This design comes from an exercise in tuning for small area on the open sky130 flow, not from production work. Where RTL was checked, it was by simulation tests only, not by an equivalence proof against the original. The series may have gaps, and a smaller design here may also do less where the tests do not look. For runs 7 and 11, only the layout was checked, not whether the RTL still works.

===== flow/design.v =====
module mul24_pieces(
    input  [23:0] ta,
    input  [23:0] tb,
    output [25:0] P,           
    output        sticky_lo    
);
  wire m_1 = ta[0] ^ 1'b0;
  wire m_2 = (ta[1] & ~ta[0] & ~1'b0) | (~ta[1] & ta[0] & 1'b0);
  wire [24:0] m_y3;
  boothrow m_br3(.one(m_1), .two(m_2), .b(tb), .y(m_y3));
  wire m_4 = m_y3[0] ^ ta[1];
  wire m_5 = m_y3[1] ^ ta[1];
  wire m_6 = m_y3[2] ^ ta[1];
  wire m_7 = m_y3[3] ^ ta[1];
  wire m_8 = m_y3[4] ^ ta[1];
  wire m_9 = m_y3[5] ^ ta[1];
  wire m_10 = m_y3[6] ^ ta[1];
  wire m_11 = m_y3[7] ^ ta[1];
  wire m_12 = m_y3[8] ^ ta[1];
  wire m_13 = m_y3[9] ^ ta[1];
  wire m_14 = m_y3[10] ^ ta[1];
  wire m_15 = m_y3[11] ^ ta[1];
  wire m_16 = m_y3[12] ^ ta[1];
  wire m_17 = m_y3[13] ^ ta[1];
  wire m_18 = m_y3[14] ^ ta[1];
  wire m_19 = m_y3[15] ^ ta[1];
  wire m_20 = m_y3[16] ^ ta[1];
  wire m_21 = m_y3[17] ^ ta[1];
  wire m_22 = m_y3[18] ^ ta[1];
  wire m_23 = m_y3[19] ^ ta[1];
  wire m_24 = m_y3[20] ^ ta[1];
  wire m_25 = m_y3[21] ^ ta[1];
  wire m_26 = m_y3[22] ^ ta[1];
  wire m_27 = m_y3[23] ^ ta[1];
  wire m_28 = m_y3[24] ^ ta[1];
  wire m_29 = ~ta[1];
  wire m_30 = ta[2] ^ ta[1];
  wire m_31 = (ta[3] & ~ta[2] & ~ta[1]) | (~ta[3] & ta[2] & ta[1]);
  wire [24:0] m_y32;
  boothrow m_br32(.one(m_30), .two(m_31), .b(tb), .y(m_y32));
  wire m_33 = m_y32[0] ^ ta[3];
  wire m_34 = m_y32[1] ^ ta[3];
  wire m_35 = m_y32[2] ^ ta[3];
  wire m_36 = m_y32[3] ^ ta[3];
  wire m_37 = m_y32[4] ^ ta[3];
  wire m_38 = m_y32[5] ^ ta[3];
  wire m_39 = m_y32[6] ^ ta[3];
  wire m_40 = m_y32[7] ^ ta[3];
  wire m_41 = m_y32[8] ^ ta[3];
  wire m_42 = m_y32[9] ^ ta[3];
  wire m_43 = m_y32[10] ^ ta[3];
  wire m_44 = m_y32[11] ^ ta[3];
  wire m_45 = m_y32[12] ^ ta[3];
  wire m_46 = m_y32[13] ^ ta[3];
  wire m_47 = m_y32[14] ^ ta[3];
  wire m_48 = m_y32[15] ^ ta[3];
  wire m_49 = m_y32[16] ^ ta[3];
  wire m_50 = m_y32[17] ^ ta[3];
  wire m_51 = m_y32[18] ^ ta[3];
  wire m_52 = m_y32[19] ^ ta[3];
  wire m_53 = m_y32[20] ^ ta[3];
  wire m_54 = m_y32[21] ^ ta[3];
  wire m_55 = m_y32[22] ^ ta[3];
  wire m_56 = m_y32[23] ^ ta[3];
  wire m_57 = m_y32[24] ^ ta[3];
  wire m_58 = ~ta[3];
  wire m_59 = ta[4] ^ ta[3];
  wire m_60 = (ta[5] & ~ta[4] & ~ta[3]) | (~ta[5] & ta[4] & ta[3]);
  wire [24:0] m_y61;
  boothrow m_br61(.one(m_59), .two(m_60), .b(tb), .y(m_y61));
  wire m_62 = m_y61[0] ^ ta[5];
  wire m_63 = m_y61[1] ^ ta[5];
  wire m_64 = m_y61[2] ^ ta[5];
  wire m_65 = m_y61[3] ^ ta[5];
  wire m_66 = m_y61[4] ^ ta[5];
  wire m_67 = m_y61[5] ^ ta[5];
  wire m_68 = m_y61[6] ^ ta[5];
  wire m_69 = m_y61[7] ^ ta[5];
  wire m_70 = m_y61[8] ^ ta[5];
  wire m_71 = m_y61[9] ^ ta[5];
  wire m_72 = m_y61[10] ^ ta[5];
  wire m_73 = m_y61[11] ^ ta[5];
  wire m_74 = m_y61[12] ^ ta[5];
  wire m_75 = m_y61[13] ^ ta[5];
  wire m_76 = m_y61[14] ^ ta[5];
  wire m_77 = m_y61[15] ^ ta[5];
  wire m_78 = m_y61[16] ^ ta[5];
  wire m_79 = m_y61[17] ^ ta[5];
  wire m_80 = m_y61[18] ^ ta[5];
  wire m_81 = m_y61[19] ^ ta[5];
  wire m_82 = m_y61[20] ^ ta[5];
  wire m_83 = m_y61[21] ^ ta[5];
  wire m_84 = m_y61[22] ^ ta[5];
  wire m_85 = m_y61[23] ^ ta[5];
  wire m_86 = m_y61[24] ^ ta[5];
  wire m_87 = ~ta[5];
  wire m_88 = ta[6] ^ ta[5];
  wire m_89 = (ta[7] & ~ta[6] & ~ta[5]) | (~ta[7] & ta[6] & ta[5]);
  wire [24:0] m_y90;
  boothrow m_br90(.one(m_88), .two(m_89), .b(tb), .y(m_y90));
  wire m_91 = m_y90[0] ^ ta[7];
  wire m_92 = m_y90[1] ^ ta[7];
  wire m_93 = m_y90[2] ^ ta[7];
  wire m_94 = m_y90[3] ^ ta[7];
  wire m_95 = m_y90[4] ^ ta[7];
  wire m_96 = m_y90[5] ^ ta[7];
  wire m_97 = m_y90[6] ^ ta[7];
  wire m_98 = m_y90[7] ^ ta[7];
  wire m_99 = m_y90[8] ^ ta[7];
  wire m_100 = m_y90[9] ^ ta[7];
  wire m_101 = m_y90[10] ^ ta[7];
  wire m_102 = m_y90[11] ^ ta[7];
  wire m_103 = m_y90[12] ^ ta[7];
  wire m_104 = m_y90[13] ^ ta[7];
  wire m_105 = m_y90[14] ^ ta[7];
  wire m_106 = m_y90[15] ^ ta[7];
  wire m_107 = m_y90[16] ^ ta[7];
  wire m_108 = m_y90[17] ^ ta[7];
  wire m_109 = m_y90[18] ^ ta[7];
  wire m_110 = m_y90[19] ^ ta[7];
  wire m_111 = m_y90[20] ^ ta[7];
  wire m_112 = m_y90[21] ^ ta[7];
  wire m_113 = m_y90[22] ^ ta[7];
  wire m_114 = m_y90[23] ^ ta[7];
  wire m_115 = m_y90[24] ^ ta[7];
  wire m_116 = ~ta[7];
  wire m_117 = ta[8] ^ ta[7];
  wire m_118 = (ta[9] & ~ta[8] & ~ta[7]) | (~ta[9] & ta[8] & ta[7]);
  wire [24:0] m_y119;
  boothrow m_br119(.one(m_117), .two(m_118), .b(tb), .y(m_y119));
  wire m_120 = m_y119[0] ^ ta[9];
  wire m_121 = m_y119[1] ^ ta[9];
  wire m_122 = m_y119[2] ^ ta[9];
  wire m_123 = m_y119[3] ^ ta[9];
  wire m_124 = m_y119[4] ^ ta[9];
  wire m_125 = m_y119[5] ^ ta[9];
  wire m_126 = m_y119[6] ^ ta[9];
  wire m_127 = m_y119[7] ^ ta[9];
  wire m_128 = m_y119[8] ^ ta[9];
  wire m_129 = m_y119[9] ^ ta[9];
  wire m_130 = m_y119[10] ^ ta[9];
  wire m_131 = m_y119[11] ^ ta[9];
  wire m_132 = m_y119[12] ^ ta[9];
  wire m_133 = m_y119[13] ^ ta[9];
  wire m_134 = m_y119[14] ^ ta[9];
  wire m_135 = m_y119[15] ^ ta[9];
  wire m_136 = m_y119[16] ^ ta[9];
  wire m_137 = m_y119[17] ^ ta[9];
  wire m_138 = m_y119[18] ^ ta[9];
  wire m_139 = m_y119[19] ^ ta[9];
  wire m_140 = m_y119[20] ^ ta[9];
  wire m_141 = m_y119[21] ^ ta[9];
  wire m_142 = m_y119[22] ^ ta[9];
  wire m_143 = m_y119[23] ^ ta[9];
  wire m_144 = m_y119[24] ^ ta[9];
  wire m_145 = ~ta[9];
  wire m_146 = ta[10] ^ ta[9];
  wire m_147 = (ta[11] & ~ta[10] & ~ta[9]) | (~ta[11] & ta[10] & ta[9]);
  wire [24:0] m_y148;
  boothrow m_br148(.one(m_146), .two(m_147), .b(tb), .y(m_y148));
  wire m_149 = m_y148[0] ^ ta[11];
  wire m_150 = m_y148[1] ^ ta[11];
  wire m_151 = m_y148[2] ^ ta[11];
  wire m_152 = m_y148[3] ^ ta[11];
  wire m_153 = m_y148[4] ^ ta[11];
  wire m_154 = m_y148[5] ^ ta[11];
  wire m_155 = m_y148[6] ^ ta[11];
  wire m_156 = m_y148[7] ^ ta[11];
  wire m_157 = m_y148[8] ^ ta[11];
  wire m_158 = m_y148[9] ^ ta[11];
  wire m_159 = m_y148[10] ^ ta[11];
  wire m_160 = m_y148[11] ^ ta[11];
  wire m_161 = m_y148[12] ^ ta[11];
  wire m_162 = m_y148[13] ^ ta[11];
  wire m_163 = m_y148[14] ^ ta[11];
  wire m_164 = m_y148[15] ^ ta[11];
  wire m_165 = m_y148[16] ^ ta[11];
  wire m_166 = m_y148[17] ^ ta[11];
  wire m_167 = m_y148[18] ^ ta[11];
  wire m_168 = m_y148[19] ^ ta[11];
  wire m_169 = m_y148[20] ^ ta[11];
  wire m_170 = m_y148[21] ^ ta[11];
  wire m_171 = m_y148[22] ^ ta[11];
  wire m_172 = m_y148[23] ^ ta[11];
  wire m_173 = m_y148[24] ^ ta[11];
  wire m_174 = ~ta[11];
  wire m_175 = ta[12] ^ ta[11];
  wire m_176 = (ta[13] & ~ta[12] & ~ta[11]) | (~ta[13] & ta[12] & ta[11]);
  wire [24:0] m_y177;
  boothrow m_br177(.one(m_175), .two(m_176), .b(tb), .y(m_y177));
  wire m_178 = m_y177[0] ^ ta[13];
  wire m_179 = m_y177[1] ^ ta[13];
  wire m_180 = m_y177[2] ^ ta[13];
  wire m_181 = m_y177[3] ^ ta[13];
  wire m_182 = m_y177[4] ^ ta[13];
  wire m_183 = m_y177[5] ^ ta[13];
  wire m_184 = m_y177[6] ^ ta[13];
  wire m_185 = m_y177[7] ^ ta[13];
  wire m_186 = m_y177[8] ^ ta[13];
  wire m_187 = m_y177[9] ^ ta[13];
  wire m_188 = m_y177[10] ^ ta[13];
  wire m_189 = m_y177[11] ^ ta[13];
  wire m_190 = m_y177[12] ^ ta[13];
  wire m_191 = m_y177[13] ^ ta[13];
  wire m_192 = m_y177[14] ^ ta[13];
  wire m_193 = m_y177[15] ^ ta[13];
  wire m_194 = m_y177[16] ^ ta[13];
  wire m_195 = m_y177[17] ^ ta[13];
  wire m_196 = m_y177[18] ^ ta[13];
  wire m_197 = m_y177[19] ^ ta[13];
  wire m_198 = m_y177[20] ^ ta[13];
  wire m_199 = m_y177[21] ^ ta[13];
  wire m_200 = m_y177[22] ^ ta[13];
  wire m_201 = m_y177[23] ^ ta[13];
  wire m_202 = m_y177[24] ^ ta[13];
  wire m_203 = ~ta[13];
  wire m_204 = ta[14] ^ ta[13];
  wire m_205 = (ta[15] & ~ta[14] & ~ta[13]) | (~ta[15] & ta[14] & ta[13]);
  wire [24:0] m_y206;
  boothrow m_br206(.one(m_204), .two(m_205), .b(tb), .y(m_y206));
  wire m_207 = m_y206[0] ^ ta[15];
  wire m_208 = m_y206[1] ^ ta[15];
  wire m_209 = m_y206[2] ^ ta[15];
  wire m_210 = m_y206[3] ^ ta[15];
  wire m_211 = m_y206[4] ^ ta[15];
  wire m_212 = m_y206[5] ^ ta[15];
  wire m_213 = m_y206[6] ^ ta[15];
  wire m_214 = m_y206[7] ^ ta[15];
  wire m_215 = m_y206[8] ^ ta[15];
  wire m_216 = m_y206[9] ^ ta[15];
  wire m_217 = m_y206[10] ^ ta[15];
  wire m_218 = m_y206[11] ^ ta[15];
  wire m_219 = m_y206[12] ^ ta[15];
  wire m_220 = m_y206[13] ^ ta[15];
  wire m_221 = m_y206[14] ^ ta[15];
  wire m_222 = m_y206[15] ^ ta[15];
  wire m_223 = m_y206[16] ^ ta[15];
  wire m_224 = m_y206[17] ^ ta[15];
  wire m_225 = m_y206[18] ^ ta[15];
  wire m_226 = m_y206[19] ^ ta[15];
  wire m_227 = m_y206[20] ^ ta[15];
  wire m_228 = m_y206[21] ^ ta[15];
  wire m_229 = m_y206[22] ^ ta[15];
  wire m_230 = m_y206[23] ^ ta[15];
  wire m_231 = m_y206[24] ^ ta[15];
  wire m_232 = ~ta[15];
  wire m_233 = ta[16] ^ ta[15];
  wire m_234 = (ta[17] & ~ta[16] & ~ta[15]) | (~ta[17] & ta[16] & ta[15]);
  wire [24:0] m_y235;
  boothrow m_br235(.one(m_233), .two(m_234), .b(tb), .y(m_y235));
  wire m_236 = m_y235[0] ^ ta[17];
  wire m_237 = m_y235[1] ^ ta[17];
  wire m_238 = m_y235[2] ^ ta[17];
  wire m_239 = m_y235[3] ^ ta[17];
  wire m_240 = m_y235[4] ^ ta[17];
  wire m_241 = m_y235[5] ^ ta[17];
  wire m_242 = m_y235[6] ^ ta[17];
  wire m_243 = m_y235[7] ^ ta[17];
  wire m_244 = m_y235[8] ^ ta[17];
  wire m_245 = m_y235[9] ^ ta[17];
  wire m_246 = m_y235[10] ^ ta[17];
  wire m_247 = m_y235[11] ^ ta[17];
  wire m_248 = m_y235[12] ^ ta[17];
  wire m_249 = m_y235[13] ^ ta[17];
  wire m_250 = m_y235[14] ^ ta[17];
  wire m_251 = m_y235[15] ^ ta[17];
  wire m_252 = m_y235[16] ^ ta[17];
  wire m_253 = m_y235[17] ^ ta[17];
  wire m_254 = m_y235[18] ^ ta[17];
  wire m_255 = m_y235[19] ^ ta[17];
  wire m_256 = m_y235[20] ^ ta[17];
  wire m_257 = m_y235[21] ^ ta[17];
  wire m_258 = m_y235[22] ^ ta[17];
  wire m_259 = m_y235[23] ^ ta[17];
  wire m_260 = m_y235[24] ^ ta[17];
  wire m_261 = ~ta[17];
  wire m_262 = ta[18] ^ ta[17];
  wire m_263 = (ta[19] & ~ta[18] & ~ta[17]) | (~ta[19] & ta[18] & ta[17]);
  wire [24:0] m_y264;
  boothrow m_br264(.one(m_262), .two(m_263), .b(tb), .y(m_y264));
  wire m_265 = m_y264[0] ^ ta[19];
  wire m_266 = m_y264[1] ^ ta[19];
  wire m_267 = m_y264[2] ^ ta[19];
  wire m_268 = m_y264[3] ^ ta[19];
  wire m_269 = m_y264[4] ^ ta[19];
  wire m_270 = m_y264[5] ^ ta[19];
  wire m_271 = m_y264[6] ^ ta[19];
  wire m_272 = m_y264[7] ^ ta[19];
  wire m_273 = m_y264[8] ^ ta[19];
  wire m_274 = m_y264[9] ^ ta[19];
  wire m_275 = m_y264[10] ^ ta[19];
  wire m_276 = m_y264[11] ^ ta[19];
  wire m_277 = m_y264[12] ^ ta[19];
  wire m_278 = m_y264[13] ^ ta[19];
  wire m_279 = m_y264[14] ^ ta[19];
  wire m_280 = m_y264[15] ^ ta[19];
  wire m_281 = m_y264[16] ^ ta[19];
  wire m_282 = m_y264[17] ^ ta[19];
  wire m_283 = m_y264[18] ^ ta[19];
  wire m_284 = m_y264[19] ^ ta[19];
  wire m_285 = m_y264[20] ^ ta[19];
  wire m_286 = m_y264[21] ^ ta[19];
  wire m_287 = m_y264[22] ^ ta[19];
  wire m_288 = m_y264[23] ^ ta[19];
  wire m_289 = m_y264[24] ^ ta[19];
  wire m_290 = ~ta[19];
  wire m_291 = ta[20] ^ ta[19];
  wire m_292 = (ta[21] & ~ta[20] & ~ta[19]) | (~ta[21] & ta[20] & ta[19]);
  wire [24:0] m_y293;
  boothrow m_br293(.one(m_291), .two(m_292), .b(tb), .y(m_y293));
  wire m_294 = m_y293[0] ^ ta[21];
  wire m_295 = m_y293[1] ^ ta[21];
  wire m_296 = m_y293[2] ^ ta[21];
  wire m_297 = m_y293[3] ^ ta[21];
  wire m_298 = m_y293[4] ^ ta[21];
  wire m_299 = m_y293[5] ^ ta[21];
  wire m_300 = m_y293[6] ^ ta[21];
  wire m_301 = m_y293[7] ^ ta[21];
  wire m_302 = m_y293[8] ^ ta[21];
  wire m_303 = m_y293[9] ^ ta[21];
  wire m_304 = m_y293[10] ^ ta[21];
  wire m_305 = m_y293[11] ^ ta[21];
  wire m_306 = m_y293[12] ^ ta[21];
  wire m_307 = m_y293[13] ^ ta[21];
  wire m_308 = m_y293[14] ^ ta[21];
  wire m_309 = m_y293[15] ^ ta[21];
  wire m_310 = m_y293[16] ^ ta[21];
  wire m_311 = m_y293[17] ^ ta[21];
  wire m_312 = m_y293[18] ^ ta[21];
  wire m_313 = m_y293[19] ^ ta[21];
  wire m_314 = m_y293[20] ^ ta[21];
  wire m_315 = m_y293[21] ^ ta[21];
  wire m_316 = m_y293[22] ^ ta[21];
  wire m_317 = m_y293[23] ^ ta[21];
  wire m_318 = m_y293[24] ^ ta[21];
  wire m_319 = ~ta[21];
  wire m_320 = ta[22] ^ ta[21];
  wire m_321 = (ta[23] & ~ta[22] & ~ta[21]) | (~ta[23] & ta[22] & ta[21]);
  wire [24:0] m_y322;
  boothrow m_br322(.one(m_320), .two(m_321), .b(tb), .y(m_y322));
  wire m_323 = m_y322[0] ^ ta[23];
  wire m_324 = m_y322[1] ^ ta[23];
  wire m_325 = m_y322[2] ^ ta[23];
  wire m_326 = m_y322[3] ^ ta[23];
  wire m_327 = m_y322[4] ^ ta[23];
  wire m_328 = m_y322[5] ^ ta[23];
  wire m_329 = m_y322[6] ^ ta[23];
  wire m_330 = m_y322[7] ^ ta[23];
  wire m_331 = m_y322[8] ^ ta[23];
  wire m_332 = m_y322[9] ^ ta[23];
  wire m_333 = m_y322[10] ^ ta[23];
  wire m_334 = m_y322[11] ^ ta[23];
  wire m_335 = m_y322[12] ^ ta[23];
  wire m_336 = m_y322[13] ^ ta[23];
  wire m_337 = m_y322[14] ^ ta[23];
  wire m_338 = m_y322[15] ^ ta[23];
  wire m_339 = m_y322[16] ^ ta[23];
  wire m_340 = m_y322[17] ^ ta[23];
  wire m_341 = m_y322[18] ^ ta[23];
  wire m_342 = m_y322[19] ^ ta[23];
  wire m_343 = m_y322[20] ^ ta[23];
  wire m_344 = m_y322[21] ^ ta[23];
  wire m_345 = m_y322[22] ^ ta[23];
  wire m_346 = m_y322[23] ^ ta[23];
  wire m_347 = m_y322[24] ^ ta[23];
  wire m_348 = ~ta[23];
  wire m_349 = ~(ta[23] & tb[0]);
  wire m_350 = ~(ta[23] & tb[1]);
  wire m_351 = ~(ta[23] & tb[2]);
  wire m_352 = ~(ta[23] & tb[3]);
  wire m_353 = ~(ta[23] & tb[4]);
  wire m_354 = ~(ta[23] & tb[5]);
  wire m_355 = ~(ta[23] & tb[6]);
  wire m_356 = ~(ta[23] & tb[7]);
  wire m_357 = ~(ta[23] & tb[8]);
  wire m_358 = ~(ta[23] & tb[9]);
  wire m_359 = ~(ta[23] & tb[10]);
  wire m_360 = ~(ta[23] & tb[11]);
  wire m_361 = ~(ta[23] & tb[12]);
  wire m_362 = ~(ta[23] & tb[13]);
  wire m_363 = ~(ta[23] & tb[14]);
  wire m_364 = ~(ta[23] & tb[15]);
  wire m_365 = ~(ta[23] & tb[16]);
  wire m_366 = ~(ta[23] & tb[17]);
  wire m_367 = ~(ta[23] & tb[18]);
  wire m_368 = ~(ta[23] & tb[19]);
  wire m_369 = ~(ta[23] & tb[20]);
  wire m_370 = ~(ta[23] & tb[21]);
  wire m_371 = ~(ta[23] & tb[22]);
  wire m_372 = ~(ta[23] & tb[23]);
  wire m_373 = ~ta[1];
  wire m_374 = ~m_351;
  wire m_s375, m_c375;
  fa m_fa375(.a(m_261), .b(m_20), .c(1'b1), .s(m_s375), .co(m_c375));
  wire m_s376, m_c376;
  fa m_fa376(.a(m_21), .b(m_48), .c(1'b1), .s(m_s376), .co(m_c376));
  wire m_s377, m_c377;
  fa m_fa377(.a(m_290), .b(m_22), .c(m_49), .s(m_s377), .co(m_c377));
  wire m_s378, m_c378;
  fa m_fa378(.a(m_76), .b(m_103), .c(1'b1), .s(m_s378), .co(m_c378));
  wire m_s379, m_c379;
  fa m_fa379(.a(m_23), .b(m_50), .c(m_77), .s(m_s379), .co(m_c379));
  wire m_s380, m_c380;
  fa m_fa380(.a(m_104), .b(m_131), .c(1'b1), .s(m_s380), .co(m_c380));
  wire m_s381, m_c381;
  fa m_fa381(.a(m_319), .b(m_24), .c(m_51), .s(m_s381), .co(m_c381));
  wire m_s382, m_c382;
  fa m_fa382(.a(m_78), .b(m_105), .c(m_132), .s(m_s382), .co(m_c382));
  wire m_s383, m_c383;
  fa m_fa383(.a(m_159), .b(m_186), .c(1'b1), .s(m_s383), .co(m_c383));
  wire m_s384, m_c384;
  fa m_fa384(.a(m_25), .b(m_52), .c(m_79), .s(m_s384), .co(m_c384));
  wire m_s385, m_c385;
  fa m_fa385(.a(m_106), .b(m_133), .c(m_160), .s(m_s385), .co(m_c385));
  wire m_s386, m_c386;
  fa m_fa386(.a(m_187), .b(m_214), .c(1'b1), .s(m_s386), .co(m_c386));
  wire m_s387, m_c387;
  fa m_fa387(.a(m_348), .b(m_26), .c(m_53), .s(m_s387), .co(m_c387));
  wire m_s388, m_c388;
  fa m_fa388(.a(m_80), .b(m_107), .c(m_134), .s(m_s388), .co(m_c388));
  wire m_s389, m_c389;
  fa m_fa389(.a(m_161), .b(m_188), .c(m_215), .s(m_s389), .co(m_c389));
  wire m_s390, m_c390;
  fa m_fa390(.a(m_242), .b(m_269), .c(1'b1), .s(m_s390), .co(m_c390));
  wire m_s391, m_c391;
  fa m_fa391(.a(m_27), .b(m_54), .c(m_81), .s(m_s391), .co(m_c391));
  wire m_s392, m_c392;
  fa m_fa392(.a(m_108), .b(m_135), .c(m_162), .s(m_s392), .co(m_c392));
  wire m_s393, m_c393;
  fa m_fa393(.a(m_189), .b(m_216), .c(m_243), .s(m_s393), .co(m_c393));
  wire m_s394, m_c394;
  fa m_fa394(.a(m_270), .b(m_297), .c(1'b1), .s(m_s394), .co(m_c394));
  wire m_s395, m_c395;
  fa m_fa395(.a(m_349), .b(m_28), .c(m_55), .s(m_s395), .co(m_c395));
  wire m_s396, m_c396;
  fa m_fa396(.a(m_82), .b(m_109), .c(m_136), .s(m_s396), .co(m_c396));
  wire m_s397, m_c397;
  fa m_fa397(.a(m_163), .b(m_190), .c(m_217), .s(m_s397), .co(m_c397));
  wire m_s398, m_c398;
  fa m_fa398(.a(m_244), .b(m_271), .c(m_298), .s(m_s398), .co(m_c398));
  wire m_s399, m_c399;
  fa m_fa399(.a(m_350), .b(m_373), .c(m_56), .s(m_s399), .co(m_c399));
  wire m_s400, m_c400;
  fa m_fa400(.a(m_83), .b(m_110), .c(m_137), .s(m_s400), .co(m_c400));
  wire m_s401, m_c401;
  fa m_fa401(.a(m_164), .b(m_191), .c(m_218), .s(m_s401), .co(m_c401));
  wire m_s402, m_c402;
  fa m_fa402(.a(m_245), .b(m_272), .c(m_299), .s(m_s402), .co(m_c402));
  wire m_s403, m_c403;
  fa m_fa403(.a(ta[1]), .b(m_374), .c(m_57), .s(m_s403), .co(m_c403));
  wire m_s404, m_c404;
  fa m_fa404(.a(m_84), .b(m_111), .c(m_138), .s(m_s404), .co(m_c404));
  wire m_s405, m_c405;
  fa m_fa405(.a(m_165), .b(m_192), .c(m_219), .s(m_s405), .co(m_c405));
  wire m_s406, m_c406;
  fa m_fa406(.a(m_246), .b(m_273), .c(m_300), .s(m_s406), .co(m_c406));
  wire m_s407, m_c407;
  fa m_fa407(.a(ta[3]), .b(m_352), .c(m_351), .s(m_s407), .co(m_c407));
  wire m_s408, m_c408;
  fa m_fa408(.a(m_85), .b(m_112), .c(m_139), .s(m_s408), .co(m_c408));
  wire m_s409, m_c409;
  fa m_fa409(.a(m_166), .b(m_193), .c(m_220), .s(m_s409), .co(m_c409));
  wire m_s410, m_c410;
  fa m_fa410(.a(m_247), .b(m_274), .c(m_301), .s(m_s410), .co(m_c410));
  wire m_411 = m_353 ^ m_86;
  wire m_412 = m_353 & m_86;
  wire m_s413, m_c413;
  fa m_fa413(.a(m_113), .b(m_140), .c(m_167), .s(m_s413), .co(m_c413));
  wire m_s414, m_c414;
  fa m_fa414(.a(m_194), .b(m_221), .c(m_248), .s(m_s414), .co(m_c414));
  wire m_s415, m_c415;
  fa m_fa415(.a(m_275), .b(m_302), .c(1'b1), .s(m_s415), .co(m_c415));
  wire m_s416, m_c416;
  fa m_fa416(.a(ta[5]), .b(m_354), .c(m_114), .s(m_s416), .co(m_c416));
  wire m_s417, m_c417;
  fa m_fa417(.a(m_141), .b(m_168), .c(m_195), .s(m_s417), .co(m_c417));
  wire m_s418, m_c418;
  fa m_fa418(.a(m_222), .b(m_249), .c(m_276), .s(m_s418), .co(m_c418));
  wire m_419 = m_355 ^ m_115;
  wire m_420 = m_355 & m_115;
  wire m_s421, m_c421;
  fa m_fa421(.a(m_142), .b(m_169), .c(m_196), .s(m_s421), .co(m_c421));
  wire m_s422, m_c422;
  fa m_fa422(.a(m_223), .b(m_250), .c(1'b1), .s(m_s422), .co(m_c422));
  wire m_s423, m_c423;
  fa m_fa423(.a(ta[7]), .b(m_356), .c(m_143), .s(m_s423), .co(m_c423));
  wire m_s424, m_c424;
  fa m_fa424(.a(m_170), .b(m_197), .c(m_224), .s(m_s424), .co(m_c424));
  wire m_425 = m_357 ^ m_144;
  wire m_426 = m_357 & m_144;
  wire m_s427, m_c427;
  fa m_fa427(.a(m_171), .b(m_198), .c(1'b1), .s(m_s427), .co(m_c427));
  wire m_s428, m_c428;
  fa m_fa428(.a(ta[9]), .b(m_358), .c(m_172), .s(m_s428), .co(m_c428));
  wire m_429 = ~m_359;
  wire m_s430, m_c430;
  fa m_fa430(.a(m_174), .b(m_14), .c(1'b1), .s(m_s430), .co(m_c430));
  wire m_s431, m_c431;
  fa m_fa431(.a(m_15), .b(m_42), .c(1'b1), .s(m_s431), .co(m_c431));
  wire m_s432, m_c432;
  fa m_fa432(.a(m_203), .b(m_16), .c(m_43), .s(m_s432), .co(m_c432));
  wire m_s433, m_c433;
  fa m_fa433(.a(m_70), .b(m_97), .c(1'b1), .s(m_s433), .co(m_c433));
  wire m_s434, m_c434;
  fa m_fa434(.a(m_17), .b(m_44), .c(m_71), .s(m_s434), .co(m_c434));
  wire m_s435, m_c435;
  fa m_fa435(.a(m_98), .b(m_125), .c(1'b1), .s(m_s435), .co(m_c435));
  wire m_s436, m_c436;
  fa m_fa436(.a(m_232), .b(m_18), .c(m_45), .s(m_s436), .co(m_c436));
  wire m_s437, m_c437;
  fa m_fa437(.a(m_72), .b(m_99), .c(m_126), .s(m_s437), .co(m_c437));
  wire m_s438, m_c438;
  fa m_fa438(.a(m_153), .b(m_180), .c(1'b1), .s(m_s438), .co(m_c438));
  wire m_s439, m_c439;
  fa m_fa439(.a(m_19), .b(m_46), .c(m_73), .s(m_s439), .co(m_c439));
  wire m_s440, m_c440;
  fa m_fa440(.a(m_100), .b(m_127), .c(m_154), .s(m_s440), .co(m_c440));
  wire m_s441, m_c441;
  fa m_fa441(.a(m_181), .b(m_208), .c(1'b1), .s(m_s441), .co(m_c441));
  wire m_s442, m_c442;
  fa m_fa442(.a(m_47), .b(m_74), .c(m_101), .s(m_s442), .co(m_c442));
  wire m_s443, m_c443;
  fa m_fa443(.a(m_128), .b(m_155), .c(m_182), .s(m_s443), .co(m_c443));
  wire m_s444, m_c444;
  fa m_fa444(.a(m_209), .b(m_236), .c(m_s375), .s(m_s444), .co(m_c444));
  wire m_s445, m_c445;
  fa m_fa445(.a(m_75), .b(m_102), .c(m_129), .s(m_s445), .co(m_c445));
  wire m_s446, m_c446;
  fa m_fa446(.a(m_156), .b(m_183), .c(m_210), .s(m_s446), .co(m_c446));
  wire m_s447, m_c447;
  fa m_fa447(.a(m_237), .b(m_c375), .c(m_s376), .s(m_s447), .co(m_c447));
  wire m_s448, m_c448;
  fa m_fa448(.a(m_130), .b(m_157), .c(m_184), .s(m_s448), .co(m_c448));
  wire m_s449, m_c449;
  fa m_fa449(.a(m_211), .b(m_238), .c(m_265), .s(m_s449), .co(m_c449));
  wire m_s450, m_c450;
  fa m_fa450(.a(m_c376), .b(m_s378), .c(m_s377), .s(m_s450), .co(m_c450));
  wire m_s451, m_c451;
  fa m_fa451(.a(m_158), .b(m_185), .c(m_212), .s(m_s451), .co(m_c451));
  wire m_s452, m_c452;
  fa m_fa452(.a(m_239), .b(m_266), .c(m_c378), .s(m_s452), .co(m_c452));
  wire m_s453, m_c453;
  fa m_fa453(.a(m_s380), .b(m_c377), .c(m_s379), .s(m_s453), .co(m_c453));
  wire m_s454, m_c454;
  fa m_fa454(.a(m_213), .b(m_240), .c(m_267), .s(m_s454), .co(m_c454));
  wire m_s455, m_c455;
  fa m_fa455(.a(m_294), .b(m_c380), .c(m_s383), .s(m_s455), .co(m_c455));
  wire m_s456, m_c456;
  fa m_fa456(.a(m_c379), .b(m_s381), .c(m_s382), .s(m_s456), .co(m_c456));
  wire m_s457, m_c457;
  fa m_fa457(.a(m_241), .b(m_268), .c(m_295), .s(m_s457), .co(m_c457));
  wire m_s458, m_c458;
  fa m_fa458(.a(m_c383), .b(m_s386), .c(m_c381), .s(m_s458), .co(m_c458));
  wire m_s459, m_c459;
  fa m_fa459(.a(m_c382), .b(m_s384), .c(m_s385), .s(m_s459), .co(m_c459));
  wire m_s460, m_c460;
  fa m_fa460(.a(m_296), .b(m_323), .c(m_c386), .s(m_s460), .co(m_c460));
  wire m_s461, m_c461;
  fa m_fa461(.a(m_s390), .b(m_c384), .c(m_c385), .s(m_s461), .co(m_c461));
  wire m_s462, m_c462;
  fa m_fa462(.a(m_s387), .b(m_s388), .c(m_s389), .s(m_s462), .co(m_c462));
  wire m_s463, m_c463;
  fa m_fa463(.a(m_324), .b(m_c390), .c(m_s394), .s(m_s463), .co(m_c463));
  wire m_s464, m_c464;
  fa m_fa464(.a(m_c387), .b(m_c388), .c(m_c389), .s(m_s464), .co(m_c464));
  wire m_s465, m_c465;
  fa m_fa465(.a(m_s391), .b(m_s392), .c(m_s393), .s(m_s465), .co(m_c465));
  wire m_s466, m_c466;
  fa m_fa466(.a(m_325), .b(m_c394), .c(m_c391), .s(m_s466), .co(m_c466));
  wire m_s467, m_c467;
  fa m_fa467(.a(m_c392), .b(m_c393), .c(m_s395), .s(m_s467), .co(m_c467));
  wire m_s468, m_c468;
  fa m_fa468(.a(m_s396), .b(m_s397), .c(m_s398), .s(m_s468), .co(m_c468));
  wire m_s469, m_c469;
  fa m_fa469(.a(m_326), .b(m_c395), .c(m_c396), .s(m_s469), .co(m_c469));
  wire m_s470, m_c470;
  fa m_fa470(.a(m_c397), .b(m_c398), .c(m_s399), .s(m_s470), .co(m_c470));
  wire m_s471, m_c471;
  fa m_fa471(.a(m_s400), .b(m_s401), .c(m_s402), .s(m_s471), .co(m_c471));
  wire m_s472, m_c472;
  fa m_fa472(.a(m_327), .b(m_c399), .c(m_c400), .s(m_s472), .co(m_c472));
  wire m_s473, m_c473;
  fa m_fa473(.a(m_c401), .b(m_c402), .c(m_s403), .s(m_s473), .co(m_c473));
  wire m_s474, m_c474;
  fa m_fa474(.a(m_s404), .b(m_s405), .c(m_s406), .s(m_s474), .co(m_c474));
  wire m_s475, m_c475;
  fa m_fa475(.a(m_328), .b(m_c403), .c(m_c404), .s(m_s475), .co(m_c475));
  wire m_s476, m_c476;
  fa m_fa476(.a(m_c405), .b(m_c406), .c(m_s407), .s(m_s476), .co(m_c476));
  wire m_s477, m_c477;
  fa m_fa477(.a(m_s408), .b(m_s409), .c(m_s410), .s(m_s477), .co(m_c477));
  wire m_s478, m_c478;
  fa m_fa478(.a(m_329), .b(m_c407), .c(m_s415), .s(m_s478), .co(m_c478));
  wire m_s479, m_c479;
  fa m_fa479(.a(m_c408), .b(m_c409), .c(m_c410), .s(m_s479), .co(m_c479));
  wire m_s480, m_c480;
  fa m_fa480(.a(m_411), .b(m_s413), .c(m_s414), .s(m_s480), .co(m_c480));
  wire m_s481, m_c481;
  fa m_fa481(.a(m_303), .b(m_330), .c(m_c415), .s(m_s481), .co(m_c481));
  wire m_s482, m_c482;
  fa m_fa482(.a(m_412), .b(m_c413), .c(m_c414), .s(m_s482), .co(m_c482));
  wire m_s483, m_c483;
  fa m_fa483(.a(m_s416), .b(m_s417), .c(m_s418), .s(m_s483), .co(m_c483));
  wire m_s484, m_c484;
  fa m_fa484(.a(m_277), .b(m_304), .c(m_331), .s(m_s484), .co(m_c484));
  wire m_s485, m_c485;
  fa m_fa485(.a(m_s422), .b(m_c416), .c(m_c417), .s(m_s485), .co(m_c485));
  wire m_s486, m_c486;
  fa m_fa486(.a(m_c418), .b(m_419), .c(m_s421), .s(m_s486), .co(m_c486));
  wire m_s487, m_c487;
  fa m_fa487(.a(m_251), .b(m_278), .c(m_305), .s(m_s487), .co(m_c487));
  wire m_s488, m_c488;
  fa m_fa488(.a(m_332), .b(m_c422), .c(m_420), .s(m_s488), .co(m_c488));
  wire m_s489, m_c489;
  fa m_fa489(.a(m_c421), .b(m_s423), .c(m_s424), .s(m_s489), .co(m_c489));
  wire m_s490, m_c490;
  fa m_fa490(.a(m_225), .b(m_252), .c(m_279), .s(m_s490), .co(m_c490));
  wire m_s491, m_c491;
  fa m_fa491(.a(m_306), .b(m_333), .c(m_s427), .s(m_s491), .co(m_c491));
  wire m_s492, m_c492;
  fa m_fa492(.a(m_c423), .b(m_c424), .c(m_425), .s(m_s492), .co(m_c492));
  wire m_s493, m_c493;
  fa m_fa493(.a(m_199), .b(m_226), .c(m_253), .s(m_s493), .co(m_c493));
  wire m_s494, m_c494;
  fa m_fa494(.a(m_280), .b(m_307), .c(m_334), .s(m_s494), .co(m_c494));
  wire m_s495, m_c495;
  fa m_fa495(.a(m_c427), .b(m_426), .c(m_s428), .s(m_s495), .co(m_c495));
  wire m_s496, m_c496;
  fa m_fa496(.a(m_429), .b(m_173), .c(m_200), .s(m_s496), .co(m_c496));
  wire m_s497, m_c497;
  fa m_fa497(.a(m_227), .b(m_254), .c(m_281), .s(m_s497), .co(m_c497));
  wire m_s498, m_c498;
  fa m_fa498(.a(m_308), .b(m_335), .c(m_c428), .s(m_s498), .co(m_c498));
  wire m_s499, m_c499;
  fa m_fa499(.a(ta[11]), .b(m_360), .c(m_359), .s(m_s499), .co(m_c499));
  wire m_s500, m_c500;
  fa m_fa500(.a(m_201), .b(m_228), .c(m_255), .s(m_s500), .co(m_c500));
  wire m_s501, m_c501;
  fa m_fa501(.a(m_282), .b(m_309), .c(m_336), .s(m_s501), .co(m_c501));
  wire m_502 = m_361 ^ m_202;
  wire m_503 = m_361 & m_202;
  wire m_s504, m_c504;
  fa m_fa504(.a(m_229), .b(m_256), .c(m_283), .s(m_s504), .co(m_c504));
  wire m_s505, m_c505;
  fa m_fa505(.a(m_310), .b(m_337), .c(1'b1), .s(m_s505), .co(m_c505));
  wire m_s506, m_c506;
  fa m_fa506(.a(ta[13]), .b(m_362), .c(m_230), .s(m_s506), .co(m_c506));
  wire m_s507, m_c507;
  fa m_fa507(.a(m_257), .b(m_284), .c(m_311), .s(m_s507), .co(m_c507));
  wire m_508 = m_363 ^ m_231;
  wire m_509 = m_363 & m_231;
  wire m_s510, m_c510;
  fa m_fa510(.a(m_258), .b(m_285), .c(1'b1), .s(m_s510), .co(m_c510));
  wire m_s511, m_c511;
  fa m_fa511(.a(ta[15]), .b(m_364), .c(m_259), .s(m_s511), .co(m_c511));
  wire m_512 = ~m_365;
  wire m_s513, m_c513;
  fa m_fa513(.a(m_116), .b(m_10), .c(1'b1), .s(m_s513), .co(m_c513));
  wire m_s514, m_c514;
  fa m_fa514(.a(m_11), .b(m_38), .c(1'b1), .s(m_s514), .co(m_c514));
  wire m_s515, m_c515;
  fa m_fa515(.a(m_145), .b(m_12), .c(m_39), .s(m_s515), .co(m_c515));
  wire m_s516, m_c516;
  fa m_fa516(.a(m_66), .b(m_93), .c(1'b1), .s(m_s516), .co(m_c516));
  wire m_s517, m_c517;
  fa m_fa517(.a(m_13), .b(m_40), .c(m_67), .s(m_s517), .co(m_c517));
  wire m_s518, m_c518;
  fa m_fa518(.a(m_94), .b(m_121), .c(1'b1), .s(m_s518), .co(m_c518));
  wire m_s519, m_c519;
  fa m_fa519(.a(m_41), .b(m_68), .c(m_95), .s(m_s519), .co(m_c519));
  wire m_s520, m_c520;
  fa m_fa520(.a(m_122), .b(m_149), .c(m_s430), .s(m_s520), .co(m_c520));
  wire m_s521, m_c521;
  fa m_fa521(.a(m_69), .b(m_96), .c(m_123), .s(m_s521), .co(m_c521));
  wire m_s522, m_c522;
  fa m_fa522(.a(m_150), .b(m_c430), .c(m_s431), .s(m_s522), .co(m_c522));
  wire m_s523, m_c523;
  fa m_fa523(.a(m_124), .b(m_151), .c(m_178), .s(m_s523), .co(m_c523));
  wire m_s524, m_c524;
  fa m_fa524(.a(m_c431), .b(m_s433), .c(m_s432), .s(m_s524), .co(m_c524));
  wire m_s525, m_c525;
  fa m_fa525(.a(m_152), .b(m_179), .c(m_c433), .s(m_s525), .co(m_c525));
  wire m_s526, m_c526;
  fa m_fa526(.a(m_s435), .b(m_c432), .c(m_s434), .s(m_s526), .co(m_c526));
  wire m_s527, m_c527;
  fa m_fa527(.a(m_207), .b(m_c435), .c(m_s438), .s(m_s527), .co(m_c527));
  wire m_s528, m_c528;
  fa m_fa528(.a(m_c434), .b(m_s436), .c(m_s437), .s(m_s528), .co(m_c528));
  wire m_s529, m_c529;
  fa m_fa529(.a(m_c438), .b(m_s441), .c(m_c436), .s(m_s529), .co(m_c529));
  wire m_s530, m_c530;
  fa m_fa530(.a(m_c437), .b(m_s439), .c(m_s440), .s(m_s530), .co(m_c530));
  wire m_s531, m_c531;
  fa m_fa531(.a(m_c441), .b(m_c439), .c(m_c440), .s(m_s531), .co(m_c531));
  wire m_s532, m_c532;
  fa m_fa532(.a(m_s442), .b(m_s443), .c(m_s444), .s(m_s532), .co(m_c532));
  wire m_s533, m_c533;
  fa m_fa533(.a(m_c442), .b(m_c443), .c(m_s445), .s(m_s533), .co(m_c533));
  wire m_s534, m_c534;
  fa m_fa534(.a(m_s446), .b(m_c444), .c(m_s447), .s(m_s534), .co(m_c534));
  wire m_s535, m_c535;
  fa m_fa535(.a(m_c445), .b(m_c446), .c(m_s448), .s(m_s535), .co(m_c535));
  wire m_s536, m_c536;
  fa m_fa536(.a(m_s449), .b(m_c447), .c(m_s450), .s(m_s536), .co(m_c536));
  wire m_s537, m_c537;
  fa m_fa537(.a(m_c448), .b(m_c449), .c(m_s451), .s(m_s537), .co(m_c537));
  wire m_s538, m_c538;
  fa m_fa538(.a(m_s452), .b(m_c450), .c(m_s453), .s(m_s538), .co(m_c538));
  wire m_s539, m_c539;
  fa m_fa539(.a(m_c451), .b(m_s454), .c(m_c452), .s(m_s539), .co(m_c539));
  wire m_s540, m_c540;
  fa m_fa540(.a(m_s455), .b(m_c453), .c(m_s456), .s(m_s540), .co(m_c540));
  wire m_s541, m_c541;
  fa m_fa541(.a(m_c454), .b(m_s457), .c(m_c455), .s(m_s541), .co(m_c541));
  wire m_s542, m_c542;
  fa m_fa542(.a(m_c456), .b(m_s458), .c(m_s459), .s(m_s542), .co(m_c542));
  wire m_s543, m_c543;
  fa m_fa543(.a(m_c457), .b(m_s460), .c(m_c458), .s(m_s543), .co(m_c543));
  wire m_s544, m_c544;
  fa m_fa544(.a(m_c459), .b(m_s461), .c(m_s462), .s(m_s544), .co(m_c544));
  wire m_s545, m_c545;
  fa m_fa545(.a(m_c460), .b(m_c461), .c(m_s463), .s(m_s545), .co(m_c545));
  wire m_s546, m_c546;
  fa m_fa546(.a(m_c462), .b(m_s464), .c(m_s465), .s(m_s546), .co(m_c546));
  wire m_s547, m_c547;
  fa m_fa547(.a(m_c463), .b(m_c464), .c(m_c465), .s(m_s547), .co(m_c547));
  wire m_s548, m_c548;
  fa m_fa548(.a(m_s466), .b(m_s467), .c(m_s468), .s(m_s548), .co(m_c548));
  wire m_s549, m_c549;
  fa m_fa549(.a(m_c466), .b(m_c467), .c(m_c468), .s(m_s549), .co(m_c549));
  wire m_s550, m_c550;
  fa m_fa550(.a(m_s469), .b(m_s470), .c(m_s471), .s(m_s550), .co(m_c550));
  wire m_s551, m_c551;
  fa m_fa551(.a(m_c469), .b(m_c470), .c(m_c471), .s(m_s551), .co(m_c551));
  wire m_s552, m_c552;
  fa m_fa552(.a(m_s472), .b(m_s473), .c(m_s474), .s(m_s552), .co(m_c552));
  wire m_s553, m_c553;
  fa m_fa553(.a(m_c472), .b(m_c473), .c(m_c474), .s(m_s553), .co(m_c553));
  wire m_s554, m_c554;
  fa m_fa554(.a(m_s475), .b(m_s476), .c(m_s477), .s(m_s554), .co(m_c554));
  wire m_s555, m_c555;
  fa m_fa555(.a(m_c475), .b(m_c476), .c(m_s478), .s(m_s555), .co(m_c555));
  wire m_s556, m_c556;
  fa m_fa556(.a(m_c477), .b(m_s479), .c(m_s480), .s(m_s556), .co(m_c556));
  wire m_s557, m_c557;
  fa m_fa557(.a(m_c478), .b(m_s481), .c(m_c479), .s(m_s557), .co(m_c557));
  wire m_s558, m_c558;
  fa m_fa558(.a(m_c480), .b(m_s482), .c(m_s483), .s(m_s558), .co(m_c558));
  wire m_s559, m_c559;
  fa m_fa559(.a(m_s484), .b(m_c481), .c(m_c482), .s(m_s559), .co(m_c559));
  wire m_s560, m_c560;
  fa m_fa560(.a(m_c483), .b(m_s485), .c(m_s486), .s(m_s560), .co(m_c560));
  wire m_s561, m_c561;
  fa m_fa561(.a(m_c484), .b(m_s487), .c(m_c485), .s(m_s561), .co(m_c561));
  wire m_s562, m_c562;
  fa m_fa562(.a(m_c486), .b(m_s488), .c(m_s489), .s(m_s562), .co(m_c562));
  wire m_s563, m_c563;
  fa m_fa563(.a(m_c487), .b(m_s490), .c(m_c488), .s(m_s563), .co(m_c563));
  wire m_s564, m_c564;
  fa m_fa564(.a(m_s491), .b(m_c489), .c(m_s492), .s(m_s564), .co(m_c564));
  wire m_s565, m_c565;
  fa m_fa565(.a(m_c490), .b(m_s493), .c(m_s494), .s(m_s565), .co(m_c565));
  wire m_s566, m_c566;
  fa m_fa566(.a(m_c491), .b(m_c492), .c(m_s495), .s(m_s566), .co(m_c566));
  wire m_s567, m_c567;
  fa m_fa567(.a(m_c493), .b(m_c494), .c(m_s496), .s(m_s567), .co(m_c567));
  wire m_s568, m_c568;
  fa m_fa568(.a(m_s497), .b(m_c495), .c(m_s498), .s(m_s568), .co(m_c568));
  wire m_s569, m_c569;
  fa m_fa569(.a(m_c496), .b(m_c497), .c(m_s499), .s(m_s569), .co(m_c569));
  wire m_s570, m_c570;
  fa m_fa570(.a(m_s500), .b(m_s501), .c(m_c498), .s(m_s570), .co(m_c570));
  wire m_s571, m_c571;
  fa m_fa571(.a(m_c499), .b(m_s505), .c(m_c500), .s(m_s571), .co(m_c571));
  wire m_s572, m_c572;
  fa m_fa572(.a(m_c501), .b(m_502), .c(m_s504), .s(m_s572), .co(m_c572));
  wire m_s573, m_c573;
  fa m_fa573(.a(m_338), .b(m_c505), .c(m_503), .s(m_s573), .co(m_c573));
  wire m_s574, m_c574;
  fa m_fa574(.a(m_c504), .b(m_s506), .c(m_s507), .s(m_s574), .co(m_c574));
  wire m_s575, m_c575;
  fa m_fa575(.a(m_312), .b(m_339), .c(m_s510), .s(m_s575), .co(m_c575));
  wire m_s576, m_c576;
  fa m_fa576(.a(m_c506), .b(m_c507), .c(m_508), .s(m_s576), .co(m_c576));
  wire m_s577, m_c577;
  fa m_fa577(.a(m_286), .b(m_313), .c(m_340), .s(m_s577), .co(m_c577));
  wire m_s578, m_c578;
  fa m_fa578(.a(m_c510), .b(m_509), .c(m_s511), .s(m_s578), .co(m_c578));
  wire m_s579, m_c579;
  fa m_fa579(.a(m_512), .b(m_260), .c(m_287), .s(m_s579), .co(m_c579));
  wire m_s580, m_c580;
  fa m_fa580(.a(m_314), .b(m_341), .c(m_c511), .s(m_s580), .co(m_c580));
  wire m_s581, m_c581;
  fa m_fa581(.a(ta[17]), .b(m_366), .c(m_365), .s(m_s581), .co(m_c581));
  wire m_s582, m_c582;
  fa m_fa582(.a(m_288), .b(m_315), .c(m_342), .s(m_s582), .co(m_c582));
  wire m_583 = m_367 ^ m_289;
  wire m_584 = m_367 & m_289;
  wire m_s585, m_c585;
  fa m_fa585(.a(m_316), .b(m_343), .c(1'b1), .s(m_s585), .co(m_c585));
  wire m_s586, m_c586;
  fa m_fa586(.a(ta[19]), .b(m_368), .c(m_317), .s(m_s586), .co(m_c586));
  wire m_587 = ~m_369;
  wire m_s588, m_c588;
  fa m_fa588(.a(m_87), .b(m_8), .c(1'b1), .s(m_s588), .co(m_c588));
  wire m_s589, m_c589;
  fa m_fa589(.a(m_9), .b(m_36), .c(1'b1), .s(m_s589), .co(m_c589));
  wire m_s590, m_c590;
  fa m_fa590(.a(m_37), .b(m_64), .c(m_91), .s(m_s590), .co(m_c590));
  wire m_s591, m_c591;
  fa m_fa591(.a(m_65), .b(m_92), .c(m_c513), .s(m_s591), .co(m_c591));
  wire m_s592, m_c592;
  fa m_fa592(.a(m_120), .b(m_c514), .c(m_s516), .s(m_s592), .co(m_c592));
  wire m_s593, m_c593;
  fa m_fa593(.a(m_c516), .b(m_s518), .c(m_c515), .s(m_s593), .co(m_c593));
  wire m_s594, m_c594;
  fa m_fa594(.a(m_c518), .b(m_c517), .c(m_s519), .s(m_s594), .co(m_c594));
  wire m_s595, m_c595;
  fa m_fa595(.a(m_c519), .b(m_s521), .c(m_c520), .s(m_s595), .co(m_c595));
  wire m_s596, m_c596;
  fa m_fa596(.a(m_c521), .b(m_s523), .c(m_c522), .s(m_s596), .co(m_c596));
  wire m_s597, m_c597;
  fa m_fa597(.a(m_c523), .b(m_s525), .c(m_c524), .s(m_s597), .co(m_c597));
  wire m_s598, m_c598;
  fa m_fa598(.a(m_c525), .b(m_s527), .c(m_c526), .s(m_s598), .co(m_c598));
  wire m_s599, m_c599;
  fa m_fa599(.a(m_c527), .b(m_c528), .c(m_s529), .s(m_s599), .co(m_c599));
  wire m_s600, m_c600;
  fa m_fa600(.a(m_c529), .b(m_c530), .c(m_s531), .s(m_s600), .co(m_c600));
  wire m_s601, m_c601;
  fa m_fa601(.a(m_c531), .b(m_s533), .c(m_c532), .s(m_s601), .co(m_c601));
  wire m_s602, m_c602;
  fa m_fa602(.a(m_c533), .b(m_s535), .c(m_c534), .s(m_s602), .co(m_c602));
  wire m_s603, m_c603;
  fa m_fa603(.a(m_c535), .b(m_s537), .c(m_c536), .s(m_s603), .co(m_c603));
  wire m_s604, m_c604;
  fa m_fa604(.a(m_c537), .b(m_s539), .c(m_c538), .s(m_s604), .co(m_c604));
  wire m_s605, m_c605;
  fa m_fa605(.a(m_c539), .b(m_s541), .c(m_c540), .s(m_s605), .co(m_c605));
  wire m_s606, m_c606;
  fa m_fa606(.a(m_c541), .b(m_s543), .c(m_c542), .s(m_s606), .co(m_c606));
  wire m_s607, m_c607;
  fa m_fa607(.a(m_c543), .b(m_s545), .c(m_c544), .s(m_s607), .co(m_c607));
  wire m_s608, m_c608;
  fa m_fa608(.a(m_c545), .b(m_s547), .c(m_c546), .s(m_s608), .co(m_c608));
  wire m_s609, m_c609;
  fa m_fa609(.a(m_c547), .b(m_s549), .c(m_c548), .s(m_s609), .co(m_c609));
  wire m_s610, m_c610;
  fa m_fa610(.a(m_c549), .b(m_s551), .c(m_c550), .s(m_s610), .co(m_c610));
  wire m_s611, m_c611;
  fa m_fa611(.a(m_c551), .b(m_s553), .c(m_c552), .s(m_s611), .co(m_c611));
  wire m_s612, m_c612;
  fa m_fa612(.a(m_c553), .b(m_s555), .c(m_c554), .s(m_s612), .co(m_c612));
  wire m_s613, m_c613;
  fa m_fa613(.a(m_c555), .b(m_s557), .c(m_c556), .s(m_s613), .co(m_c613));
  wire m_s614, m_c614;
  fa m_fa614(.a(m_c557), .b(m_s559), .c(m_c558), .s(m_s614), .co(m_c614));
  wire m_s615, m_c615;
  fa m_fa615(.a(m_c559), .b(m_s561), .c(m_c560), .s(m_s615), .co(m_c615));
  wire m_s616, m_c616;
  fa m_fa616(.a(m_c561), .b(m_s563), .c(m_c562), .s(m_s616), .co(m_c616));
  wire m_s617, m_c617;
  fa m_fa617(.a(m_s565), .b(m_c563), .c(m_c564), .s(m_s617), .co(m_c617));
  wire m_s618, m_c618;
  fa m_fa618(.a(m_c565), .b(m_s567), .c(m_s568), .s(m_s618), .co(m_c618));
  wire m_s619, m_c619;
  fa m_fa619(.a(m_c567), .b(m_s569), .c(m_s570), .s(m_s619), .co(m_c619));
  wire m_s620, m_c620;
  fa m_fa620(.a(m_c569), .b(m_s571), .c(m_s572), .s(m_s620), .co(m_c620));
  wire m_s621, m_c621;
  fa m_fa621(.a(m_c571), .b(m_c572), .c(m_s573), .s(m_s621), .co(m_c621));
  wire m_s622, m_c622;
  fa m_fa622(.a(m_c573), .b(m_s575), .c(m_c574), .s(m_s622), .co(m_c622));
  wire m_s623, m_c623;
  fa m_fa623(.a(m_s577), .b(m_c575), .c(m_c576), .s(m_s623), .co(m_c623));
  wire m_s624, m_c624;
  fa m_fa624(.a(m_c577), .b(m_s579), .c(m_c578), .s(m_s624), .co(m_c624));
  wire m_s625, m_c625;
  fa m_fa625(.a(m_c579), .b(m_s581), .c(m_s582), .s(m_s625), .co(m_c625));
  wire m_s626, m_c626;
  fa m_fa626(.a(m_c581), .b(m_s585), .c(m_c582), .s(m_s626), .co(m_c626));
  wire m_s627, m_c627;
  fa m_fa627(.a(m_344), .b(m_c585), .c(m_584), .s(m_s627), .co(m_c627));
  wire m_s628, m_c628;
  fa m_fa628(.a(m_587), .b(m_318), .c(m_345), .s(m_s628), .co(m_c628));
  wire m_s629, m_c629;
  fa m_fa629(.a(ta[21]), .b(m_370), .c(m_369), .s(m_s629), .co(m_c629));
  wire m_630 = ~m_371;
  wire m_s631, m_c631;
  fa m_fa631(.a(m_58), .b(m_6), .c(1'b1), .s(m_s631), .co(m_c631));
  wire m_s632, m_c632;
  fa m_fa632(.a(m_7), .b(m_34), .c(1'b1), .s(m_s632), .co(m_c632));
  wire m_s633, m_c633;
  fa m_fa633(.a(m_35), .b(m_62), .c(m_s588), .s(m_s633), .co(m_c633));
  wire m_s634, m_c634;
  fa m_fa634(.a(m_63), .b(m_c588), .c(m_s589), .s(m_s634), .co(m_c634));
  wire m_s635, m_c635;
  fa m_fa635(.a(m_c589), .b(m_s513), .c(m_s590), .s(m_s635), .co(m_c635));
  wire m_s636, m_c636;
  fa m_fa636(.a(m_s514), .b(m_c590), .c(m_s591), .s(m_s636), .co(m_c636));
  wire m_s637, m_c637;
  fa m_fa637(.a(m_s515), .b(m_c591), .c(m_s592), .s(m_s637), .co(m_c637));
  wire m_s638, m_c638;
  fa m_fa638(.a(m_s517), .b(m_c592), .c(m_s593), .s(m_s638), .co(m_c638));
  wire m_s639, m_c639;
  fa m_fa639(.a(m_c593), .b(m_s520), .c(m_s594), .s(m_s639), .co(m_c639));
  wire m_s640, m_c640;
  fa m_fa640(.a(m_s522), .b(m_c594), .c(m_s595), .s(m_s640), .co(m_c640));
  wire m_s641, m_c641;
  fa m_fa641(.a(m_s524), .b(m_c595), .c(m_s596), .s(m_s641), .co(m_c641));
  wire m_s642, m_c642;
  fa m_fa642(.a(m_s526), .b(m_c596), .c(m_s597), .s(m_s642), .co(m_c642));
  wire m_s643, m_c643;
  fa m_fa643(.a(m_s528), .b(m_c597), .c(m_s598), .s(m_s643), .co(m_c643));
  wire m_s644, m_c644;
  fa m_fa644(.a(m_s530), .b(m_c598), .c(m_s599), .s(m_s644), .co(m_c644));
  wire m_s645, m_c645;
  fa m_fa645(.a(m_c599), .b(m_s532), .c(m_s600), .s(m_s645), .co(m_c645));
  wire m_s646, m_c646;
  fa m_fa646(.a(m_c600), .b(m_s534), .c(m_s601), .s(m_s646), .co(m_c646));
  wire m_s647, m_c647;
  fa m_fa647(.a(m_s536), .b(m_c601), .c(m_s602), .s(m_s647), .co(m_c647));
  wire m_s648, m_c648;
  fa m_fa648(.a(m_s538), .b(m_c602), .c(m_s603), .s(m_s648), .co(m_c648));
  wire m_s649, m_c649;
  fa m_fa649(.a(m_s540), .b(m_c603), .c(m_s604), .s(m_s649), .co(m_c649));
  wire m_s650, m_c650;
  fa m_fa650(.a(m_s542), .b(m_c604), .c(m_s605), .s(m_s650), .co(m_c650));
  wire m_s651, m_c651;
  fa m_fa651(.a(m_s544), .b(m_c605), .c(m_s606), .s(m_s651), .co(m_c651));
  wire m_s652, m_c652;
  fa m_fa652(.a(m_s546), .b(m_c606), .c(m_s607), .s(m_s652), .co(m_c652));
  wire m_s653, m_c653;
  fa m_fa653(.a(m_s548), .b(m_c607), .c(m_s608), .s(m_s653), .co(m_c653));
  wire m_s654, m_c654;
  fa m_fa654(.a(m_s550), .b(m_c608), .c(m_s609), .s(m_s654), .co(m_c654));
  wire m_s655, m_c655;
  fa m_fa655(.a(m_s552), .b(m_c609), .c(m_s610), .s(m_s655), .co(m_c655));
  wire m_s656, m_c656;
  fa m_fa656(.a(m_s554), .b(m_c610), .c(m_s611), .s(m_s656), .co(m_c656));
  wire m_s657, m_c657;
  fa m_fa657(.a(m_s556), .b(m_c611), .c(m_s612), .s(m_s657), .co(m_c657));
  wire m_s658, m_c658;
  fa m_fa658(.a(m_s558), .b(m_c612), .c(m_s613), .s(m_s658), .co(m_c658));
  wire m_s659, m_c659;
  fa m_fa659(.a(m_s560), .b(m_c613), .c(m_s614), .s(m_s659), .co(m_c659));
  wire m_s660, m_c660;
  fa m_fa660(.a(m_s562), .b(m_c614), .c(m_s615), .s(m_s660), .co(m_c660));
  wire m_s661, m_c661;
  fa m_fa661(.a(m_s564), .b(m_c615), .c(m_s616), .s(m_s661), .co(m_c661));
  wire m_s662, m_c662;
  fa m_fa662(.a(m_s566), .b(m_c616), .c(m_s617), .s(m_s662), .co(m_c662));
  wire m_s663, m_c663;
  fa m_fa663(.a(m_c566), .b(m_c617), .c(m_s618), .s(m_s663), .co(m_c663));
  wire m_s664, m_c664;
  fa m_fa664(.a(m_c568), .b(m_c618), .c(m_s619), .s(m_s664), .co(m_c664));
  wire m_s665, m_c665;
  fa m_fa665(.a(m_c570), .b(m_s620), .c(m_c619), .s(m_s665), .co(m_c665));
  wire m_s666, m_c666;
  fa m_fa666(.a(m_s574), .b(m_s621), .c(m_c620), .s(m_s666), .co(m_c666));
  wire m_s667, m_c667;
  fa m_fa667(.a(m_s576), .b(m_c621), .c(m_s622), .s(m_s667), .co(m_c667));
  wire m_s668, m_c668;
  fa m_fa668(.a(m_s578), .b(m_c622), .c(m_s623), .s(m_s668), .co(m_c668));
  wire m_s669, m_c669;
  fa m_fa669(.a(m_s580), .b(m_c623), .c(m_s624), .s(m_s669), .co(m_c669));
  wire m_s670, m_c670;
  fa m_fa670(.a(m_c580), .b(m_s625), .c(m_c624), .s(m_s670), .co(m_c670));
  wire m_s671, m_c671;
  fa m_fa671(.a(m_583), .b(m_c625), .c(m_s626), .s(m_s671), .co(m_c671));
  wire m_s672, m_c672;
  fa m_fa672(.a(m_s586), .b(m_c626), .c(m_s627), .s(m_s672), .co(m_c672));
  wire m_s673, m_c673;
  fa m_fa673(.a(m_c586), .b(m_s628), .c(m_c627), .s(m_s673), .co(m_c673));
  wire m_s674, m_c674;
  fa m_fa674(.a(m_346), .b(m_c628), .c(m_s629), .s(m_s674), .co(m_c674));
  wire m_s675, m_c675;
  fa m_fa675(.a(m_630), .b(m_347), .c(m_c629), .s(m_s675), .co(m_c675));
  wire m_s676, m_c676;
  fa m_fa676(.a(ta[23]), .b(m_372), .c(m_371), .s(m_s676), .co(m_c676));
  wire m_677 = m_29 ^ m_4;
  wire m_678 = m_29 & m_4;
  wire m_679 = ~m_5;
  wire m_680 = m_s631 ^ m_33;
  wire m_681 = m_s631 & m_33;
  wire m_682 = m_c631 ^ m_s632;
  wire m_683 = m_c631 & m_s632;
  wire m_684 = m_c632 ^ m_s633;
  wire m_685 = m_c632 & m_s633;
  wire m_686 = m_c633 ^ m_s634;
  wire m_687 = m_c633 & m_s634;
  wire m_688 = m_c634 ^ m_s635;
  wire m_689 = m_c634 & m_s635;
  wire m_690 = m_c635 ^ m_s636;
  wire m_691 = m_c635 & m_s636;
  wire m_692 = m_c636 ^ m_s637;
  wire m_693 = m_c636 & m_s637;
  wire m_694 = m_c637 ^ m_s638;
  wire m_695 = m_c637 & m_s638;
  wire m_696 = m_c638 ^ m_s639;
  wire m_697 = m_c638 & m_s639;
  wire m_698 = m_c639 ^ m_s640;
  wire m_699 = m_c639 & m_s640;
  wire m_700 = m_c640 ^ m_s641;
  wire m_701 = m_c640 & m_s641;
  wire m_702 = m_c641 ^ m_s642;
  wire m_703 = m_c641 & m_s642;
  wire m_704 = m_c642 ^ m_s643;
  wire m_705 = m_c642 & m_s643;
  wire m_706 = m_c643 ^ m_s644;
  wire m_707 = m_c643 & m_s644;
  wire m_708 = m_c644 ^ m_s645;
  wire m_709 = m_c644 & m_s645;
  wire m_710 = m_c645 ^ m_s646;
  wire m_711 = m_c645 & m_s646;
  wire m_712 = m_c646 ^ m_s647;
  wire m_713 = m_c646 & m_s647;
  wire m_714 = m_c647 ^ m_s648;
  wire m_715 = m_c647 & m_s648;
  wire m_716 = m_c648 ^ m_s649;
  wire m_717 = m_c648 & m_s649;
  wire m_718 = m_c649 ^ m_s650;
  wire m_719 = m_c649 & m_s650;
  wire m_720 = m_c650 ^ m_s651;
  wire m_721 = m_c650 & m_s651;
  wire m_722 = m_c651 ^ m_s652;
  wire m_723 = m_c651 & m_s652;
  wire m_724 = m_c652 ^ m_s653;
  wire m_725 = m_c652 & m_s653;
  wire m_726 = m_c653 ^ m_s654;
  wire m_727 = m_c653 & m_s654;
  wire m_728 = m_c654 ^ m_s655;
  wire m_729 = m_c654 & m_s655;
  wire m_730 = m_c655 ^ m_s656;
  wire m_731 = m_c655 & m_s656;
  wire m_732 = m_c656 ^ m_s657;
  wire m_733 = m_c656 & m_s657;
  wire m_734 = m_c657 ^ m_s658;
  wire m_735 = m_c657 & m_s658;
  wire m_736 = m_c658 ^ m_s659;
  wire m_737 = m_c658 & m_s659;
  wire m_738 = m_c659 ^ m_s660;
  wire m_739 = m_c659 & m_s660;
  wire m_740 = m_c660 ^ m_s661;
  wire m_741 = m_c660 & m_s661;
  wire m_742 = m_c661 ^ m_s662;
  wire m_743 = m_c661 & m_s662;
  wire m_744 = m_c662 ^ m_s663;
  wire m_745 = m_c662 & m_s663;
  wire m_746 = m_c663 ^ m_s664;
  wire m_747 = m_c663 & m_s664;
  wire m_748 = m_c664 ^ m_s665;
  wire m_749 = m_c664 & m_s665;
  wire m_750 = m_c665 ^ m_s666;
  wire m_751 = m_c665 & m_s666;
  wire m_752 = m_c666 ^ m_s667;
  wire m_753 = m_c666 & m_s667;
  wire m_754 = m_c667 ^ m_s668;
  wire m_755 = m_c667 & m_s668;
  wire m_756 = m_c668 ^ m_s669;
  wire m_757 = m_c668 & m_s669;
  wire m_758 = m_c669 ^ m_s670;
  wire m_759 = m_c669 & m_s670;
  wire m_760 = m_c670 ^ m_s671;
  wire m_761 = m_c670 & m_s671;
  wire m_762 = m_c671 ^ m_s672;
  wire m_763 = m_c671 & m_s672;
  wire m_764 = m_c672 ^ m_s673;
  wire m_765 = m_c672 & m_s673;
  wire m_766 = m_c673 ^ m_s674;
  wire m_767 = m_c673 & m_s674;
  wire m_768 = m_c674 ^ m_s675;
  wire m_769 = m_c674 & m_s675;
  wire m_770 = m_c675 ^ m_s676;
  wire m_771 = m_c675 & m_s676;
  wire m_772 = m_679 ^ m_678;
  wire m_773 = m_680 ^ m_5;
  wire m_774 = m_682 ^ m_681;
  wire m_775 = m_684 ^ m_683;
  wire m_776 = m_686 ^ m_685;
  wire m_777 = m_688 ^ m_687;
  wire m_778 = m_690 ^ m_689;
  wire m_779 = m_692 ^ m_691;
  wire m_780 = m_694 ^ m_693;
  wire m_781 = m_696 ^ m_695;
  wire m_782 = m_698 ^ m_697;
  wire m_783 = m_700 ^ m_699;
  wire m_784 = m_702 ^ m_701;
  wire m_785 = m_704 ^ m_703;
  wire m_786 = m_706 ^ m_705;
  wire m_787 = m_708 ^ m_707;
  wire m_788 = m_710 ^ m_709;
  wire m_789 = m_712 ^ m_711;
  wire m_790 = m_714 ^ m_713;
  wire m_791 = m_716 ^ m_715;
  wire m_792 = m_718 ^ m_717;
  wire m_793 = ~(~m_677 & m_772 & m_773 & m_774 & m_775 & m_776 & m_777 & m_778 & m_779 & m_780 & m_781 & m_782 & m_783 & m_784 & m_785 & m_786 & m_787 & m_788 & m_789 & m_790 & m_791 & m_792);
  wire m_794 = m_678 | (m_677 & 1'b1);
  wire m_795 = m_681 | (m_680 & m_5);
  wire m_796 = m_680 & m_679;
  wire m_797 = m_685 | (m_684 & m_683);
  wire m_798 = m_684 & m_682;
  wire m_799 = m_689 | (m_688 & m_687);
  wire m_800 = m_688 & m_686;
  wire m_801 = m_693 | (m_692 & m_691);
  wire m_802 = m_692 & m_690;
  wire m_803 = m_697 | (m_696 & m_695);
  wire m_804 = m_696 & m_694;
  wire m_805 = m_701 | (m_700 & m_699);
  wire m_806 = m_700 & m_698;
  wire m_807 = m_705 | (m_704 & m_703);
  wire m_808 = m_704 & m_702;
  wire m_809 = m_709 | (m_708 & m_707);
  wire m_810 = m_708 & m_706;
  wire m_811 = m_713 | (m_712 & m_711);
  wire m_812 = m_712 & m_710;
  wire m_813 = m_717 | (m_716 & m_715);
  wire m_814 = m_716 & m_714;
  wire m_815 = m_721 | (m_720 & m_719);
  wire m_816 = m_720 & m_718;
  wire m_817 = m_725 | (m_724 & m_723);
  wire m_818 = m_724 & m_722;
  wire m_819 = m_729 | (m_728 & m_727);
  wire m_820 = m_728 & m_726;
  wire m_821 = m_733 | (m_732 & m_731);
  wire m_822 = m_732 & m_730;
  wire m_823 = m_737 | (m_736 & m_735);
  wire m_824 = m_736 & m_734;
  wire m_825 = m_741 | (m_740 & m_739);
  wire m_826 = m_740 & m_738;
  wire m_827 = m_745 | (m_744 & m_743);
  wire m_828 = m_744 & m_742;
  wire m_829 = m_749 | (m_748 & m_747);
  wire m_830 = m_748 & m_746;
  wire m_831 = m_753 | (m_752 & m_751);
  wire m_832 = m_752 & m_750;
  wire m_833 = m_757 | (m_756 & m_755);
  wire m_834 = m_756 & m_754;
  wire m_835 = m_761 | (m_760 & m_759);
  wire m_836 = m_760 & m_758;
  wire m_837 = m_765 | (m_764 & m_763);
  wire m_838 = m_764 & m_762;
  wire m_839 = m_769 | (m_768 & m_767);
  wire m_840 = m_768 & m_766;
  wire m_841 = m_795 | (m_796 & m_794);
  wire m_842 = m_799 | (m_800 & m_797);
  wire m_843 = m_800 & m_798;
  wire m_844 = m_803 | (m_804 & m_801);
  wire m_845 = m_804 & m_802;
  wire m_846 = m_807 | (m_808 & m_805);
  wire m_847 = m_808 & m_806;
  wire m_848 = m_811 | (m_812 & m_809);
  wire m_849 = m_812 & m_810;
  wire m_850 = m_815 | (m_816 & m_813);
  wire m_851 = m_816 & m_814;
  wire m_852 = m_819 | (m_820 & m_817);
  wire m_853 = m_820 & m_818;
  wire m_854 = m_823 | (m_824 & m_821);
  wire m_855 = m_824 & m_822;
  wire m_856 = m_827 | (m_828 & m_825);
  wire m_857 = m_828 & m_826;
  wire m_858 = m_831 | (m_832 & m_829);
  wire m_859 = m_832 & m_830;
  wire m_860 = m_835 | (m_836 & m_833);
  wire m_861 = m_836 & m_834;
  wire m_862 = m_839 | (m_840 & m_837);
  wire m_863 = m_840 & m_838;
  wire m_864 = m_842 | (m_843 & m_841);
  wire m_865 = m_846 | (m_847 & m_844);
  wire m_866 = m_847 & m_845;
  wire m_867 = m_850 | (m_851 & m_848);
  wire m_868 = m_851 & m_849;
  wire m_869 = m_854 | (m_855 & m_852);
  wire m_870 = m_855 & m_853;
  wire m_871 = m_858 | (m_859 & m_856);
  wire m_872 = m_859 & m_857;
  wire m_873 = m_862 | (m_863 & m_860);
  wire m_874 = m_863 & m_861;
  wire m_875 = m_865 | (m_866 & m_864);
  wire m_876 = m_869 | (m_870 & m_867);
  wire m_877 = m_870 & m_868;
  wire m_878 = m_873 | (m_874 & m_871);
  wire m_879 = m_874 & m_872;
  wire m_880 = m_876 | (m_877 & m_875);
  wire m_881 = m_878 | (m_879 & m_880);
  wire m_882 = m_867 | (m_868 & m_875);
  wire m_883 = m_871 | (m_872 & m_880);
  wire m_884 = m_844 | (m_845 & m_864);
  wire m_885 = m_848 | (m_849 & m_875);
  wire m_886 = m_852 | (m_853 & m_882);
  wire m_887 = m_856 | (m_857 & m_880);
  wire m_888 = m_860 | (m_861 & m_883);
  wire m_889 = m_797 | (m_798 & m_841);
  wire m_890 = m_801 | (m_802 & m_864);
  wire m_891 = m_805 | (m_806 & m_884);
  wire m_892 = m_809 | (m_810 & m_875);
  wire m_893 = m_813 | (m_814 & m_885);
  wire m_894 = m_817 | (m_818 & m_882);
  wire m_895 = m_821 | (m_822 & m_886);
  wire m_896 = m_825 | (m_826 & m_880);
  wire m_897 = m_829 | (m_830 & m_887);
  wire m_898 = m_833 | (m_834 & m_883);
  wire m_899 = m_837 | (m_838 & m_888);
  wire m_900 = m_5 | (m_679 & m_794);
  wire m_901 = m_683 | (m_682 & m_841);
  wire m_902 = m_687 | (m_686 & m_889);
  wire m_903 = m_691 | (m_690 & m_864);
  wire m_904 = m_695 | (m_694 & m_890);
  wire m_905 = m_699 | (m_698 & m_884);
  wire m_906 = m_703 | (m_702 & m_891);
  wire m_907 = m_707 | (m_706 & m_875);
  wire m_908 = m_711 | (m_710 & m_892);
  wire m_909 = m_715 | (m_714 & m_885);
  wire m_910 = m_719 | (m_718 & m_893);
  wire m_911 = m_723 | (m_722 & m_882);
  wire m_912 = m_727 | (m_726 & m_894);
  wire m_913 = m_731 | (m_730 & m_886);
  wire m_914 = m_735 | (m_734 & m_895);
  wire m_915 = m_739 | (m_738 & m_880);
  wire m_916 = m_743 | (m_742 & m_896);
  wire m_917 = m_747 | (m_746 & m_887);
  wire m_918 = m_751 | (m_750 & m_897);
  wire m_919 = m_755 | (m_754 & m_883);
  wire m_920 = m_759 | (m_758 & m_898);
  wire m_921 = m_763 | (m_762 & m_888);
  wire m_922 = m_767 | (m_766 & m_899);
  wire m_923 = m_771 | (m_770 & m_881);
  wire m_924 = ~(m_720 ^ m_910);
  wire m_925 = ~(m_722 ^ m_882);
  wire m_926 = ~(m_724 ^ m_911);
  wire m_927 = ~(m_726 ^ m_894);
  wire m_928 = ~(m_728 ^ m_912);
  wire m_929 = ~(m_730 ^ m_886);
  wire m_930 = ~(m_732 ^ m_913);
  wire m_931 = ~(m_734 ^ m_895);
  wire m_932 = ~(m_736 ^ m_914);
  wire m_933 = ~(m_738 ^ m_880);
  wire m_934 = ~(m_740 ^ m_915);
  wire m_935 = ~(m_742 ^ m_896);
  wire m_936 = ~(m_744 ^ m_916);
  wire m_937 = ~(m_746 ^ m_887);
  wire m_938 = ~(m_748 ^ m_917);
  wire m_939 = ~(m_750 ^ m_897);
  wire m_940 = ~(m_752 ^ m_918);
  wire m_941 = ~(m_754 ^ m_883);
  wire m_942 = ~(m_756 ^ m_919);
  wire m_943 = ~(m_758 ^ m_898);
  wire m_944 = ~(m_760 ^ m_920);
  wire m_945 = ~(m_762 ^ m_888);
  wire m_946 = ~(m_764 ^ m_921);
  wire m_947 = ~(m_766 ^ m_899);
  wire m_948 = ~(m_768 ^ m_922);
  wire m_949 = ~(m_770 ^ m_881);
  assign P = {m_949, m_948, m_947, m_946, m_945, m_944, m_943, m_942, m_941, m_940, m_939, m_938, m_937, m_936, m_935, m_934, m_933, m_932, m_931, m_930, m_929, m_928, m_927, m_926, m_925, m_924};
  assign sticky_lo = m_793;
endmodule
module inc23(input [22:0] f, input inc, output [22:0] r);
  wire i_1 = f[1] & f[0];
  wire i_2 = f[3] & f[2];
  wire i_3 = f[5] & f[4];
  wire i_4 = f[7] & f[6];
  wire i_5 = f[9] & f[8];
  wire i_6 = f[11] & f[10];
  wire i_7 = f[13] & f[12];
  wire i_8 = f[15] & f[14];
  wire i_9 = f[17] & f[16];
  wire i_10 = f[19] & f[18];
  wire i_11 = f[21] & f[20];
  wire i_12 = f[2] & i_1;
  wire i_13 = i_2 & i_1;
  wire i_14 = f[6] & i_3;
  wire i_15 = i_4 & i_3;
  wire i_16 = f[10] & i_5;
  wire i_17 = i_6 & i_5;
  wire i_18 = f[14] & i_7;
  wire i_19 = i_8 & i_7;
  wire i_20 = f[18] & i_9;
  wire i_21 = i_10 & i_9;
  wire i_22 = f[4] & i_13;
  wire i_23 = i_3 & i_13;
  wire i_24 = i_14 & i_13;
  wire i_25 = i_15 & i_13;
  wire i_26 = f[12] & i_17;
  wire i_27 = i_7 & i_17;
  wire i_28 = i_18 & i_17;
  wire i_29 = i_19 & i_17;
  wire i_30 = f[20] & i_21;
  wire i_31 = i_11 & i_21;
  wire i_32 = f[8] & i_25;
  wire i_33 = i_5 & i_25;
  wire i_34 = i_16 & i_25;
  wire i_35 = i_17 & i_25;
  wire i_36 = i_26 & i_25;
  wire i_37 = i_27 & i_25;
  wire i_38 = i_28 & i_25;
  wire i_39 = i_29 & i_25;
  wire i_40 = f[16] & i_39;
  wire i_41 = i_9 & i_39;
  wire i_42 = i_20 & i_39;
  wire i_43 = i_21 & i_39;
  wire i_44 = i_30 & i_39;
  wire i_45 = i_31 & i_39;
  assign r[0] = f[0] ^ inc;
  assign r[1] = f[1] ^ (inc & f[0]);
  assign r[2] = f[2] ^ (inc & i_1);
  assign r[3] = f[3] ^ (inc & i_12);
  assign r[4] = f[4] ^ (inc & i_13);
  assign r[5] = f[5] ^ (inc & i_22);
  assign r[6] = f[6] ^ (inc & i_23);
  assign r[7] = f[7] ^ (inc & i_24);
  assign r[8] = f[8] ^ (inc & i_25);
  assign r[9] = f[9] ^ (inc & i_32);
  assign r[10] = f[10] ^ (inc & i_33);
  assign r[11] = f[11] ^ (inc & i_34);
  assign r[12] = f[12] ^ (inc & i_35);
  assign r[13] = f[13] ^ (inc & i_36);
  assign r[14] = f[14] ^ (inc & i_37);
  assign r[15] = f[15] ^ (inc & i_38);
  assign r[16] = f[16] ^ (inc & i_39);
  assign r[17] = f[17] ^ (inc & i_40);
  assign r[18] = f[18] ^ (inc & i_41);
  assign r[19] = f[19] ^ (inc & i_42);
  assign r[20] = f[20] ^ (inc & i_43);
  assign r[21] = f[21] ^ (inc & i_44);
  assign r[22] = f[22] ^ (inc & i_45);
endmodule
module Fmultiplier(
    input  [31:0] A,
    input  [31:0] B,
    output [31:0] result
);
    wire [7:0]  eA = A[30:23];
    wire [7:0]  eB = B[30:23];
    wire [23:0] ta = {|eA, A[22:0]};
    wire [23:0] tb = {|eB, B[22:0]};
    wire [25:0] P;
    wire        sticky_lo;
    mul24_pieces u_pp(.ta(ta), .tb(tb), .P(P), .sticky_lo(sticky_lo));
    wire        n     = P[25];                        
    wire [22:0] frac  = n ? P[24:2] : P[23:1];
    wire        guard = n ? P[1] : P[0];
    wire        st    = n ? (P[0] | sticky_lo) : sticky_lo;
    wire        inc   = guard & st;
    wire [22:0] rfrac;
    inc23 u_inc(.f(frac), .inc(inc), .r(rfrac));
    genvar i;
    wire [7:0] e0;
    wire [8:0] ec;
    assign ec[0] = 1'b1;
    generate for (i = 0; i < 8; i = i + 1) begin : g_exp
        assign e0[i]   = eA[i] ^ eB[i] ^ ec[i];
        assign ec[i+1] = (eA[i] & eB[i]) | (eA[i] & ec[i]) | (eB[i] & ec[i]);
    end endgenerate
    wire [7:0] ic;
    assign ic[0] = n;
    generate for (i = 1; i < 8; i = i + 1) begin : g_einc
        assign ic[i] = ic[i-1] & e0[i-1];
    end endgenerate
    wire [7:0] rexp = (e0 ^ ic) ^ 8'h80;
    wire sgn   = A[31] ^ B[31];
    wire zero  = ~(|A[30:0]) | ~(|B[30:0]);
    wire nan   = ((eA == 8'd1) & (|A[22:0])) | ((eB == 8'd1) & (|B[22:0]));
    assign result = zero ? {sgn, 31'b0} : nan ? 32'h00000001 : {sgn, rexp, rfrac};
endmodule
module fa(input a, input b, input c, output s, output co);
    assign s  = a ^ b ^ c;
    assign co = (a & b) | (a & c) | (b & c);
endmodule
module boothrow(input one, input two, input [23:0] b, output [24:0] y);
    assign y = ~(({25{one}} & {1'b0, b}) | ({25{two}} & {b, 1'b0}));
endmodule
module fadd_pieces(
    input  [31:0] A,
    input  [31:0] B,
    input  [23:0] X,
    input  [23:0] Y,
    input         cin,
    output        ge,       
    output        eqm,      
    output [24:0] S         
);
  wire a_1 = A[0] & ~B[0];
  wire a_2 = ~(A[0] ^ B[0]);
  wire a_3 = A[1] & ~B[1];
  wire a_4 = ~(A[1] ^ B[1]);
  wire a_5 = A[2] & ~B[2];
  wire a_6 = ~(A[2] ^ B[2]);
  wire a_7 = A[3] & ~B[3];
  wire a_8 = ~(A[3] ^ B[3]);
  wire a_9 = A[4] & ~B[4];
  wire a_10 = ~(A[4] ^ B[4]);
  wire a_11 = A[5] & ~B[5];
  wire a_12 = ~(A[5] ^ B[5]);
  wire a_13 = A[6] & ~B[6];
  wire a_14 = ~(A[6] ^ B[6]);
  wire a_15 = A[7] & ~B[7];
  wire a_16 = ~(A[7] ^ B[7]);
  wire a_17 = A[8] & ~B[8];
  wire a_18 = ~(A[8] ^ B[8]);
  wire a_19 = A[9] & ~B[9];
  wire a_20 = ~(A[9] ^ B[9]);
  wire a_21 = A[10] & ~B[10];
  wire a_22 = ~(A[10] ^ B[10]);
  wire a_23 = A[11] & ~B[11];
  wire a_24 = ~(A[11] ^ B[11]);
  wire a_25 = A[12] & ~B[12];
  wire a_26 = ~(A[12] ^ B[12]);
  wire a_27 = A[13] & ~B[13];
  wire a_28 = ~(A[13] ^ B[13]);
  wire a_29 = A[14] & ~B[14];
  wire a_30 = ~(A[14] ^ B[14]);
  wire a_31 = A[15] & ~B[15];
  wire a_32 = ~(A[15] ^ B[15]);
  wire a_33 = A[16] & ~B[16];
  wire a_34 = ~(A[16] ^ B[16]);
  wire a_35 = A[17] & ~B[17];
  wire a_36 = ~(A[17] ^ B[17]);
  wire a_37 = A[18] & ~B[18];
  wire a_38 = ~(A[18] ^ B[18]);
  wire a_39 = A[19] & ~B[19];
  wire a_40 = ~(A[19] ^ B[19]);
  wire a_41 = A[20] & ~B[20];
  wire a_42 = ~(A[20] ^ B[20]);
  wire a_43 = A[21] & ~B[21];
  wire a_44 = ~(A[21] ^ B[21]);
  wire a_45 = A[22] & ~B[22];
  wire a_46 = ~(A[22] ^ B[22]);
  wire a_47 = A[23] & ~B[23];
  wire a_48 = ~(A[23] ^ B[23]);
  wire a_49 = A[24] & ~B[24];
  wire a_50 = ~(A[24] ^ B[24]);
  wire a_51 = A[25] & ~B[25];
  wire a_52 = ~(A[25] ^ B[25]);
  wire a_53 = A[26] & ~B[26];
  wire a_54 = ~(A[26] ^ B[26]);
  wire a_55 = A[27] & ~B[27];
  wire a_56 = ~(A[27] ^ B[27]);
  wire a_57 = A[28] & ~B[28];
  wire a_58 = ~(A[28] ^ B[28]);
  wire a_59 = A[29] & ~B[29];
  wire a_60 = ~(A[29] ^ B[29]);
  wire a_61 = A[30] & ~B[30];
  wire a_62 = ~(A[30] ^ B[30]);
  wire a_63 = a_3 | (a_4 & a_1);
  wire a_64 = a_4 & a_2;
  wire a_65 = a_7 | (a_8 & a_5);
  wire a_66 = a_8 & a_6;
  wire a_67 = a_11 | (a_12 & a_9);
  wire a_68 = a_12 & a_10;
  wire a_69 = a_15 | (a_16 & a_13);
  wire a_70 = a_16 & a_14;
  wire a_71 = a_19 | (a_20 & a_17);
  wire a_72 = a_20 & a_18;
  wire a_73 = a_23 | (a_24 & a_21);
  wire a_74 = a_24 & a_22;
  wire a_75 = a_27 | (a_28 & a_25);
  wire a_76 = a_28 & a_26;
  wire a_77 = a_31 | (a_32 & a_29);
  wire a_78 = a_32 & a_30;
  wire a_79 = a_35 | (a_36 & a_33);
  wire a_80 = a_36 & a_34;
  wire a_81 = a_39 | (a_40 & a_37);
  wire a_82 = a_40 & a_38;
  wire a_83 = a_43 | (a_44 & a_41);
  wire a_84 = a_44 & a_42;
  wire a_85 = a_47 | (a_48 & a_45);
  wire a_86 = a_48 & a_46;
  wire a_87 = a_51 | (a_52 & a_49);
  wire a_88 = a_52 & a_50;
  wire a_89 = a_55 | (a_56 & a_53);
  wire a_90 = a_56 & a_54;
  wire a_91 = a_59 | (a_60 & a_57);
  wire a_92 = a_60 & a_58;
  wire a_93 = a_65 | (a_66 & a_63);
  wire a_94 = a_66 & a_64;
  wire a_95 = a_69 | (a_70 & a_67);
  wire a_96 = a_70 & a_68;
  wire a_97 = a_73 | (a_74 & a_71);
  wire a_98 = a_74 & a_72;
  wire a_99 = a_77 | (a_78 & a_75);
  wire a_100 = a_78 & a_76;
  wire a_101 = a_81 | (a_82 & a_79);
  wire a_102 = a_82 & a_80;
  wire a_103 = a_85 | (a_86 & a_83);
  wire a_104 = a_86 & a_84;
  wire a_105 = a_89 | (a_90 & a_87);
  wire a_106 = a_90 & a_88;
  wire a_107 = a_61 | (a_62 & a_91);
  wire a_108 = a_62 & a_92;
  wire a_109 = a_95 | (a_96 & a_93);
  wire a_110 = a_96 & a_94;
  wire a_111 = a_99 | (a_100 & a_97);
  wire a_112 = a_100 & a_98;
  wire a_113 = a_103 | (a_104 & a_101);
  wire a_114 = a_104 & a_102;
  wire a_115 = a_107 | (a_108 & a_105);
  wire a_116 = a_108 & a_106;
  wire a_117 = a_111 | (a_112 & a_109);
  wire a_118 = a_112 & a_110;
  wire a_119 = a_115 | (a_116 & a_113);
  wire a_120 = a_116 & a_114;
  wire a_121 = a_119 | (a_120 & a_117);
  wire a_122 = a_120 & a_118;
  assign ge = a_121 | a_122;
  assign eqm = a_122;
  wire a_123 = X[0] & Y[0];
  wire a_124 = X[0] ^ Y[0];
  wire a_125 = X[1] & Y[1];
  wire a_126 = X[1] ^ Y[1];
  wire a_127 = X[2] & Y[2];
  wire a_128 = X[2] ^ Y[2];
  wire a_129 = X[3] & Y[3];
  wire a_130 = X[3] ^ Y[3];
  wire a_131 = X[4] & Y[4];
  wire a_132 = X[4] ^ Y[4];
  wire a_133 = X[5] & Y[5];
  wire a_134 = X[5] ^ Y[5];
  wire a_135 = X[6] & Y[6];
  wire a_136 = X[6] ^ Y[6];
  wire a_137 = X[7] & Y[7];
  wire a_138 = X[7] ^ Y[7];
  wire a_139 = X[8] & Y[8];
  wire a_140 = X[8] ^ Y[8];
  wire a_141 = X[9] & Y[9];
  wire a_142 = X[9] ^ Y[9];
  wire a_143 = X[10] & Y[10];
  wire a_144 = X[10] ^ Y[10];
  wire a_145 = X[11] & Y[11];
  wire a_146 = X[11] ^ Y[11];
  wire a_147 = X[12] & Y[12];
  wire a_148 = X[12] ^ Y[12];
  wire a_149 = X[13] & Y[13];
  wire a_150 = X[13] ^ Y[13];
  wire a_151 = X[14] & Y[14];
  wire a_152 = X[14] ^ Y[14];
  wire a_153 = X[15] & Y[15];
  wire a_154 = X[15] ^ Y[15];
  wire a_155 = X[16] & Y[16];
  wire a_156 = X[16] ^ Y[16];
  wire a_157 = X[17] & Y[17];
  wire a_158 = X[17] ^ Y[17];
  wire a_159 = X[18] & Y[18];
  wire a_160 = X[18] ^ Y[18];
  wire a_161 = X[19] & Y[19];
  wire a_162 = X[19] ^ Y[19];
  wire a_163 = X[20] & Y[20];
  wire a_164 = X[20] ^ Y[20];
  wire a_165 = X[21] & Y[21];
  wire a_166 = X[21] ^ Y[21];
  wire a_167 = X[22] & Y[22];
  wire a_168 = X[22] ^ Y[22];
  wire a_169 = X[23] & Y[23];
  wire a_170 = X[23] ^ Y[23];
  wire a_171 = a_123 | (a_124 & cin);
  wire a_172 = a_127 | (a_128 & a_125);
  wire a_173 = a_128 & a_126;
  wire a_174 = a_131 | (a_132 & a_129);
  wire a_175 = a_132 & a_130;
  wire a_176 = a_135 | (a_136 & a_133);
  wire a_177 = a_136 & a_134;
  wire a_178 = a_139 | (a_140 & a_137);
  wire a_179 = a_140 & a_138;
  wire a_180 = a_143 | (a_144 & a_141);
  wire a_181 = a_144 & a_142;
  wire a_182 = a_147 | (a_148 & a_145);
  wire a_183 = a_148 & a_146;
  wire a_184 = a_151 | (a_152 & a_149);
  wire a_185 = a_152 & a_150;
  wire a_186 = a_155 | (a_156 & a_153);
  wire a_187 = a_156 & a_154;
  wire a_188 = a_159 | (a_160 & a_157);
  wire a_189 = a_160 & a_158;
  wire a_190 = a_163 | (a_164 & a_161);
  wire a_191 = a_164 & a_162;
  wire a_192 = a_167 | (a_168 & a_165);
  wire a_193 = a_168 & a_166;
  wire a_194 = a_172 | (a_173 & a_171);
  wire a_195 = a_176 | (a_177 & a_174);
  wire a_196 = a_177 & a_175;
  wire a_197 = a_180 | (a_181 & a_178);
  wire a_198 = a_181 & a_179;
  wire a_199 = a_184 | (a_185 & a_182);
  wire a_200 = a_185 & a_183;
  wire a_201 = a_188 | (a_189 & a_186);
  wire a_202 = a_189 & a_187;
  wire a_203 = a_192 | (a_193 & a_190);
  wire a_204 = a_193 & a_191;
  wire a_205 = a_195 | (a_196 & a_194);
  wire a_206 = a_199 | (a_200 & a_197);
  wire a_207 = a_200 & a_198;
  wire a_208 = a_203 | (a_204 & a_201);
  wire a_209 = a_204 & a_202;
  wire a_210 = a_206 | (a_207 & a_205);
  wire a_211 = a_208 | (a_209 & a_210);
  wire a_212 = a_197 | (a_198 & a_205);
  wire a_213 = a_201 | (a_202 & a_210);
  wire a_214 = a_174 | (a_175 & a_194);
  wire a_215 = a_178 | (a_179 & a_205);
  wire a_216 = a_182 | (a_183 & a_212);
  wire a_217 = a_186 | (a_187 & a_210);
  wire a_218 = a_190 | (a_191 & a_213);
  wire a_219 = a_125 | (a_126 & a_171);
  wire a_220 = a_129 | (a_130 & a_194);
  wire a_221 = a_133 | (a_134 & a_214);
  wire a_222 = a_137 | (a_138 & a_205);
  wire a_223 = a_141 | (a_142 & a_215);
  wire a_224 = a_145 | (a_146 & a_212);
  wire a_225 = a_149 | (a_150 & a_216);
  wire a_226 = a_153 | (a_154 & a_210);
  wire a_227 = a_157 | (a_158 & a_217);
  wire a_228 = a_161 | (a_162 & a_213);
  wire a_229 = a_165 | (a_166 & a_218);
  wire a_230 = a_169 | (a_170 & a_211);
  assign S[0] = a_124 ^ cin;
  assign S[1] = a_126 ^ a_171;
  assign S[2] = a_128 ^ a_219;
  assign S[3] = a_130 ^ a_194;
  assign S[4] = a_132 ^ a_220;
  assign S[5] = a_134 ^ a_214;
  assign S[6] = a_136 ^ a_221;
  assign S[7] = a_138 ^ a_205;
  assign S[8] = a_140 ^ a_222;
  assign S[9] = a_142 ^ a_215;
  assign S[10] = a_144 ^ a_223;
  assign S[11] = a_146 ^ a_212;
  assign S[12] = a_148 ^ a_224;
  assign S[13] = a_150 ^ a_216;
  assign S[14] = a_152 ^ a_225;
  assign S[15] = a_154 ^ a_210;
  assign S[16] = a_156 ^ a_226;
  assign S[17] = a_158 ^ a_217;
  assign S[18] = a_160 ^ a_227;
  assign S[19] = a_162 ^ a_213;
  assign S[20] = a_164 ^ a_228;
  assign S[21] = a_166 ^ a_218;
  assign S[22] = a_168 ^ a_229;
  assign S[23] = a_170 ^ a_211;
  assign S[24] = a_230;
endmodule
module Fadder_Fsubtractor(
    input  [31:0] A,
    input  [31:0] B,
    output [31:0] result
);
    genvar i;
    wire ge, eqm;
    wire [24:0] S;
    wire [23:0] X, Y;
    wire sub = A[31] ^ B[31];
    fadd_pieces u_p(.A(A), .B(B), .X(X), .Y(Y), .cin(sub), .ge(ge), .eqm(eqm), .S(S));
    wire        rsign = ge ? A[31] : B[31];
    wire [7:0]  big_e = ge ? A[30:23] : B[30:23];
    wire [22:0] big_f = ge ? A[22:0] : B[22:0];
    wire [22:0] sml_f = ge ? B[22:0] : A[22:0];
    wire [7:0] dab, dba;
    wire [8:0] c1, c2;
    assign c1[0] = 1'b1;
    assign c2[0] = 1'b1;
    generate for (i = 0; i < 8; i = i + 1) begin : g_d
        assign dab[i]  = A[23+i] ^ ~B[23+i] ^ c1[i];
        assign c1[i+1] = (A[23+i] & ~B[23+i]) | (A[23+i] & c1[i]) | (~B[23+i] & c1[i]);
        assign dba[i]  = B[23+i] ^ ~A[23+i] ^ c2[i];
        assign c2[i+1] = (B[23+i] & ~A[23+i]) | (B[23+i] & c2[i]) | (~A[23+i] & c2[i]);
    end endgenerate
    wire [7:0] d = ge ? dab : dba;
    wire [23:0] s0 = {1'b1, sml_f};
    wire [23:0] s1 = d[0] ? {1'b0,  s0[23:1]}  : s0;
    wire [23:0] s2 = d[1] ? {2'b0,  s1[23:2]}  : s1;
    wire [23:0] s3 = d[2] ? {4'b0,  s2[23:4]}  : s2;
    wire [23:0] s4 = d[3] ? {8'b0,  s3[23:8]}  : s3;
    wire [23:0] s5 = d[4] ? {16'b0, s4[23:16]} : s4;
    wire        kill = |d[7:5] | (d[4] & d[3]);
    wire [23:0] ts = kill ? 24'b0 : s5;
    assign X = {1'b1, big_f};
    assign Y = sub ? ~ts : ts;
    wire rs = ~sub & S[24];
    wire [23:0] tf = S[23:0];
    wire z16 = ~(|tf[23:8]);
    wire [23:0] n1 = z16 ? {tf[7:0], 16'b0} : tf;
    wire z8  = ~(|n1[23:16]);
    wire [23:0] n2 = z8 ? {n1[15:0], 8'b0} : n1;
    wire z4  = ~(|n2[23:20]);
    wire [23:0] n3 = z4 ? {n2[19:0], 4'b0} : n2;
    wire z2  = ~(|n3[23:22]);
    wire [23:0] n4 = z2 ? {n3[21:0], 2'b0} : n3;
    wire z1  = ~n4[23];
    wire [22:0] nf = z1 ? n4[21:0] << 1 : n4[22:0];
    wire [4:0] lz = {z16, z8, z4, z2, z1};
    wire [4:0] ls = (lz == 5'd31) ? 5'd0 : (lz == 5'd22) ? 5'd21 : (lz == 5'd23) ? 5'd22 : lz;
    wire [22:0] rfrac = rs ? S[23:1] : nf;
    wire [7:0] xe = rs ? 8'd0 : ~{3'b0, ls};
    wire [7:0] rexp;
    wire [8:0] c3;
    assign c3[0] = 1'b1;
    generate for (i = 0; i < 8; i = i + 1) begin : g_e
        assign rexp[i]  = big_e[i] ^ xe[i] ^ c3[i];
        assign c3[i+1] = (big_e[i] & xe[i]) | (big_e[i] & c3[i]) | (xe[i] & c3[i]);
    end endgenerate
    wire eq = eqm & ~sub;
    assign result = eq ? 32'b0 : {rsign, rexp, rfrac};
endmodule
module z(
    input [31:0] x1, x2, x3,
    input [31:0] w1, w2, w3,
    input clk,
    output[31:0] out
);
    wire [31:0] p1, p2, p3;
    Fmultiplier mul1(.A(w1), .B(x1), .result(p1));
    Fmultiplier mul2(.A(w2), .B(x2), .result(p2));
    Fmultiplier mul3(.A(w3), .B(x3), .result(p3));
    reg [31:0] p1_q, p2_q, p3_q;
    always @(posedge clk) begin
        p1_q <= p1;
        p2_q <= p2;
        p3_q <= p3;
    end
    wire [31:0] s12;
    Fadder_Fsubtractor add1(.A(p1_q), .B(p2_q), .result(s12));
    reg [31:0] s12_q, p3_qq;
    always @(posedge clk) begin
        s12_q <= s12;
        p3_qq <= p3_q;
    end
    wire [31:0] s;
    Fadder_Fsubtractor add2(.A(s12_q), .B(p3_qq), .result(s));
    reg [31:0] s_q, out_q;
    always @(posedge clk) begin
        s_q   <= s;
        out_q <= s_q;
    end
    assign out = out_q;
endmodule

===== flow/flow/run.sh =====
#!/bin/bash
# The standard layout, with the smallest buffer on the input and output ports.
set -euo pipefail
export BUFFER_PORTS_ARGS="-buffer_cell sky130_fd_sc_hd__buf_1"
bash standard.sh > standard_flow.log 2>&1

===== flow/standard.sh =====
#!/bin/bash
# synth_recipe.tcl (not shown) runs the flow's synth.tcl, then flattens the netlist and writes it again
# the make line also repeats each setting of config.mk as NAME=value (left out here)
make -C /OpenROAD-flow-scripts/flow DESIGN_CONFIG=/design/flow/config.mk WORK_HOME=/design/flow/orfs CLKGATE_MAP_FILE= SYNTH_SCRIPT=/design/flow/synth_recipe.tcl "${@:-finish}"

===== flow/config.mk =====
export PLATFORM = sky130hd
export DESIGN_NAME = z
export DESIGN_NICKNAME = z
export VERILOG_FILES = /design/flow/design.v
export SDC_FILE = /design/flow/constraint.sdc
export NUM_CORES = 4
export LEC_CHECK = 0
export CAP_MARGIN = 20
export CORE_MARGIN = 2
export CORE_UTILIZATION = 60
export SLEW_MARGIN = 20
export SYNTH_HIERARCHICAL = 1

===== flow/constraint.sdc =====
create_clock -name core_clock -period 12.0 [get_ports {clk}]
set_input_delay 2.4000 -clock core_clock [delete_from_list [all_inputs] [get_ports {clk}]]
set_output_delay 2.4000 -clock core_clock [all_outputs]
set_load 0.01 [all_outputs]

==> run_1/power_grid.png <==
Scale bar: 100 µm. Pins as bars on the die edge. Tap cells in gray.
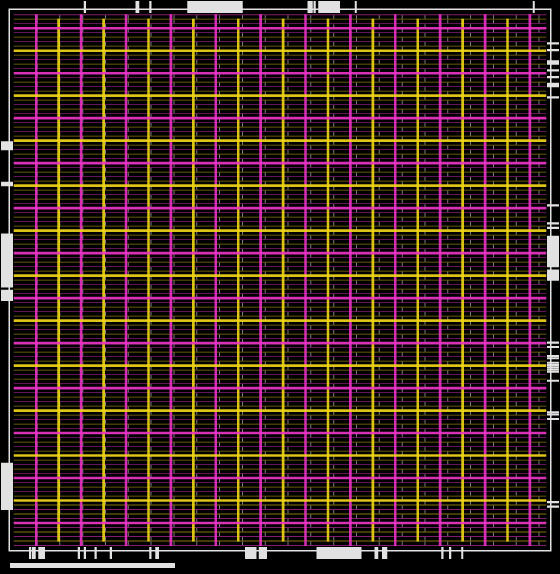
color	net
yellow	VDD
magenta	VSS
met4 straps	23
tap cells	1380

==> run_1/placement_by_type.png <==
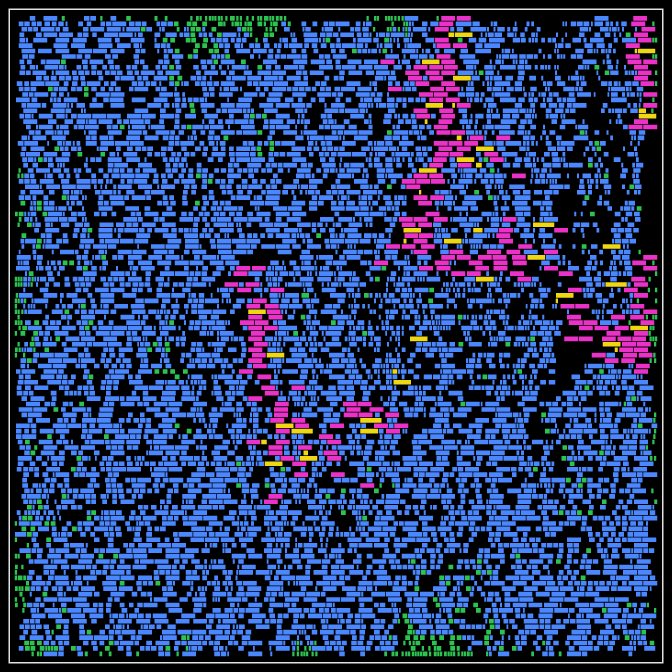
color	class	cells	share of their area
yellow	clock drivers and dummy loads	44	1.3%
green	other buffers and delay cells	500	4.6%
magenta	flops	224	7.0%
blue	combinational and other logic	5673	87%

==> summary.txt, run 1 <==
sequential share of the synthesized area 0.0718; min cycle time layout 11.29 ns; sum of overflow across all layers after global routing 0; Final Net Count 7922; number of placed I/O pins 225; Worst Hold End out_q[2]; die boundary width 327 µm; standard-cell rows 118; dominant synthesized flop cell sky130_fd_sc_hd__dfxtp_1; half-perimeter wire length after placement 157000 µm; clock buffers created by TritonCTS 25; endpoint kind of the worst setup timing path flip-flop; CP max stage delay 0.57 ns; final antenna-violating net count 0; total of endpoints with negative setup slack in the final report 0; post-CTS setup buffer count 0; Max Transition Viols Final 0; cell area after placement 64800 µm²; area of the core 103000 µm²; commonest cells after routing, fill and taps aside sky130_fd_sc_hd__fa_1 (1004), sky130_fd_sc_hd__xor2_1 (945), sky130_fd_sc_hd__a22oi_1 (836); final routed wirelength across all metal layers 203000 µm; Reg clk slew, reported paths 0.06 ns; starting utilization of the core area 0.604; R2R cell count 41; Least-Margin Pin Slew 1.21 ns; number of design-rule violations left by the first detailed-router iteration 5522; DIE HEIGHT 327 µm; synthesized netlist cell count 6284; clk buf depth 3; FF+latch count, synth 224; most frequent standard cell in the layout excluding fill and tap cells sky130_fd_sc_hd__fa_1; worst slew margin relative to its limit 0.193; Via Count 51164; area of the die 107000 µm²; hold buffers post-CTS 0; placer's final routability congestion estimate 0.985; final cell area excluding filler cells 65700 µm²; outcome finished clean; summed negative setup slack over all endpoints 0 ns; adder-cell share of the synthesized area 0.382; reg-to-reg slack, setup 0.71 ns; count of final hold-check violations 0; worst hold start s_q[2]; clock latency reported for the late side of the worst-skew pair 0.57 ns; CTS tree built; dominant combinational cell family by area after synthesis adder cells; DRC violation count after routing 0; cell type with the highest occurrence count on the critical path sky130_fd_sc_hd__fa_1; maximum fanout count along the critical path 20; first-pass GRT wire length 316000 µm; count of flip-flops with a built-in enable after synthesis 0; pin count of the biggest net entering global routing 52; number of global-route vias before repair 53426; area growth from synthesis to final layout 5.19%; Port Buffers 224
==> run_1/worst_path.png <==
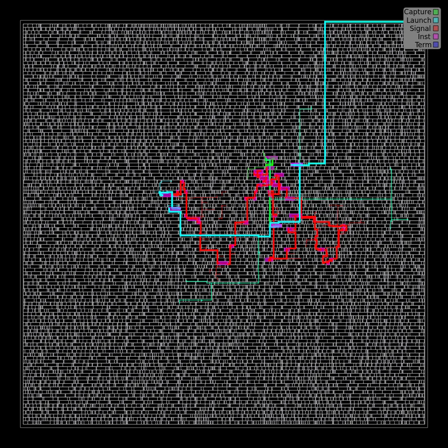
final std cells w/o fill: 7823
core occupancy in the finished layout: 0.635

## run 1: sequential cells by signal, indices dropped and copies added (netlist names)
signal / cells
out_q: 32
p1_q: 32
p2_q: 32
p3_q: 32
p3_qq: 32
s12_q: 32
s_q: 32
## run 1: stage by stage
stage	setup slack [ns]	hold WS, ns	instances	utilization
2_1_floorplan	1.41	0.310	6365	-
3_3_place_gp	0.629	0.309	7777	0.627
3_5_place_dp	0.532	0.312	7777	0.627
4_1_cts	0.509	0.325	7821	0.635
5_1_grt	0.00269	0.329	7821	0.635
6_report	0.711	0.324	7823	0.635
## run 1: routing by layer
layer  vias up  track usage  part of all wire
li1      22129            -                 -
met1     25377        0.495              0.39
met2      3011        0.615              0.47
met3       643       0.0788             0.098
met4         4        0.163             0.050
met5         -            0           0.00011
## run 1: cells in the mapped netlist (18+ instances only)
master	count	area (µm²)
sky130_fd_sc_hd__ha_1	301	3770
sky130_fd_sc_hd__inv_1	376	1410
sky130_fd_sc_hd__xor2_1	972	8510
sky130_fd_sc_hd__a22oi_1	836	6280
sky130_fd_sc_hd__nor2_1	128	480
sky130_fd_sc_hd__nand2_1	363	1360
sky130_fd_sc_hd__mux2i_1	108	1080
sky130_fd_sc_hd__buf_6	80	901
sky130_fd_sc_hd__a21o_1	36	270
sky130_fd_sc_hd__nand4_1	60	375
sky130_fd_sc_hd__o21bai_1	20	150
sky130_fd_sc_hd__a21oi_1	161	806
sky130_fd_sc_hd__clkbuf_1	118	443
sky130_fd_sc_hd__o21ai_1	20	100
sky130_fd_sc_hd__buf_4	161	1210
sky130_fd_sc_hd__mux4_2	46	1040
sky130_fd_sc_hd__nor3b_1	87	653
sky130_fd_sc_hd__o21a_1	21	158
sky130_fd_sc_hd__a31oi_1	18	113
sky130_fd_sc_hd__buf_1	82	308
sky130_fd_sc_hd__dfxtp_1	224	4480
sky130_fd_sc_hd__xnor2_1	197	1730
sky130_fd_sc_hd__mux2_2	141	1590
sky130_fd_sc_hd__a211oi_1	20	150
sky130_fd_sc_hd__nand3_1	98	490
sky130_fd_sc_hd__nand2b_1	44	275
sky130_fd_sc_hd__a32oi_1	20	175
sky130_fd_sc_hd__fa_1	1004	20100
sky130_fd_sc_hd__a32o_1	18	180
sky130_fd_sc_hd__nor3_1	46	230
sky130_fd_sc_hd__o22ai_1	20	125
sky130_fd_sc_hd__buf_2	27	135
sky130_fd_sc_hd__o21ai_0	117	586
sky130_fd_sc_hd__or3_1	33	206
sky130_fd_sc_hd__nor4_1	50	313
## run 1: modules after synthesis, one instance, submodules excluded
module              copies in the design  cells
mul24_pieces                           3    678
z                                      1    224
Fadder_Fsubtractor                     2    548
fadd_pieces                            2    223
Fmultiplier                            3    142
inc23                                  3     52
boothrow                              36     29
fa                                   858      1
## run 1: worst max-delay path by stage
stage / slack (ns) / from / to
after CTS: 0.51 / p1_q[29] / s12_q[30]
final: 0.71 / p2_q[26] / s12_q[30]
after floorplan: 1.41 / w1[1] / p1_q[21]
after global routing: 0.003 / p3_qq[15] / s_q[30]
after global placement: 0.63 / p1_q[29] / s12_q[30]
after detailed placement: 0.53 / p1_q[29] / s12_q[30]
## run 1: repair_timing
action | CTS | global route
setup endpoints to repair | 0 | 2
endpoints found under the hold margin | 0 | 0
gates resized for setup | 0 | 5
## run 1: critical path, delay by kind of cell, from the launching register on
family	cells	cell delay, ns
simple gates	8	2.09
flops	1	0.42
compound gates	11	2.91
buf+inv	7	1.10
mux	3	1.04
fa+ha+maj	9	3.17
xor+xnor	3	0.44
## run 1: cell type report
| cell class | count | area (µm²) |
|---|---|---|
| sequential | 224 | 4480 |
| timing repair buffer | 500 | 2960 |
| tap | 1380 | 1730 |
| multi-input combinational | 5295 | 54200 |
| inverter | 378 | 1420 |
| clock inverter | 15 | 200 |
| clock buffer | 29 | 651 |
| fill | 8862 | 37700 |
| antenna | 2 | 5.00 |
## run 1: kinds of logic after synthesis
group / count (synthesis)
and+or+nand+nor: 1000
other: 5
adders and majority gates: 1305
buffers and inverters: 846
muxes: 305
DFF: 224
AOI/OAI and AO/OA: 1430
xor gates and xnor gates: 1169
==> run_1/clk_routes.png <==
Scale bar: 100 µm.
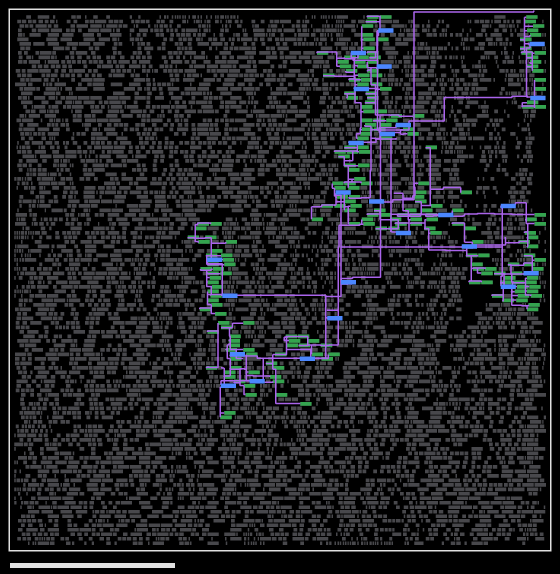

==> run 2, diff against run 1 <==
==> flow/run.sh (new file) <==
#!/bin/bash
# synth_recipe.tcl (not shown) runs the flow's synth.tcl, then flattens the netlist and writes it again
# the make line also repeats each setting of config.mk as NAME=value (left out here)
make -C /OpenROAD-flow-scripts/flow DESIGN_CONFIG=/design/flow/config.mk WORK_HOME=/design/flow/orfs CLKGATE_MAP_FILE= SYNTH_SCRIPT=/design/flow/synth_recipe.tcl finish
removed: flow/flow/run.sh
removed: flow/standard.sh
==> run_2/clk_routes.png <==
Scale bar: 100 µm.
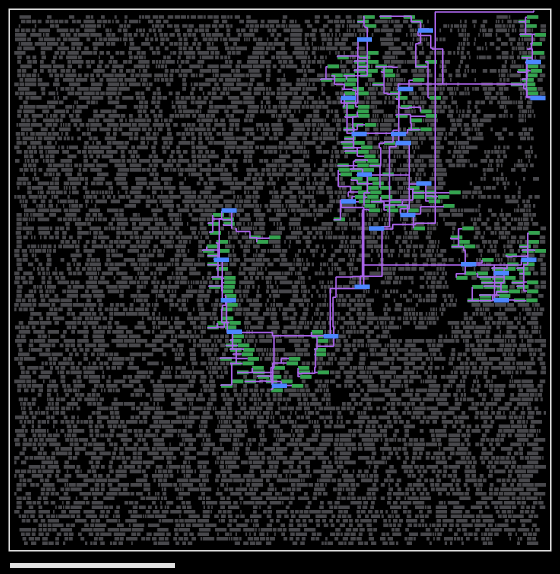
[green] flip-flops | count: 224
[blue] clock drivers | count: 25
[purple] clock wires | length: 2930 µm
routed clock nets	26

==> run 2 against run 1 <==
Compared with the run above: still clean on timing, DRC and antenna; global-route usage up 0.15 points; core utilization up 1.0 points; setup slack better by 0.029 ns; synthesized cell count unchanged; register-to-register slack better by 0.03 ns; final area up 1.6%; non-clock buffer count down 8; wire length down 0.20%; highest routed layer unchanged.
==> summary.txt, run 2 <==
outcome finished clean; Least-Margin Pin Slew 1.12 ns; worst slew margin relative to its limit 0.251; number of placed I/O pins 225; CP max stage delay 0.61 ns; commonest cells after routing, fill and taps aside sky130_fd_sc_hd__fa_1 (1004), sky130_fd_sc_hd__xor2_1 (947), sky130_fd_sc_hd__a22oi_1 (836); DIE HEIGHT 327 µm; placer's final routability congestion estimate 0.961; summed negative setup slack over all endpoints 0 ns; Via Count 50924; number of design-rule violations left by the first detailed-router iteration 5544; Max Transition Viols Final 0; synthesized netlist cell count 6284; cell type with the highest aggregate area in the netlist sky130_fd_sc_hd__fa_1; area taken by multi-input logic gates 54200 µm²; count of flip-flops with a built-in enable after synthesis 0; final routed wirelength across all metal layers 202000 µm; min cycle time layout 11.26 ns; final hold slack 0.322 ns; first-pass GRT wire length 318000 µm; FF+latch count, synth 224; core occupancy in the finished layout 0.646; endpoint kind of the worst setup timing path flip-flop; gr busiest metal met2; Final Net Count 7914; sum of overflow across all layers after global routing 0; Reg clk slew, reported paths 0.06 ns; pin count of the biggest net entering global routing 67; standard-cell rows 118; area of the core 103000 µm²; DRC violation count after routing 0; clk buf depth 3; clock buffers created by TritonCTS 25; Port Buffers 224; area growth from synthesis to final layout 6.92%; starting utilization of the core area 0.604; top cells by area in the synthesized netlist sky130_fd_sc_hd__fa_1 (32%), sky130_fd_sc_hd__xor2_1 (14%), sky130_fd_sc_hd__a22oi_1 (10%), sky130_fd_sc_hd__dfxtp_1 (7.2%), sky130_fd_sc_hd__ha_1 (6.0%); count of fill cells added during filler insertion 8793; most frequent standard cell in the layout excluding fill and tap cells sky130_fd_sc_hd__fa_1; register area 4480 µm²
==> run_2/placement_by_type.png <==
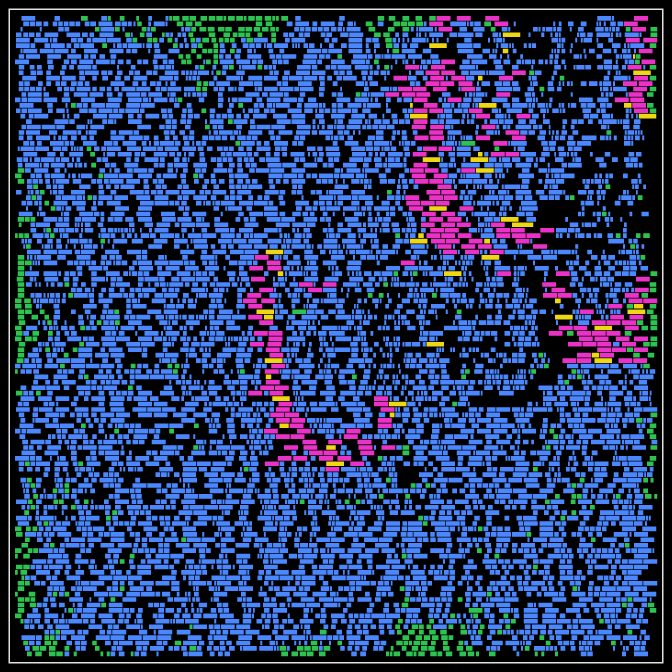
color	class	cells	share of their area
blue	combinational and other logic	5673	85%
magenta	flops	224	6.9%
green	other buffers and delay cells	492	6.3%
yellow	clock drivers and dummy loads	43	1.3%

## run 2: cell count changes in the layout (fill, tap and decap cells not counted), sizes merged
cell           before  now
clkdlybuf4s50       0  191
buf               462  301
clkbuf             67   30
inv               380  384
bufinv              4    1
clkinv              6    3
diode               2    1
## run 2: cell type report
cell class                      instances  share of cell area
Clock buffer                           30              0.0103
Antenna cell                            1           0.0000375
Inverter                              378              0.0213
Sequential cell                       224              0.0672
Multi-Input combinational cell       5295               0.812
Clock inverter                         13             0.00199
Tap cell                             1380              0.0259
Timing Repair Buffer                  492              0.0618
## run 2: final timing paths
kind | slack [ns] | from | depth (start not counted) | endpoint
max | 0.74 | p3_qq[15] | 45 | s_q[30]
min | 0.32 | s_q[0] | 0 | out_q[0]
max reg2reg | 0.74 | p3_qq[15] | 45 | s_q[30]
min reg2reg | 0.32 | s_q[0] | 0 | out_q[0]
## run 2: metrics by stage
step / worst slack (ns) / instances / cell area [µm²]
3_3_place_gp: 0.769 / 7769 / 65900
2_1_floorplan: 1.41 / 6365 / 62700
5_1_grt: -0.0534 / 7812 / 66700
6_report: 0.739 / 7813 / 66700
3_5_place_dp: 0.633 / 7769 / 65900
4_1_cts: 0.603 / 7812 / 66700
## run 2: per-module statistics from Yosys, one instance, submodules excluded
module              flip-flops and latches  times used
Fadder_Fsubtractor                       0           2
Fmultiplier                              0           3
boothrow                                 0          36
fa                                       0         858
fadd_pieces                              0           2
inc23                                    0           3
mul24_pieces                             0           3
z                                      224           1
## run 2: timing repair
| action | in CTS | in global routing |
|---|---|---|
| resized for setup | 0 | 3 |
| endpoints found under the setup margin | 0 | 2 |
| endpoints found under the hold margin | 0 | 0 |
## run 2: critical path: cells and delay by family (launching register included)
family | cells | cell delay [ns]
compound gates | 15 | 3.48
fa+ha+maj | 10 | 3.33
simple gates | 10 | 2.13
buf+inv | 6 | 0.76
mux | 1 | 0.61
xor+xnor | 3 | 0.46
flops | 1 | 0.36
## run 2: logic make-up after synthesis
| logic type | after synthesis | share of synthesized area |
|---|---|---|
| xor gates and xnor gates | 1169 | 0.164 |
| adders and majority gates | 1305 | 0.382 |
| other | 5 | 0.000301 |
| buffers and inverters | 846 | 0.0707 |
| muxes | 305 | 0.0612 |
| AOI/OAI and AO/OA | 1430 | 0.165 |
| and+or+nand+nor | 1000 | 0.0850 |
| DFF | 224 | 0.0718 |
## run 2: per-layer routing
metal  wire length, µm  part of all wire
met5                37           0.00018
met3             19000             0.094
met1             78300              0.39
met4             10600             0.052
met2             94500              0.47
==> run_2/wires.png <==
Scale bar: 100 µm.
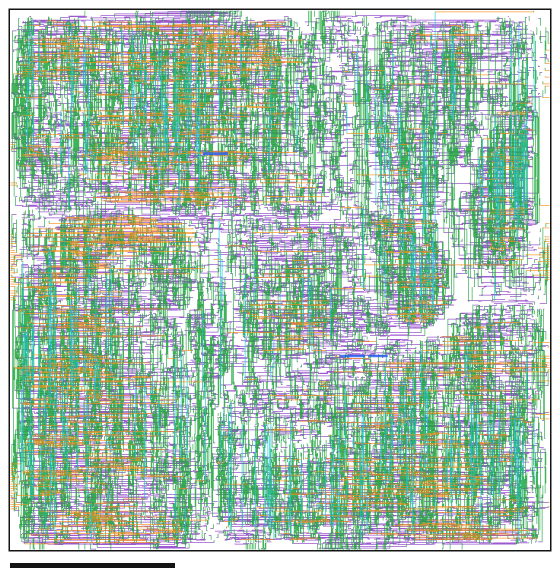

==> run 3, diff against run 2 <==
--- a/flow/design.v
+++ b/flow/design.v
@@ -1254,7 +1254,8 @@
   assign P = {m_949, m_948, m_947, m_946, m_945, m_944, m_943, m_942, m_941, m_940, m_939, m_938, m_937, m_936, m_935, m_934, m_933, m_932, m_931, m_930, m_929, m_928, m_927, m_926, m_925, m_924};
   assign sticky_lo = m_793;
 endmodule
-module inc23(input [22:0] f, input inc, output [22:0] r);
+module inc23(input [22:0] f, input inc, input z, input nan, output [22:0] r);
+  wire en = ~z & ~nan;
   wire i_1 = f[1] & f[0];
   wire i_2 = f[3] & f[2];
   wire i_3 = f[5] & f[4];
@@ -1300,29 +1301,29 @@
   wire i_43 = i_21 & i_39;
   wire i_44 = i_30 & i_39;
   wire i_45 = i_31 & i_39;
-  assign r[0] = f[0] ^ inc;
-  assign r[1] = f[1] ^ (inc & f[0]);
-  assign r[2] = f[2] ^ (inc & i_1);
-  assign r[3] = f[3] ^ (inc & i_12);
-  assign r[4] = f[4] ^ (inc & i_13);
-  assign r[5] = f[5] ^ (inc & i_22);
-  assign r[6] = f[6] ^ (inc & i_23);
-  assign r[7] = f[7] ^ (inc & i_24);
-  assign r[8] = f[8] ^ (inc & i_25);
-  assign r[9] = f[9] ^ (inc & i_32);
-  assign r[10] = f[10] ^ (inc & i_33);
-  assign r[11] = f[11] ^ (inc & i_34);
-  assign r[12] = f[12] ^ (inc & i_35);
-  assign r[13] = f[13] ^ (inc & i_36);
-  assign r[14] = f[14] ^ (inc & i_37);
-  assign r[15] = f[15] ^ (inc & i_38);
-  assign r[16] = f[16] ^ (inc & i_39);
-  assign r[17] = f[17] ^ (inc & i_40);
-  assign r[18] = f[18] ^ (inc & i_41);
-  assign r[19] = f[19] ^ (inc & i_42);
-  assign r[20] = f[20] ^ (inc & i_43);
-  assign r[21] = f[21] ^ (inc & i_44);
-  assign r[22] = f[22] ^ (inc & i_45);
+  assign r[0] = ~z & (nan | (f[0] ^ inc));
+  assign r[1] = en & (f[1] ^ (inc & f[0]));
+  assign r[2] = en & (f[2] ^ (inc & i_1));
+  assign r[3] = en & (f[3] ^ (inc & i_12));
+  assign r[4] = en & (f[4] ^ (inc & i_13));
+  assign r[5] = en & (f[5] ^ (inc & i_22));
+  assign r[6] = en & (f[6] ^ (inc & i_23));
+  assign r[7] = en & (f[7] ^ (inc & i_24));
+  assign r[8] = en & (f[8] ^ (inc & i_25));
+  assign r[9] = en & (f[9] ^ (inc & i_32));
+  assign r[10] = en & (f[10] ^ (inc & i_33));
+  assign r[11] = en & (f[11] ^ (inc & i_34));
+  assign r[12] = en & (f[12] ^ (inc & i_35));
+  assign r[13] = en & (f[13] ^ (inc & i_36));
+  assign r[14] = en & (f[14] ^ (inc & i_37));
+  assign r[15] = en & (f[15] ^ (inc & i_38));
+  assign r[16] = en & (f[16] ^ (inc & i_39));
+  assign r[17] = en & (f[17] ^ (inc & i_40));
+  assign r[18] = en & (f[18] ^ (inc & i_41));
+  assign r[19] = en & (f[19] ^ (inc & i_42));
+  assign r[20] = en & (f[20] ^ (inc & i_43));
+  assign r[21] = en & (f[21] ^ (inc & i_44));
+  assign r[22] = en & (f[22] ^ (inc & i_45));
 endmodule
 module Fmultiplier(
     input  [31:0] A,
@@ -1333,6 +1334,8 @@
     wire [7:0]  eB = B[30:23];
     wire [23:0] ta = {|eA, A[22:0]};
     wire [23:0] tb = {|eB, B[22:0]};
+    wire zero  = ~(|A[30:0]) | ~(|B[30:0]);
+    wire nan   = ((eA == 8'd1) & (|A[22:0])) | ((eB == 8'd1) & (|B[22:0]));
     wire [25:0] P;
     wire        sticky_lo;
     mul24_pieces u_pp(.ta(ta), .tb(tb), .P(P), .sticky_lo(sticky_lo));
@@ -1342,7 +1345,7 @@
     wire        st    = n ? (P[0] | sticky_lo) : sticky_lo;
     wire        inc   = guard & st;
     wire [22:0] rfrac;
-    inc23 u_inc(.f(frac), .inc(inc), .r(rfrac));
+    inc23 u_inc(.f(frac), .inc(inc), .z(zero), .nan(nan), .r(rfrac));
     genvar i;
     wire [7:0] e0;
     wire [8:0] ec;
@@ -1358,9 +1361,7 @@
     end endgenerate
     wire [7:0] rexp = (e0 ^ ic) ^ 8'h80;
     wire sgn   = A[31] ^ B[31];
-    wire zero  = ~(|A[30:0]) | ~(|B[30:0]);
-    wire nan   = ((eA == 8'd1) & (|A[22:0])) | ((eB == 8'd1) & (|B[22:0]));
-    assign result = zero ? {sgn, 31'b0} : nan ? 32'h00000001 : {sgn, rexp, rfrac};
+    assign result = {sgn & ~(nan & ~zero), (zero | nan) ? 8'b0 : rexp, rfrac};
 endmodule
 module fa(input a, input b, input c, output s, output co);
     assign s  = a ^ b ^ c;
==> flow/flow/run.sh (new file) <==
#!/bin/bash
# The standard layout, with the smallest buffer on the input and output ports.
set -euo pipefail
export BUFFER_PORTS_ARGS="-buffer_cell sky130_fd_sc_hd__buf_1"
bash standard.sh > standard_flow.log 2>&1
==> flow/standard.sh (new file) <==
#!/bin/bash
# synth_recipe.tcl (not shown) runs the flow's synth.tcl, then flattens the netlist and writes it again
# the make line also repeats each setting of config.mk as NAME=value (left out here)
make -C /OpenROAD-flow-scripts/flow DESIGN_CONFIG=/design/flow/config.mk WORK_HOME=/design/flow/orfs CLKGATE_MAP_FILE= SYNTH_SCRIPT=/design/flow/synth_recipe.tcl "${@:-finish}"
--- a/flow/config.mk
+++ b/flow/config.mk
@@ -8,5 +8,8 @@
 export CAP_MARGIN = 20
 export CORE_MARGIN = 2
 export CORE_UTILIZATION = 60
+export CTS_BUF_LIST = sky130_fd_sc_hd__clkbuf_8
+export CTS_CLUSTER_DIAMETER = 60
+export CTS_CLUSTER_SIZE = 16
 export SLEW_MARGIN = 20
 export SYNTH_HIERARCHICAL = 1
removed: flow/run.sh
==> run_3/wires.png <==
Scale bar: 100 µm.
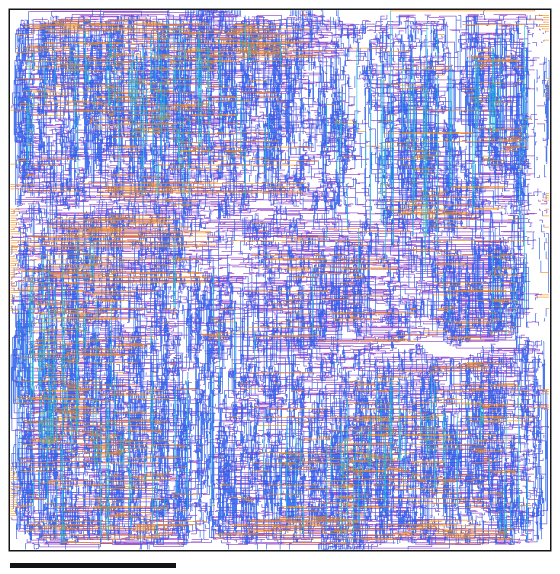
color	layer	wire length
purple	metal 1	80.4 mm
cyan	metal 4	9060 µm
orange	metal 3	20.5 mm
blue	metal 2	92.4 mm

==> run_3/power_grid.png <==
Scale bar: 100 µm. Pins as bars on the die edge. Tap cells in gray.
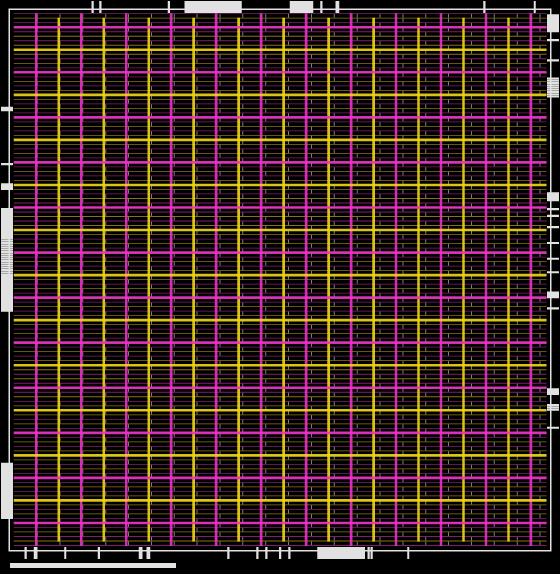
color	net
magenta	VSS
yellow	VDD
met4 straps	23
tap cells	1380
signal pins	225
rows	118
met5 straps	23
area of the core: 103000 µm²
die boundary width: 326 µm
DIE HEIGHT: 326 µm

==> run 3 against run 2 <==
Compared with the run above: wire length barely moved; setup slack got worse by 0.11 ns; sequential share of layout area is 0.16 points higher; non-clock buffer count rose by 10; critical path depth unchanged; cell count rose by 0.70%; critical endpoint unchanged.
==> summary.txt, run 3 <==
CTS tree built; Port Buffers 224; area of the die 106000 µm²; summed negative setup slack over all endpoints 0 ns; CP max stage delay 0.71 ns; area share of and/or/nand/nor cells after synthesis 0.0842; outcome finished clean; Via Count 51374; top cells by area in the synthesized netlist sky130_fd_sc_hd__fa_1 (32%), sky130_fd_sc_hd__xor2_1 (14%), sky130_fd_sc_hd__a22oi_1 (10%), sky130_fd_sc_hd__dfxtp_1 (7.2%), sky130_fd_sc_hd__ha_1 (6.1%); buffering stage count on the worst path with inverters included 6; count of fill cells added during filler insertion 8877; dominant combinational cell family by area after synthesis adder cells; Final Net Count 7968; mux share of post-synthesis cell area 0.0628; worst slew margin relative to its limit 0.204; cell type with the highest aggregate area in the netlist sky130_fd_sc_hd__fa_1; Reg clk slew, reported paths 0.09 ns; number of stages on the worst setup path 45; synthesized area per cell 9.83 µm²; Post-Synth XOR/XNOR Area 0.160; clock buffers created by TritonCTS 24; number of placed I/O pins 225; half-perimeter wire length after placement 158000 µm; area growth from synthesis to final layout 4.81%; first-pass GRT wire length 318000 µm; setup slack of the critical path after layout 0.625 ns; adder-cell share of the synthesized area 0.384; worst slack after detailed placement 0.667 ns; most frequent cell after synthesis sky130_fd_sc_hd__fa_1; most frequent standard cell in the layout excluding fill and tap cells sky130_fd_sc_hd__fa_1; area taken by multi-input logic gates 54000 µm²; ranking of synthesized cells by instance count sky130_fd_sc_hd__fa_1 (1004), sky130_fd_sc_hd__xor2_1 (975), sky130_fd_sc_hd__a22oi_1 (836), sky130_fd_sc_hd__nand2_1 (381), sky130_fd_sc_hd__inv_1 (379); starting utilization of the core area 0.602; clock latency reported for the late side of the worst-skew pair 0.62 ns; synthesized netlist cell count 6323; maximum fanout count along the critical path 66; clk buf depth 3; sequential share of the synthesized area 0.0721; endpoint kind of the worst setup timing path flip-flop; standard-cell rows 118; count of final hold-check violations 0; total of endpoints with negative setup slack in the final report 0; cell type with the highest occurrence count on the critical path sky130_fd_sc_hd__fa_1; number of global-route vias before repair 53709; number of design-rule violations left by the first detailed-router iteration 5292; count of flip-flops with a built-in enable after synthesis 0; final antenna-violating net count 0; R2R cell count 45; register area 4480 µm²; final routed wirelength across all metal layers 202000 µm; commonest cells after routing, fill and taps aside sky130_fd_sc_hd__fa_1 (1004), sky130_fd_sc_hd__xor2_1 (949), sky130_fd_sc_hd__a22oi_1 (836); area fraction of the dominant cell type after synthesis 0.323; CP arrival 11.87 ns; Worst path top cell family by delay adder cells; Max Transition Viols Final 0; dominant synthesized flop cell sky130_fd_sc_hd__dfxtp_1; compound-cell area share of the yosys netlist 0.167; number of instances on the worst hold path 0
-- run 3: cell count changes after synthesis, sizes merged, moves of 15 or more --
cell   before  now
nor3b      87    0
xnor2     197  161
and4        7   22
nand2     367  388
nor2      128  182
and2       18   42
-- run 3: timing repair --
item / 4_1_cts / 5_1_grt
buffers inserted: 0 / 3
endpoints found under the hold margin: 0 / 0
resized for setup: 0 / 2
hold buffers: 0 / 0
setup endpoints to repair: 0 / 2
-- run 3: through the flow --
step / utilization / cell area [µm²] / hold slack [ns] / std cells
3_3_place_gp: 0.626 / 64600 / 0.310 / 7821
4_1_cts: 0.631 / 65100 / 0.332 / 7863
2_1_floorplan: - / 62500 / 0.310 / 6404
3_5_place_dp: 0.626 / 64600 / 0.312 / 7821
6_report: 0.631 / 65200 / 0.330 / 7868
5_1_grt: 0.631 / 65200 / 0.329 / 7867
-- run 3: path summary, 6_finish.rpt --
| path | from | endpoint | slack, ns |
|---|---|---|---|
| worst min-delay path | s_q[0] | out_q[0] | 0.33 |
| worst min register to register | s_q[0] | out_q[0] | 0.33 |
| worst max-delay path | p3_qq[15] | s_q[30] | 0.62 |
| worst max register to register | p3_qq[15] | s_q[30] | 0.62 |
-- run 3: routing by layer --
layer  global-route usage  part of all wire
met1                0.512              0.40
met2                0.607              0.46
met3               0.0860              0.10
met4                0.143             0.045
met5                    0                 0
-- run 3: modules after synthesis, one instance, submodules excluded --
module | times used | cell area [µm²]
mul24_pieces | 3 | 5420
z | 1 | 4480
Fadder_Fsubtractor | 2 | 4240
fadd_pieces | 2 | 1780
Fmultiplier | 3 | 861
inc23 | 3 | 601
boothrow | 36 | 218
fa | 858 | 20.0
-- run 3: worst reg2reg max path: cells and delay by family (launching register included) --
kind            cells  cell delay (ns)
simple gates       11             2.51
xor+xnor            3             0.46
flops               1             0.38
mux                 1             0.72
compound gates     14             3.09
fa+ha+maj          10             3.29
buf+inv             6             0.78
-- run 3: logic make-up (layout without fill, tap and decap cells) --
logic type                 count (synthesis)  count (layout)
DFF                                      224             224
muxes                                    314             314
and+or+nand+nor                         1048            1048
buffers and inverters                    843             925
xor gates and xnor gates                1136            1136
AOI/OAI and AO/OA                       1448            1448
other                                      5              88
adders and majority gates               1305            1305
-- run 3: layout make-up --
cell class / count / share of cell area
sequential: 224 / 0.0688
clock buffer: 25 / 0.00528
timing repair buffer: 502 / 0.0464
clock inverter: 17 / 0.00282
inverter: 381 / 0.0219
multi-input combinational: 5337 / 0.828
antenna: 2 / 0.0000768
tap: 1380 / 0.0265
==> run_3/placement_by_type.png <==
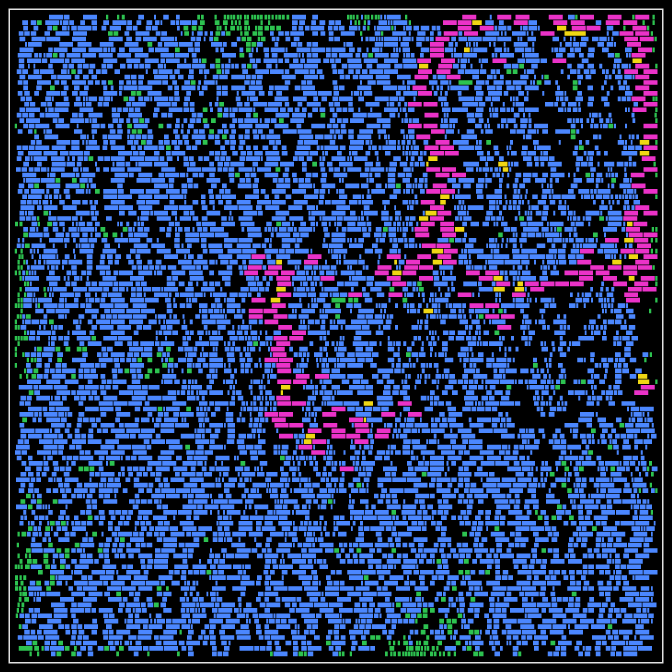

==> run 4, diff against run 3 <==
--- a/flow/config.mk
+++ b/flow/config.mk
@@ -8,8 +8,8 @@
 export CAP_MARGIN = 20
 export CORE_MARGIN = 2
 export CORE_UTILIZATION = 60
-export CTS_BUF_LIST = sky130_fd_sc_hd__clkbuf_8
-export CTS_CLUSTER_DIAMETER = 60
-export CTS_CLUSTER_SIZE = 16
+export CTS_BUF_LIST = sky130_fd_sc_hd__clkbuf_4
+export CTS_CLUSTER_DIAMETER = 40
+export CTS_CLUSTER_SIZE = 8
 export SLEW_MARGIN = 20
 export SYNTH_HIERARCHICAL = 1
==> run_4/placement_by_type.png <==
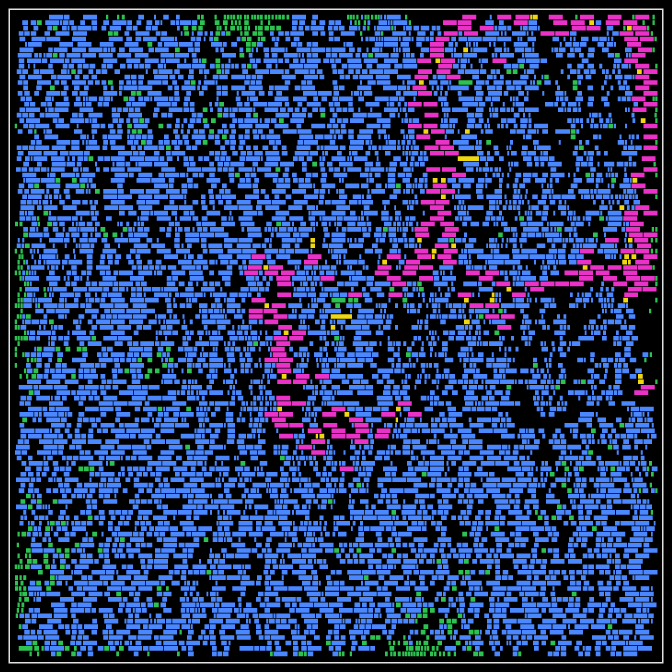
color	class	cells	share of their area
blue	combinational and other logic	5718	88%
yellow	clock drivers and dummy loads	50	0.64%
green	other buffers and delay cells	502	4.8%
magenta	flops	224	7.1%
core occupancy in the finished layout: 0.630
fraction of area in registers: 0.0689

==> run_4/worst_path.png <==
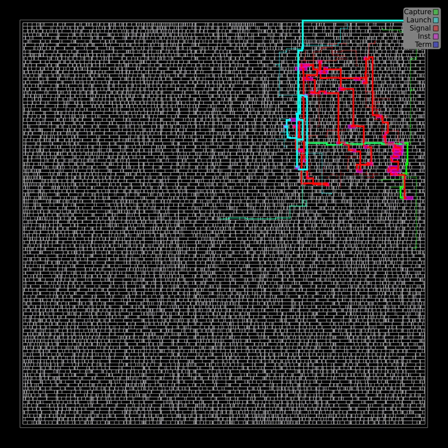
min cycle time layout: 11.24 ns
setup slack of the critical path after layout: 0.760 ns
summed negative setup slack over all endpoints: 0 ns
final std cells w/o fill: 7878

==> run 4 against run 3 <==
Compared with the run above: global-route usage grew 0.064 points; count of clock-buffer cells in the layout is 13 higher; area after synthesis stayed put; clock skew is 0.028 ns higher; register-to-register slack better by 0.14 ns; critical path depth fell by 1; critical path type unchanged.
==> summary.txt, run 4 <==
outcome finished clean; Max Transition Viols Final 0; standard-cell rows 118; synthesized area per cell 9.83 µm²; synthesized netlist cell count 6323; FF+latch count, synth 224; number of placed I/O pins 225; hold buffers post-CTS 0; Reg clk slew, reported paths 0.08 ns; placer's final routability congestion estimate 0.980; register area 4480 µm²; cell area after placement 64600 µm²; starting utilization of the core area 0.602; sum of overflow across all layers after global routing 0; count of flip-flops with a built-in enable after synthesis 0; CP max stage delay 0.71 ns; area taken by multi-input logic gates 54000 µm²; met2 Usage GRT 0.605; DRC violation count after routing 0; final hold slack 0.295 ns; first-pass GRT wire length 318000 µm; Via Count 51475; clock latency reported for the late side of the worst-skew pair 0.74 ns; final routed wirelength across all metal layers 202000 µm; most frequent standard cell in the layout excluding fill and tap cells sky130_fd_sc_hd__fa_1; top cells by area in the synthesized netlist sky130_fd_sc_hd__fa_1 (32%), sky130_fd_sc_hd__xor2_1 (14%), sky130_fd_sc_hd__a22oi_1 (10%), sky130_fd_sc_hd__dfxtp_1 (7.2%), sky130_fd_sc_hd__ha_1 (6.1%)
-- run 4: path summary, 6_finish.rpt --
path                                start        to  slack [ns]  depth (start not counted)
worst max-delay path            p3_qq[15]   s_q[30]        0.76                         44
worst min-delay path              p3_q[9]  p3_qq[9]        0.29                          0
worst max register to register  p3_qq[15]   s_q[30]        0.76                         44
worst min register to register    p3_q[9]  p3_qq[9]        0.29                          0
-- run 4: Yosys stat by module (local to each module, per instance) --
module / cell area, µm² / flip-flops and latches / cells inside
Fadder_Fsubtractor: 4240 / 0 / 548
Fmultiplier: 861 / 0 / 104
inc23: 601 / 0 / 103
fadd_pieces: 1780 / 0 / 223
fa: 20.0 / 0 / 1
z: 4480 / 224 / 224
boothrow: 218 / 0 / 29
mul24_pieces: 5420 / 0 / 678
-- run 4: layout make-up --
class,count,share of cell area
Antenna cell,4,0.000154
Clock inverter,12,0.00183
Clock buffer,38,0.00439
Sequential cell,224,0.0689
Timing Repair Buffer,502,0.0464
Tap cell,1380,0.0265
Inverter,381,0.0220
Multi-Input combinational cell,5337,0.830
-- run 4: repair_timing --
item / 4_1_cts / 5_1_grt
setup buffers: 0 / 3
gates resized for setup: 0 / 3
endpoints found under the setup margin: 0 / 3
-- run 4: through the flow --
stage,setup WS [ns],cells
after floorplan,1.46,6404
after global placement,0.676,7821
after detailed placement,0.667,7821
after CTS,0.694,7871
after global routing,0.0453,7878
final,0.760,7878
-- run 4: logic make-up (layout without fill, tap and decap cells) --
kind of cell | Yosys count | in the layout | share of synthesized area
AO/OA/AOI/OAI | 1448 | 1448 | 0.167
adder cells (fa/ha/maj) | 1305 | 1305 | 0.384
XOR/XNOR | 1136 | 1136 | 0.160
AND/OR/NAND/NOR | 1048 | 1048 | 0.0842
buffers and inverters | 843 | 933 | 0.0702
multiplexers | 314 | 314 | 0.0628
flip-flops | 224 | 224 | 0.0721
other | 5 | 90 | 0.000302
-- run 4: worst max-delay path, delay by kind of cell, from the launching register on --
| kind | cells | cell delay [ns] |
|---|---|---|
| AOI/OAI and AO/OA | 15 | 3.37 |
| adders and majority gates | 10 | 3.03 |
| and+or+nand+nor | 9 | 1.66 |
| xor gates and xnor gates | 4 | 1.17 |
| muxes | 2 | 0.85 |
| buffers and inverters | 4 | 0.59 |
| DFF | 1 | 0.38 |
-- run 4: metal layers --
metal,wire (µm),part of all wire,up-vias
li1,-,-,22288
met1,80500,0.40,25680
met2,92500,0.46,2938
met3,20400,0.10,569
met4,9000,0.044,0
met5,0,0,-
==> run_4/clk_routes.png <==
Scale bar: 100 µm.
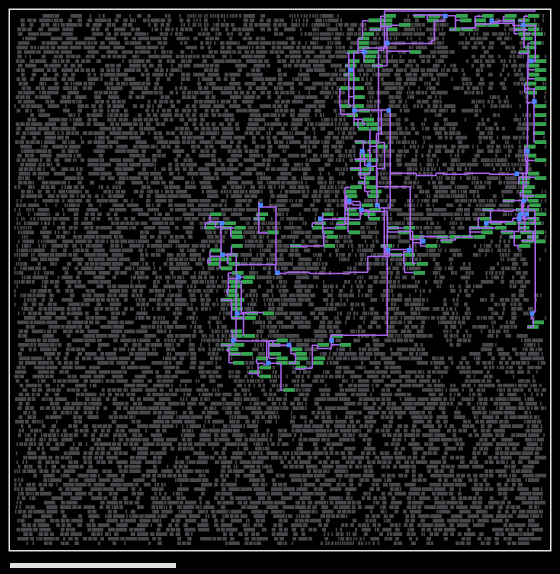

==> run 5, diff against run 4 <==
--- a/flow/config.mk
+++ b/flow/config.mk
@@ -5,11 +5,11 @@
 export SDC_FILE = /design/flow/constraint.sdc
 export NUM_CORES = 4
 export LEC_CHECK = 0
-export CAP_MARGIN = 20
+export CAP_MARGIN = 0
 export CORE_MARGIN = 2
 export CORE_UTILIZATION = 60
 export CTS_BUF_LIST = sky130_fd_sc_hd__clkbuf_4
 export CTS_CLUSTER_DIAMETER = 40
 export CTS_CLUSTER_SIZE = 8
-export SLEW_MARGIN = 20
+export SLEW_MARGIN = 0
 export SYNTH_HIERARCHICAL = 1
==> run_5/clk_routes.png <==
Scale bar: 100 µm.
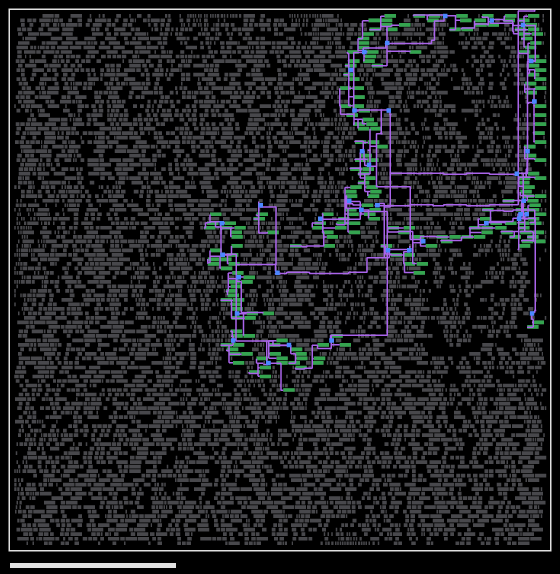
[purple] clock wires | length: 2960 µm
[blue] clock drivers | count: 37
[green] flip-flops | count: 224
routed clock nets	38
Clock Skews: 0.0516 ns
clock latency reported for the late side of the worst-skew pair: 0.73 ns

==> run 5 against run 4 <==
Compared with the run above: critical path depth fell by 1; wire length is essentially flat; first-iteration DRC count is 2.6% lower; sequential share of layout area about the same; flip-flop and latch count is the same; largest cell class unchanged; die area unchanged; count of clock-buffer cells in the layout unchanged; synthesized cell count unchanged; clock skew is 0.0025 ns lower; via count shrank 0.11%.
==> summary.txt, run 5 <==
clock buffers created by TritonCTS 37; hold buffers post-CTS 0; worst slew margin relative to its limit 0.154; number of design-rule violations left by the first detailed-router iteration 5169; final std cells w/o fill 7878; starting utilization of the core area 0.602; cell type with the highest aggregate area in the netlist sky130_fd_sc_hd__fa_1; post-synth cell types 90; Worst Hold End p3_qq[9]; worst hold start p3_q[9]; placer's final routability congestion estimate 0.980; number of global-route vias before repair 53899; half-perimeter wire length after placement 158000 µm; area of the core 103000 µm²; number of placed I/O pins 225; FF+latch count, synth 224; number of instances on the worst hold path 0; cell type with the highest occurrence count on the critical path sky130_fd_sc_hd__fa_1; first-pass GRT wire length 318000 µm; area of the die 106000 µm²; CTS tree built; commonest cells after routing, fill and taps aside sky130_fd_sc_hd__fa_1 (1004), sky130_fd_sc_hd__xor2_1 (949), sky130_fd_sc_hd__a22oi_1 (836); Reg clk slew, reported paths 0.08 ns; synthesized area per cell 9.83 µm²; top cells by area in the synthesized netlist sky130_fd_sc_hd__fa_1 (32%), sky130_fd_sc_hd__xor2_1 (14%), sky130_fd_sc_hd__a22oi_1 (10%), sky130_fd_sc_hd__dfxtp_1 (7.2%), sky130_fd_sc_hd__ha_1 (6.1%); ranking of synthesized cells by instance count sky130_fd_sc_hd__fa_1 (1004), sky130_fd_sc_hd__xor2_1 (975), sky130_fd_sc_hd__a22oi_1 (836), sky130_fd_sc_hd__nand2_1 (381), sky130_fd_sc_hd__inv_1 (379); outcome finished clean; summed negative setup slack over all endpoints 0 ns; area fraction of the dominant cell type after synthesis 0.323; synthesized netlist cell count 6323; Final Net Count 7981; maximum fanout count along the critical path 66; Least-Margin Pin Slew 1.27 ns; die boundary width 326 µm; standard-cell rows 118; endpoint of the worst register-to-register path s_q[30]; CP max stage delay 0.71 ns; DIE HEIGHT 326 µm; count of fill cells added during filler insertion 8893; reg-to-reg slack, setup 0.76 ns; area growth from synthesis to final layout 4.62%; R2R cell count 43; total of endpoints with negative setup slack in the final report 0; dominant synthesized flop cell sky130_fd_sc_hd__dfxtp_1; placed cell count 7821; clk buf depth 3
==> run_5/worst_path.png <==
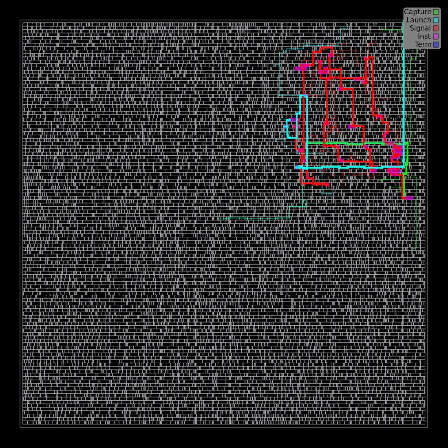
core occupancy in the finished layout: 0.630
setup slack of the critical path after layout: 0.756 ns
min cycle time layout: 11.24 ns

==> run 5: area by class of cell <==
cell class                      instances  area, µm²  area share
Clock inverter                         12        119     0.00183
Multi-Input combinational cell       5337      54000       0.830
Timing Repair Buffer                  502       3020      0.0464
Antenna cell                            4       10.0    0.000154
Clock buffer                           38        285     0.00439
Tap cell                             1380       1730      0.0265
Inverter                              381       1430      0.0220
Sequential cell                       224       4480      0.0689
==> run 5: per-layer routing <==
metal,track usage,vias up,wire length (µm)
met5,0,-,0
met1,0.512,25640,80400
met2,0.605,2889,92200
met4,0.150,0,9440
met3,0.0870,593,20200
li1,-,22295,-
==> run 5: per-stage QoR <==
stage                      util  cell area [µm²]  hold slack, ns  setup WS (ns)
after detailed placement  0.626            64600           0.312          0.667
final                     0.630            65100           0.296          0.756
after floorplan               -            62500           0.310           1.46
after global routing      0.630            65100           0.284         0.0453
after CTS                 0.630            65000           0.283          0.694
after global placement    0.626            64600           0.310          0.676
==> run 5: cell families (layout without fill, tap and decap cells) <==
kind of cell | count (synthesis) | count (layout) | share of synthesized area
adders and majority gates | 1305 | 1305 | 0.384
other | 5 | 90 | 0.000302
AOI/OAI and AO/OA | 1448 | 1448 | 0.167
DFF | 224 | 224 | 0.0721
xor gates and xnor gates | 1136 | 1136 | 0.160
muxes | 314 | 314 | 0.0628
buffers and inverters | 843 | 933 | 0.0702
and+or+nand+nor | 1048 | 1048 | 0.0842
==> run 5: worst max-delay path by stage <==
stage               from        end  slack (ns)  cells after the start
2_1_floorplan      w1[1]   p1_q[17]        1.46                     31
3_3_place_gp      w1[26]   p1_q[15]        0.68                     27
3_5_place_dp      w1[26]   p1_q[15]        0.67                     27
4_1_cts        p3_qq[15]    s_q[30]        0.69                     45
5_1_grt         p2_q[25]  s12_q[30]        0.05                     46
6_report       p3_qq[15]    s_q[30]        0.76                     43
==> run 5: worst max-delay path: cells and delay by family (launching register included) <==
kind | cells | cell delay [ns]
flip-flops | 1 | 0.38
AO/OA/AOI/OAI | 13 | 3.06
adder cells (fa/ha/maj) | 10 | 3.04
buffers and inverters | 4 | 0.59
XOR/XNOR | 4 | 1.26
AND/OR/NAND/NOR | 11 | 2.15
multiplexers | 1 | 0.57
==> run 5: modules after synthesis (local to each module, per instance) <==
module / cells / copies in the design / cell area, µm²
z: 224 / 1 / 4480
Fmultiplier: 104 / 3 / 861
fa: 1 / 858 / 20.0
fadd_pieces: 223 / 2 / 1780
boothrow: 29 / 36 / 218
inc23: 103 / 3 / 601
mul24_pieces: 678 / 3 / 5420
Fadder_Fsubtractor: 548 / 2 / 4240
==> run 5: timing repair <==
action	CTS	global route
setup endpoints to repair	0	3
endpoints found under the hold margin	0	0
buffers inserted	0	3
resized for setup	0	3
==> run_5/wires.png <==
Scale bar: 100 µm.
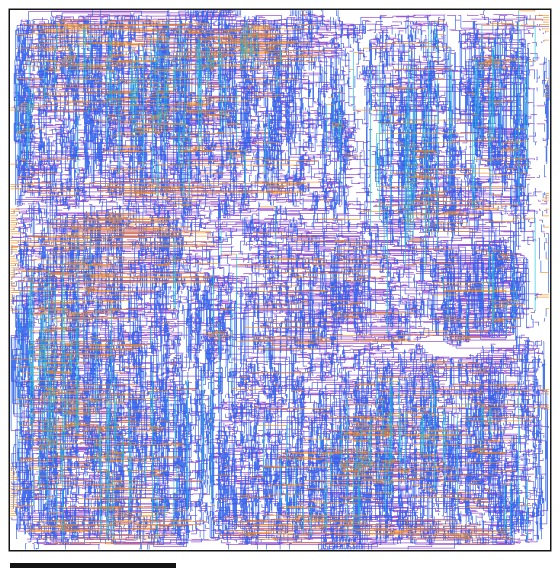

==> run 6, diff against run 5 <==
==> flow/flow/run.sh (replaced) <==
#!/bin/bash
# The standard layout, with the smallest buffer on the input and output ports and
# non-critical gates downsized after global routing (repair_timing -recover_power).
set -euo pipefail
export BUFFER_PORTS_ARGS="-buffer_cell sky130_fd_sc_hd__buf_1"
export RECOVER_POWER=100
bash standard.sh > standard_flow.log 2>&1
--- a/flow/config.mk
+++ b/flow/config.mk
@@ -5,11 +5,11 @@
 export SDC_FILE = /design/flow/constraint.sdc
 export NUM_CORES = 4
 export LEC_CHECK = 0
-export CAP_MARGIN = 0
+export CAP_MARGIN = 20
 export CORE_MARGIN = 2
 export CORE_UTILIZATION = 60
 export CTS_BUF_LIST = sky130_fd_sc_hd__clkbuf_4
 export CTS_CLUSTER_DIAMETER = 40
 export CTS_CLUSTER_SIZE = 8
-export SLEW_MARGIN = 0
+export SLEW_MARGIN = 20
 export SYNTH_HIERARCHICAL = 1
==> run_6/wires.png <==
Scale bar: 100 µm.
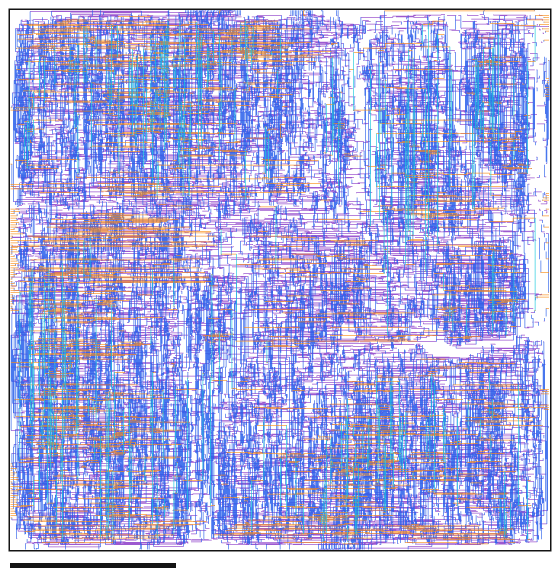
color	layer	wire length
cyan	metal 4	9590 µm
blue	metal 2	92.0 mm
purple	metal 1	80.9 mm
orange	metal 3	19800 µm

==> run 6 against run 5 <==
Compared with the run above: now fails the layout checks on max-capacitance violations, max-slew violations; count of clock-buffer cells in the layout is the same; synthesized cell count is the same; flip-flop and latch count is the same; critical endpoint is now p1_q[15]; final area shrank 0.13%; via count shrank 0.14%; hold slack lost 0.0026 ns; core utilization shrank 0.085 points; critical path type is now primary input to flip-flop.
==> summary.txt, run 6 <==
sequential share of the synthesized area 0.0721; adder-cell share of the synthesized area 0.384; synthesized area per cell 9.83 µm²; standard-cell rows 118; clock latency reported for the late side of the worst-skew pair 0.74 ns; DIE HEIGHT 326 µm; final routed wirelength across all metal layers 202000 µm; min cycle time layout 11.51 ns; number of design-rule violations left by the first detailed-router iteration 5143; cell area after placement 64600 µm²; top cells by area in the synthesized netlist sky130_fd_sc_hd__fa_1 (32%), sky130_fd_sc_hd__xor2_1 (14%), sky130_fd_sc_hd__a22oi_1 (10%), sky130_fd_sc_hd__dfxtp_1 (7.2%), sky130_fd_sc_hd__ha_1 (6.1%); clock buffers created by TritonCTS 37; hold buffers post-CTS 0; Least-Margin Pin Slew 1.94 ns; most frequent standard cell in the layout excluding fill and tap cells sky130_fd_sc_hd__fa_1; maxcap violations 7; final antenna-violating net count 0; dominant synthesized flop cell sky130_fd_sc_hd__dfxtp_1; area taken by multi-input logic gates 53900 µm²; area growth from synthesis to final layout 4.48%; CP arrival 12.13 ns; mux share of post-synthesis cell area 0.0628; most frequent cell after synthesis sky130_fd_sc_hd__fa_1; Via Count 51347; placed cell count 7821; Layout Check Failures max-capacitance violations, max-slew violations; CTS tree built; final cell area excluding filler cells 65000 µm²; dominant combinational cell family by area after synthesis adder cells; die boundary width 326 µm; Max Transition Viols Final 108; half-perimeter wire length after placement 158000 µm; count of final hold-check violations 0; outcome failed layout checks; ranking of synthesized cells by instance count sky130_fd_sc_hd__fa_1 (1004), sky130_fd_sc_hd__xor2_1 (975), sky130_fd_sc_hd__a22oi_1 (836), sky130_fd_sc_hd__nand2_1 (381), sky130_fd_sc_hd__inv_1 (379); starting utilization of the core area 0.602; area of the core 103000 µm²; total of endpoints with negative setup slack in the final report 0; FF+latch count, synth 224
==> run_6/clk_routes.png <==
Scale bar: 100 µm.
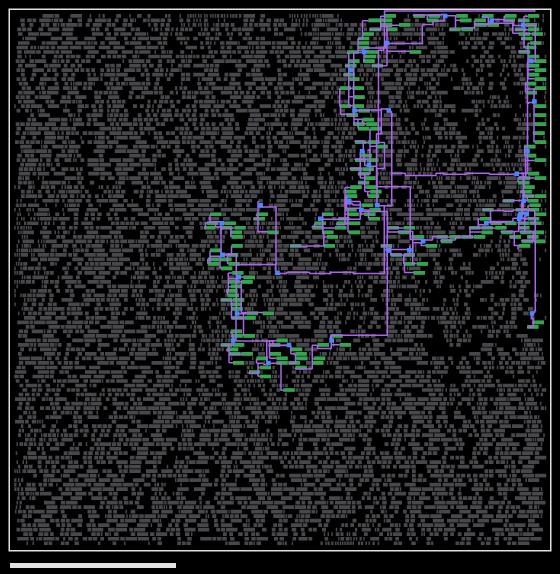
[green] flip-flops | count: 224
[purple] clock wires | length: 2950 µm
[blue] clock drivers | count: 37
routed clock nets	38

[run 6: cell counts after synthesis]
Identical to the previous run, type by type.
[run 6: kinds of logic after synthesis]
family,count (synthesis)
adder cells (fa/ha/maj),1305
AND/OR/NAND/NOR,1048
XOR/XNOR,1136
multiplexers,314
AO/OA/AOI/OAI,1448
flip-flops,224
other,5
buffers and inverters,843
[run 6: stage by stage]
step	setup slack, ns	util	hold WS, ns
global placement	0.676	0.626	0.310
global route	0.0360	0.629	0.284
detailed placement	0.667	0.626	0.312
CTS	0.694	0.630	0.283
floorplan	1.46	-	0.310
finish	0.491	0.629	0.294
[run 6: area by class of cell]
class | instances | area share
clock buffer | 38 | 0.00439
multi-input combinational | 5337 | 0.830
timing repair buffer | 502 | 0.0462
inverter | 381 | 0.0220
tap | 1380 | 0.0266
clock inverter | 12 | 0.00183
antenna | 4 | 0.000154
sequential | 224 | 0.0690
[run 6: critical path, delay by kind of cell]
| family | cells | cell delay (ns) |
|---|---|---|
| AO/OA/AOI/OAI | 10 | 2.36 |
| XOR/XNOR | 2 | 0.65 |
| adder cells (fa/ha/maj) | 6 | 2.74 |
| buffers and inverters | 4 | 2.26 |
| AND/OR/NAND/NOR | 6 | 1.65 |
[run 6: final timing paths]
| path | depth (start not counted) | end | startpoint |
|---|---|---|---|
| worst max-delay path | 28 | p1_q[15] | w1[17] |
| worst min-delay path | 0 | p3_qq[9] | p3_q[9] |
| worst max register to register | 44 | s_q[30] | p3_qq[15] |
| worst min register to register | 0 | p3_qq[9] | p3_q[9] |
[run 6: timing repair]
action                                  4_1_cts  5_1_grt
setup buffers                                 0        3
resized for setup                             0        3
endpoints found under the setup margin        0        3
[run 6: modules after synthesis (local to each module, per instance)]
module	cell area [µm²]	cells
Fmultiplier	861	104
inc23	601	103
z	4480	224
fadd_pieces	1780	223
Fadder_Fsubtractor	4240	548
fa	20.0	1
mul24_pieces	5420	678
boothrow	218	29
[run 6: metal layers]
| layer | up-vias | share of wire | GRT usage |
|---|---|---|---|
| li1 | 22291 | - | - |
| met1 | 25632 | 0.40 | 0.512 |
| met2 | 2823 | 0.45 | 0.605 |
| met3 | 601 | 0.098 | 0.0870 |
| met4 | 0 | 0.047 | 0.150 |
| met5 | - | 0 | 0 |
==> run_6/placement_by_type.png <==
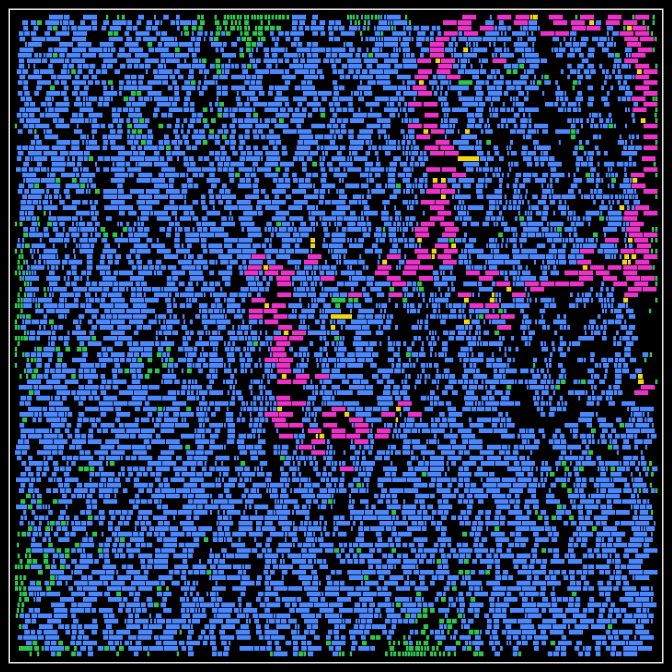

==> run 7: a larger rewrite; changed files in full <==
removed: flow/flow/run.sh
removed: flow/standard.sh
==> flow/design.v <==
module Fmultiplier #(parameter BIAS = 127)(
    input clk,
    input reset_n,
    input [31:0] A,
    input [31:0] B,
    output reg exception,
    output reg [31:0] result
);
reg A_sign, B_sign;
reg [7:0] A_exponent, B_exponent;
reg [22:0] A_fraction, B_fraction;
reg [23:0] ta_fraction, tb_fraction;
reg [7:0] temp_exponent;
reg [47:0] frac_prod, temp_fraction, normed_prod;
reg carry_exp, normed_carry, product_round, overflow, underflow;
reg result_sign;
reg [7:0] result_exp;
reg [22:0] result_frac;
always @ (posedge clk) begin
    if (!reset_n) begin
        result <= result;
    end else begin
        A_sign = A[31];
        B_sign = B[31];
        A_exponent = A[30:23];
        B_exponent = B[30:23];
        A_fraction = A[22:0];
        B_fraction = B[22:0];
        result_sign = A[31] ^ B[31];
        if (A[30:0] == 31'b0) begin  
            result <= {result_sign, 31'b0};
            exception <= 1'b0;
        end else if (B[30:0] == 31'b0) begin  
            result <= {result_sign, 31'b0};
            exception <= 1'b0;
        end else if ((A_exponent == 8'b1) & (A_fraction != 23'b0)) begin  
            result <= 32'b1;
            exception <= 1'b1;
        end else if ((B_exponent == 8'b1) & (B_fraction != 23'b0)) begin  
            result <= 32'b1;
            exception <= 1'b1;
        end else begin  
            ta_fraction = (|A_exponent) ? {1'b1, A_fraction} : {1'b0, A_fraction};
            tb_fraction = (|B_exponent) ? {1'b1, B_fraction} : {1'b0, B_fraction};
            frac_prod = ta_fraction * tb_fraction;
            normed_carry = frac_prod[47] ? 1'b1 : 1'b0;
            normed_prod = normed_carry ? frac_prod : frac_prod << 1;
            product_round = |normed_prod[22:0];  
	        result_frac = normed_prod[46:24]  + (normed_prod[23] & product_round);
            {carry_exp, result_exp} = A_exponent + B_exponent - BIAS + normed_carry;
            overflow = carry_exp;
            underflow = (!carry_exp & !result_exp[7]);
            result <= {result_sign, result_exp, result_frac};
	        exception <= 1'b0;
	    end 
    end
end
endmodule
module Fadder_Fsubtractor(
    input clk,
    input [31:0] A,
    input [31:0] B,
    input reset_n,
    input IsSub,
    output reg [31:0] result
);
reg result_sign;
reg B_sign;
reg big_sign, small_sign;
reg [7:0] big_exponent, small_exponent;
reg [22:0] big_fraction, small_fraction;
reg [7:0] exponent_diff;
reg input_diff;
reg [23:0] ts_fraction, temp_fraction;
reg [7:0] temp_exponent;
reg right_shift;
reg [4:0] left_shift;
reg operator;
always @ (posedge clk) begin
    if (!reset_n) begin
        temp_fraction = 0;
        temp_exponent = 0;
    end else begin
        B_sign = B[31];
        operator = (IsSub & B_sign) ? 1'b0 : IsSub;  
        B_sign = (IsSub & B_sign) ? 1'b0 : B_sign; 
        B_sign = (!operator) ? B_sign : 1'b1;
        input_diff = ({A[30:23], A[22:0]} >= {B[30:23], B[22:0]}) ? 1'b1 : 1'b0;
        big_sign = (input_diff) ? A[31] : B_sign;
        big_exponent = (input_diff) ? A[30:23] : B[30:23];
        big_fraction = (input_diff) ? A[22:0] : B[22:0];
        small_sign = (input_diff) ? B_sign : A[31];
        small_exponent = (input_diff) ? B[30:23] : A[30:23];
        small_fraction = (input_diff) ? B[22:0] : A[22:0];
        result_sign = big_sign;
        if (big_sign == small_sign) begin
            big_sign = 1'b0;
            small_sign = 1'b0;
        end
        exponent_diff = big_exponent - small_exponent;
        ts_fraction = {1'b1, small_fraction};
        ts_fraction = ts_fraction >> exponent_diff;
        {right_shift, temp_fraction} = (big_sign == small_sign) ? {1'b1, big_fraction} + ts_fraction : {1'b1, big_fraction} - ts_fraction;
        temp_exponent = big_exponent;
        if (right_shift) begin
            temp_fraction = temp_fraction >> 1'b1;
            temp_exponent = temp_exponent + 1'b1;
        end else begin
            left_shift = 0;
            casex (temp_fraction)
                24'b1xxx_xxxx_xxxx_xxxx_xxxx_xxxx :	    begin
                                                            temp_fraction = temp_fraction;
                                                            left_shift = 5'd0;
                                                        end
                24'b01xx_xxxx_xxxx_xxxx_xxxx_xxxx :     begin
                                                            temp_fraction = temp_fraction << 1;
                                                            left_shift = 5'd1;
                                                        end
                24'b001x_xxxx_xxxx_xxxx_xxxx_xxxx : 	begin
                                                            temp_fraction = temp_fraction << 2;
                                                            left_shift = 5'd2;
                                                        end
                24'b0001_xxxx_xxxx_xxxx_xxxx_xxxx : 	begin
                                                            temp_fraction = temp_fraction << 3;
                                                            left_shift = 5'd3;
                                                        end
                24'b0000_1xxx_xxxx_xxxx_xxxx_xxxx : 	begin
                                                            temp_fraction = temp_fraction << 4;
                                                            left_shift = 5'd4;
                                                        end
                24'b0000_01xx_xxxx_xxxx_xxxx_xxxx : 	begin
                                                            temp_fraction = temp_fraction << 5;
                                                            left_shift = 5'd5;
                                                        end
                24'b0000_001x_xxxx_xxxx_xxxx_xxxx : 	begin
                                                            temp_fraction = temp_fraction << 6;
                                                            left_shift = 5'd6;
                                                        end
                24'b0000_0001_xxxx_xxxx_xxxx_xxxx : 	begin
                                                            temp_fraction = temp_fraction << 7;
                                                            left_shift = 5'd7;
                                                        end
                24'b0000_0000_1xxx_xxxx_xxxx_xxxx : 	begin
                                                            temp_fraction = temp_fraction << 8;
                                                            left_shift = 5'd8;
                                                        end
                24'b0000_0000_01xx_xxxx_xxxx_xxxx : 	begin
                                                            temp_fraction = temp_fraction << 9;
                                                            left_shift = 5'd9;
                                                        end
                24'b0000_0000_001x_xxxx_xxxx_xxxx : 	begin
                                                            temp_fraction = temp_fraction << 10;
                                                            left_shift = 5'd10;
                                                        end
                24'b0000_0000_0001_xxxx_xxxx_xxxx : 	begin
                                                            temp_fraction = temp_fraction << 11;
                                                            left_shift = 5'd11;
                                                        end
                24'b0000_0000_0000_1xxx_xxxx_xxxx : 	begin
                                                            temp_fraction = temp_fraction << 12;
                                                            left_shift = 5'd12;
                                                        end
                24'b0000_0000_0000_01xx_xxxx_xxxx : 	begin
                                                            temp_fraction = temp_fraction << 13;
                                                            left_shift = 5'd13;
                                                        end
                24'b0000_0000_0000_001x_xxxx_xxxx : 	begin
                                                            temp_fraction = temp_fraction << 14;
                                                            left_shift = 5'd14;
                                                        end
                24'b0000_0000_0000_0001_xxxx_xxxx  : 	begin
                                                            temp_fraction = temp_fraction << 15;
                                                            left_shift = 5'd15;
                                                        end
                24'b0000_0000_0000_0000_1xxx_xxxx : 	begin
                                                            temp_fraction = temp_fraction << 16;
                                                            left_shift = 5'd16;
                                                        end
                24'b0000_0000_0000_0000_01xx_xxxx : 	begin
                                                            temp_fraction = temp_fraction << 17;
                                                            left_shift = 5'd17;
                                                        end
                24'b0000_0000_0000_0000_001x_xxxx : 	begin
                                                            temp_fraction = temp_fraction << 18;
                                                            left_shift = 5'd18;
                                                        end
                24'b0000_0000_0000_0000_0001_xxxx : 	begin
                                                            temp_fraction = temp_fraction << 19;
                                                            left_shift = 5'd19;
                                                        end
                24'b0000_0000_0000_0000_0000_1xxx :	begin
                                                            temp_fraction = temp_fraction << 20;
                                                            left_shift = 5'd20;
                                                        end
                24'b0000_0000_0000_0000_0000_01xx : 	begin
                                                            temp_fraction = temp_fraction << 21;
                                                            left_shift = 5'd21;
                                                        end
                24'b0000_0000_0000_0000_0000_001x : 	begin
                                                            temp_fraction = temp_fraction << 22;
                                                            left_shift = 5'd21;
                                                        end
                24'b0000_0000_0000_0000_0000_0001 : 	begin
                                                            temp_fraction = temp_fraction << 23;
                                                            left_shift = 5'd22;
                                                        end
                default : 	                            begin
                                                            temp_fraction = temp_fraction;
                                                            left_shift = 5'd0;
                                                        end
            endcase
	        temp_exponent = temp_exponent - left_shift;
        end
    end
    result <= (A == B) ? 32'b0 : {result_sign, temp_exponent, temp_fraction[22:0]};
end
endmodule
module sum(
    input clk,
    input [31:0] x1, x2, x3,
    input [31:0] w1, w2, w3,
    output[31:0] out
);
wire [31:0] wx1;
wire [31:0] wx2;
wire [31:0] wx3;
wire [31:0] sum_wx1, sum_wx2;
wire [31:0] final_result;
reg  [31:0] wx3_d;
always @(posedge clk) begin
    wx3_d <= wx3;
end
Fmultiplier mult1(.clk(clk), .reset_n(1'b1), .A(w1), .B(x1), .result(wx1));
Fmultiplier mult2(.clk(clk), .reset_n(1'b1), .A(w2), .B(x2), .result(wx2));
Fmultiplier mult3(.clk(clk), .reset_n(1'b1), .A(w3), .B(x3), .result(wx3));
Fadder_Fsubtractor add3(.clk(clk), .reset_n(1'b1), .IsSub(1'b0), .A(wx1), .B(wx2), .result(sum_wx1));
Fadder_Fsubtractor add4(.clk(clk), .reset_n(1'b1), .IsSub(1'b0), .A(sum_wx1), .B(wx3_d), .result(final_result));
assign out = final_result;
endmodule
module z(
    input [31:0] x1, x2, x3,
    input [31:0] w1, w2, w3,
    input clk,
    output[31:0] out
);
wire [31:0] sum;
reg [31:0] x11, x22, x33, w11, w22, w33;
assign out = sum;
sum sm(.clk(clk), .x1(x11), .x2(x22), .x3(x33), .w1(w11), .w2(w22), .w3(w33), .out(sum));
always @(posedge clk) begin
    x11 <= x1;
    x22 <= x2;
    x33 <= x3;
    w11 <= w1;
    w22 <= w2;
    w33 <= w3;
end
endmodule
==> flow/run.sh <==
#!/bin/bash
# synth_recipe.tcl (not shown) runs the flow's synth.tcl, then flattens the netlist and writes it again
# the make line also repeats each setting of config.mk as NAME=value (left out here)
make -C /OpenROAD-flow-scripts/flow DESIGN_CONFIG=/design/flow/config.mk WORK_HOME=/design/flow/orfs CLKGATE_MAP_FILE= SYNTH_SCRIPT=/design/flow/synth_recipe.tcl finish
==> flow/config.mk <==
export PLATFORM = sky130hd
export DESIGN_NAME = z
export DESIGN_NICKNAME = z
export VERILOG_FILES = /design/flow/design.v
export SDC_FILE = /design/flow/constraint.sdc
export NUM_CORES = 4
export LEC_CHECK = 0
export CAP_MARGIN = 20
export CORE_MARGIN = 2
export CORE_UTILIZATION = 40
export SLEW_MARGIN = 20
==> run_7/placement_by_type.png <==
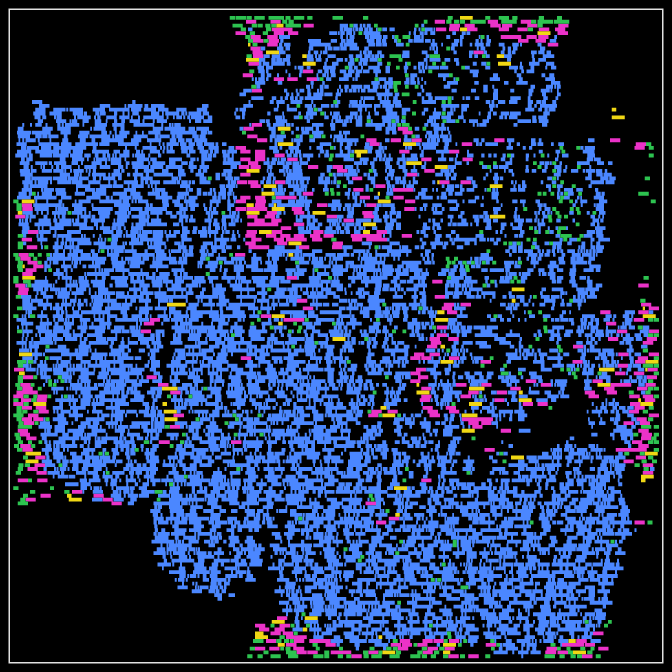
color	class	cells	share of their area
yellow	clock drivers and dummy loads	100	2.2%
green	other buffers and delay cells	562	5.4%
blue	combinational and other logic	9123	84%
magenta	flops	384	8.6%
fraction of area in registers: 0.0828
standard-cell rows: 168
area of the core: 210000 µm²
final cell area excluding filler cells: 93000 µm²

==> run_7/worst_path.png <==
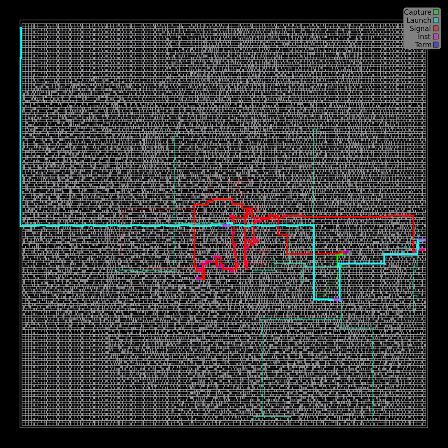
final std cells w/o fill: 12988
setup slack of the critical path after layout: 0.808 ns
core occupancy in the finished layout: 0.443
min cycle time layout: 11.19 ns

==> run 7 against run 6 <==
Compared with the run above: the run now finishes clean; final area up 43%; setup slack better by 0.32 ns; die area increased by 100%; sequential share of layout area up 1.4 points; first-iteration DRC count grew 15%; count of clock-buffer cells in the layout increased by 30; cell count increased by 65%; fmax increased by 2.8%; core utilization shrank 19 points; critical endpoint is now sm.mult2.result[20]; largest cell class unchanged.
==> summary.txt, run 7 <==
die boundary width 464 µm; sum of overflow across all layers after global routing 0; count of flip-flops with a built-in enable after synthesis 0; outcome finished clean; number of design-rule violations left by the first detailed-router iteration 5913; CP max stage delay 0.63 ns; adder-cell share of the synthesized area 0.447; area share of and/or/nand/nor cells after synthesis 0.187; CP arrival 11.78 ns; clk buf depth 3; mux share of post-synthesis cell area 0.0192; number of placed I/O pins 225; ranking of synthesized cells by instance count sky130_fd_sc_hd__inv_1 (1642), sky130_fd_sc_hd__nand2_1 (1561), sky130_fd_sc_hd__fa_1 (1453), sky130_fd_sc_hd__ha_1 (698), sky130_fd_sc_hd__and2_1 (601); hold buffers post-CTS 0; clock buffers created by TritonCTS 54; endpoint of the worst register-to-register path sm.mult2.result[20]; area fraction of the dominant cell type after synthesis 0.344; cell type with the highest aggregate area in the netlist sky130_fd_sc_hd__fa_1; top cells by area in the synthesized netlist sky130_fd_sc_hd__fa_1 (34%), sky130_fd_sc_hd__ha_1 (10%), sky130_fd_sc_hd__dfxtp_1 (9.1%), sky130_fd_sc_hd__inv_1 (7.3%), sky130_fd_sc_hd__nand2_1 (6.9%); number of global-route vias before repair 75733; final routed wirelength across all metal layers 281000 µm; Reg clk slew, reported paths 0.06 ns; starting utilization of the core area 0.403; dominant combinational cell family by area after synthesis adder cells
## run 7: cell count changes after synthesis, moves of 122 or more
cell / delta
sky130_fd_sc_hd__a22oi_1: -773
sky130_fd_sc_hd__buf_4: -143
sky130_fd_sc_hd__nor2_1: +238
sky130_fd_sc_hd__and2_1: +565
sky130_fd_sc_hd__ha_1: +397
sky130_fd_sc_hd__a21oi_1: +177
sky130_fd_sc_hd__clkbuf_1: +353
sky130_fd_sc_hd__nor3_1: +122
sky130_fd_sc_hd__nand2_1: +1180
sky130_fd_sc_hd__dfxtp_1: +160
sky130_fd_sc_hd__xor2_1: -858
sky130_fd_sc_hd__inv_1: +1263
sky130_fd_sc_hd__fa_1: +449
sky130_fd_sc_hd__o21ai_0: +191
## run 7: logic make-up (layout without fill, tap and decap cells)
group | Yosys count | in the layout
and+or+nand+nor | 3339 | 3339
buffers and inverters | 2191 | 2307
adders and majority gates | 2151 | 2151
AOI/OAI and AO/OA | 1536 | 1536
DFF | 384 | 384
xor gates and xnor gates | 323 | 323
muxes | 129 | 129
other | 0 | 14
## run 7: worst min path at each step
stage                                   start  slack (ns)           end  cells past startpoint
after floorplan            sm.mult3.result[0]        0.31   sm.wx3_d[0]                      0
after global placement    sm.mult3.result[18]        0.31  sm.wx3_d[18]                      0
after detailed placement  sm.mult3.result[18]        0.31  sm.wx3_d[18]                      0
after CTS                 sm.mult3.result[18]        0.33  sm.wx3_d[18]                      0
after global routing      sm.mult3.result[18]        0.33  sm.wx3_d[18]                      0
final                     sm.mult3.result[18]        0.33  sm.wx3_d[18]                      0
## run 7: layer usage
layer	up-vias	global-route usage	part of all wire
met4	12	0.0956	0.041
li1	32501	-	-
met1	36463	0.350	0.43
met2	2839	0.425	0.46
met3	526	0.0364	0.072
met5	-	0.00245	0.00054
## run 7: cell type report
type	instances	area [µm²]	area share
multi-input cells	7478	68800	0.740
inverters	1645	6180	0.0665
flip-flops and latches	384	7700	0.0828
clock buffers	68	1520	0.0163
well taps	2805	3510	0.0378
clock inverters	32	443	0.00477
repair buffers	562	4800	0.0516
diodes	14	35.0	0.000377
## run 7: through the flow
step	hold WS, ns	instance area, µm²	util	std cells
5_1_grt	0.329	92900	0.443	12983
3_5_place_dp	0.313	90800	0.432	12868
2_1_floorplan	0.310	84600	-	10053
3_3_place_gp	0.313	90800	0.432	12868
6_report	0.327	93000	0.443	12988
4_1_cts	0.326	92800	0.442	12968
## run 7: worst max-delay path, delay by kind of cell, from the launching register on
family                   cells  cell delay (ns)
adder cells (fa/ha/maj)     10             4.42
AND/OR/NAND/NOR             11             2.85
AO/OA/AOI/OAI               11             2.38
buffers and inverters        4             0.49
flip-flops                   1             0.32
multiplexers                 1             0.31
XOR/XNOR                     1             0.20
## run 7: what timing repair did
| item | 4_1_cts | 5_1_grt |
|---|---|---|
| resized for setup | 0 | 17 |
| endpoints found under the setup margin | 0 | 7 |
| setup buffers | 0 | 5 |
==> run_7/clk_routes.png <==
Scale bar: 100 µm.
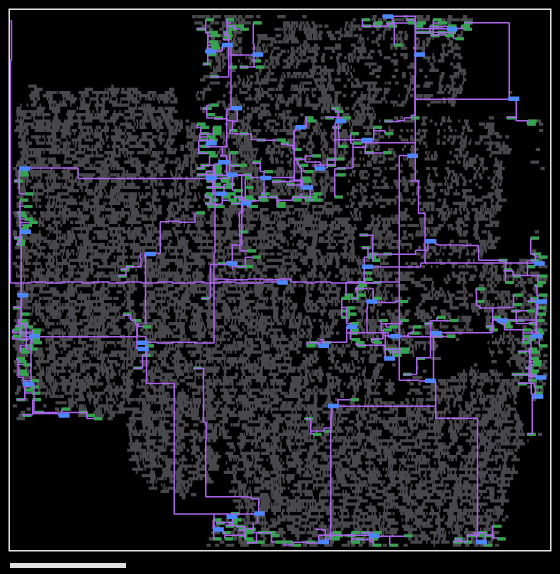

--- run 8: outline of the changes from run 7 ---
flow/design.v: 258 -> 1529 lines; modules unchanged: 0
  mul24_pieces: new, 1048 lines
  inc23: new, 71 lines
  Fmultiplier: edited, 58 -> 38 lines
  fa: new, 4 lines
  boothrow: new, 3 lines
  boothrow3: new, 3 lines
  fadd_pieces: new, 268 lines
  Fadder_Fsubtractor: edited, 159 -> 62 lines
  z: edited, 19 -> 32 lines
  removed: sum
==> module z as of run 8 <==
module z(
    input [31:0] x1, x2, x3,
    input [31:0] w1, w2, w3,
    input clk,
    output[31:0] out
);
    wire [31:0] p1, p2, p3;
    Fmultiplier mul1(.A(w1), .B(x1), .result(p1));
    Fmultiplier mul2(.A(w2), .B(x2), .result(p2));
    Fmultiplier mul3(.A(w3), .B(x3), .result(p3));
    reg [31:0] p1_q, p2_q, p3_q;
    always @(posedge clk) begin
        p1_q <= p1;
        p2_q <= p2;
        p3_q <= p3;
    end
    wire [31:0] s12;
    Fadder_Fsubtractor add1(.A(p1_q), .B(p2_q), .result(s12));
    reg [31:0] s12_q, p3_qq;
    always @(posedge clk) begin
        s12_q <= s12;
        p3_qq <= p3_q;
    end
    wire [31:0] s;
    Fadder_Fsubtractor add2(.A(s12_q), .B(p3_qq), .result(s));
    reg [31:0] s_q, out_q;
    always @(posedge clk) begin
        s_q   <= s;
        out_q <= s_q;
    end
    assign out = out_q;
endmodule
==> module fa as of run 8 <==
module fa(input a, input b, input c, output s, output co);
    assign s  = a ^ b ^ c;
    assign co = (a & b) | (a & c) | (b & c);
endmodule
==> module boothrow3 as of run 8 <==
module boothrow3(input p1, input two, input [24:0] c, input [23:0] b, output [24:0] y);
    assign y = ~(({25{p1}} & {1'b0, b}) | ({25{two}} & {b, 1'b0}) | c);
endmodule
==> module Fadder_Fsubtractor as of run 8 <==
module Fadder_Fsubtractor(
    input  [31:0] A,
    input  [31:0] B,
    output [31:0] result
);
    genvar i;
    wire ge, eqm;
    wire [24:0] S;
    wire [23:0] X, Y;
    wire sub = A[31] ^ B[31];
    fadd_pieces u_p(.A(A), .B(B), .X(X), .Y(Y), .cin(sub), .ge(ge), .eqm(eqm), .S(S));
    wire        rsign = ge ? A[31] : B[31];
    wire [7:0]  big_e = ge ? A[30:23] : B[30:23];
    wire [22:0] big_f = ge ? A[22:0] : B[22:0];
    wire [22:0] sml_f = ge ? B[22:0] : A[22:0];
    wire [7:0] dab, dba;
    wire [8:0] c1, c2;
    assign c1[0] = 1'b1;
    assign c2[0] = 1'b1;
    generate for (i = 0; i < 8; i = i + 1) begin : g_d
        assign dab[i]  = A[23+i] ^ ~B[23+i] ^ c1[i];
        assign c1[i+1] = (A[23+i] & ~B[23+i]) | (A[23+i] & c1[i]) | (~B[23+i] & c1[i]);
        assign dba[i]  = B[23+i] ^ ~A[23+i] ^ c2[i];
        assign c2[i+1] = (B[23+i] & ~A[23+i]) | (B[23+i] & c2[i]) | (~A[23+i] & c2[i]);
    end endgenerate
    wire [7:0] d = ge ? dab : dba;
    wire [23:0] s0 = {1'b1, sml_f};
    wire [23:0] s1 = d[0] ? {1'b0,  s0[23:1]}  : s0;
    wire [23:0] s2 = d[1] ? {2'b0,  s1[23:2]}  : s1;
    wire [23:0] s3 = d[2] ? {4'b0,  s2[23:4]}  : s2;
    wire [23:0] s4 = d[3] ? {8'b0,  s3[23:8]}  : s3;
    wire [23:0] s5 = d[4] ? {16'b0, s4[23:16]} : s4;
    wire        kill = |d[7:5] | (d[4] & d[3]);
    wire [23:0] ts = kill ? 24'b0 : s5;
    assign X = {1'b1, big_f};
    assign Y = sub ? ~ts : ts;
    wire rs = ~sub & S[24];
    wire [23:0] tf = S[23:0];
    wire z16 = ~(|tf[23:8]);
    wire [23:0] n1 = z16 ? {tf[7:0], 16'b0} : tf;
    wire z8  = ~(|n1[23:16]);
    wire [23:0] n2 = z8 ? {n1[15:0], 8'b0} : n1;
    wire z4  = ~(|n2[23:20]);
    wire [23:0] n3 = z4 ? {n2[19:0], 4'b0} : n2;
    wire z2  = ~(|n3[23:22]);
    wire [23:0] n4 = z2 ? {n3[21:0], 2'b0} : n3;
    wire z1  = ~n4[23];
    wire [22:0] nf = z1 ? n4[21:0] << 1 : n4[22:0];
    wire [4:0] lz = {z16, z8, z4, z2, z1};
    wire [4:0] ls = (lz == 5'd31) ? 5'd0 : (lz == 5'd22) ? 5'd21 : (lz == 5'd23) ? 5'd22 : lz;
    wire [22:0] rfrac = rs ? S[23:1] : nf;
    wire [7:0] xe = rs ? 8'd0 : ~{3'b0, ls};
    wire [7:0] rexp;
    wire [8:0] c3;
    assign c3[0] = 1'b1;
    generate for (i = 0; i < 8; i = i + 1) begin : g_e
        assign rexp[i]  = big_e[i] ^ xe[i] ^ c3[i];
        assign c3[i+1] = (big_e[i] & xe[i]) | (big_e[i] & c3[i]) | (xe[i] & c3[i]);
    end endgenerate
    wire eq = eqm & ~sub;
    assign result = eq ? 32'b0 : {rsign, rexp, rfrac};
endmodule
==> module fadd_pieces as of run 8 <==
module fadd_pieces(
    input  [31:0] A,
    input  [31:0] B,
    input  [23:0] X,
    input  [23:0] Y,
    input         cin,
    output        ge,       
    output        eqm,      
    output [24:0] S         
);
  wire a_1 = A[0] & ~B[0];
  wire a_2 = ~(A[0] ^ B[0]);
  wire a_3 = A[1] & ~B[1];
  wire a_4 = ~(A[1] ^ B[1]);
  wire a_5 = A[2] & ~B[2];
  wire a_6 = ~(A[2] ^ B[2]);
  wire a_7 = A[3] & ~B[3];
  wire a_8 = ~(A[3] ^ B[3]);
  wire a_9 = A[4] & ~B[4];
  wire a_10 = ~(A[4] ^ B[4]);
  wire a_11 = A[5] & ~B[5];
  wire a_12 = ~(A[5] ^ B[5]);
  wire a_13 = A[6] & ~B[6];
  wire a_14 = ~(A[6] ^ B[6]);
  wire a_15 = A[7] & ~B[7];
  wire a_16 = ~(A[7] ^ B[7]);
  wire a_17 = A[8] & ~B[8];
  wire a_18 = ~(A[8] ^ B[8]);
  wire a_19 = A[9] & ~B[9];
  wire a_20 = ~(A[9] ^ B[9]);
  wire a_21 = A[10] & ~B[10];
  wire a_22 = ~(A[10] ^ B[10]);
  wire a_23 = A[11] & ~B[11];
  wire a_24 = ~(A[11] ^ B[11]);
  wire a_25 = A[12] & ~B[12];
  wire a_26 = ~(A[12] ^ B[12]);
  wire a_27 = A[13] & ~B[13];
  wire a_28 = ~(A[13] ^ B[13]);
  wire a_29 = A[14] & ~B[14];
  wire a_30 = ~(A[14] ^ B[14]);
  wire a_31 = A[15] & ~B[15];
  wire a_32 = ~(A[15] ^ B[15]);
  wire a_33 = A[16] & ~B[16];
  wire a_34 = ~(A[16] ^ B[16]);
  wire a_35 = A[17] & ~B[17];
  wire a_36 = ~(A[17] ^ B[17]);
  wire a_37 = A[18] & ~B[18];
  wire a_38 = ~(A[18] ^ B[18]);
  wire a_39 = A[19] & ~B[19];
  wire a_40 = ~(A[19] ^ B[19]);
  wire a_41 = A[20] & ~B[20];
  wire a_42 = ~(A[20] ^ B[20]);
  wire a_43 = A[21] & ~B[21];
  wire a_44 = ~(A[21] ^ B[21]);
  wire a_45 = A[22] & ~B[22];
  wire a_46 = ~(A[22] ^ B[22]);
  wire a_47 = A[23] & ~B[23];
  wire a_48 = ~(A[23] ^ B[23]);
  wire a_49 = A[24] & ~B[24];
  wire a_50 = ~(A[24] ^ B[24]);
  wire a_51 = A[25] & ~B[25];
  wire a_52 = ~(A[25] ^ B[25]);
  wire a_53 = A[26] & ~B[26];
  wire a_54 = ~(A[26] ^ B[26]);
  wire a_55 = A[27] & ~B[27];
  wire a_56 = ~(A[27] ^ B[27]);
  wire a_57 = A[28] & ~B[28];
  wire a_58 = ~(A[28] ^ B[28]);
  wire a_59 = A[29] & ~B[29];
  wire a_60 = ~(A[29] ^ B[29]);
  wire a_61 = A[30] & ~B[30];
  wire a_62 = ~(A[30] ^ B[30]);
  wire a_63 = a_3 | (a_4 & a_1);
  wire a_64 = a_4 & a_2;
  wire a_65 = a_7 | (a_8 & a_5);
  wire a_66 = a_8 & a_6;
  wire a_67 = a_11 | (a_12 & a_9);
  wire a_68 = a_12 & a_10;
  wire a_69 = a_15 | (a_16 & a_13);
  wire a_70 = a_16 & a_14;
  wire a_71 = a_19 | (a_20 & a_17);
  wire a_72 = a_20 & a_18;
  wire a_73 = a_23 | (a_24 & a_21);
  wire a_74 = a_24 & a_22;
  wire a_75 = a_27 | (a_28 & a_25);
  wire a_76 = a_28 & a_26;
  wire a_77 = a_31 | (a_32 & a_29);
  wire a_78 = a_32 & a_30;
  wire a_79 = a_35 | (a_36 & a_33);
  wire a_80 = a_36 & a_34;
  wire a_81 = a_39 | (a_40 & a_37);
  wire a_82 = a_40 & a_38;
  wire a_83 = a_43 | (a_44 & a_41);
  wire a_84 = a_44 & a_42;
  wire a_85 = a_47 | (a_48 & a_45);
  wire a_86 = a_48 & a_46;
  wire a_87 = a_51 | (a_52 & a_49);
  wire a_88 = a_52 & a_50;
  wire a_89 = a_55 | (a_56 & a_53);
  wire a_90 = a_56 & a_54;
  wire a_91 = a_59 | (a_60 & a_57);
  wire a_92 = a_60 & a_58;
  wire a_93 = a_65 | (a_66 & a_63);
  wire a_94 = a_66 & a_64;
  wire a_95 = a_69 | (a_70 & a_67);
  wire a_96 = a_70 & a_68;
  wire a_97 = a_73 | (a_74 & a_71);
  wire a_98 = a_74 & a_72;
  wire a_99 = a_77 | (a_78 & a_75);
  wire a_100 = a_78 & a_76;
  wire a_101 = a_81 | (a_82 & a_79);
  wire a_102 = a_82 & a_80;
  wire a_103 = a_85 | (a_86 & a_83);
  wire a_104 = a_86 & a_84;
  wire a_105 = a_89 | (a_90 & a_87);
  wire a_106 = a_90 & a_88;
  wire a_107 = a_61 | (a_62 & a_91);
  wire a_108 = a_62 & a_92;
  wire a_109 = a_95 | (a_96 & a_93);
  wire a_110 = a_96 & a_94;
  wire a_111 = a_99 | (a_100 & a_97);
  wire a_112 = a_100 & a_98;
  wire a_113 = a_103 | (a_104 & a_101);
  wire a_114 = a_104 & a_102;
  wire a_115 = a_107 | (a_108 & a_105);
  wire a_116 = a_108 & a_106;
  wire a_117 = a_111 | (a_112 & a_109);
  wire a_118 = a_112 & a_110;
  wire a_119 = a_115 | (a_116 & a_113);
  wire a_120 = a_116 & a_114;
  wire a_121 = a_119 | (a_120 & a_117);
  wire a_122 = a_120 & a_118;
  assign ge = a_121 | a_122;
  assign eqm = a_122;
  wire a_123 = X[0] & Y[0];
  wire a_124 = X[0] ^ Y[0];
  wire a_125 = X[1] & Y[1];
  wire a_126 = X[1] ^ Y[1];
  wire a_127 = X[2] & Y[2];
  wire a_128 = X[2] ^ Y[2];
  wire a_129 = X[3] & Y[3];
  wire a_130 = X[3] ^ Y[3];
  wire a_131 = X[4] & Y[4];
  wire a_132 = X[4] ^ Y[4];
  wire a_133 = X[5] & Y[5];
  wire a_134 = X[5] ^ Y[5];
  wire a_135 = X[6] & Y[6];
  wire a_136 = X[6] ^ Y[6];
  wire a_137 = X[7] & Y[7];
  wire a_138 = X[7] ^ Y[7];
  wire a_139 = X[8] & Y[8];
  wire a_140 = X[8] ^ Y[8];
  wire a_141 = X[9] & Y[9];
  wire a_142 = X[9] ^ Y[9];
  wire a_143 = X[10] & Y[10];
  wire a_144 = X[10] ^ Y[10];
  wire a_145 = X[11] & Y[11];
  wire a_146 = X[11] ^ Y[11];
  wire a_147 = X[12] & Y[12];
  wire a_148 = X[12] ^ Y[12];
  wire a_149 = X[13] & Y[13];
  wire a_150 = X[13] ^ Y[13];
  wire a_151 = X[14] & Y[14];
  wire a_152 = X[14] ^ Y[14];
  wire a_153 = X[15] & Y[15];
  wire a_154 = X[15] ^ Y[15];
  wire a_155 = X[16] & Y[16];
  wire a_156 = X[16] ^ Y[16];
  wire a_157 = X[17] & Y[17];
  wire a_158 = X[17] ^ Y[17];
  wire a_159 = X[18] & Y[18];
  wire a_160 = X[18] ^ Y[18];
  wire a_161 = X[19] & Y[19];
  wire a_162 = X[19] ^ Y[19];
  wire a_163 = X[20] & Y[20];
  wire a_164 = X[20] ^ Y[20];
  wire a_165 = X[21] & Y[21];
  wire a_166 = X[21] ^ Y[21];
  wire a_167 = X[22] & Y[22];
  wire a_168 = X[22] ^ Y[22];
  wire a_169 = X[23] & Y[23];
  wire a_170 = X[23] ^ Y[23];
  wire a_171 = a_123 | (a_124 & cin);
  wire a_172 = a_127 | (a_128 & a_125);
  wire a_173 = a_128 & a_126;
  wire a_174 = a_131 | (a_132 & a_129);
  wire a_175 = a_132 & a_130;
  wire a_176 = a_135 | (a_136 & a_133);
  wire a_177 = a_136 & a_134;
  wire a_178 = a_139 | (a_140 & a_137);
  wire a_179 = a_140 & a_138;
  wire a_180 = a_143 | (a_144 & a_141);
  wire a_181 = a_144 & a_142;
  wire a_182 = a_147 | (a_148 & a_145);
  wire a_183 = a_148 & a_146;
  wire a_184 = a_151 | (a_152 & a_149);
  wire a_185 = a_152 & a_150;
  wire a_186 = a_155 | (a_156 & a_153);
  wire a_187 = a_156 & a_154;
  wire a_188 = a_159 | (a_160 & a_157);
  wire a_189 = a_160 & a_158;
  wire a_190 = a_163 | (a_164 & a_161);
  wire a_191 = a_164 & a_162;
  wire a_192 = a_167 | (a_168 & a_165);
  wire a_193 = a_168 & a_166;
  wire a_194 = a_172 | (a_173 & a_171);
  wire a_195 = a_176 | (a_177 & a_174);
  wire a_196 = a_177 & a_175;
  wire a_197 = a_180 | (a_181 & a_178);
  wire a_198 = a_181 & a_179;
  wire a_199 = a_184 | (a_185 & a_182);
  wire a_200 = a_185 & a_183;
  wire a_201 = a_188 | (a_189 & a_186);
  wire a_202 = a_189 & a_187;
  wire a_203 = a_192 | (a_193 & a_190);
  wire a_204 = a_193 & a_191;
  wire a_205 = a_195 | (a_196 & a_194);
  wire a_206 = a_199 | (a_200 & a_197);
  wire a_207 = a_200 & a_198;
  wire a_208 = a_203 | (a_204 & a_201);
  wire a_209 = a_204 & a_202;
  wire a_210 = a_206 | (a_207 & a_205);
  wire a_211 = a_208 | (a_209 & a_210);
  wire a_212 = a_197 | (a_198 & a_205);
  wire a_213 = a_201 | (a_202 & a_210);
  wire a_214 = a_174 | (a_175 & a_194);
  wire a_215 = a_178 | (a_179 & a_205);
  wire a_216 = a_182 | (a_183 & a_212);
  wire a_217 = a_186 | (a_187 & a_210);
  wire a_218 = a_190 | (a_191 & a_213);
  wire a_219 = a_125 | (a_126 & a_171);
  wire a_220 = a_129 | (a_130 & a_194);
  wire a_221 = a_133 | (a_134 & a_214);
  wire a_222 = a_137 | (a_138 & a_205);
  wire a_223 = a_141 | (a_142 & a_215);
  wire a_224 = a_145 | (a_146 & a_212);
  wire a_225 = a_149 | (a_150 & a_216);
  wire a_226 = a_153 | (a_154 & a_210);
  wire a_227 = a_157 | (a_158 & a_217);
  wire a_228 = a_161 | (a_162 & a_213);
  wire a_229 = a_165 | (a_166 & a_218);
  wire a_230 = a_169 | (a_170 & a_211);
  assign S[0] = a_124 ^ cin;
  assign S[1] = a_126 ^ a_171;
  assign S[2] = a_128 ^ a_219;
  assign S[3] = a_130 ^ a_194;
  assign S[4] = a_132 ^ a_220;
  assign S[5] = a_134 ^ a_214;
  assign S[6] = a_136 ^ a_221;
  assign S[7] = a_138 ^ a_205;
  assign S[8] = a_140 ^ a_222;
  assign S[9] = a_142 ^ a_215;
  assign S[10] = a_144 ^ a_223;
  assign S[11] = a_146 ^ a_212;
  assign S[12] = a_148 ^ a_224;
  assign S[13] = a_150 ^ a_216;
  assign S[14] = a_152 ^ a_225;
  assign S[15] = a_154 ^ a_210;
  assign S[16] = a_156 ^ a_226;
  assign S[17] = a_158 ^ a_217;
  assign S[18] = a_160 ^ a_227;
  assign S[19] = a_162 ^ a_213;
  assign S[20] = a_164 ^ a_228;
  assign S[21] = a_166 ^ a_218;
  assign S[22] = a_168 ^ a_229;
  assign S[23] = a_170 ^ a_211;
  assign S[24] = a_230;
endmodule
==> module boothrow as of run 8 <==
module boothrow(input one, input two, input [23:0] b, output [24:0] y);
    assign y = ~(({25{one}} & {1'b0, b}) | ({25{two}} & {b, 1'b0}));
endmodule
==> module Fmultiplier as of run 8 <==
module Fmultiplier(
    input  [31:0] A,
    input  [31:0] B,
    output [31:0] result
);
    wire [7:0]  eA = A[30:23];
    wire [7:0]  eB = B[30:23];
    wire [23:0] ta = {|eA, A[22:0]};
    wire [23:0] tb = {|eB, B[22:0]};
    wire zero  = ~(|A[30:0]) | ~(|B[30:0]);
    wire nan   = ((eA == 8'd1) & (|A[22:0])) | ((eB == 8'd1) & (|B[22:0]));
    wire [25:0] P;
    wire        sticky_lo;
    mul24_pieces u_pp(.ta(ta), .tb(tb), .P(P), .sticky_lo(sticky_lo));
    wire        n     = P[25];                        
    wire [22:0] frac  = n ? P[24:2] : P[23:1];
    wire        guard = n ? P[1] : P[0];
    wire        st    = n ? (P[0] | sticky_lo) : sticky_lo;
    wire        inc   = guard & st;
    wire [22:0] rfrac;
    inc23 u_inc(.f(frac), .inc(inc), .z(zero), .nan(nan), .r(rfrac));
    genvar i;
    wire [7:0] e0;
    wire [8:0] ec;
    assign ec[0] = 1'b1;
    generate for (i = 0; i < 8; i = i + 1) begin : g_exp
        assign e0[i]   = eA[i] ^ eB[i] ^ ec[i];
        assign ec[i+1] = (eA[i] & eB[i]) | (eA[i] & ec[i]) | (eB[i] & ec[i]);
    end endgenerate
    wire [7:0] ic;
    assign ic[0] = n;
    generate for (i = 1; i < 8; i = i + 1) begin : g_einc
        assign ic[i] = ic[i-1] & e0[i-1];
    end endgenerate
    wire [7:0] rexp = (e0 ^ ic) ^ 8'h80;
    wire sgn   = A[31] ^ B[31];
    assign result = {sgn & ~(nan & ~zero), (zero | nan) ? 8'b0 : rexp, rfrac};
endmodule
==> flow/flow/run.sh (new file) <==
#!/bin/bash
# The standard layout, with the smallest buffer on the input and output ports.
set -euo pipefail
export BUFFER_PORTS_ARGS="-buffer_cell sky130_fd_sc_hd__buf_1"
bash standard.sh > standard_flow.log 2>&1
==> flow/standard.sh (new file) <==
#!/bin/bash
# synth_recipe.tcl (not shown) runs the flow's synth.tcl, then flattens the netlist and writes it again
# the make line also repeats each setting of config.mk as NAME=value (left out here)
make -C /OpenROAD-flow-scripts/flow DESIGN_CONFIG=/design/flow/config.mk WORK_HOME=/design/flow/orfs CLKGATE_MAP_FILE= SYNTH_SCRIPT=/design/flow/synth_recipe.tcl "${@:-finish}"
--- a/flow/config.mk
+++ b/flow/config.mk
@@ -8,4 +8,8 @@
 export CAP_MARGIN = 20
 export CORE_MARGIN = 2
-export CORE_UTILIZATION = 40
+export CORE_UTILIZATION = 60
+export CTS_BUF_LIST = sky130_fd_sc_hd__clkbuf_4
+export CTS_CLUSTER_DIAMETER = 40
+export CTS_CLUSTER_SIZE = 8
 export SLEW_MARGIN = 20
+export SYNTH_HIERARCHICAL = 1
removed: flow/run.sh
==> run_8/clk_routes.png <==
Scale bar: 100 µm.
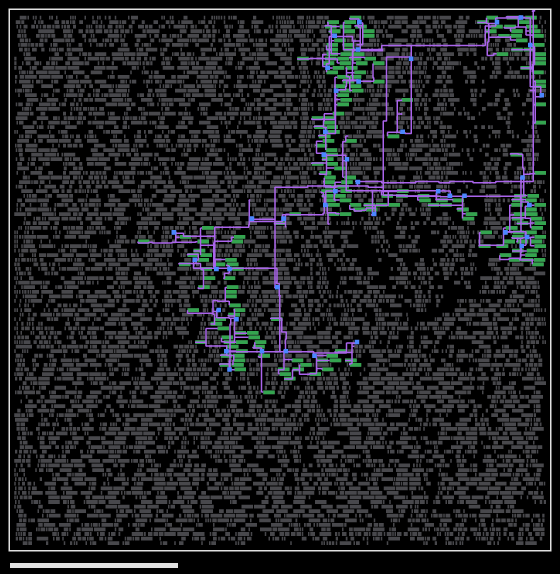
[green] flip-flops | count: 224
[purple] clock wires | length: 3110 µm
[blue] clock drivers | count: 42
routed clock nets	43
Clock Skews: 0.138 ns
clock latency reported for the late side of the worst-skew pair: 0.81 ns

==> run 8 against run 7 <==
Compared with the run above: cell count fell by 39%; setup slack lost 0.12 ns; first-iteration DRC count rose by 16%; critical path type unchanged; clock skew up 0.089 ns; fmax fell by 1.0%.
==> summary.txt, run 8 <==
outcome finished clean; synthesized netlist cell count 6503; CP max stage delay 0.58 ns; endpoint kind of the worst setup timing path flip-flop; final hold slack 0.262 ns; most frequent cell after synthesis sky130_fd_sc_hd__nor2_1; first-pass GRT wire length 317000 µm; min cycle time layout 11.31 ns; final antenna-violating net count 0; count of fill cells added during filler insertion 8823; setup slack of the critical path after layout 0.692 ns; most frequent standard cell in the layout excluding fill and tap cells sky130_fd_sc_hd__nor2_1; maxcap violations 0; Port Buffers 224; number of design-rule violations left by the first detailed-router iteration 6857; sequential share of the synthesized area 0.0742; cell type with the highest occurrence count on the critical path sky130_fd_sc_hd__fa_1; starting utilization of the core area 0.604; total of endpoints with negative setup slack in the final report 0; hold buffers post-CTS 0; top cells by area in the synthesized netlist sky130_fd_sc_hd__fa_1 (33%), sky130_fd_sc_hd__a221oi_1 (12%), sky130_fd_sc_hd__dfxtp_1 (7.4%), sky130_fd_sc_hd__nor2_1 (6.7%), sky130_fd_sc_hd__ha_1 (6.2%); ranking of synthesized cells by instance count sky130_fd_sc_hd__nor2_1 (1076), sky130_fd_sc_hd__fa_1 (1004), sky130_fd_sc_hd__a221oi_1 (828), sky130_fd_sc_hd__inv_1 (358), sky130_fd_sc_hd__nand2_1 (336); maximum fanout count along the critical path 66; area of the die 103000 µm²; number of global-route vias before repair 54634; reg-to-reg slack, setup 0.69 ns; clock buffers created by TritonCTS 42; Via Count 54668; final routed wirelength across all metal layers 204000 µm; number of placed I/O pins 225; clk buf depth 3
==> run_8/placement_by_type.png <==
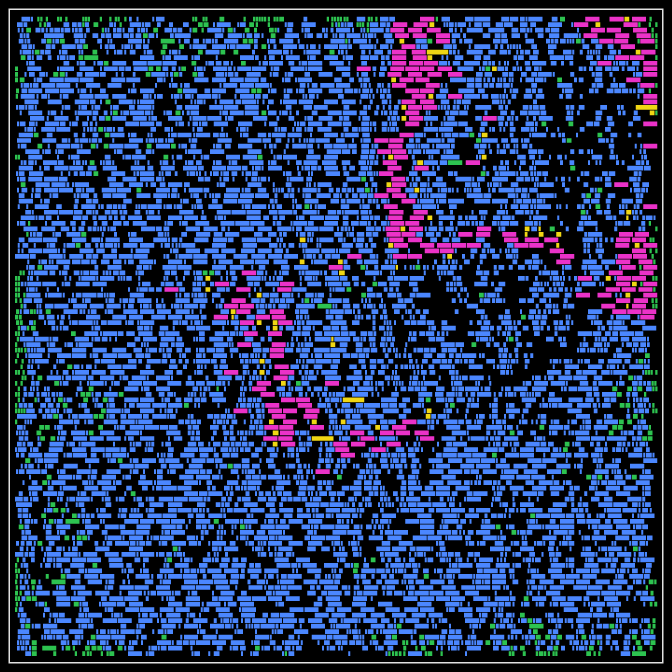
color	class	cells	share of their area
blue	combinational and other logic	5844	87%
green	other buffers and delay cells	468	4.6%
yellow	clock drivers and dummy loads	65	0.92%
magenta	flops	224	7.4%
core occupancy in the finished layout: 0.624
standard-cell rows: 116
area of the core: 100000 µm²
final cell area excluding filler cells: 62400 µm²
fraction of area in registers: 0.0719

[run 8: kinds of logic after synthesis]
logic type / count (synthesis) / share of synthesized area
xor+xnor: 230 / 0.0333
mux: 323 / 0.0668
simple gates: 1954 / 0.145
compound gates: 1586 / 0.204
other cells: 5 / 0.000311
flops: 224 / 0.0742
fa+ha+maj: 1305 / 0.395
buf+inv: 876 / 0.0817
[run 8: critical path: cells and delay by family, from the launching register on]
family                   cells  cell delay, ns
AO/OA/AOI/OAI               13            2.66
XOR/XNOR                     3            0.46
adder cells (fa/ha/maj)     10            3.31
buffers and inverters        6            0.84
flip-flops                   1            0.40
multiplexers                 3            1.01
AND/OR/NAND/NOR             10            2.38
[run 8: repair_timing]
item / 4_1_cts / 5_1_grt
setup endpoints to repair: 0 / 2
resized for setup: 0 / 4
setup buffers: 0 / 0
[run 8: worst paths after layout]
path         startpoint       end  cells after the start
max           p3_qq[12]   s_q[30]                     45
min             p3_q[9]  p3_qq[9]                      0
max reg2reg   p3_qq[12]   s_q[30]                     45
min reg2reg     p3_q[9]  p3_qq[9]                      0
[run 8: cell type report]
class	instances	area, µm²	share of cell area
Antenna cell	1	2.50	0.0000401
Clock buffer	45	338	0.00541
Clock inverter	20	219	0.00351
Inverter	360	1350	0.0217
Multi-Input combinational cell	5484	51600	0.826
Sequential cell	224	4480	0.0719
Tap cell	1298	1620	0.0260
Timing Repair Buffer	468	2820	0.0452
[run 8: stage by stage]
stage          cells  instance area (µm²)
3_3_place_gp    7834                61800
3_5_place_dp    7834                61800
5_1_grt         7900                62400
2_1_floorplan   6584                60700
6_report        7900                62400
4_1_cts         7899                62400
[run 8: routing by layer]
layer	routed length (µm)	global-route usage
met1	78200	0.508
met2	93100	0.629
met3	23100	0.0989
met4	10000	0.167
met5	35	0
[run 8: modules after synthesis, one instance, submodules excluded]
module,flops+latches,cells,times used
boothrow3,0,29,36
Fadder_Fsubtractor,0,548,2
Fmultiplier,0,104,3
z,224,224,1
fadd_pieces,0,223,2
fa,0,1,858
mul24_pieces,0,738,3
inc23,0,103,3
==> run_8/worst_path.png <==
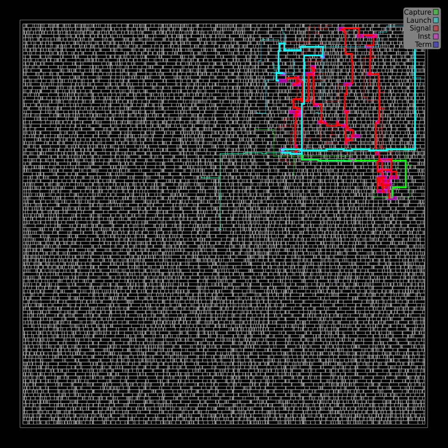

==> run 9, diff against run 8 <==
--- a/flow/design.v
+++ b/flow/design.v
@@ -183,29 +183,35 @@
   wire m_153 = ~m_59;
   wire m_154 = ~m_131;
   wire m_s155, m_c155;
-  fa m_fa155(.a(m_110), .b(m_y61[16]), .c(1'b1), .s(m_s155), .co(m_c155));
+  xnor2m m_xn155(.a(m_110), .b(m_y61[16]), .y(m_s155));
+  or2m m_or155(.a(m_110), .b(m_y61[16]), .y(m_c155));
   wire m_s156, m_c156;
-  fa m_fa156(.a(m_y61[17]), .b(m_y67[15]), .c(1'b1), .s(m_s156), .co(m_c156));
+  xnor2m m_xn156(.a(m_y61[17]), .b(m_y67[15]), .y(m_s156));
+  or2m m_or156(.a(m_y61[17]), .b(m_y67[15]), .y(m_c156));
   wire m_s157, m_c157;
   fa m_fa157(.a(m_116), .b(m_y61[18]), .c(m_y67[16]), .s(m_s157), .co(m_c157));
   wire m_s158, m_c158;
-  fa m_fa158(.a(m_y73[14]), .b(m_y79[12]), .c(1'b1), .s(m_s158), .co(m_c158));
+  xnor2m m_xn158(.a(m_y73[14]), .b(m_y79[12]), .y(m_s158));
+  or2m m_or158(.a(m_y73[14]), .b(m_y79[12]), .y(m_c158));
   wire m_s159, m_c159;
   fa m_fa159(.a(m_y61[19]), .b(m_y67[17]), .c(m_y73[15]), .s(m_s159), .co(m_c159));
   wire m_s160, m_c160;
-  fa m_fa160(.a(m_y79[13]), .b(m_y85[11]), .c(1'b1), .s(m_s160), .co(m_c160));
+  xnor2m m_xn160(.a(m_y79[13]), .b(m_y85[11]), .y(m_s160));
+  or2m m_or160(.a(m_y79[13]), .b(m_y85[11]), .y(m_c160));
   wire m_s161, m_c161;
   fa m_fa161(.a(m_122), .b(m_y61[20]), .c(m_y67[18]), .s(m_s161), .co(m_c161));
   wire m_s162, m_c162;
   fa m_fa162(.a(m_y73[16]), .b(m_y79[14]), .c(m_y85[12]), .s(m_s162), .co(m_c162));
   wire m_s163, m_c163;
-  fa m_fa163(.a(m_y91[10]), .b(m_y97[8]), .c(1'b1), .s(m_s163), .co(m_c163));
+  xnor2m m_xn163(.a(m_y91[10]), .b(m_y97[8]), .y(m_s163));
+  or2m m_or163(.a(m_y91[10]), .b(m_y97[8]), .y(m_c163));
   wire m_s164, m_c164;
   fa m_fa164(.a(m_y61[21]), .b(m_y67[19]), .c(m_y73[17]), .s(m_s164), .co(m_c164));
   wire m_s165, m_c165;
   fa m_fa165(.a(m_y79[15]), .b(m_y85[13]), .c(m_y91[11]), .s(m_s165), .co(m_c165));
   wire m_s166, m_c166;
-  fa m_fa166(.a(m_y97[9]), .b(m_y103[7]), .c(1'b1), .s(m_s166), .co(m_c166));
+  xnor2m m_xn166(.a(m_y97[9]), .b(m_y103[7]), .y(m_s166));
+  or2m m_or166(.a(m_y97[9]), .b(m_y103[7]), .y(m_c166));
   wire m_s167, m_c167;
   fa m_fa167(.a(m_128), .b(m_y61[22]), .c(m_y67[20]), .s(m_s167), .co(m_c167));
   wire m_s168, m_c168;
@@ -213,7 +219,8 @@
   wire m_s169, m_c169;
   fa m_fa169(.a(m_y91[12]), .b(m_y97[10]), .c(m_y103[8]), .s(m_s169), .co(m_c169));
   wire m_s170, m_c170;
-  fa m_fa170(.a(m_y109[6]), .b(m_y115[4]), .c(1'b1), .s(m_s170), .co(m_c170));
+  xnor2m m_xn170(.a(m_y109[6]), .b(m_y115[4]), .y(m_s170));
+  or2m m_or170(.a(m_y109[6]), .b(m_y115[4]), .y(m_c170));
   wire m_s171, m_c171;
   fa m_fa171(.a(m_y61[23]), .b(m_y67[21]), .c(m_y73[19]), .s(m_s171), .co(m_c171));
   wire m_s172, m_c172;
@@ -221,7 +228,8 @@
   wire m_s173, m_c173;
   fa m_fa173(.a(m_y97[11]), .b(m_y103[9]), .c(m_y109[7]), .s(m_s173), .co(m_c173));
   wire m_s174, m_c174;
-  fa m_fa174(.a(m_y115[5]), .b(m_y121[3]), .c(1'b1), .s(m_s174), .co(m_c174));
+  xnor2m m_xn174(.a(m_y115[5]), .b(m_y121[3]), .y(m_s174));
+  or2m m_or174(.a(m_y115[5]), .b(m_y121[3]), .y(m_c174));
   wire m_s175, m_c175;
   fa m_fa175(.a(m_129), .b(m_y61[24]), .c(m_y67[22]), .s(m_s175), .co(m_c175));
   wire m_s176, m_c176;
@@ -261,7 +269,8 @@
   wire m_s194, m_c194;
   fa m_fa194(.a(m_y97[16]), .b(m_y103[14]), .c(m_y109[12]), .s(m_s194), .co(m_c194));
   wire m_s195, m_c195;
-  fa m_fa195(.a(m_y115[10]), .b(m_y121[8]), .c(1'b1), .s(m_s195), .co(m_c195));
+  xnor2m m_xn195(.a(m_y115[10]), .b(m_y121[8]), .y(m_s195));
+  or2m m_or195(.a(m_y115[10]), .b(m_y121[8]), .y(m_c195));
   wire m_s196, m_c196;
   fa m_fa196(.a(m_71), .b(m_134), .c(m_y79[23]), .s(m_s196), .co(m_c196));
   wire m_s197, m_c197;
@@ -273,7 +282,8 @@
   wire m_s201, m_c201;
   fa m_fa201(.a(m_y85[22]), .b(m_y91[20]), .c(m_y97[18]), .s(m_s201), .co(m_c201));
   wire m_s202, m_c202;
-  fa m_fa202(.a(m_y103[16]), .b(m_y109[14]), .c(1'b1), .s(m_s202), .co(m_c202));
+  xnor2m m_xn202(.a(m_y103[16]), .b(m_y109[14]), .y(m_s202));
+  or2m m_or202(.a(m_y103[16]), .b(m_y109[14]), .y(m_c202));
   wire m_s203, m_c203;
   fa m_fa203(.a(m_77), .b(m_136), .c(m_y85[23]), .s(m_s203), .co(m_c203));
   wire m_s204, m_c204;
@@ -281,34 +291,41 @@
   wire m_205 = m_137 ^ m_y85[24];
   wire m_206 = m_137 & m_y85[24];
   wire m_s207, m_c207;
-  fa m_fa207(.a(m_y91[22]), .b(m_y97[20]), .c(1'b1), .s(m_s207), .co(m_c207));
+  xnor2m m_xn207(.a(m_y91[22]), .b(m_y97[20]), .y(m_s207));
+  or2m m_or207(.a(m_y91[22]), .b(m_y97[20]), .y(m_c207));
   wire m_s208, m_c208;
   fa m_fa208(.a(m_83), .b(m_138), .c(m_y91[23]), .s(m_s208), .co(m_c208));
   wire m_209 = ~m_139;
   wire m_s210, m_c210;
-  fa m_fa210(.a(m_92), .b(m_y61[10]), .c(1'b1), .s(m_s210), .co(m_c210));
+  xnor2m m_xn210(.a(m_92), .b(m_y61[10]), .y(m_s210));
+  or2m m_or210(.a(m_92), .b(m_y61[10]), .y(m_c210));
   wire m_s211, m_c211;
-  fa m_fa211(.a(m_y61[11]), .b(m_y67[9]), .c(1'b1), .s(m_s211), .co(m_c211));
+  xnor2m m_xn211(.a(m_y61[11]), .b(m_y67[9]), .y(m_s211));
+  or2m m_or211(.a(m_y61[11]), .b(m_y67[9]), .y(m_c211));
   wire m_s212, m_c212;
   fa m_fa212(.a(m_98), .b(m_y61[12]), .c(m_y67[10]), .s(m_s212), .co(m_c212));
   wire m_s213, m_c213;
-  fa m_fa213(.a(m_y73[8]), .b(m_y79[6]), .c(1'b1), .s(m_s213), .co(m_c213));
+  xnor2m m_xn213(.a(m_y73[8]), .b(m_y79[6]), .y(m_s213));
+  or2m m_or213(.a(m_y73[8]), .b(m_y79[6]), .y(m_c213));
   wire m_s214, m_c214;
   fa m_fa214(.a(m_y61[13]), .b(m_y67[11]), .c(m_y73[9]), .s(m_s214), .co(m_c214));
   wire m_s215, m_c215;
-  fa m_fa215(.a(m_y79[7]), .b(m_y85[5]), .c(1'b1), .s(m_s215), .co(m_c215));
+  xnor2m m_xn215(.a(m_y79[7]), .b(m_y85[5]), .y(m_s215));
+  or2m m_or215(.a(m_y79[7]), .b(m_y85[5]), .y(m_c215));
   wire m_s216, m_c216;
   fa m_fa216(.a(m_104), .b(m_y61[14]), .c(m_y67[12]), .s(m_s216), .co(m_c216));
   wire m_s217, m_c217;
   fa m_fa217(.a(m_y73[10]), .b(m_y79[8]), .c(m_y85[6]), .s(m_s217), .co(m_c217));
   wire m_s218, m_c218;
-  fa m_fa218(.a(m_y91[4]), .b(m_y97[2]), .c(1'b1), .s(m_s218), .co(m_c218));
+  xnor2m m_xn218(.a(m_y91[4]), .b(m_y97[2]), .y(m_s218));
+  or2m m_or218(.a(m_y91[4]), .b(m_y97[2]), .y(m_c218));
   wire m_s219, m_c219;
   fa m_fa219(.a(m_y61[15]), .b(m_y67[13]), .c(m_y73[11]), .s(m_s219), .co(m_c219));
   wire m_s220, m_c220;
   fa m_fa220(.a(m_y79[9]), .b(m_y85[7]), .c(m_y91[5]), .s(m_s220), .co(m_c220));
   wire m_s221, m_c221;
-  fa m_fa221(.a(m_y97[3]), .b(m_y103[1]), .c(1'b1), .s(m_s221), .co(m_c221));
+  xnor2m m_xn221(.a(m_y97[3]), .b(m_y103[1]), .y(m_s221));
+  or2m m_or221(.a(m_y97[3]), .b(m_y103[1]), .y(m_c221));
   wire m_s222, m_c222;
   fa m_fa222(.a(m_y67[14]), .b(m_y73[12]), .c(m_y79[10]), .s(m_s222), .co(m_c222));
   wire m_s223, m_c223;
@@ -434,7 +451,8 @@
   wire m_s284, m_c284;
   fa m_fa284(.a(m_y103[22]), .b(m_y109[20]), .c(m_y115[18]), .s(m_s284), .co(m_c284));
   wire m_s285, m_c285;
-  fa m_fa285(.a(m_y121[16]), .b(m_y127[14]), .c(1'b1), .s(m_s285), .co(m_c285));
+  xnor2m m_xn285(.a(m_y121[16]), .b(m_y127[14]), .y(m_s285));
+  or2m m_or285(.a(m_y121[16]), .b(m_y127[14]), .y(m_c285));
   wire m_s286, m_c286;
   fa m_fa286(.a(m_95), .b(m_142), .c(m_y103[23]), .s(m_s286), .co(m_c286));
   wire m_s287, m_c287;
@@ -442,22 +460,27 @@
   wire m_288 = m_143 ^ m_y103[24];
   wire m_289 = m_143 & m_y103[24];
   wire m_s290, m_c290;
-  fa m_fa290(.a(m_y109[22]), .b(m_y115[20]), .c(1'b1), .s(m_s290), .co(m_c290));
+  xnor2m m_xn290(.a(m_y109[22]), .b(m_y115[20]), .y(m_s290));
+  or2m m_or290(.a(m_y109[22]), .b(m_y115[20]), .y(m_c290));
   wire m_s291, m_c291;
   fa m_fa291(.a(m_101), .b(m_144), .c(m_y109[23]), .s(m_s291), .co(m_c291));
   wire m_292 = ~m_145;
   wire m_s293, m_c293;
-  fa m_fa293(.a(m_80), .b(m_y61[6]), .c(1'b1), .s(m_s293), .co(m_c293));
+  xnor2m m_xn293(.a(m_80), .b(m_y61[6]), .y(m_s293));
+  or2m m_or293(.a(m_80), .b(m_y61[6]), .y(m_c293));
   wire m_s294, m_c294;
-  fa m_fa294(.a(m_y61[7]), .b(m_y67[5]), .c(1'b1), .s(m_s294), .co(m_c294));
+  xnor2m m_xn294(.a(m_y61[7]), .b(m_y67[5]), .y(m_s294));
+  or2m m_or294(.a(m_y61[7]), .b(m_y67[5]), .y(m_c294));
   wire m_s295, m_c295;
   fa m_fa295(.a(m_86), .b(m_y61[8]), .c(m_y67[6]), .s(m_s295), .co(m_c295));
   wire m_s296, m_c296;
-  fa m_fa296(.a(m_y73[4]), .b(m_y79[2]), .c(1'b1), .s(m_s296), .co(m_c296));
+  xnor2m m_xn296(.a(m_y73[4]), .b(m_y79[2]), .y(m_s296));
+  or2m m_or296(.a(m_y73[4]), .b(m_y79[2]), .y(m_c296));
   wire m_s297, m_c297;
   fa m_fa297(.a(m_y61[9]), .b(m_y67[7]), .c(m_y73[5]), .s(m_s297), .co(m_c297));
   wire m_s298, m_c298;
-  fa m_fa298(.a(m_y79[3]), .b(m_y85[1]), .c(1'b1), .s(m_s298), .co(m_c298));
+  xnor2m m_xn298(.a(m_y79[3]), .b(m_y85[1]), .y(m_s298));
+  or2m m_or298(.a(m_y79[3]), .b(m_y85[1]), .y(m_c298));
   wire m_s299, m_c299;
   fa m_fa299(.a(m_y67[8]), .b(m_y73[6]), .c(m_y79[4]), .s(m_s299), .co(m_c299));
   wire m_s300, m_c300;
@@ -589,14 +612,17 @@
   wire m_363 = m_147 ^ m_y115[24];
   wire m_364 = m_147 & m_y115[24];
   wire m_s365, m_c365;
-  fa m_fa365(.a(m_y121[22]), .b(m_y127[20]), .c(1'b1), .s(m_s365), .co(m_c365));
+  xnor2m m_xn365(.a(m_y121[22]), .b(m_y127[20]), .y(m_s365));
+  or2m m_or365(.a(m_y121[22]), .b(m_y127[20]), .y(m_c365));
   wire m_s366, m_c366;
   fa m_fa366(.a(m_113), .b(m_148), .c(m_y121[23]), .s(m_s366), .co(m_c366));
   wire m_367 = ~m_149;
   wire m_s368, m_c368;
-  fa m_fa368(.a(m_74), .b(m_y61[4]), .c(1'b1), .s(m_s368), .co(m_c368));
+  xnor2m m_xn368(.a(m_74), .b(m_y61[4]), .y(m_s368));
+  or2m m_or368(.a(m_74), .b(m_y61[4]), .y(m_c368));
   wire m_s369, m_c369;
-  fa m_fa369(.a(m_y61[5]), .b(m_y67[3]), .c(1'b1), .s(m_s369), .co(m_c369));
+  xnor2m m_xn369(.a(m_y61[5]), .b(m_y67[3]), .y(m_s369));
+  or2m m_or369(.a(m_y61[5]), .b(m_y67[3]), .y(m_c369));
   wire m_s370, m_c370;
   fa m_fa370(.a(m_y67[4]), .b(m_y73[2]), .c(m_y79[0]), .s(m_s370), .co(m_c370));
   wire m_s371, m_c371;
@@ -679,9 +705,11 @@
   fa m_fa409(.a(m_119), .b(m_150), .c(m_y127[23]), .s(m_s409), .co(m_c409));
   wire m_410 = ~m_151;
   wire m_s411, m_c411;
-  fa m_fa411(.a(m_68), .b(m_y61[2]), .c(1'b1), .s(m_s411), .co(m_c411));
+  xnor2m m_xn411(.a(m_68), .b(m_y61[2]), .y(m_s411));
+  or2m m_or411(.a(m_68), .b(m_y61[2]), .y(m_c411));
   wire m_s412, m_c412;
-  fa m_fa412(.a(m_y61[3]), .b(m_y67[1]), .c(1'b1), .s(m_s412), .co(m_c412));
+  xnor2m m_xn412(.a(m_y61[3]), .b(m_y67[1]), .y(m_s412));
+  or2m m_or412(.a(m_y61[3]), .b(m_y67[1]), .y(m_c412));
   wire m_s413, m_c413;
   fa m_fa413(.a(m_y67[2]), .b(m_y73[0]), .c(m_s368), .s(m_s413), .co(m_c413));
   wire m_s414, m_c414;
@@ -1159,6 +1187,12 @@
     assign s  = a ^ b ^ c;
     assign co = (a & b) | (a & c) | (b & c);
 endmodule
+module xnor2m(input a, input b, output y);
+    assign y = ~(a ^ b);
+endmodule
+module or2m(input a, input b, output y);
+    assign y = a | b;
+endmodule
 module boothrow(input one, input two, input [23:0] b, output [24:0] y);
     assign y = ~(({25{one}} & {1'b0, b}) | ({25{two}} & {b, 1'b0}));
 endmodule
==> run_9/worst_path.png <==
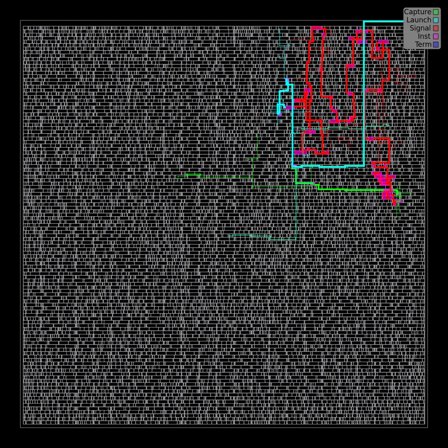
min cycle time layout: 11.30 ns
setup slack of the critical path after layout: 0.700 ns

==> run_9/power_grid.png <==
Scale bar: 100 µm. Pins as bars on the die edge. Tap cells in gray.
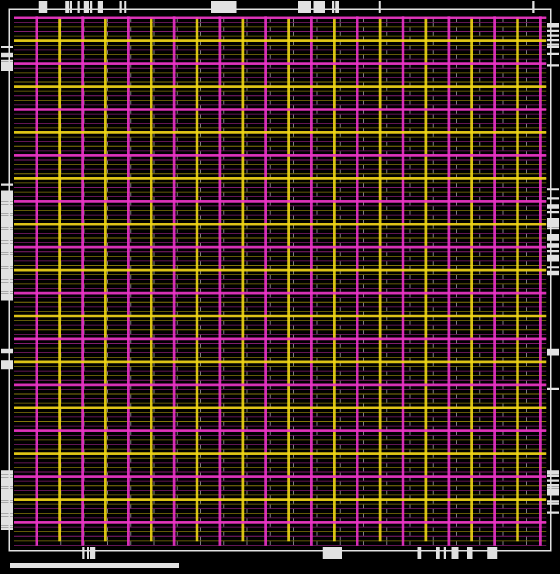
color	net
yellow	VDD
magenta	VSS
met4 straps	23
tap cells	1287
DIE HEIGHT: 320 µm

==> run 9 against run 8 <==
Compared with the run above: hold slack better by 0.062 ns; synthesized cell count is 1.2% higher; area after synthesis is 0.78% lower; non-clock buffer count is 15 lower; wire length is 2.1% lower; fmax hardly changed; critical endpoint unchanged; highest routed layer unchanged.
==> summary.txt, run 9 <==
outcome finished clean; Port Buffers 224; R2R cell count 45; Clock Skews 0.0652 ns; CTS tree built; ranking of synthesized cells by instance count sky130_fd_sc_hd__nor2_1 (1076), sky130_fd_sc_hd__fa_1 (920), sky130_fd_sc_hd__a221oi_1 (828), sky130_fd_sc_hd__inv_1 (355), sky130_fd_sc_hd__nand2_1 (336); summed negative setup slack over all endpoints 0 ns; Max Transition Viols Final 0; cell type with the highest aggregate area in the netlist sky130_fd_sc_hd__fa_1; total of endpoints with negative setup slack in the final report 0; Worst Hold End out_q[14]; number of instances on the worst hold path 0; number of design-rule violations left by the first detailed-router iteration 6942; DRC violation count after routing 0; count of final hold-check violations 0; clk buf depth 3; worst slew margin relative to its limit 0.214; critical path startpoint p3_qq[12]; CP arrival 11.93 ns; maximum fanout count along the critical path 48; count of flip-flops with a built-in enable after synthesis 0; sequential share of the synthesized area 0.0748; dominant synthesized flop cell sky130_fd_sc_hd__dfxtp_1; FF+latch count, synth 224; placed cell count 7802; final antenna-violating net count 0
==> run 9: how the worst max path moves through the flow <==
stage                      endpoint  slack (ns)  cells past startpoint
after floorplan           s12_q[30]        1.66                     48
final                       s_q[30]        0.70                     45
after CTS                   s_q[30]        0.50                     45
after global placement      s_q[30]        0.49                     45
after detailed placement    s_q[30]        0.46                     45
after global routing        s_q[30]        0.03                     44
==> run 9: final cells by class <==
cell class | count | area [µm²] | area share
Clock buffer | 43 | 323 | 0.00526
Multi-Input combinational cell | 5481 | 50800 | 0.828
Sequential cell | 224 | 4480 | 0.0730
Timing Repair Buffer | 453 | 2630 | 0.0429
Clock inverter | 16 | 150 | 0.00245
Inverter | 357 | 1340 | 0.0218
Antenna cell | 7 | 17.5 | 0.000285
Tap cell | 1287 | 1610 | 0.0262
==> run 9: worst max-delay path, delay by kind of cell, from the launching register on <==
family	cells	cell delay (ns)
DFF	1	0.38
muxes	1	0.58
buffers and inverters	5	0.60
adders and majority gates	10	2.99
and+or+nand+nor	9	1.64
xor gates and xnor gates	4	1.26
AOI/OAI and AO/OA	16	3.73
==> run 9: per-layer routing <==
layer | up-vias | global-route usage | part of all wire
met5 | - | 0.00142 | 0.00019
met4 | 6 | 0.175 | 0.051
met3 | 766 | 0.0931 | 0.11
met2 | 3566 | 0.605 | 0.44
met1 | 26399 | 0.514 | 0.39
li1 | 23815 | - | -
==> run 9: cells by family (layout without fill, tap and decap cells) <==
kind of cell / count (synthesis) / in the layout / synth area share
muxes: 323 / 323 / 0.0674
DFF: 224 / 224 / 0.0748
other: 2 / 9 / 0.000125
adders and majority gates: 1221 / 1221 / 0.370
and+or+nand+nor: 2041 / 2041 / 0.156
xor gates and xnor gates: 314 / 314 / 0.0459
buffers and inverters: 873 / 869 / 0.0815
AOI/OAI and AO/OA: 1580 / 1580 / 0.205
==> run 9: modules after synthesis (local to each module, per instance), a selection <==
| module | area (µm²) | flops+latches |
|---|---|---|
| inc23 | 601 | 0 |
| xnor2m | 8.76 | 0 |
| Fmultiplier | 861 | 0 |
| or2m | 6.26 | 0 |
| fadd_pieces | 1780 | 0 |
| Fadder_Fsubtractor | 4240 | 0 |
| z | 4480 | 224 |
| fa | 20.0 | 0 |
==> run 9: metrics by stage <==
step / util / hold WS, ns / setup WS [ns] / cell area (µm²)
after global placement: 0.617 / 0.310 / 0.487 / 60900
after CTS: 0.622 / 0.319 / 0.504 / 61400
final: 0.622 / 0.324 / 0.700 / 61400
after global routing: 0.622 / 0.309 / 0.0267 / 61400
after detailed placement: 0.617 / 0.312 / 0.461 / 60900
after floorplan: - / 0.310 / 1.66 / 60000
==> run 9: what timing repair did <==
item | in CTS | in global routing
setup endpoints to repair | 0 | 2
gates resized for setup | 0 | 3
hold buffers | 0 | 0
==> run_9/clk_routes.png <==
Scale bar: 100 µm.
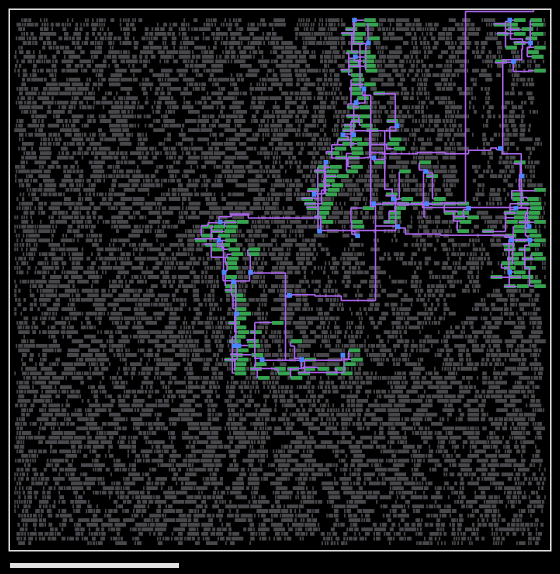

==> run 10, diff against run 9 <==
--- a/flow/config.mk
+++ b/flow/config.mk
@@ -7,7 +7,7 @@
 export LEC_CHECK = 0
 export CAP_MARGIN = 20
 export CORE_MARGIN = 2
-export CORE_UTILIZATION = 60
+export CORE_UTILIZATION = 55
 export CTS_BUF_LIST = sky130_fd_sc_hd__clkbuf_4
 export CTS_CLUSTER_DIAMETER = 40
 export CTS_CLUSTER_SIZE = 8
==> run_10/clk_routes.png <==
Scale bar: 100 µm.
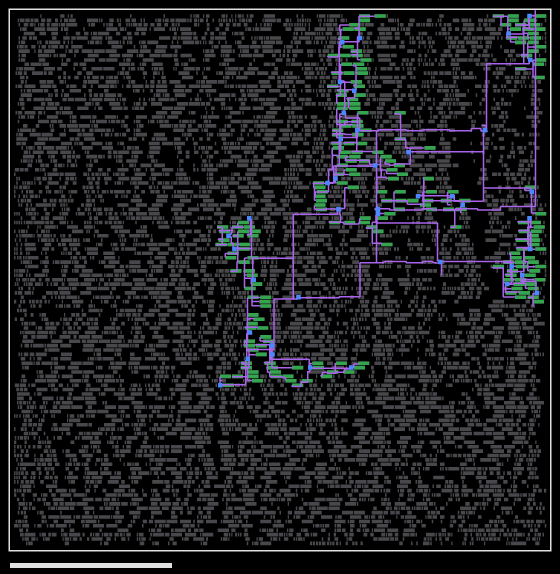
[purple] clock wires | length: 3110 µm
[green] flip-flops | count: 224
[blue] clock drivers | count: 41
routed clock nets	42

==> run_10/worst_path.png <==
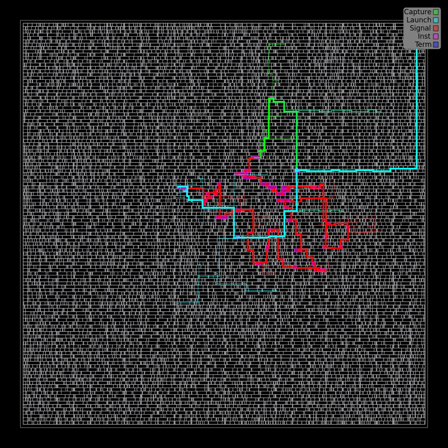
setup slack of the critical path after layout: 0.764 ns
min cycle time layout: 11.24 ns
final std cells w/o fill: 8005
core occupancy in the finished layout: 0.569

==> run 10 against run 9 <==
Compared with the run above: global-route usage fell by 1.9 points; via count down 1.1%; cell count is 1.7% higher; critical endpoint is now s12_q[30]; largest cell class unchanged.
==> summary.txt, run 10 <==
buffering stage count on the worst path with inverters included 3; commonest cells after routing, fill and taps aside sky130_fd_sc_hd__nor2_1 (1074), sky130_fd_sc_hd__fa_1 (920), sky130_fd_sc_hd__a221oi_1 (828); number of instances on the worst hold path 0; number of design-rule violations left by the first detailed-router iteration 5908; maximum fanout count along the critical path 28; final cell area excluding filler cells 61700 µm²; DIE HEIGHT 334 µm; Clock Skews 0.105 ns; hold buffers post-CTS 0; sum of overflow across all layers after global routing 0; clock buffers created by TritonCTS 41; final antenna-violating net count 0; die boundary width 334 µm; first-pass GRT wire length 321000 µm; total of endpoints with negative setup slack in the final report 0; endpoint kind of the worst setup timing path flip-flop; end point of the critical path s12_q[30]; endpoint of the worst register-to-register path s12_q[30]; reg-to-reg slack, setup 0.76 ns; CTS tree built; number of stages on the worst setup path 45; area fraction of the dominant cell type after synthesis 0.307; Least-Margin Pin Slew 1.14 ns; worst slew margin relative to its limit 0.238; dominant synthesized flop cell sky130_fd_sc_hd__dfxtp_1; most frequent standard cell in the layout excluding fill and tap cells sky130_fd_sc_hd__nor2_1; Port Buffers 224; R2R cell count 45; area of the die 112000 µm²; synthesized area per cell 9.12 µm²; most frequent cell after synthesis sky130_fd_sc_hd__nor2_1; standard-cell rows 121; maxcap violations 0; worst slack after detailed placement 0.452 ns; pin count of the biggest net entering global routing 40; ranking of synthesized cells by instance count sky130_fd_sc_hd__nor2_1 (1076), sky130_fd_sc_hd__fa_1 (920), sky130_fd_sc_hd__a221oi_1 (828), sky130_fd_sc_hd__inv_1 (355), sky130_fd_sc_hd__nand2_1 (336); number of placed I/O pins 225; Via Count 53943; sequential share of the synthesized area 0.0748; Worst path top cell family by delay compound AO/OA/AOI/OAI gates; critical path startpoint p2_q[25]; top cells by area in the synthesized netlist sky130_fd_sc_hd__fa_1 (31%), sky130_fd_sc_hd__a221oi_1 (12%), sky130_fd_sc_hd__dfxtp_1 (7.5%), sky130_fd_sc_hd__nor2_1 (6.7%), sky130_fd_sc_hd__ha_1 (6.3%); starting utilization of the core area 0.552; startpoint of the lowest-slack register-to-register path p2_q[25]; outcome finished clean; cell type with the highest occurrence count on the critical path sky130_fd_sc_hd__fa_1; cell type with the highest aggregate area in the netlist sky130_fd_sc_hd__fa_1; count of flip-flops with a built-in enable after synthesis 0; number of global-route vias before repair 53773; final routed wirelength across all metal layers 208000 µm; FF+latch count, synth 224; cell area after placement 61100 µm²
[run 10: cell type report]
class | instances | area [µm²]
Multi-Input combinational cell | 5481 | 50900
Fill cell | 9883 | 46800
Sequential cell | 224 | 4480
Timing Repair Buffer | 465 | 2740
Tap cell | 1414 | 1770
Inverter | 357 | 1340
Clock buffer | 45 | 338
Clock inverter | 17 | 186
Antenna cell | 2 | 5.00
[run 10: what timing repair did]
| item | 4_1_cts | 5_1_grt |
|---|---|---|
| gates resized for setup | 0 | 7 |
| setup endpoints to repair | 0 | 4 |
| setup buffers | 0 | 4 |
[run 10: logic make-up after synthesis]
| kind of cell | share of synthesized area |
|---|---|
| xor+xnor | 0.0459 |
| other cells | 0.000125 |
| fa+ha+maj | 0.370 |
| mux | 0.0674 |
| compound gates | 0.205 |
| simple gates | 0.156 |
| flops | 0.0748 |
| buf+inv | 0.0815 |
[run 10: how the worst min path moves through the flow]
stage / start / end / slack (ns)
3_3_place_gp: s_q[31] / out_q[31] / 0.31
3_5_place_dp: s_q[11] / out_q[11] / 0.31
6_report: p3_q[28] / p3_qq[28] / 0.23
2_1_floorplan: s_q[0] / out_q[0] / 0.31
5_1_grt: p3_q[28] / p3_qq[28] / 0.25
4_1_cts: p3_q[28] / p3_qq[28] / 0.22
[run 10: Yosys stat by module, one instance, submodules excluded]
module / cell area, µm² / times used / flops+latches
Fmultiplier: 861 / 3 / 0
mul24_pieces: 4350 / 3 / 0
boothrow3: 256 / 36 / 0
inc23: 601 / 3 / 0
Fadder_Fsubtractor: 4240 / 2 / 0
fa: 20.0 / 774 / 0
fadd_pieces: 1780 / 2 / 0
z: 4480 / 1 / 224
xnor2m: 8.76 / 84 / 0
or2m: 6.26 / 84 / 0
[run 10: stage by stage]
step / setup TNS (ns) / hold slack (ns) / cells
floorplan: 0 / 0.310 / 6578
global placement: 0 / 0.310 / 7937
detailed placement: 0 / 0.312 / 7937
CTS: 0 / 0.221 / 7999
global route: -0.0540 / 0.254 / 8005
finish: 0 / 0.232 / 8005
[run 10: routing by layer]
metal  GRT usage  vias to the layer above  wire (µm)  share of wire
li1            -                    23849          -              -
met1       0.489                    26133      82200           0.40
met2       0.576                     3259      92300           0.44
met3      0.0871                      698      22700           0.11
met4       0.159                        4      10400          0.050
met5           0                        -         26        0.00013
==> run_10/power_grid.png <==
Scale bar: 100 µm. Pins as bars on the die edge. Tap cells in gray.
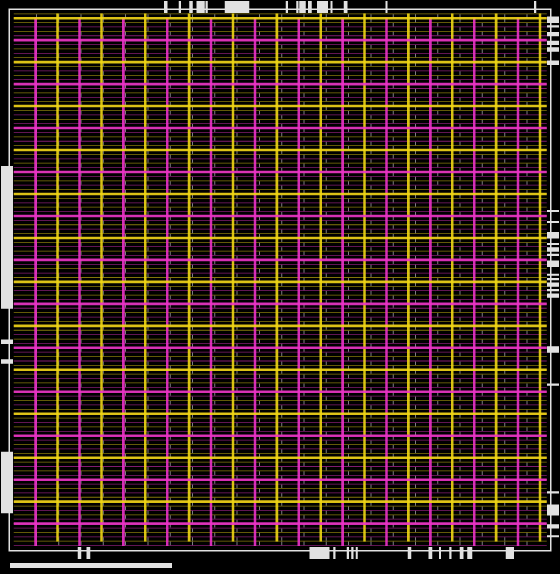

## Run 11: large edit since run 10, in outline
flow/design.v: 1563 -> 2342 lines; modules unchanged: 4
  mul24_pieces: edited, 1076 -> 1868 lines
  inc23: edited, 71 -> 70 lines
  Fmultiplier: edited, 38 -> 38 lines
  removed: xnor2m, or2m, boothrow, boothrow3
==> module inc23 as of run 11 <==
module inc23(input [22:0] f, input inc, output [22:0] r);
  wire i_1 = f[1] & f[0];
  wire i_2 = f[3] & f[2];
  wire i_3 = f[5] & f[4];
  wire i_4 = f[7] & f[6];
  wire i_5 = f[9] & f[8];
  wire i_6 = f[11] & f[10];
  wire i_7 = f[13] & f[12];
  wire i_8 = f[15] & f[14];
  wire i_9 = f[17] & f[16];
  wire i_10 = f[19] & f[18];
  wire i_11 = f[21] & f[20];
  wire i_12 = f[2] & i_1;
  wire i_13 = i_2 & i_1;
  wire i_14 = f[6] & i_3;
  wire i_15 = i_4 & i_3;
  wire i_16 = f[10] & i_5;
  wire i_17 = i_6 & i_5;
  wire i_18 = f[14] & i_7;
  wire i_19 = i_8 & i_7;
  wire i_20 = f[18] & i_9;
  wire i_21 = i_10 & i_9;
  wire i_22 = f[4] & i_13;
  wire i_23 = i_3 & i_13;
  wire i_24 = i_14 & i_13;
  wire i_25 = i_15 & i_13;
  wire i_26 = f[12] & i_17;
  wire i_27 = i_7 & i_17;
  wire i_28 = i_18 & i_17;
  wire i_29 = i_19 & i_17;
  wire i_30 = f[20] & i_21;
  wire i_31 = i_11 & i_21;
  wire i_32 = f[8] & i_25;
  wire i_33 = i_5 & i_25;
  wire i_34 = i_16 & i_25;
  wire i_35 = i_17 & i_25;
  wire i_36 = i_26 & i_25;
  wire i_37 = i_27 & i_25;
  wire i_38 = i_28 & i_25;
  wire i_39 = i_29 & i_25;
  wire i_40 = f[16] & i_39;
  wire i_41 = i_9 & i_39;
  wire i_42 = i_20 & i_39;
  wire i_43 = i_21 & i_39;
  wire i_44 = i_30 & i_39;
  wire i_45 = i_31 & i_39;
  assign r[0] = f[0] ^ inc;
  assign r[1] = f[1] ^ (inc & f[0]);
  assign r[2] = f[2] ^ (inc & i_1);
  assign r[3] = f[3] ^ (inc & i_12);
  assign r[4] = f[4] ^ (inc & i_13);
  assign r[5] = f[5] ^ (inc & i_22);
  assign r[6] = f[6] ^ (inc & i_23);
  assign r[7] = f[7] ^ (inc & i_24);
  assign r[8] = f[8] ^ (inc & i_25);
  assign r[9] = f[9] ^ (inc & i_32);
  assign r[10] = f[10] ^ (inc & i_33);
  assign r[11] = f[11] ^ (inc & i_34);
  assign r[12] = f[12] ^ (inc & i_35);
  assign r[13] = f[13] ^ (inc & i_36);
  assign r[14] = f[14] ^ (inc & i_37);
  assign r[15] = f[15] ^ (inc & i_38);
  assign r[16] = f[16] ^ (inc & i_39);
  assign r[17] = f[17] ^ (inc & i_40);
  assign r[18] = f[18] ^ (inc & i_41);
  assign r[19] = f[19] ^ (inc & i_42);
  assign r[20] = f[20] ^ (inc & i_43);
  assign r[21] = f[21] ^ (inc & i_44);
  assign r[22] = f[22] ^ (inc & i_45);
endmodule
==> module Fmultiplier as of run 11 <==
module Fmultiplier(
    input  [31:0] A,
    input  [31:0] B,
    output [31:0] result
);
    wire [7:0]  eA = A[30:23];
    wire [7:0]  eB = B[30:23];
    wire [23:0] ta = {|eA, A[22:0]};
    wire [23:0] tb = {|eB, B[22:0]};
    wire [25:0] P;
    wire        sticky_lo;
    mul24_pieces u_pp(.ta(ta), .tb(tb), .P(P), .sticky_lo(sticky_lo));
    wire        n     = P[25];                        
    wire [22:0] frac  = n ? P[24:2] : P[23:1];
    wire        guard = n ? P[1] : P[0];
    wire        st    = n ? (P[0] | sticky_lo) : sticky_lo;
    wire        inc   = guard & st;
    wire [22:0] rfrac;
    inc23 u_inc(.f(frac), .inc(inc), .r(rfrac));
    genvar i;
    wire [7:0] e0;
    wire [8:0] ec;
    assign ec[0] = 1'b1;
    generate for (i = 0; i < 8; i = i + 1) begin : g_exp
        assign e0[i]   = eA[i] ^ eB[i] ^ ec[i];
        assign ec[i+1] = (eA[i] & eB[i]) | (eA[i] & ec[i]) | (eB[i] & ec[i]);
    end endgenerate
    wire [7:0] ic;
    assign ic[0] = n;
    generate for (i = 1; i < 8; i = i + 1) begin : g_einc
        assign ic[i] = ic[i-1] & e0[i-1];
    end endgenerate
    wire [7:0] rexp = (e0 ^ ic) ^ 8'h80;
    wire sgn   = A[31] ^ B[31];
    wire zero  = ~(|A[30:0]) | ~(|B[30:0]);
    wire nan   = ((eA == 8'd1) & (|A[22:0])) | ((eB == 8'd1) & (|B[22:0]));
    assign result = zero ? {sgn, 31'b0} : nan ? 32'h00000001 : {sgn, rexp, rfrac};
endmodule
==> flow/run.sh (new file) <==
#!/bin/bash
# synth_recipe.tcl (not shown) runs the flow's synth.tcl, then flattens the netlist and writes it again
# the make line also repeats each setting of config.mk as NAME=value (left out here)
make -C /OpenROAD-flow-scripts/flow DESIGN_CONFIG=/design/flow/config.mk WORK_HOME=/design/flow/orfs CLKGATE_MAP_FILE= SYNTH_SCRIPT=/design/flow/synth_recipe.tcl finish
--- a/flow/config.mk
+++ b/flow/config.mk
@@ -8,8 +8,5 @@
 export CAP_MARGIN = 20
 export CORE_MARGIN = 2
-export CORE_UTILIZATION = 55
-export CTS_BUF_LIST = sky130_fd_sc_hd__clkbuf_4
-export CTS_CLUSTER_DIAMETER = 40
-export CTS_CLUSTER_SIZE = 8
+export CORE_UTILIZATION = 40
 export SLEW_MARGIN = 20
 export SYNTH_HIERARCHICAL = 1
removed: flow/flow/run.sh
removed: flow/standard.sh
==> run_11/power_grid.png <==
Scale bar: 100 µm. Pins as bars on the die edge. Tap cells in gray.
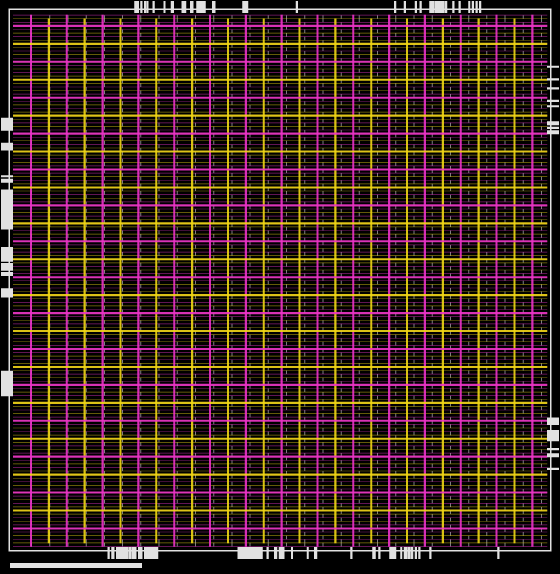
color	net
yellow	VDD
magenta	VSS
met1 rails	149
tap cells	2175
met4 straps	29

==> run 11 against run 10 <==
Compared with the run above: core utilization decreased by 13 points; register-to-register slack about the same; sequential share of layout area decreased by 1.0 points; non-clock buffer count increased by 47; synthesized cell count increased by 0.79%; clock skew decreased by 0.086 ns; critical path type unchanged; critical endpoint unchanged; highest routed layer unchanged.
==> summary.txt, run 11 <==
placer's final routability congestion estimate 0.937; worst slew margin relative to its limit 0.254; clk buf depth 3; sum of overflow across all layers after global routing 0; worst hold start s_q[19]; Least-Margin Pin Slew 1.12 ns; critical path startpoint p2_q[12]; most frequent cell after synthesis sky130_fd_sc_hd__nand2_1; Port Buffers 224; cell type with the highest occurrence count on the critical path sky130_fd_sc_hd__fa_1; outcome finished clean; FF+latch count, synth 224; endpoint of the worst register-to-register path s12_q[30]; min cycle time layout 11.24 ns; dominant synthesized flop cell sky130_fd_sc_hd__dfxtp_1; startpoint of the lowest-slack register-to-register path p2_q[12]; final antenna-violating net count 0; CP arrival 11.70 ns; number of instances on the worst hold path 0; count of final hold-check violations 0; count of flip-flops with a built-in enable after synthesis 0; ranking of synthesized cells by instance count sky130_fd_sc_hd__nand2_1 (1910), sky130_fd_sc_hd__fa_1 (1664), sky130_fd_sc_hd__clkbuf_1 (361), sky130_fd_sc_hd__inv_1 (311), sky130_fd_sc_hd__ha_1 (277); commonest cells after routing, fill and taps aside sky130_fd_sc_hd__nand2_1 (1910), sky130_fd_sc_hd__fa_1 (1664), sky130_fd_sc_hd__inv_1 (311); endpoint kind of the worst setup timing path flip-flop; starting utilization of the core area 0.403; clock buffers created by TritonCTS 25
==> run_11/placement_by_type.png <==
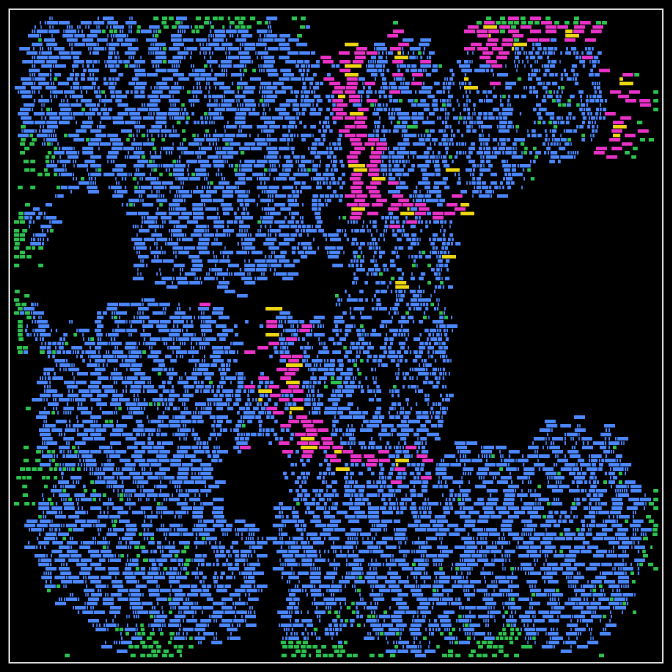
color	class	cells	share of their area
yellow	clock drivers and dummy loads	46	1.3%
green	other buffers and delay cells	512	6.4%
blue	combinational and other logic	5979	86%
magenta	flops	224	6.5%
area of the core: 163000 µm²
standard-cell rows: 148

[run 11: cell types whose count changed in the layout (fill, tap and decap cells not counted), moves of 100 or more]
cell                              previous run  this run
sky130_fd_sc_hd__a21oi_1                   248       148
sky130_fd_sc_hd__a221oi_1                  828        10
sky130_fd_sc_hd__buf_1                     179         0
sky130_fd_sc_hd__clkdlybuf4s50_1             0       218
sky130_fd_sc_hd__fa_1                      920      1664
sky130_fd_sc_hd__nand2_1                   336      1910
sky130_fd_sc_hd__nor2_1                   1074       169
[run 11: cells by family after synthesis]
family | after synthesis | synth area share
flops | 224 | 0.0683
fa+ha+maj | 1941 | 0.560
simple gates | 2543 | 0.169
other cells | 5 | 0.000286
mux | 299 | 0.0568
xor+xnor | 227 | 0.0303
buf+inv | 806 | 0.0524
compound gates | 585 | 0.0626
[run 11: routing by layer]
layer	global-route usage	routed length, µm	vias up
met1	0.333	83900	26464
li1	-	-	21495
met4	0.0869	8090	10
met3	0.0501	18500	542
met5	0	166	-
met2	0.427	100000	2504
[run 11: repair_timing]
action / 4_1_cts / 5_1_grt
setup buffers: 0 / 1
resized for setup: 0 / 4
setup endpoints to repair: 0 / 1
endpoints found under the hold margin: 0 / 0
[run 11: cell type report]
cell class | instances | share of cell area
multi-input combinational | 5666 | 0.809
tap | 2175 | 0.0379
clock buffer | 32 | 0.00964
timing repair buffer | 512 | 0.0614
inverter | 313 | 0.0164
clock inverter | 14 | 0.00326
antenna | 7 | 0.000244
sequential | 224 | 0.0624
[run 11: modules after synthesis (local to each module, per instance)]
| module | cells | flops+latches | times used |
|---|---|---|---|
| mul24_pieces | 910 | 0 | 3 |
| Fmultiplier | 142 | 0 | 3 |
| fa | 1 | 0 | 1518 |
| z | 224 | 224 | 1 |
| inc23 | 52 | 0 | 3 |
| fadd_pieces | 223 | 0 | 2 |
| Fadder_Fsubtractor | 565 | 0 | 2 |
[run 11: worst max path at each step]
stage / endpoint / cells past startpoint
final: s12_q[30] / 46
after global routing: s_q[30] / 45
after CTS: s12_q[30] / 43
after detailed placement: s12_q[30] / 43
after global placement: s12_q[30] / 45
after floorplan: s12_q[30] / 45
[run 11: through the flow]
step	util	hold slack [ns]	cell area, µm²	std cells	worst slack, ns
after floorplan	-	0.310	65900	6696	1.43
after global placement	0.435	0.312	70800	8889	0.740
after detailed placement	0.435	0.312	70800	8889	0.580
after CTS	0.440	0.304	71800	8935	0.550
after global routing	0.441	0.329	71800	8939	0.0512
final	0.441	0.317	71800	8943	0.756
[run 11: critical path, delay by kind of cell (launching register included)]
family | cells | cell delay, ns
simple gates | 11 | 2.80
buf+inv | 6 | 0.69
xor+xnor | 3 | 0.41
mux | 2 | 0.85
flops | 1 | 0.44
compound gates | 14 | 2.58
fa+ha+maj | 10 | 3.29

==> layout pictures side by side <==
Cell classes on the final placement.
picture 1
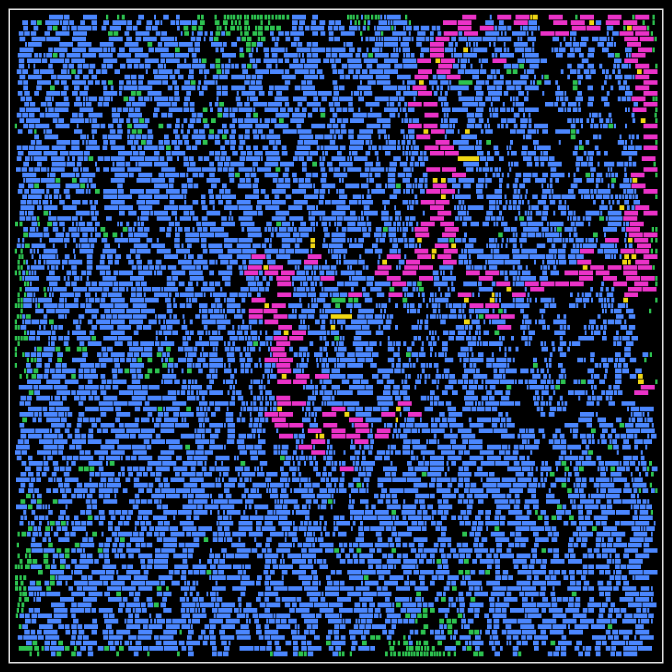
picture 2
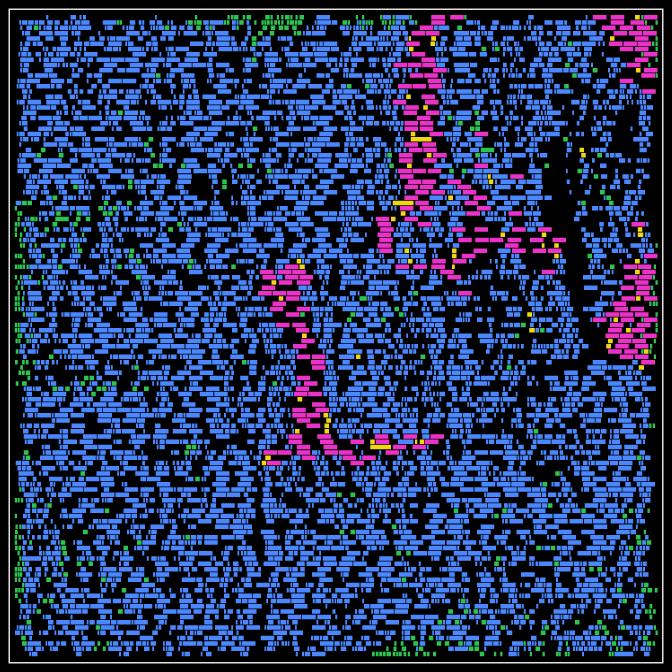
| picture | from |
|---|---|
| picture 1 | run 5 |
| picture 2 | run 10 |

Key to picture 1:
color	class	cells	share of their area
blue	combinational and other logic	5718	88%
yellow	clock drivers and dummy loads	50	0.64%
green	other buffers and delay cells	502	4.8%
magenta	flops	224	7.1%


## Gallery

Routed metal, one color a layer.
Scale bar: 100 µm.
Plate I
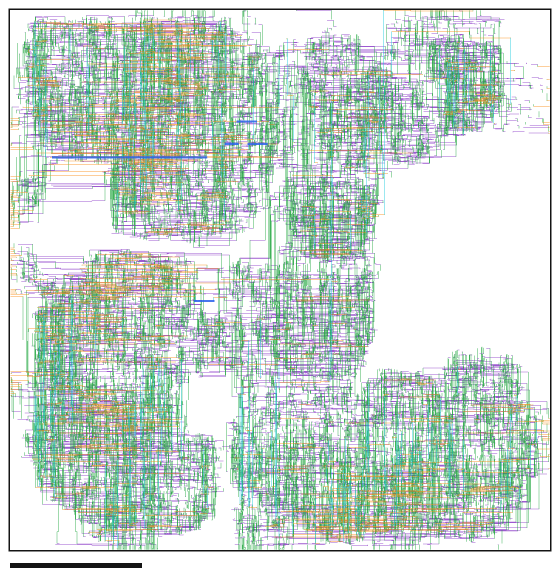
Plate II
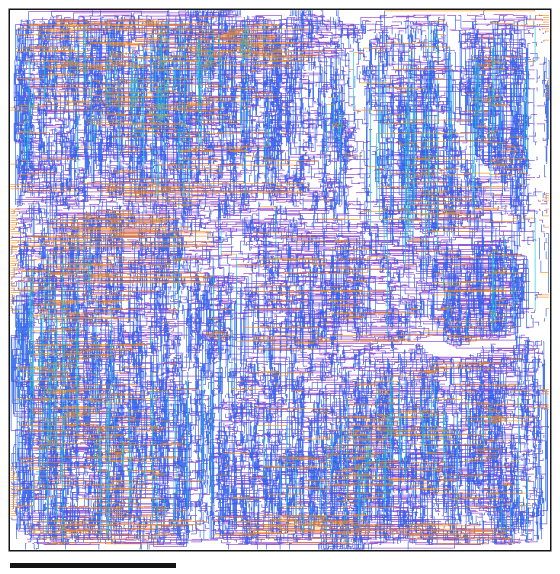
Plate III
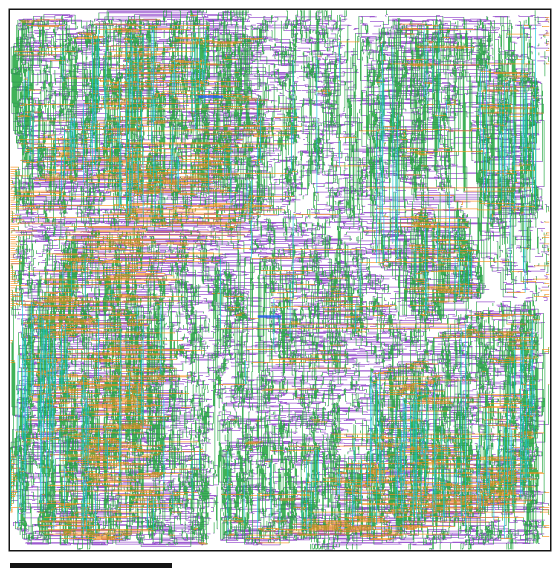
Plate IV
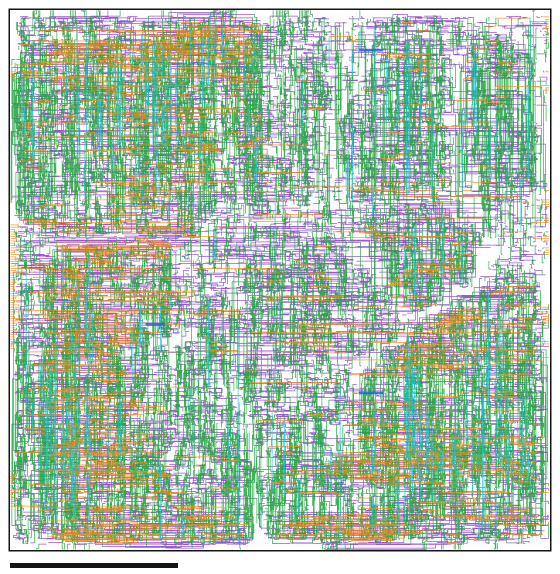
Plate V
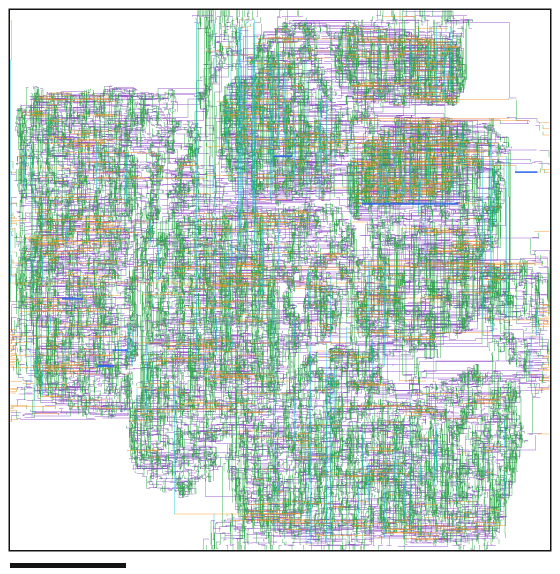
Plate III is run 10.
Plate I is run 11.
Plate II is run 4.
Plate IV is run 8.
Plate V is run 7.

what the ideal ports hide:
The flow's constraints put no driver on any port. The routed layouts listed below were extracted and timed again, unchanged, in two steps. Step 1: set_driving_cell puts a clkbuf_16 on clk and a buf_2 on each other input, an assumption about the parent block. Step 2 times the ports against the registers' clock, not the clock port: input delays grow and output delays shrink by t, the midpoint of the rising clock arrivals with the driver on. Slacks: ideal / step 1 / step 2; pairs: ideal / step 1.
| run | t, ns | setup slack, ns | worst setup path after step 2 | clock arrival spread, ns | worst data-port slew with drivers (ns) |
|---|---|---|---|---|---|
| run 1 | 0.609 | 0.711 / 0.711 / 0.671 | input to register | 0.033 / 0.033 | 0.17 |
| run 2 | 0.599 | 0.739 / 0.739 / 0.732 | input to register | 0.023 / 0.023 | 0.16 |
| run 3 | 0.654 | 0.625 / 0.625 / 0.518 | input to register | 0.030 / 0.030 | 0.11 |
| run 4 | 0.753 | 0.760 / 0.760 / 0.481 | input to register | 0.060 / 0.060 | 0.12 |
| run 5 | 0.768 | 0.756 / 0.756 / 0.496 | input to register | 0.057 / 0.057 | 0.12 |
| run 6 | 0.752 | 0.491 / 0.502 / -0.250 | input to register | 0.059 / 0.059 | 0.12 |
| run 7 | 0.816 | 0.808 / 0.808 / 0.808 | register to register | 0.049 / 0.048 | 0.16 |
| run 8 | 0.794 | 0.692 / 0.692 / 0.303 | input to register | 0.137 / 0.138 | 0.11 |
| run 9 | 0.774 | 0.700 / 0.700 / 0.508 | input to register | 0.066 / 0.065 | 0.10 |
| run 10 | 0.798 | 0.764 / 0.764 / 0.523 | input to register | 0.107 / 0.107 | 0.08 |
| run 11 | 0.615 | 0.756 / 0.756 / 0.585 | input to register | 0.019 / 0.019 | 0.09 |
The setup slack of run 6, which loses most, moves by +0.011 ns with the drivers and by -0.741 ns with both steps.
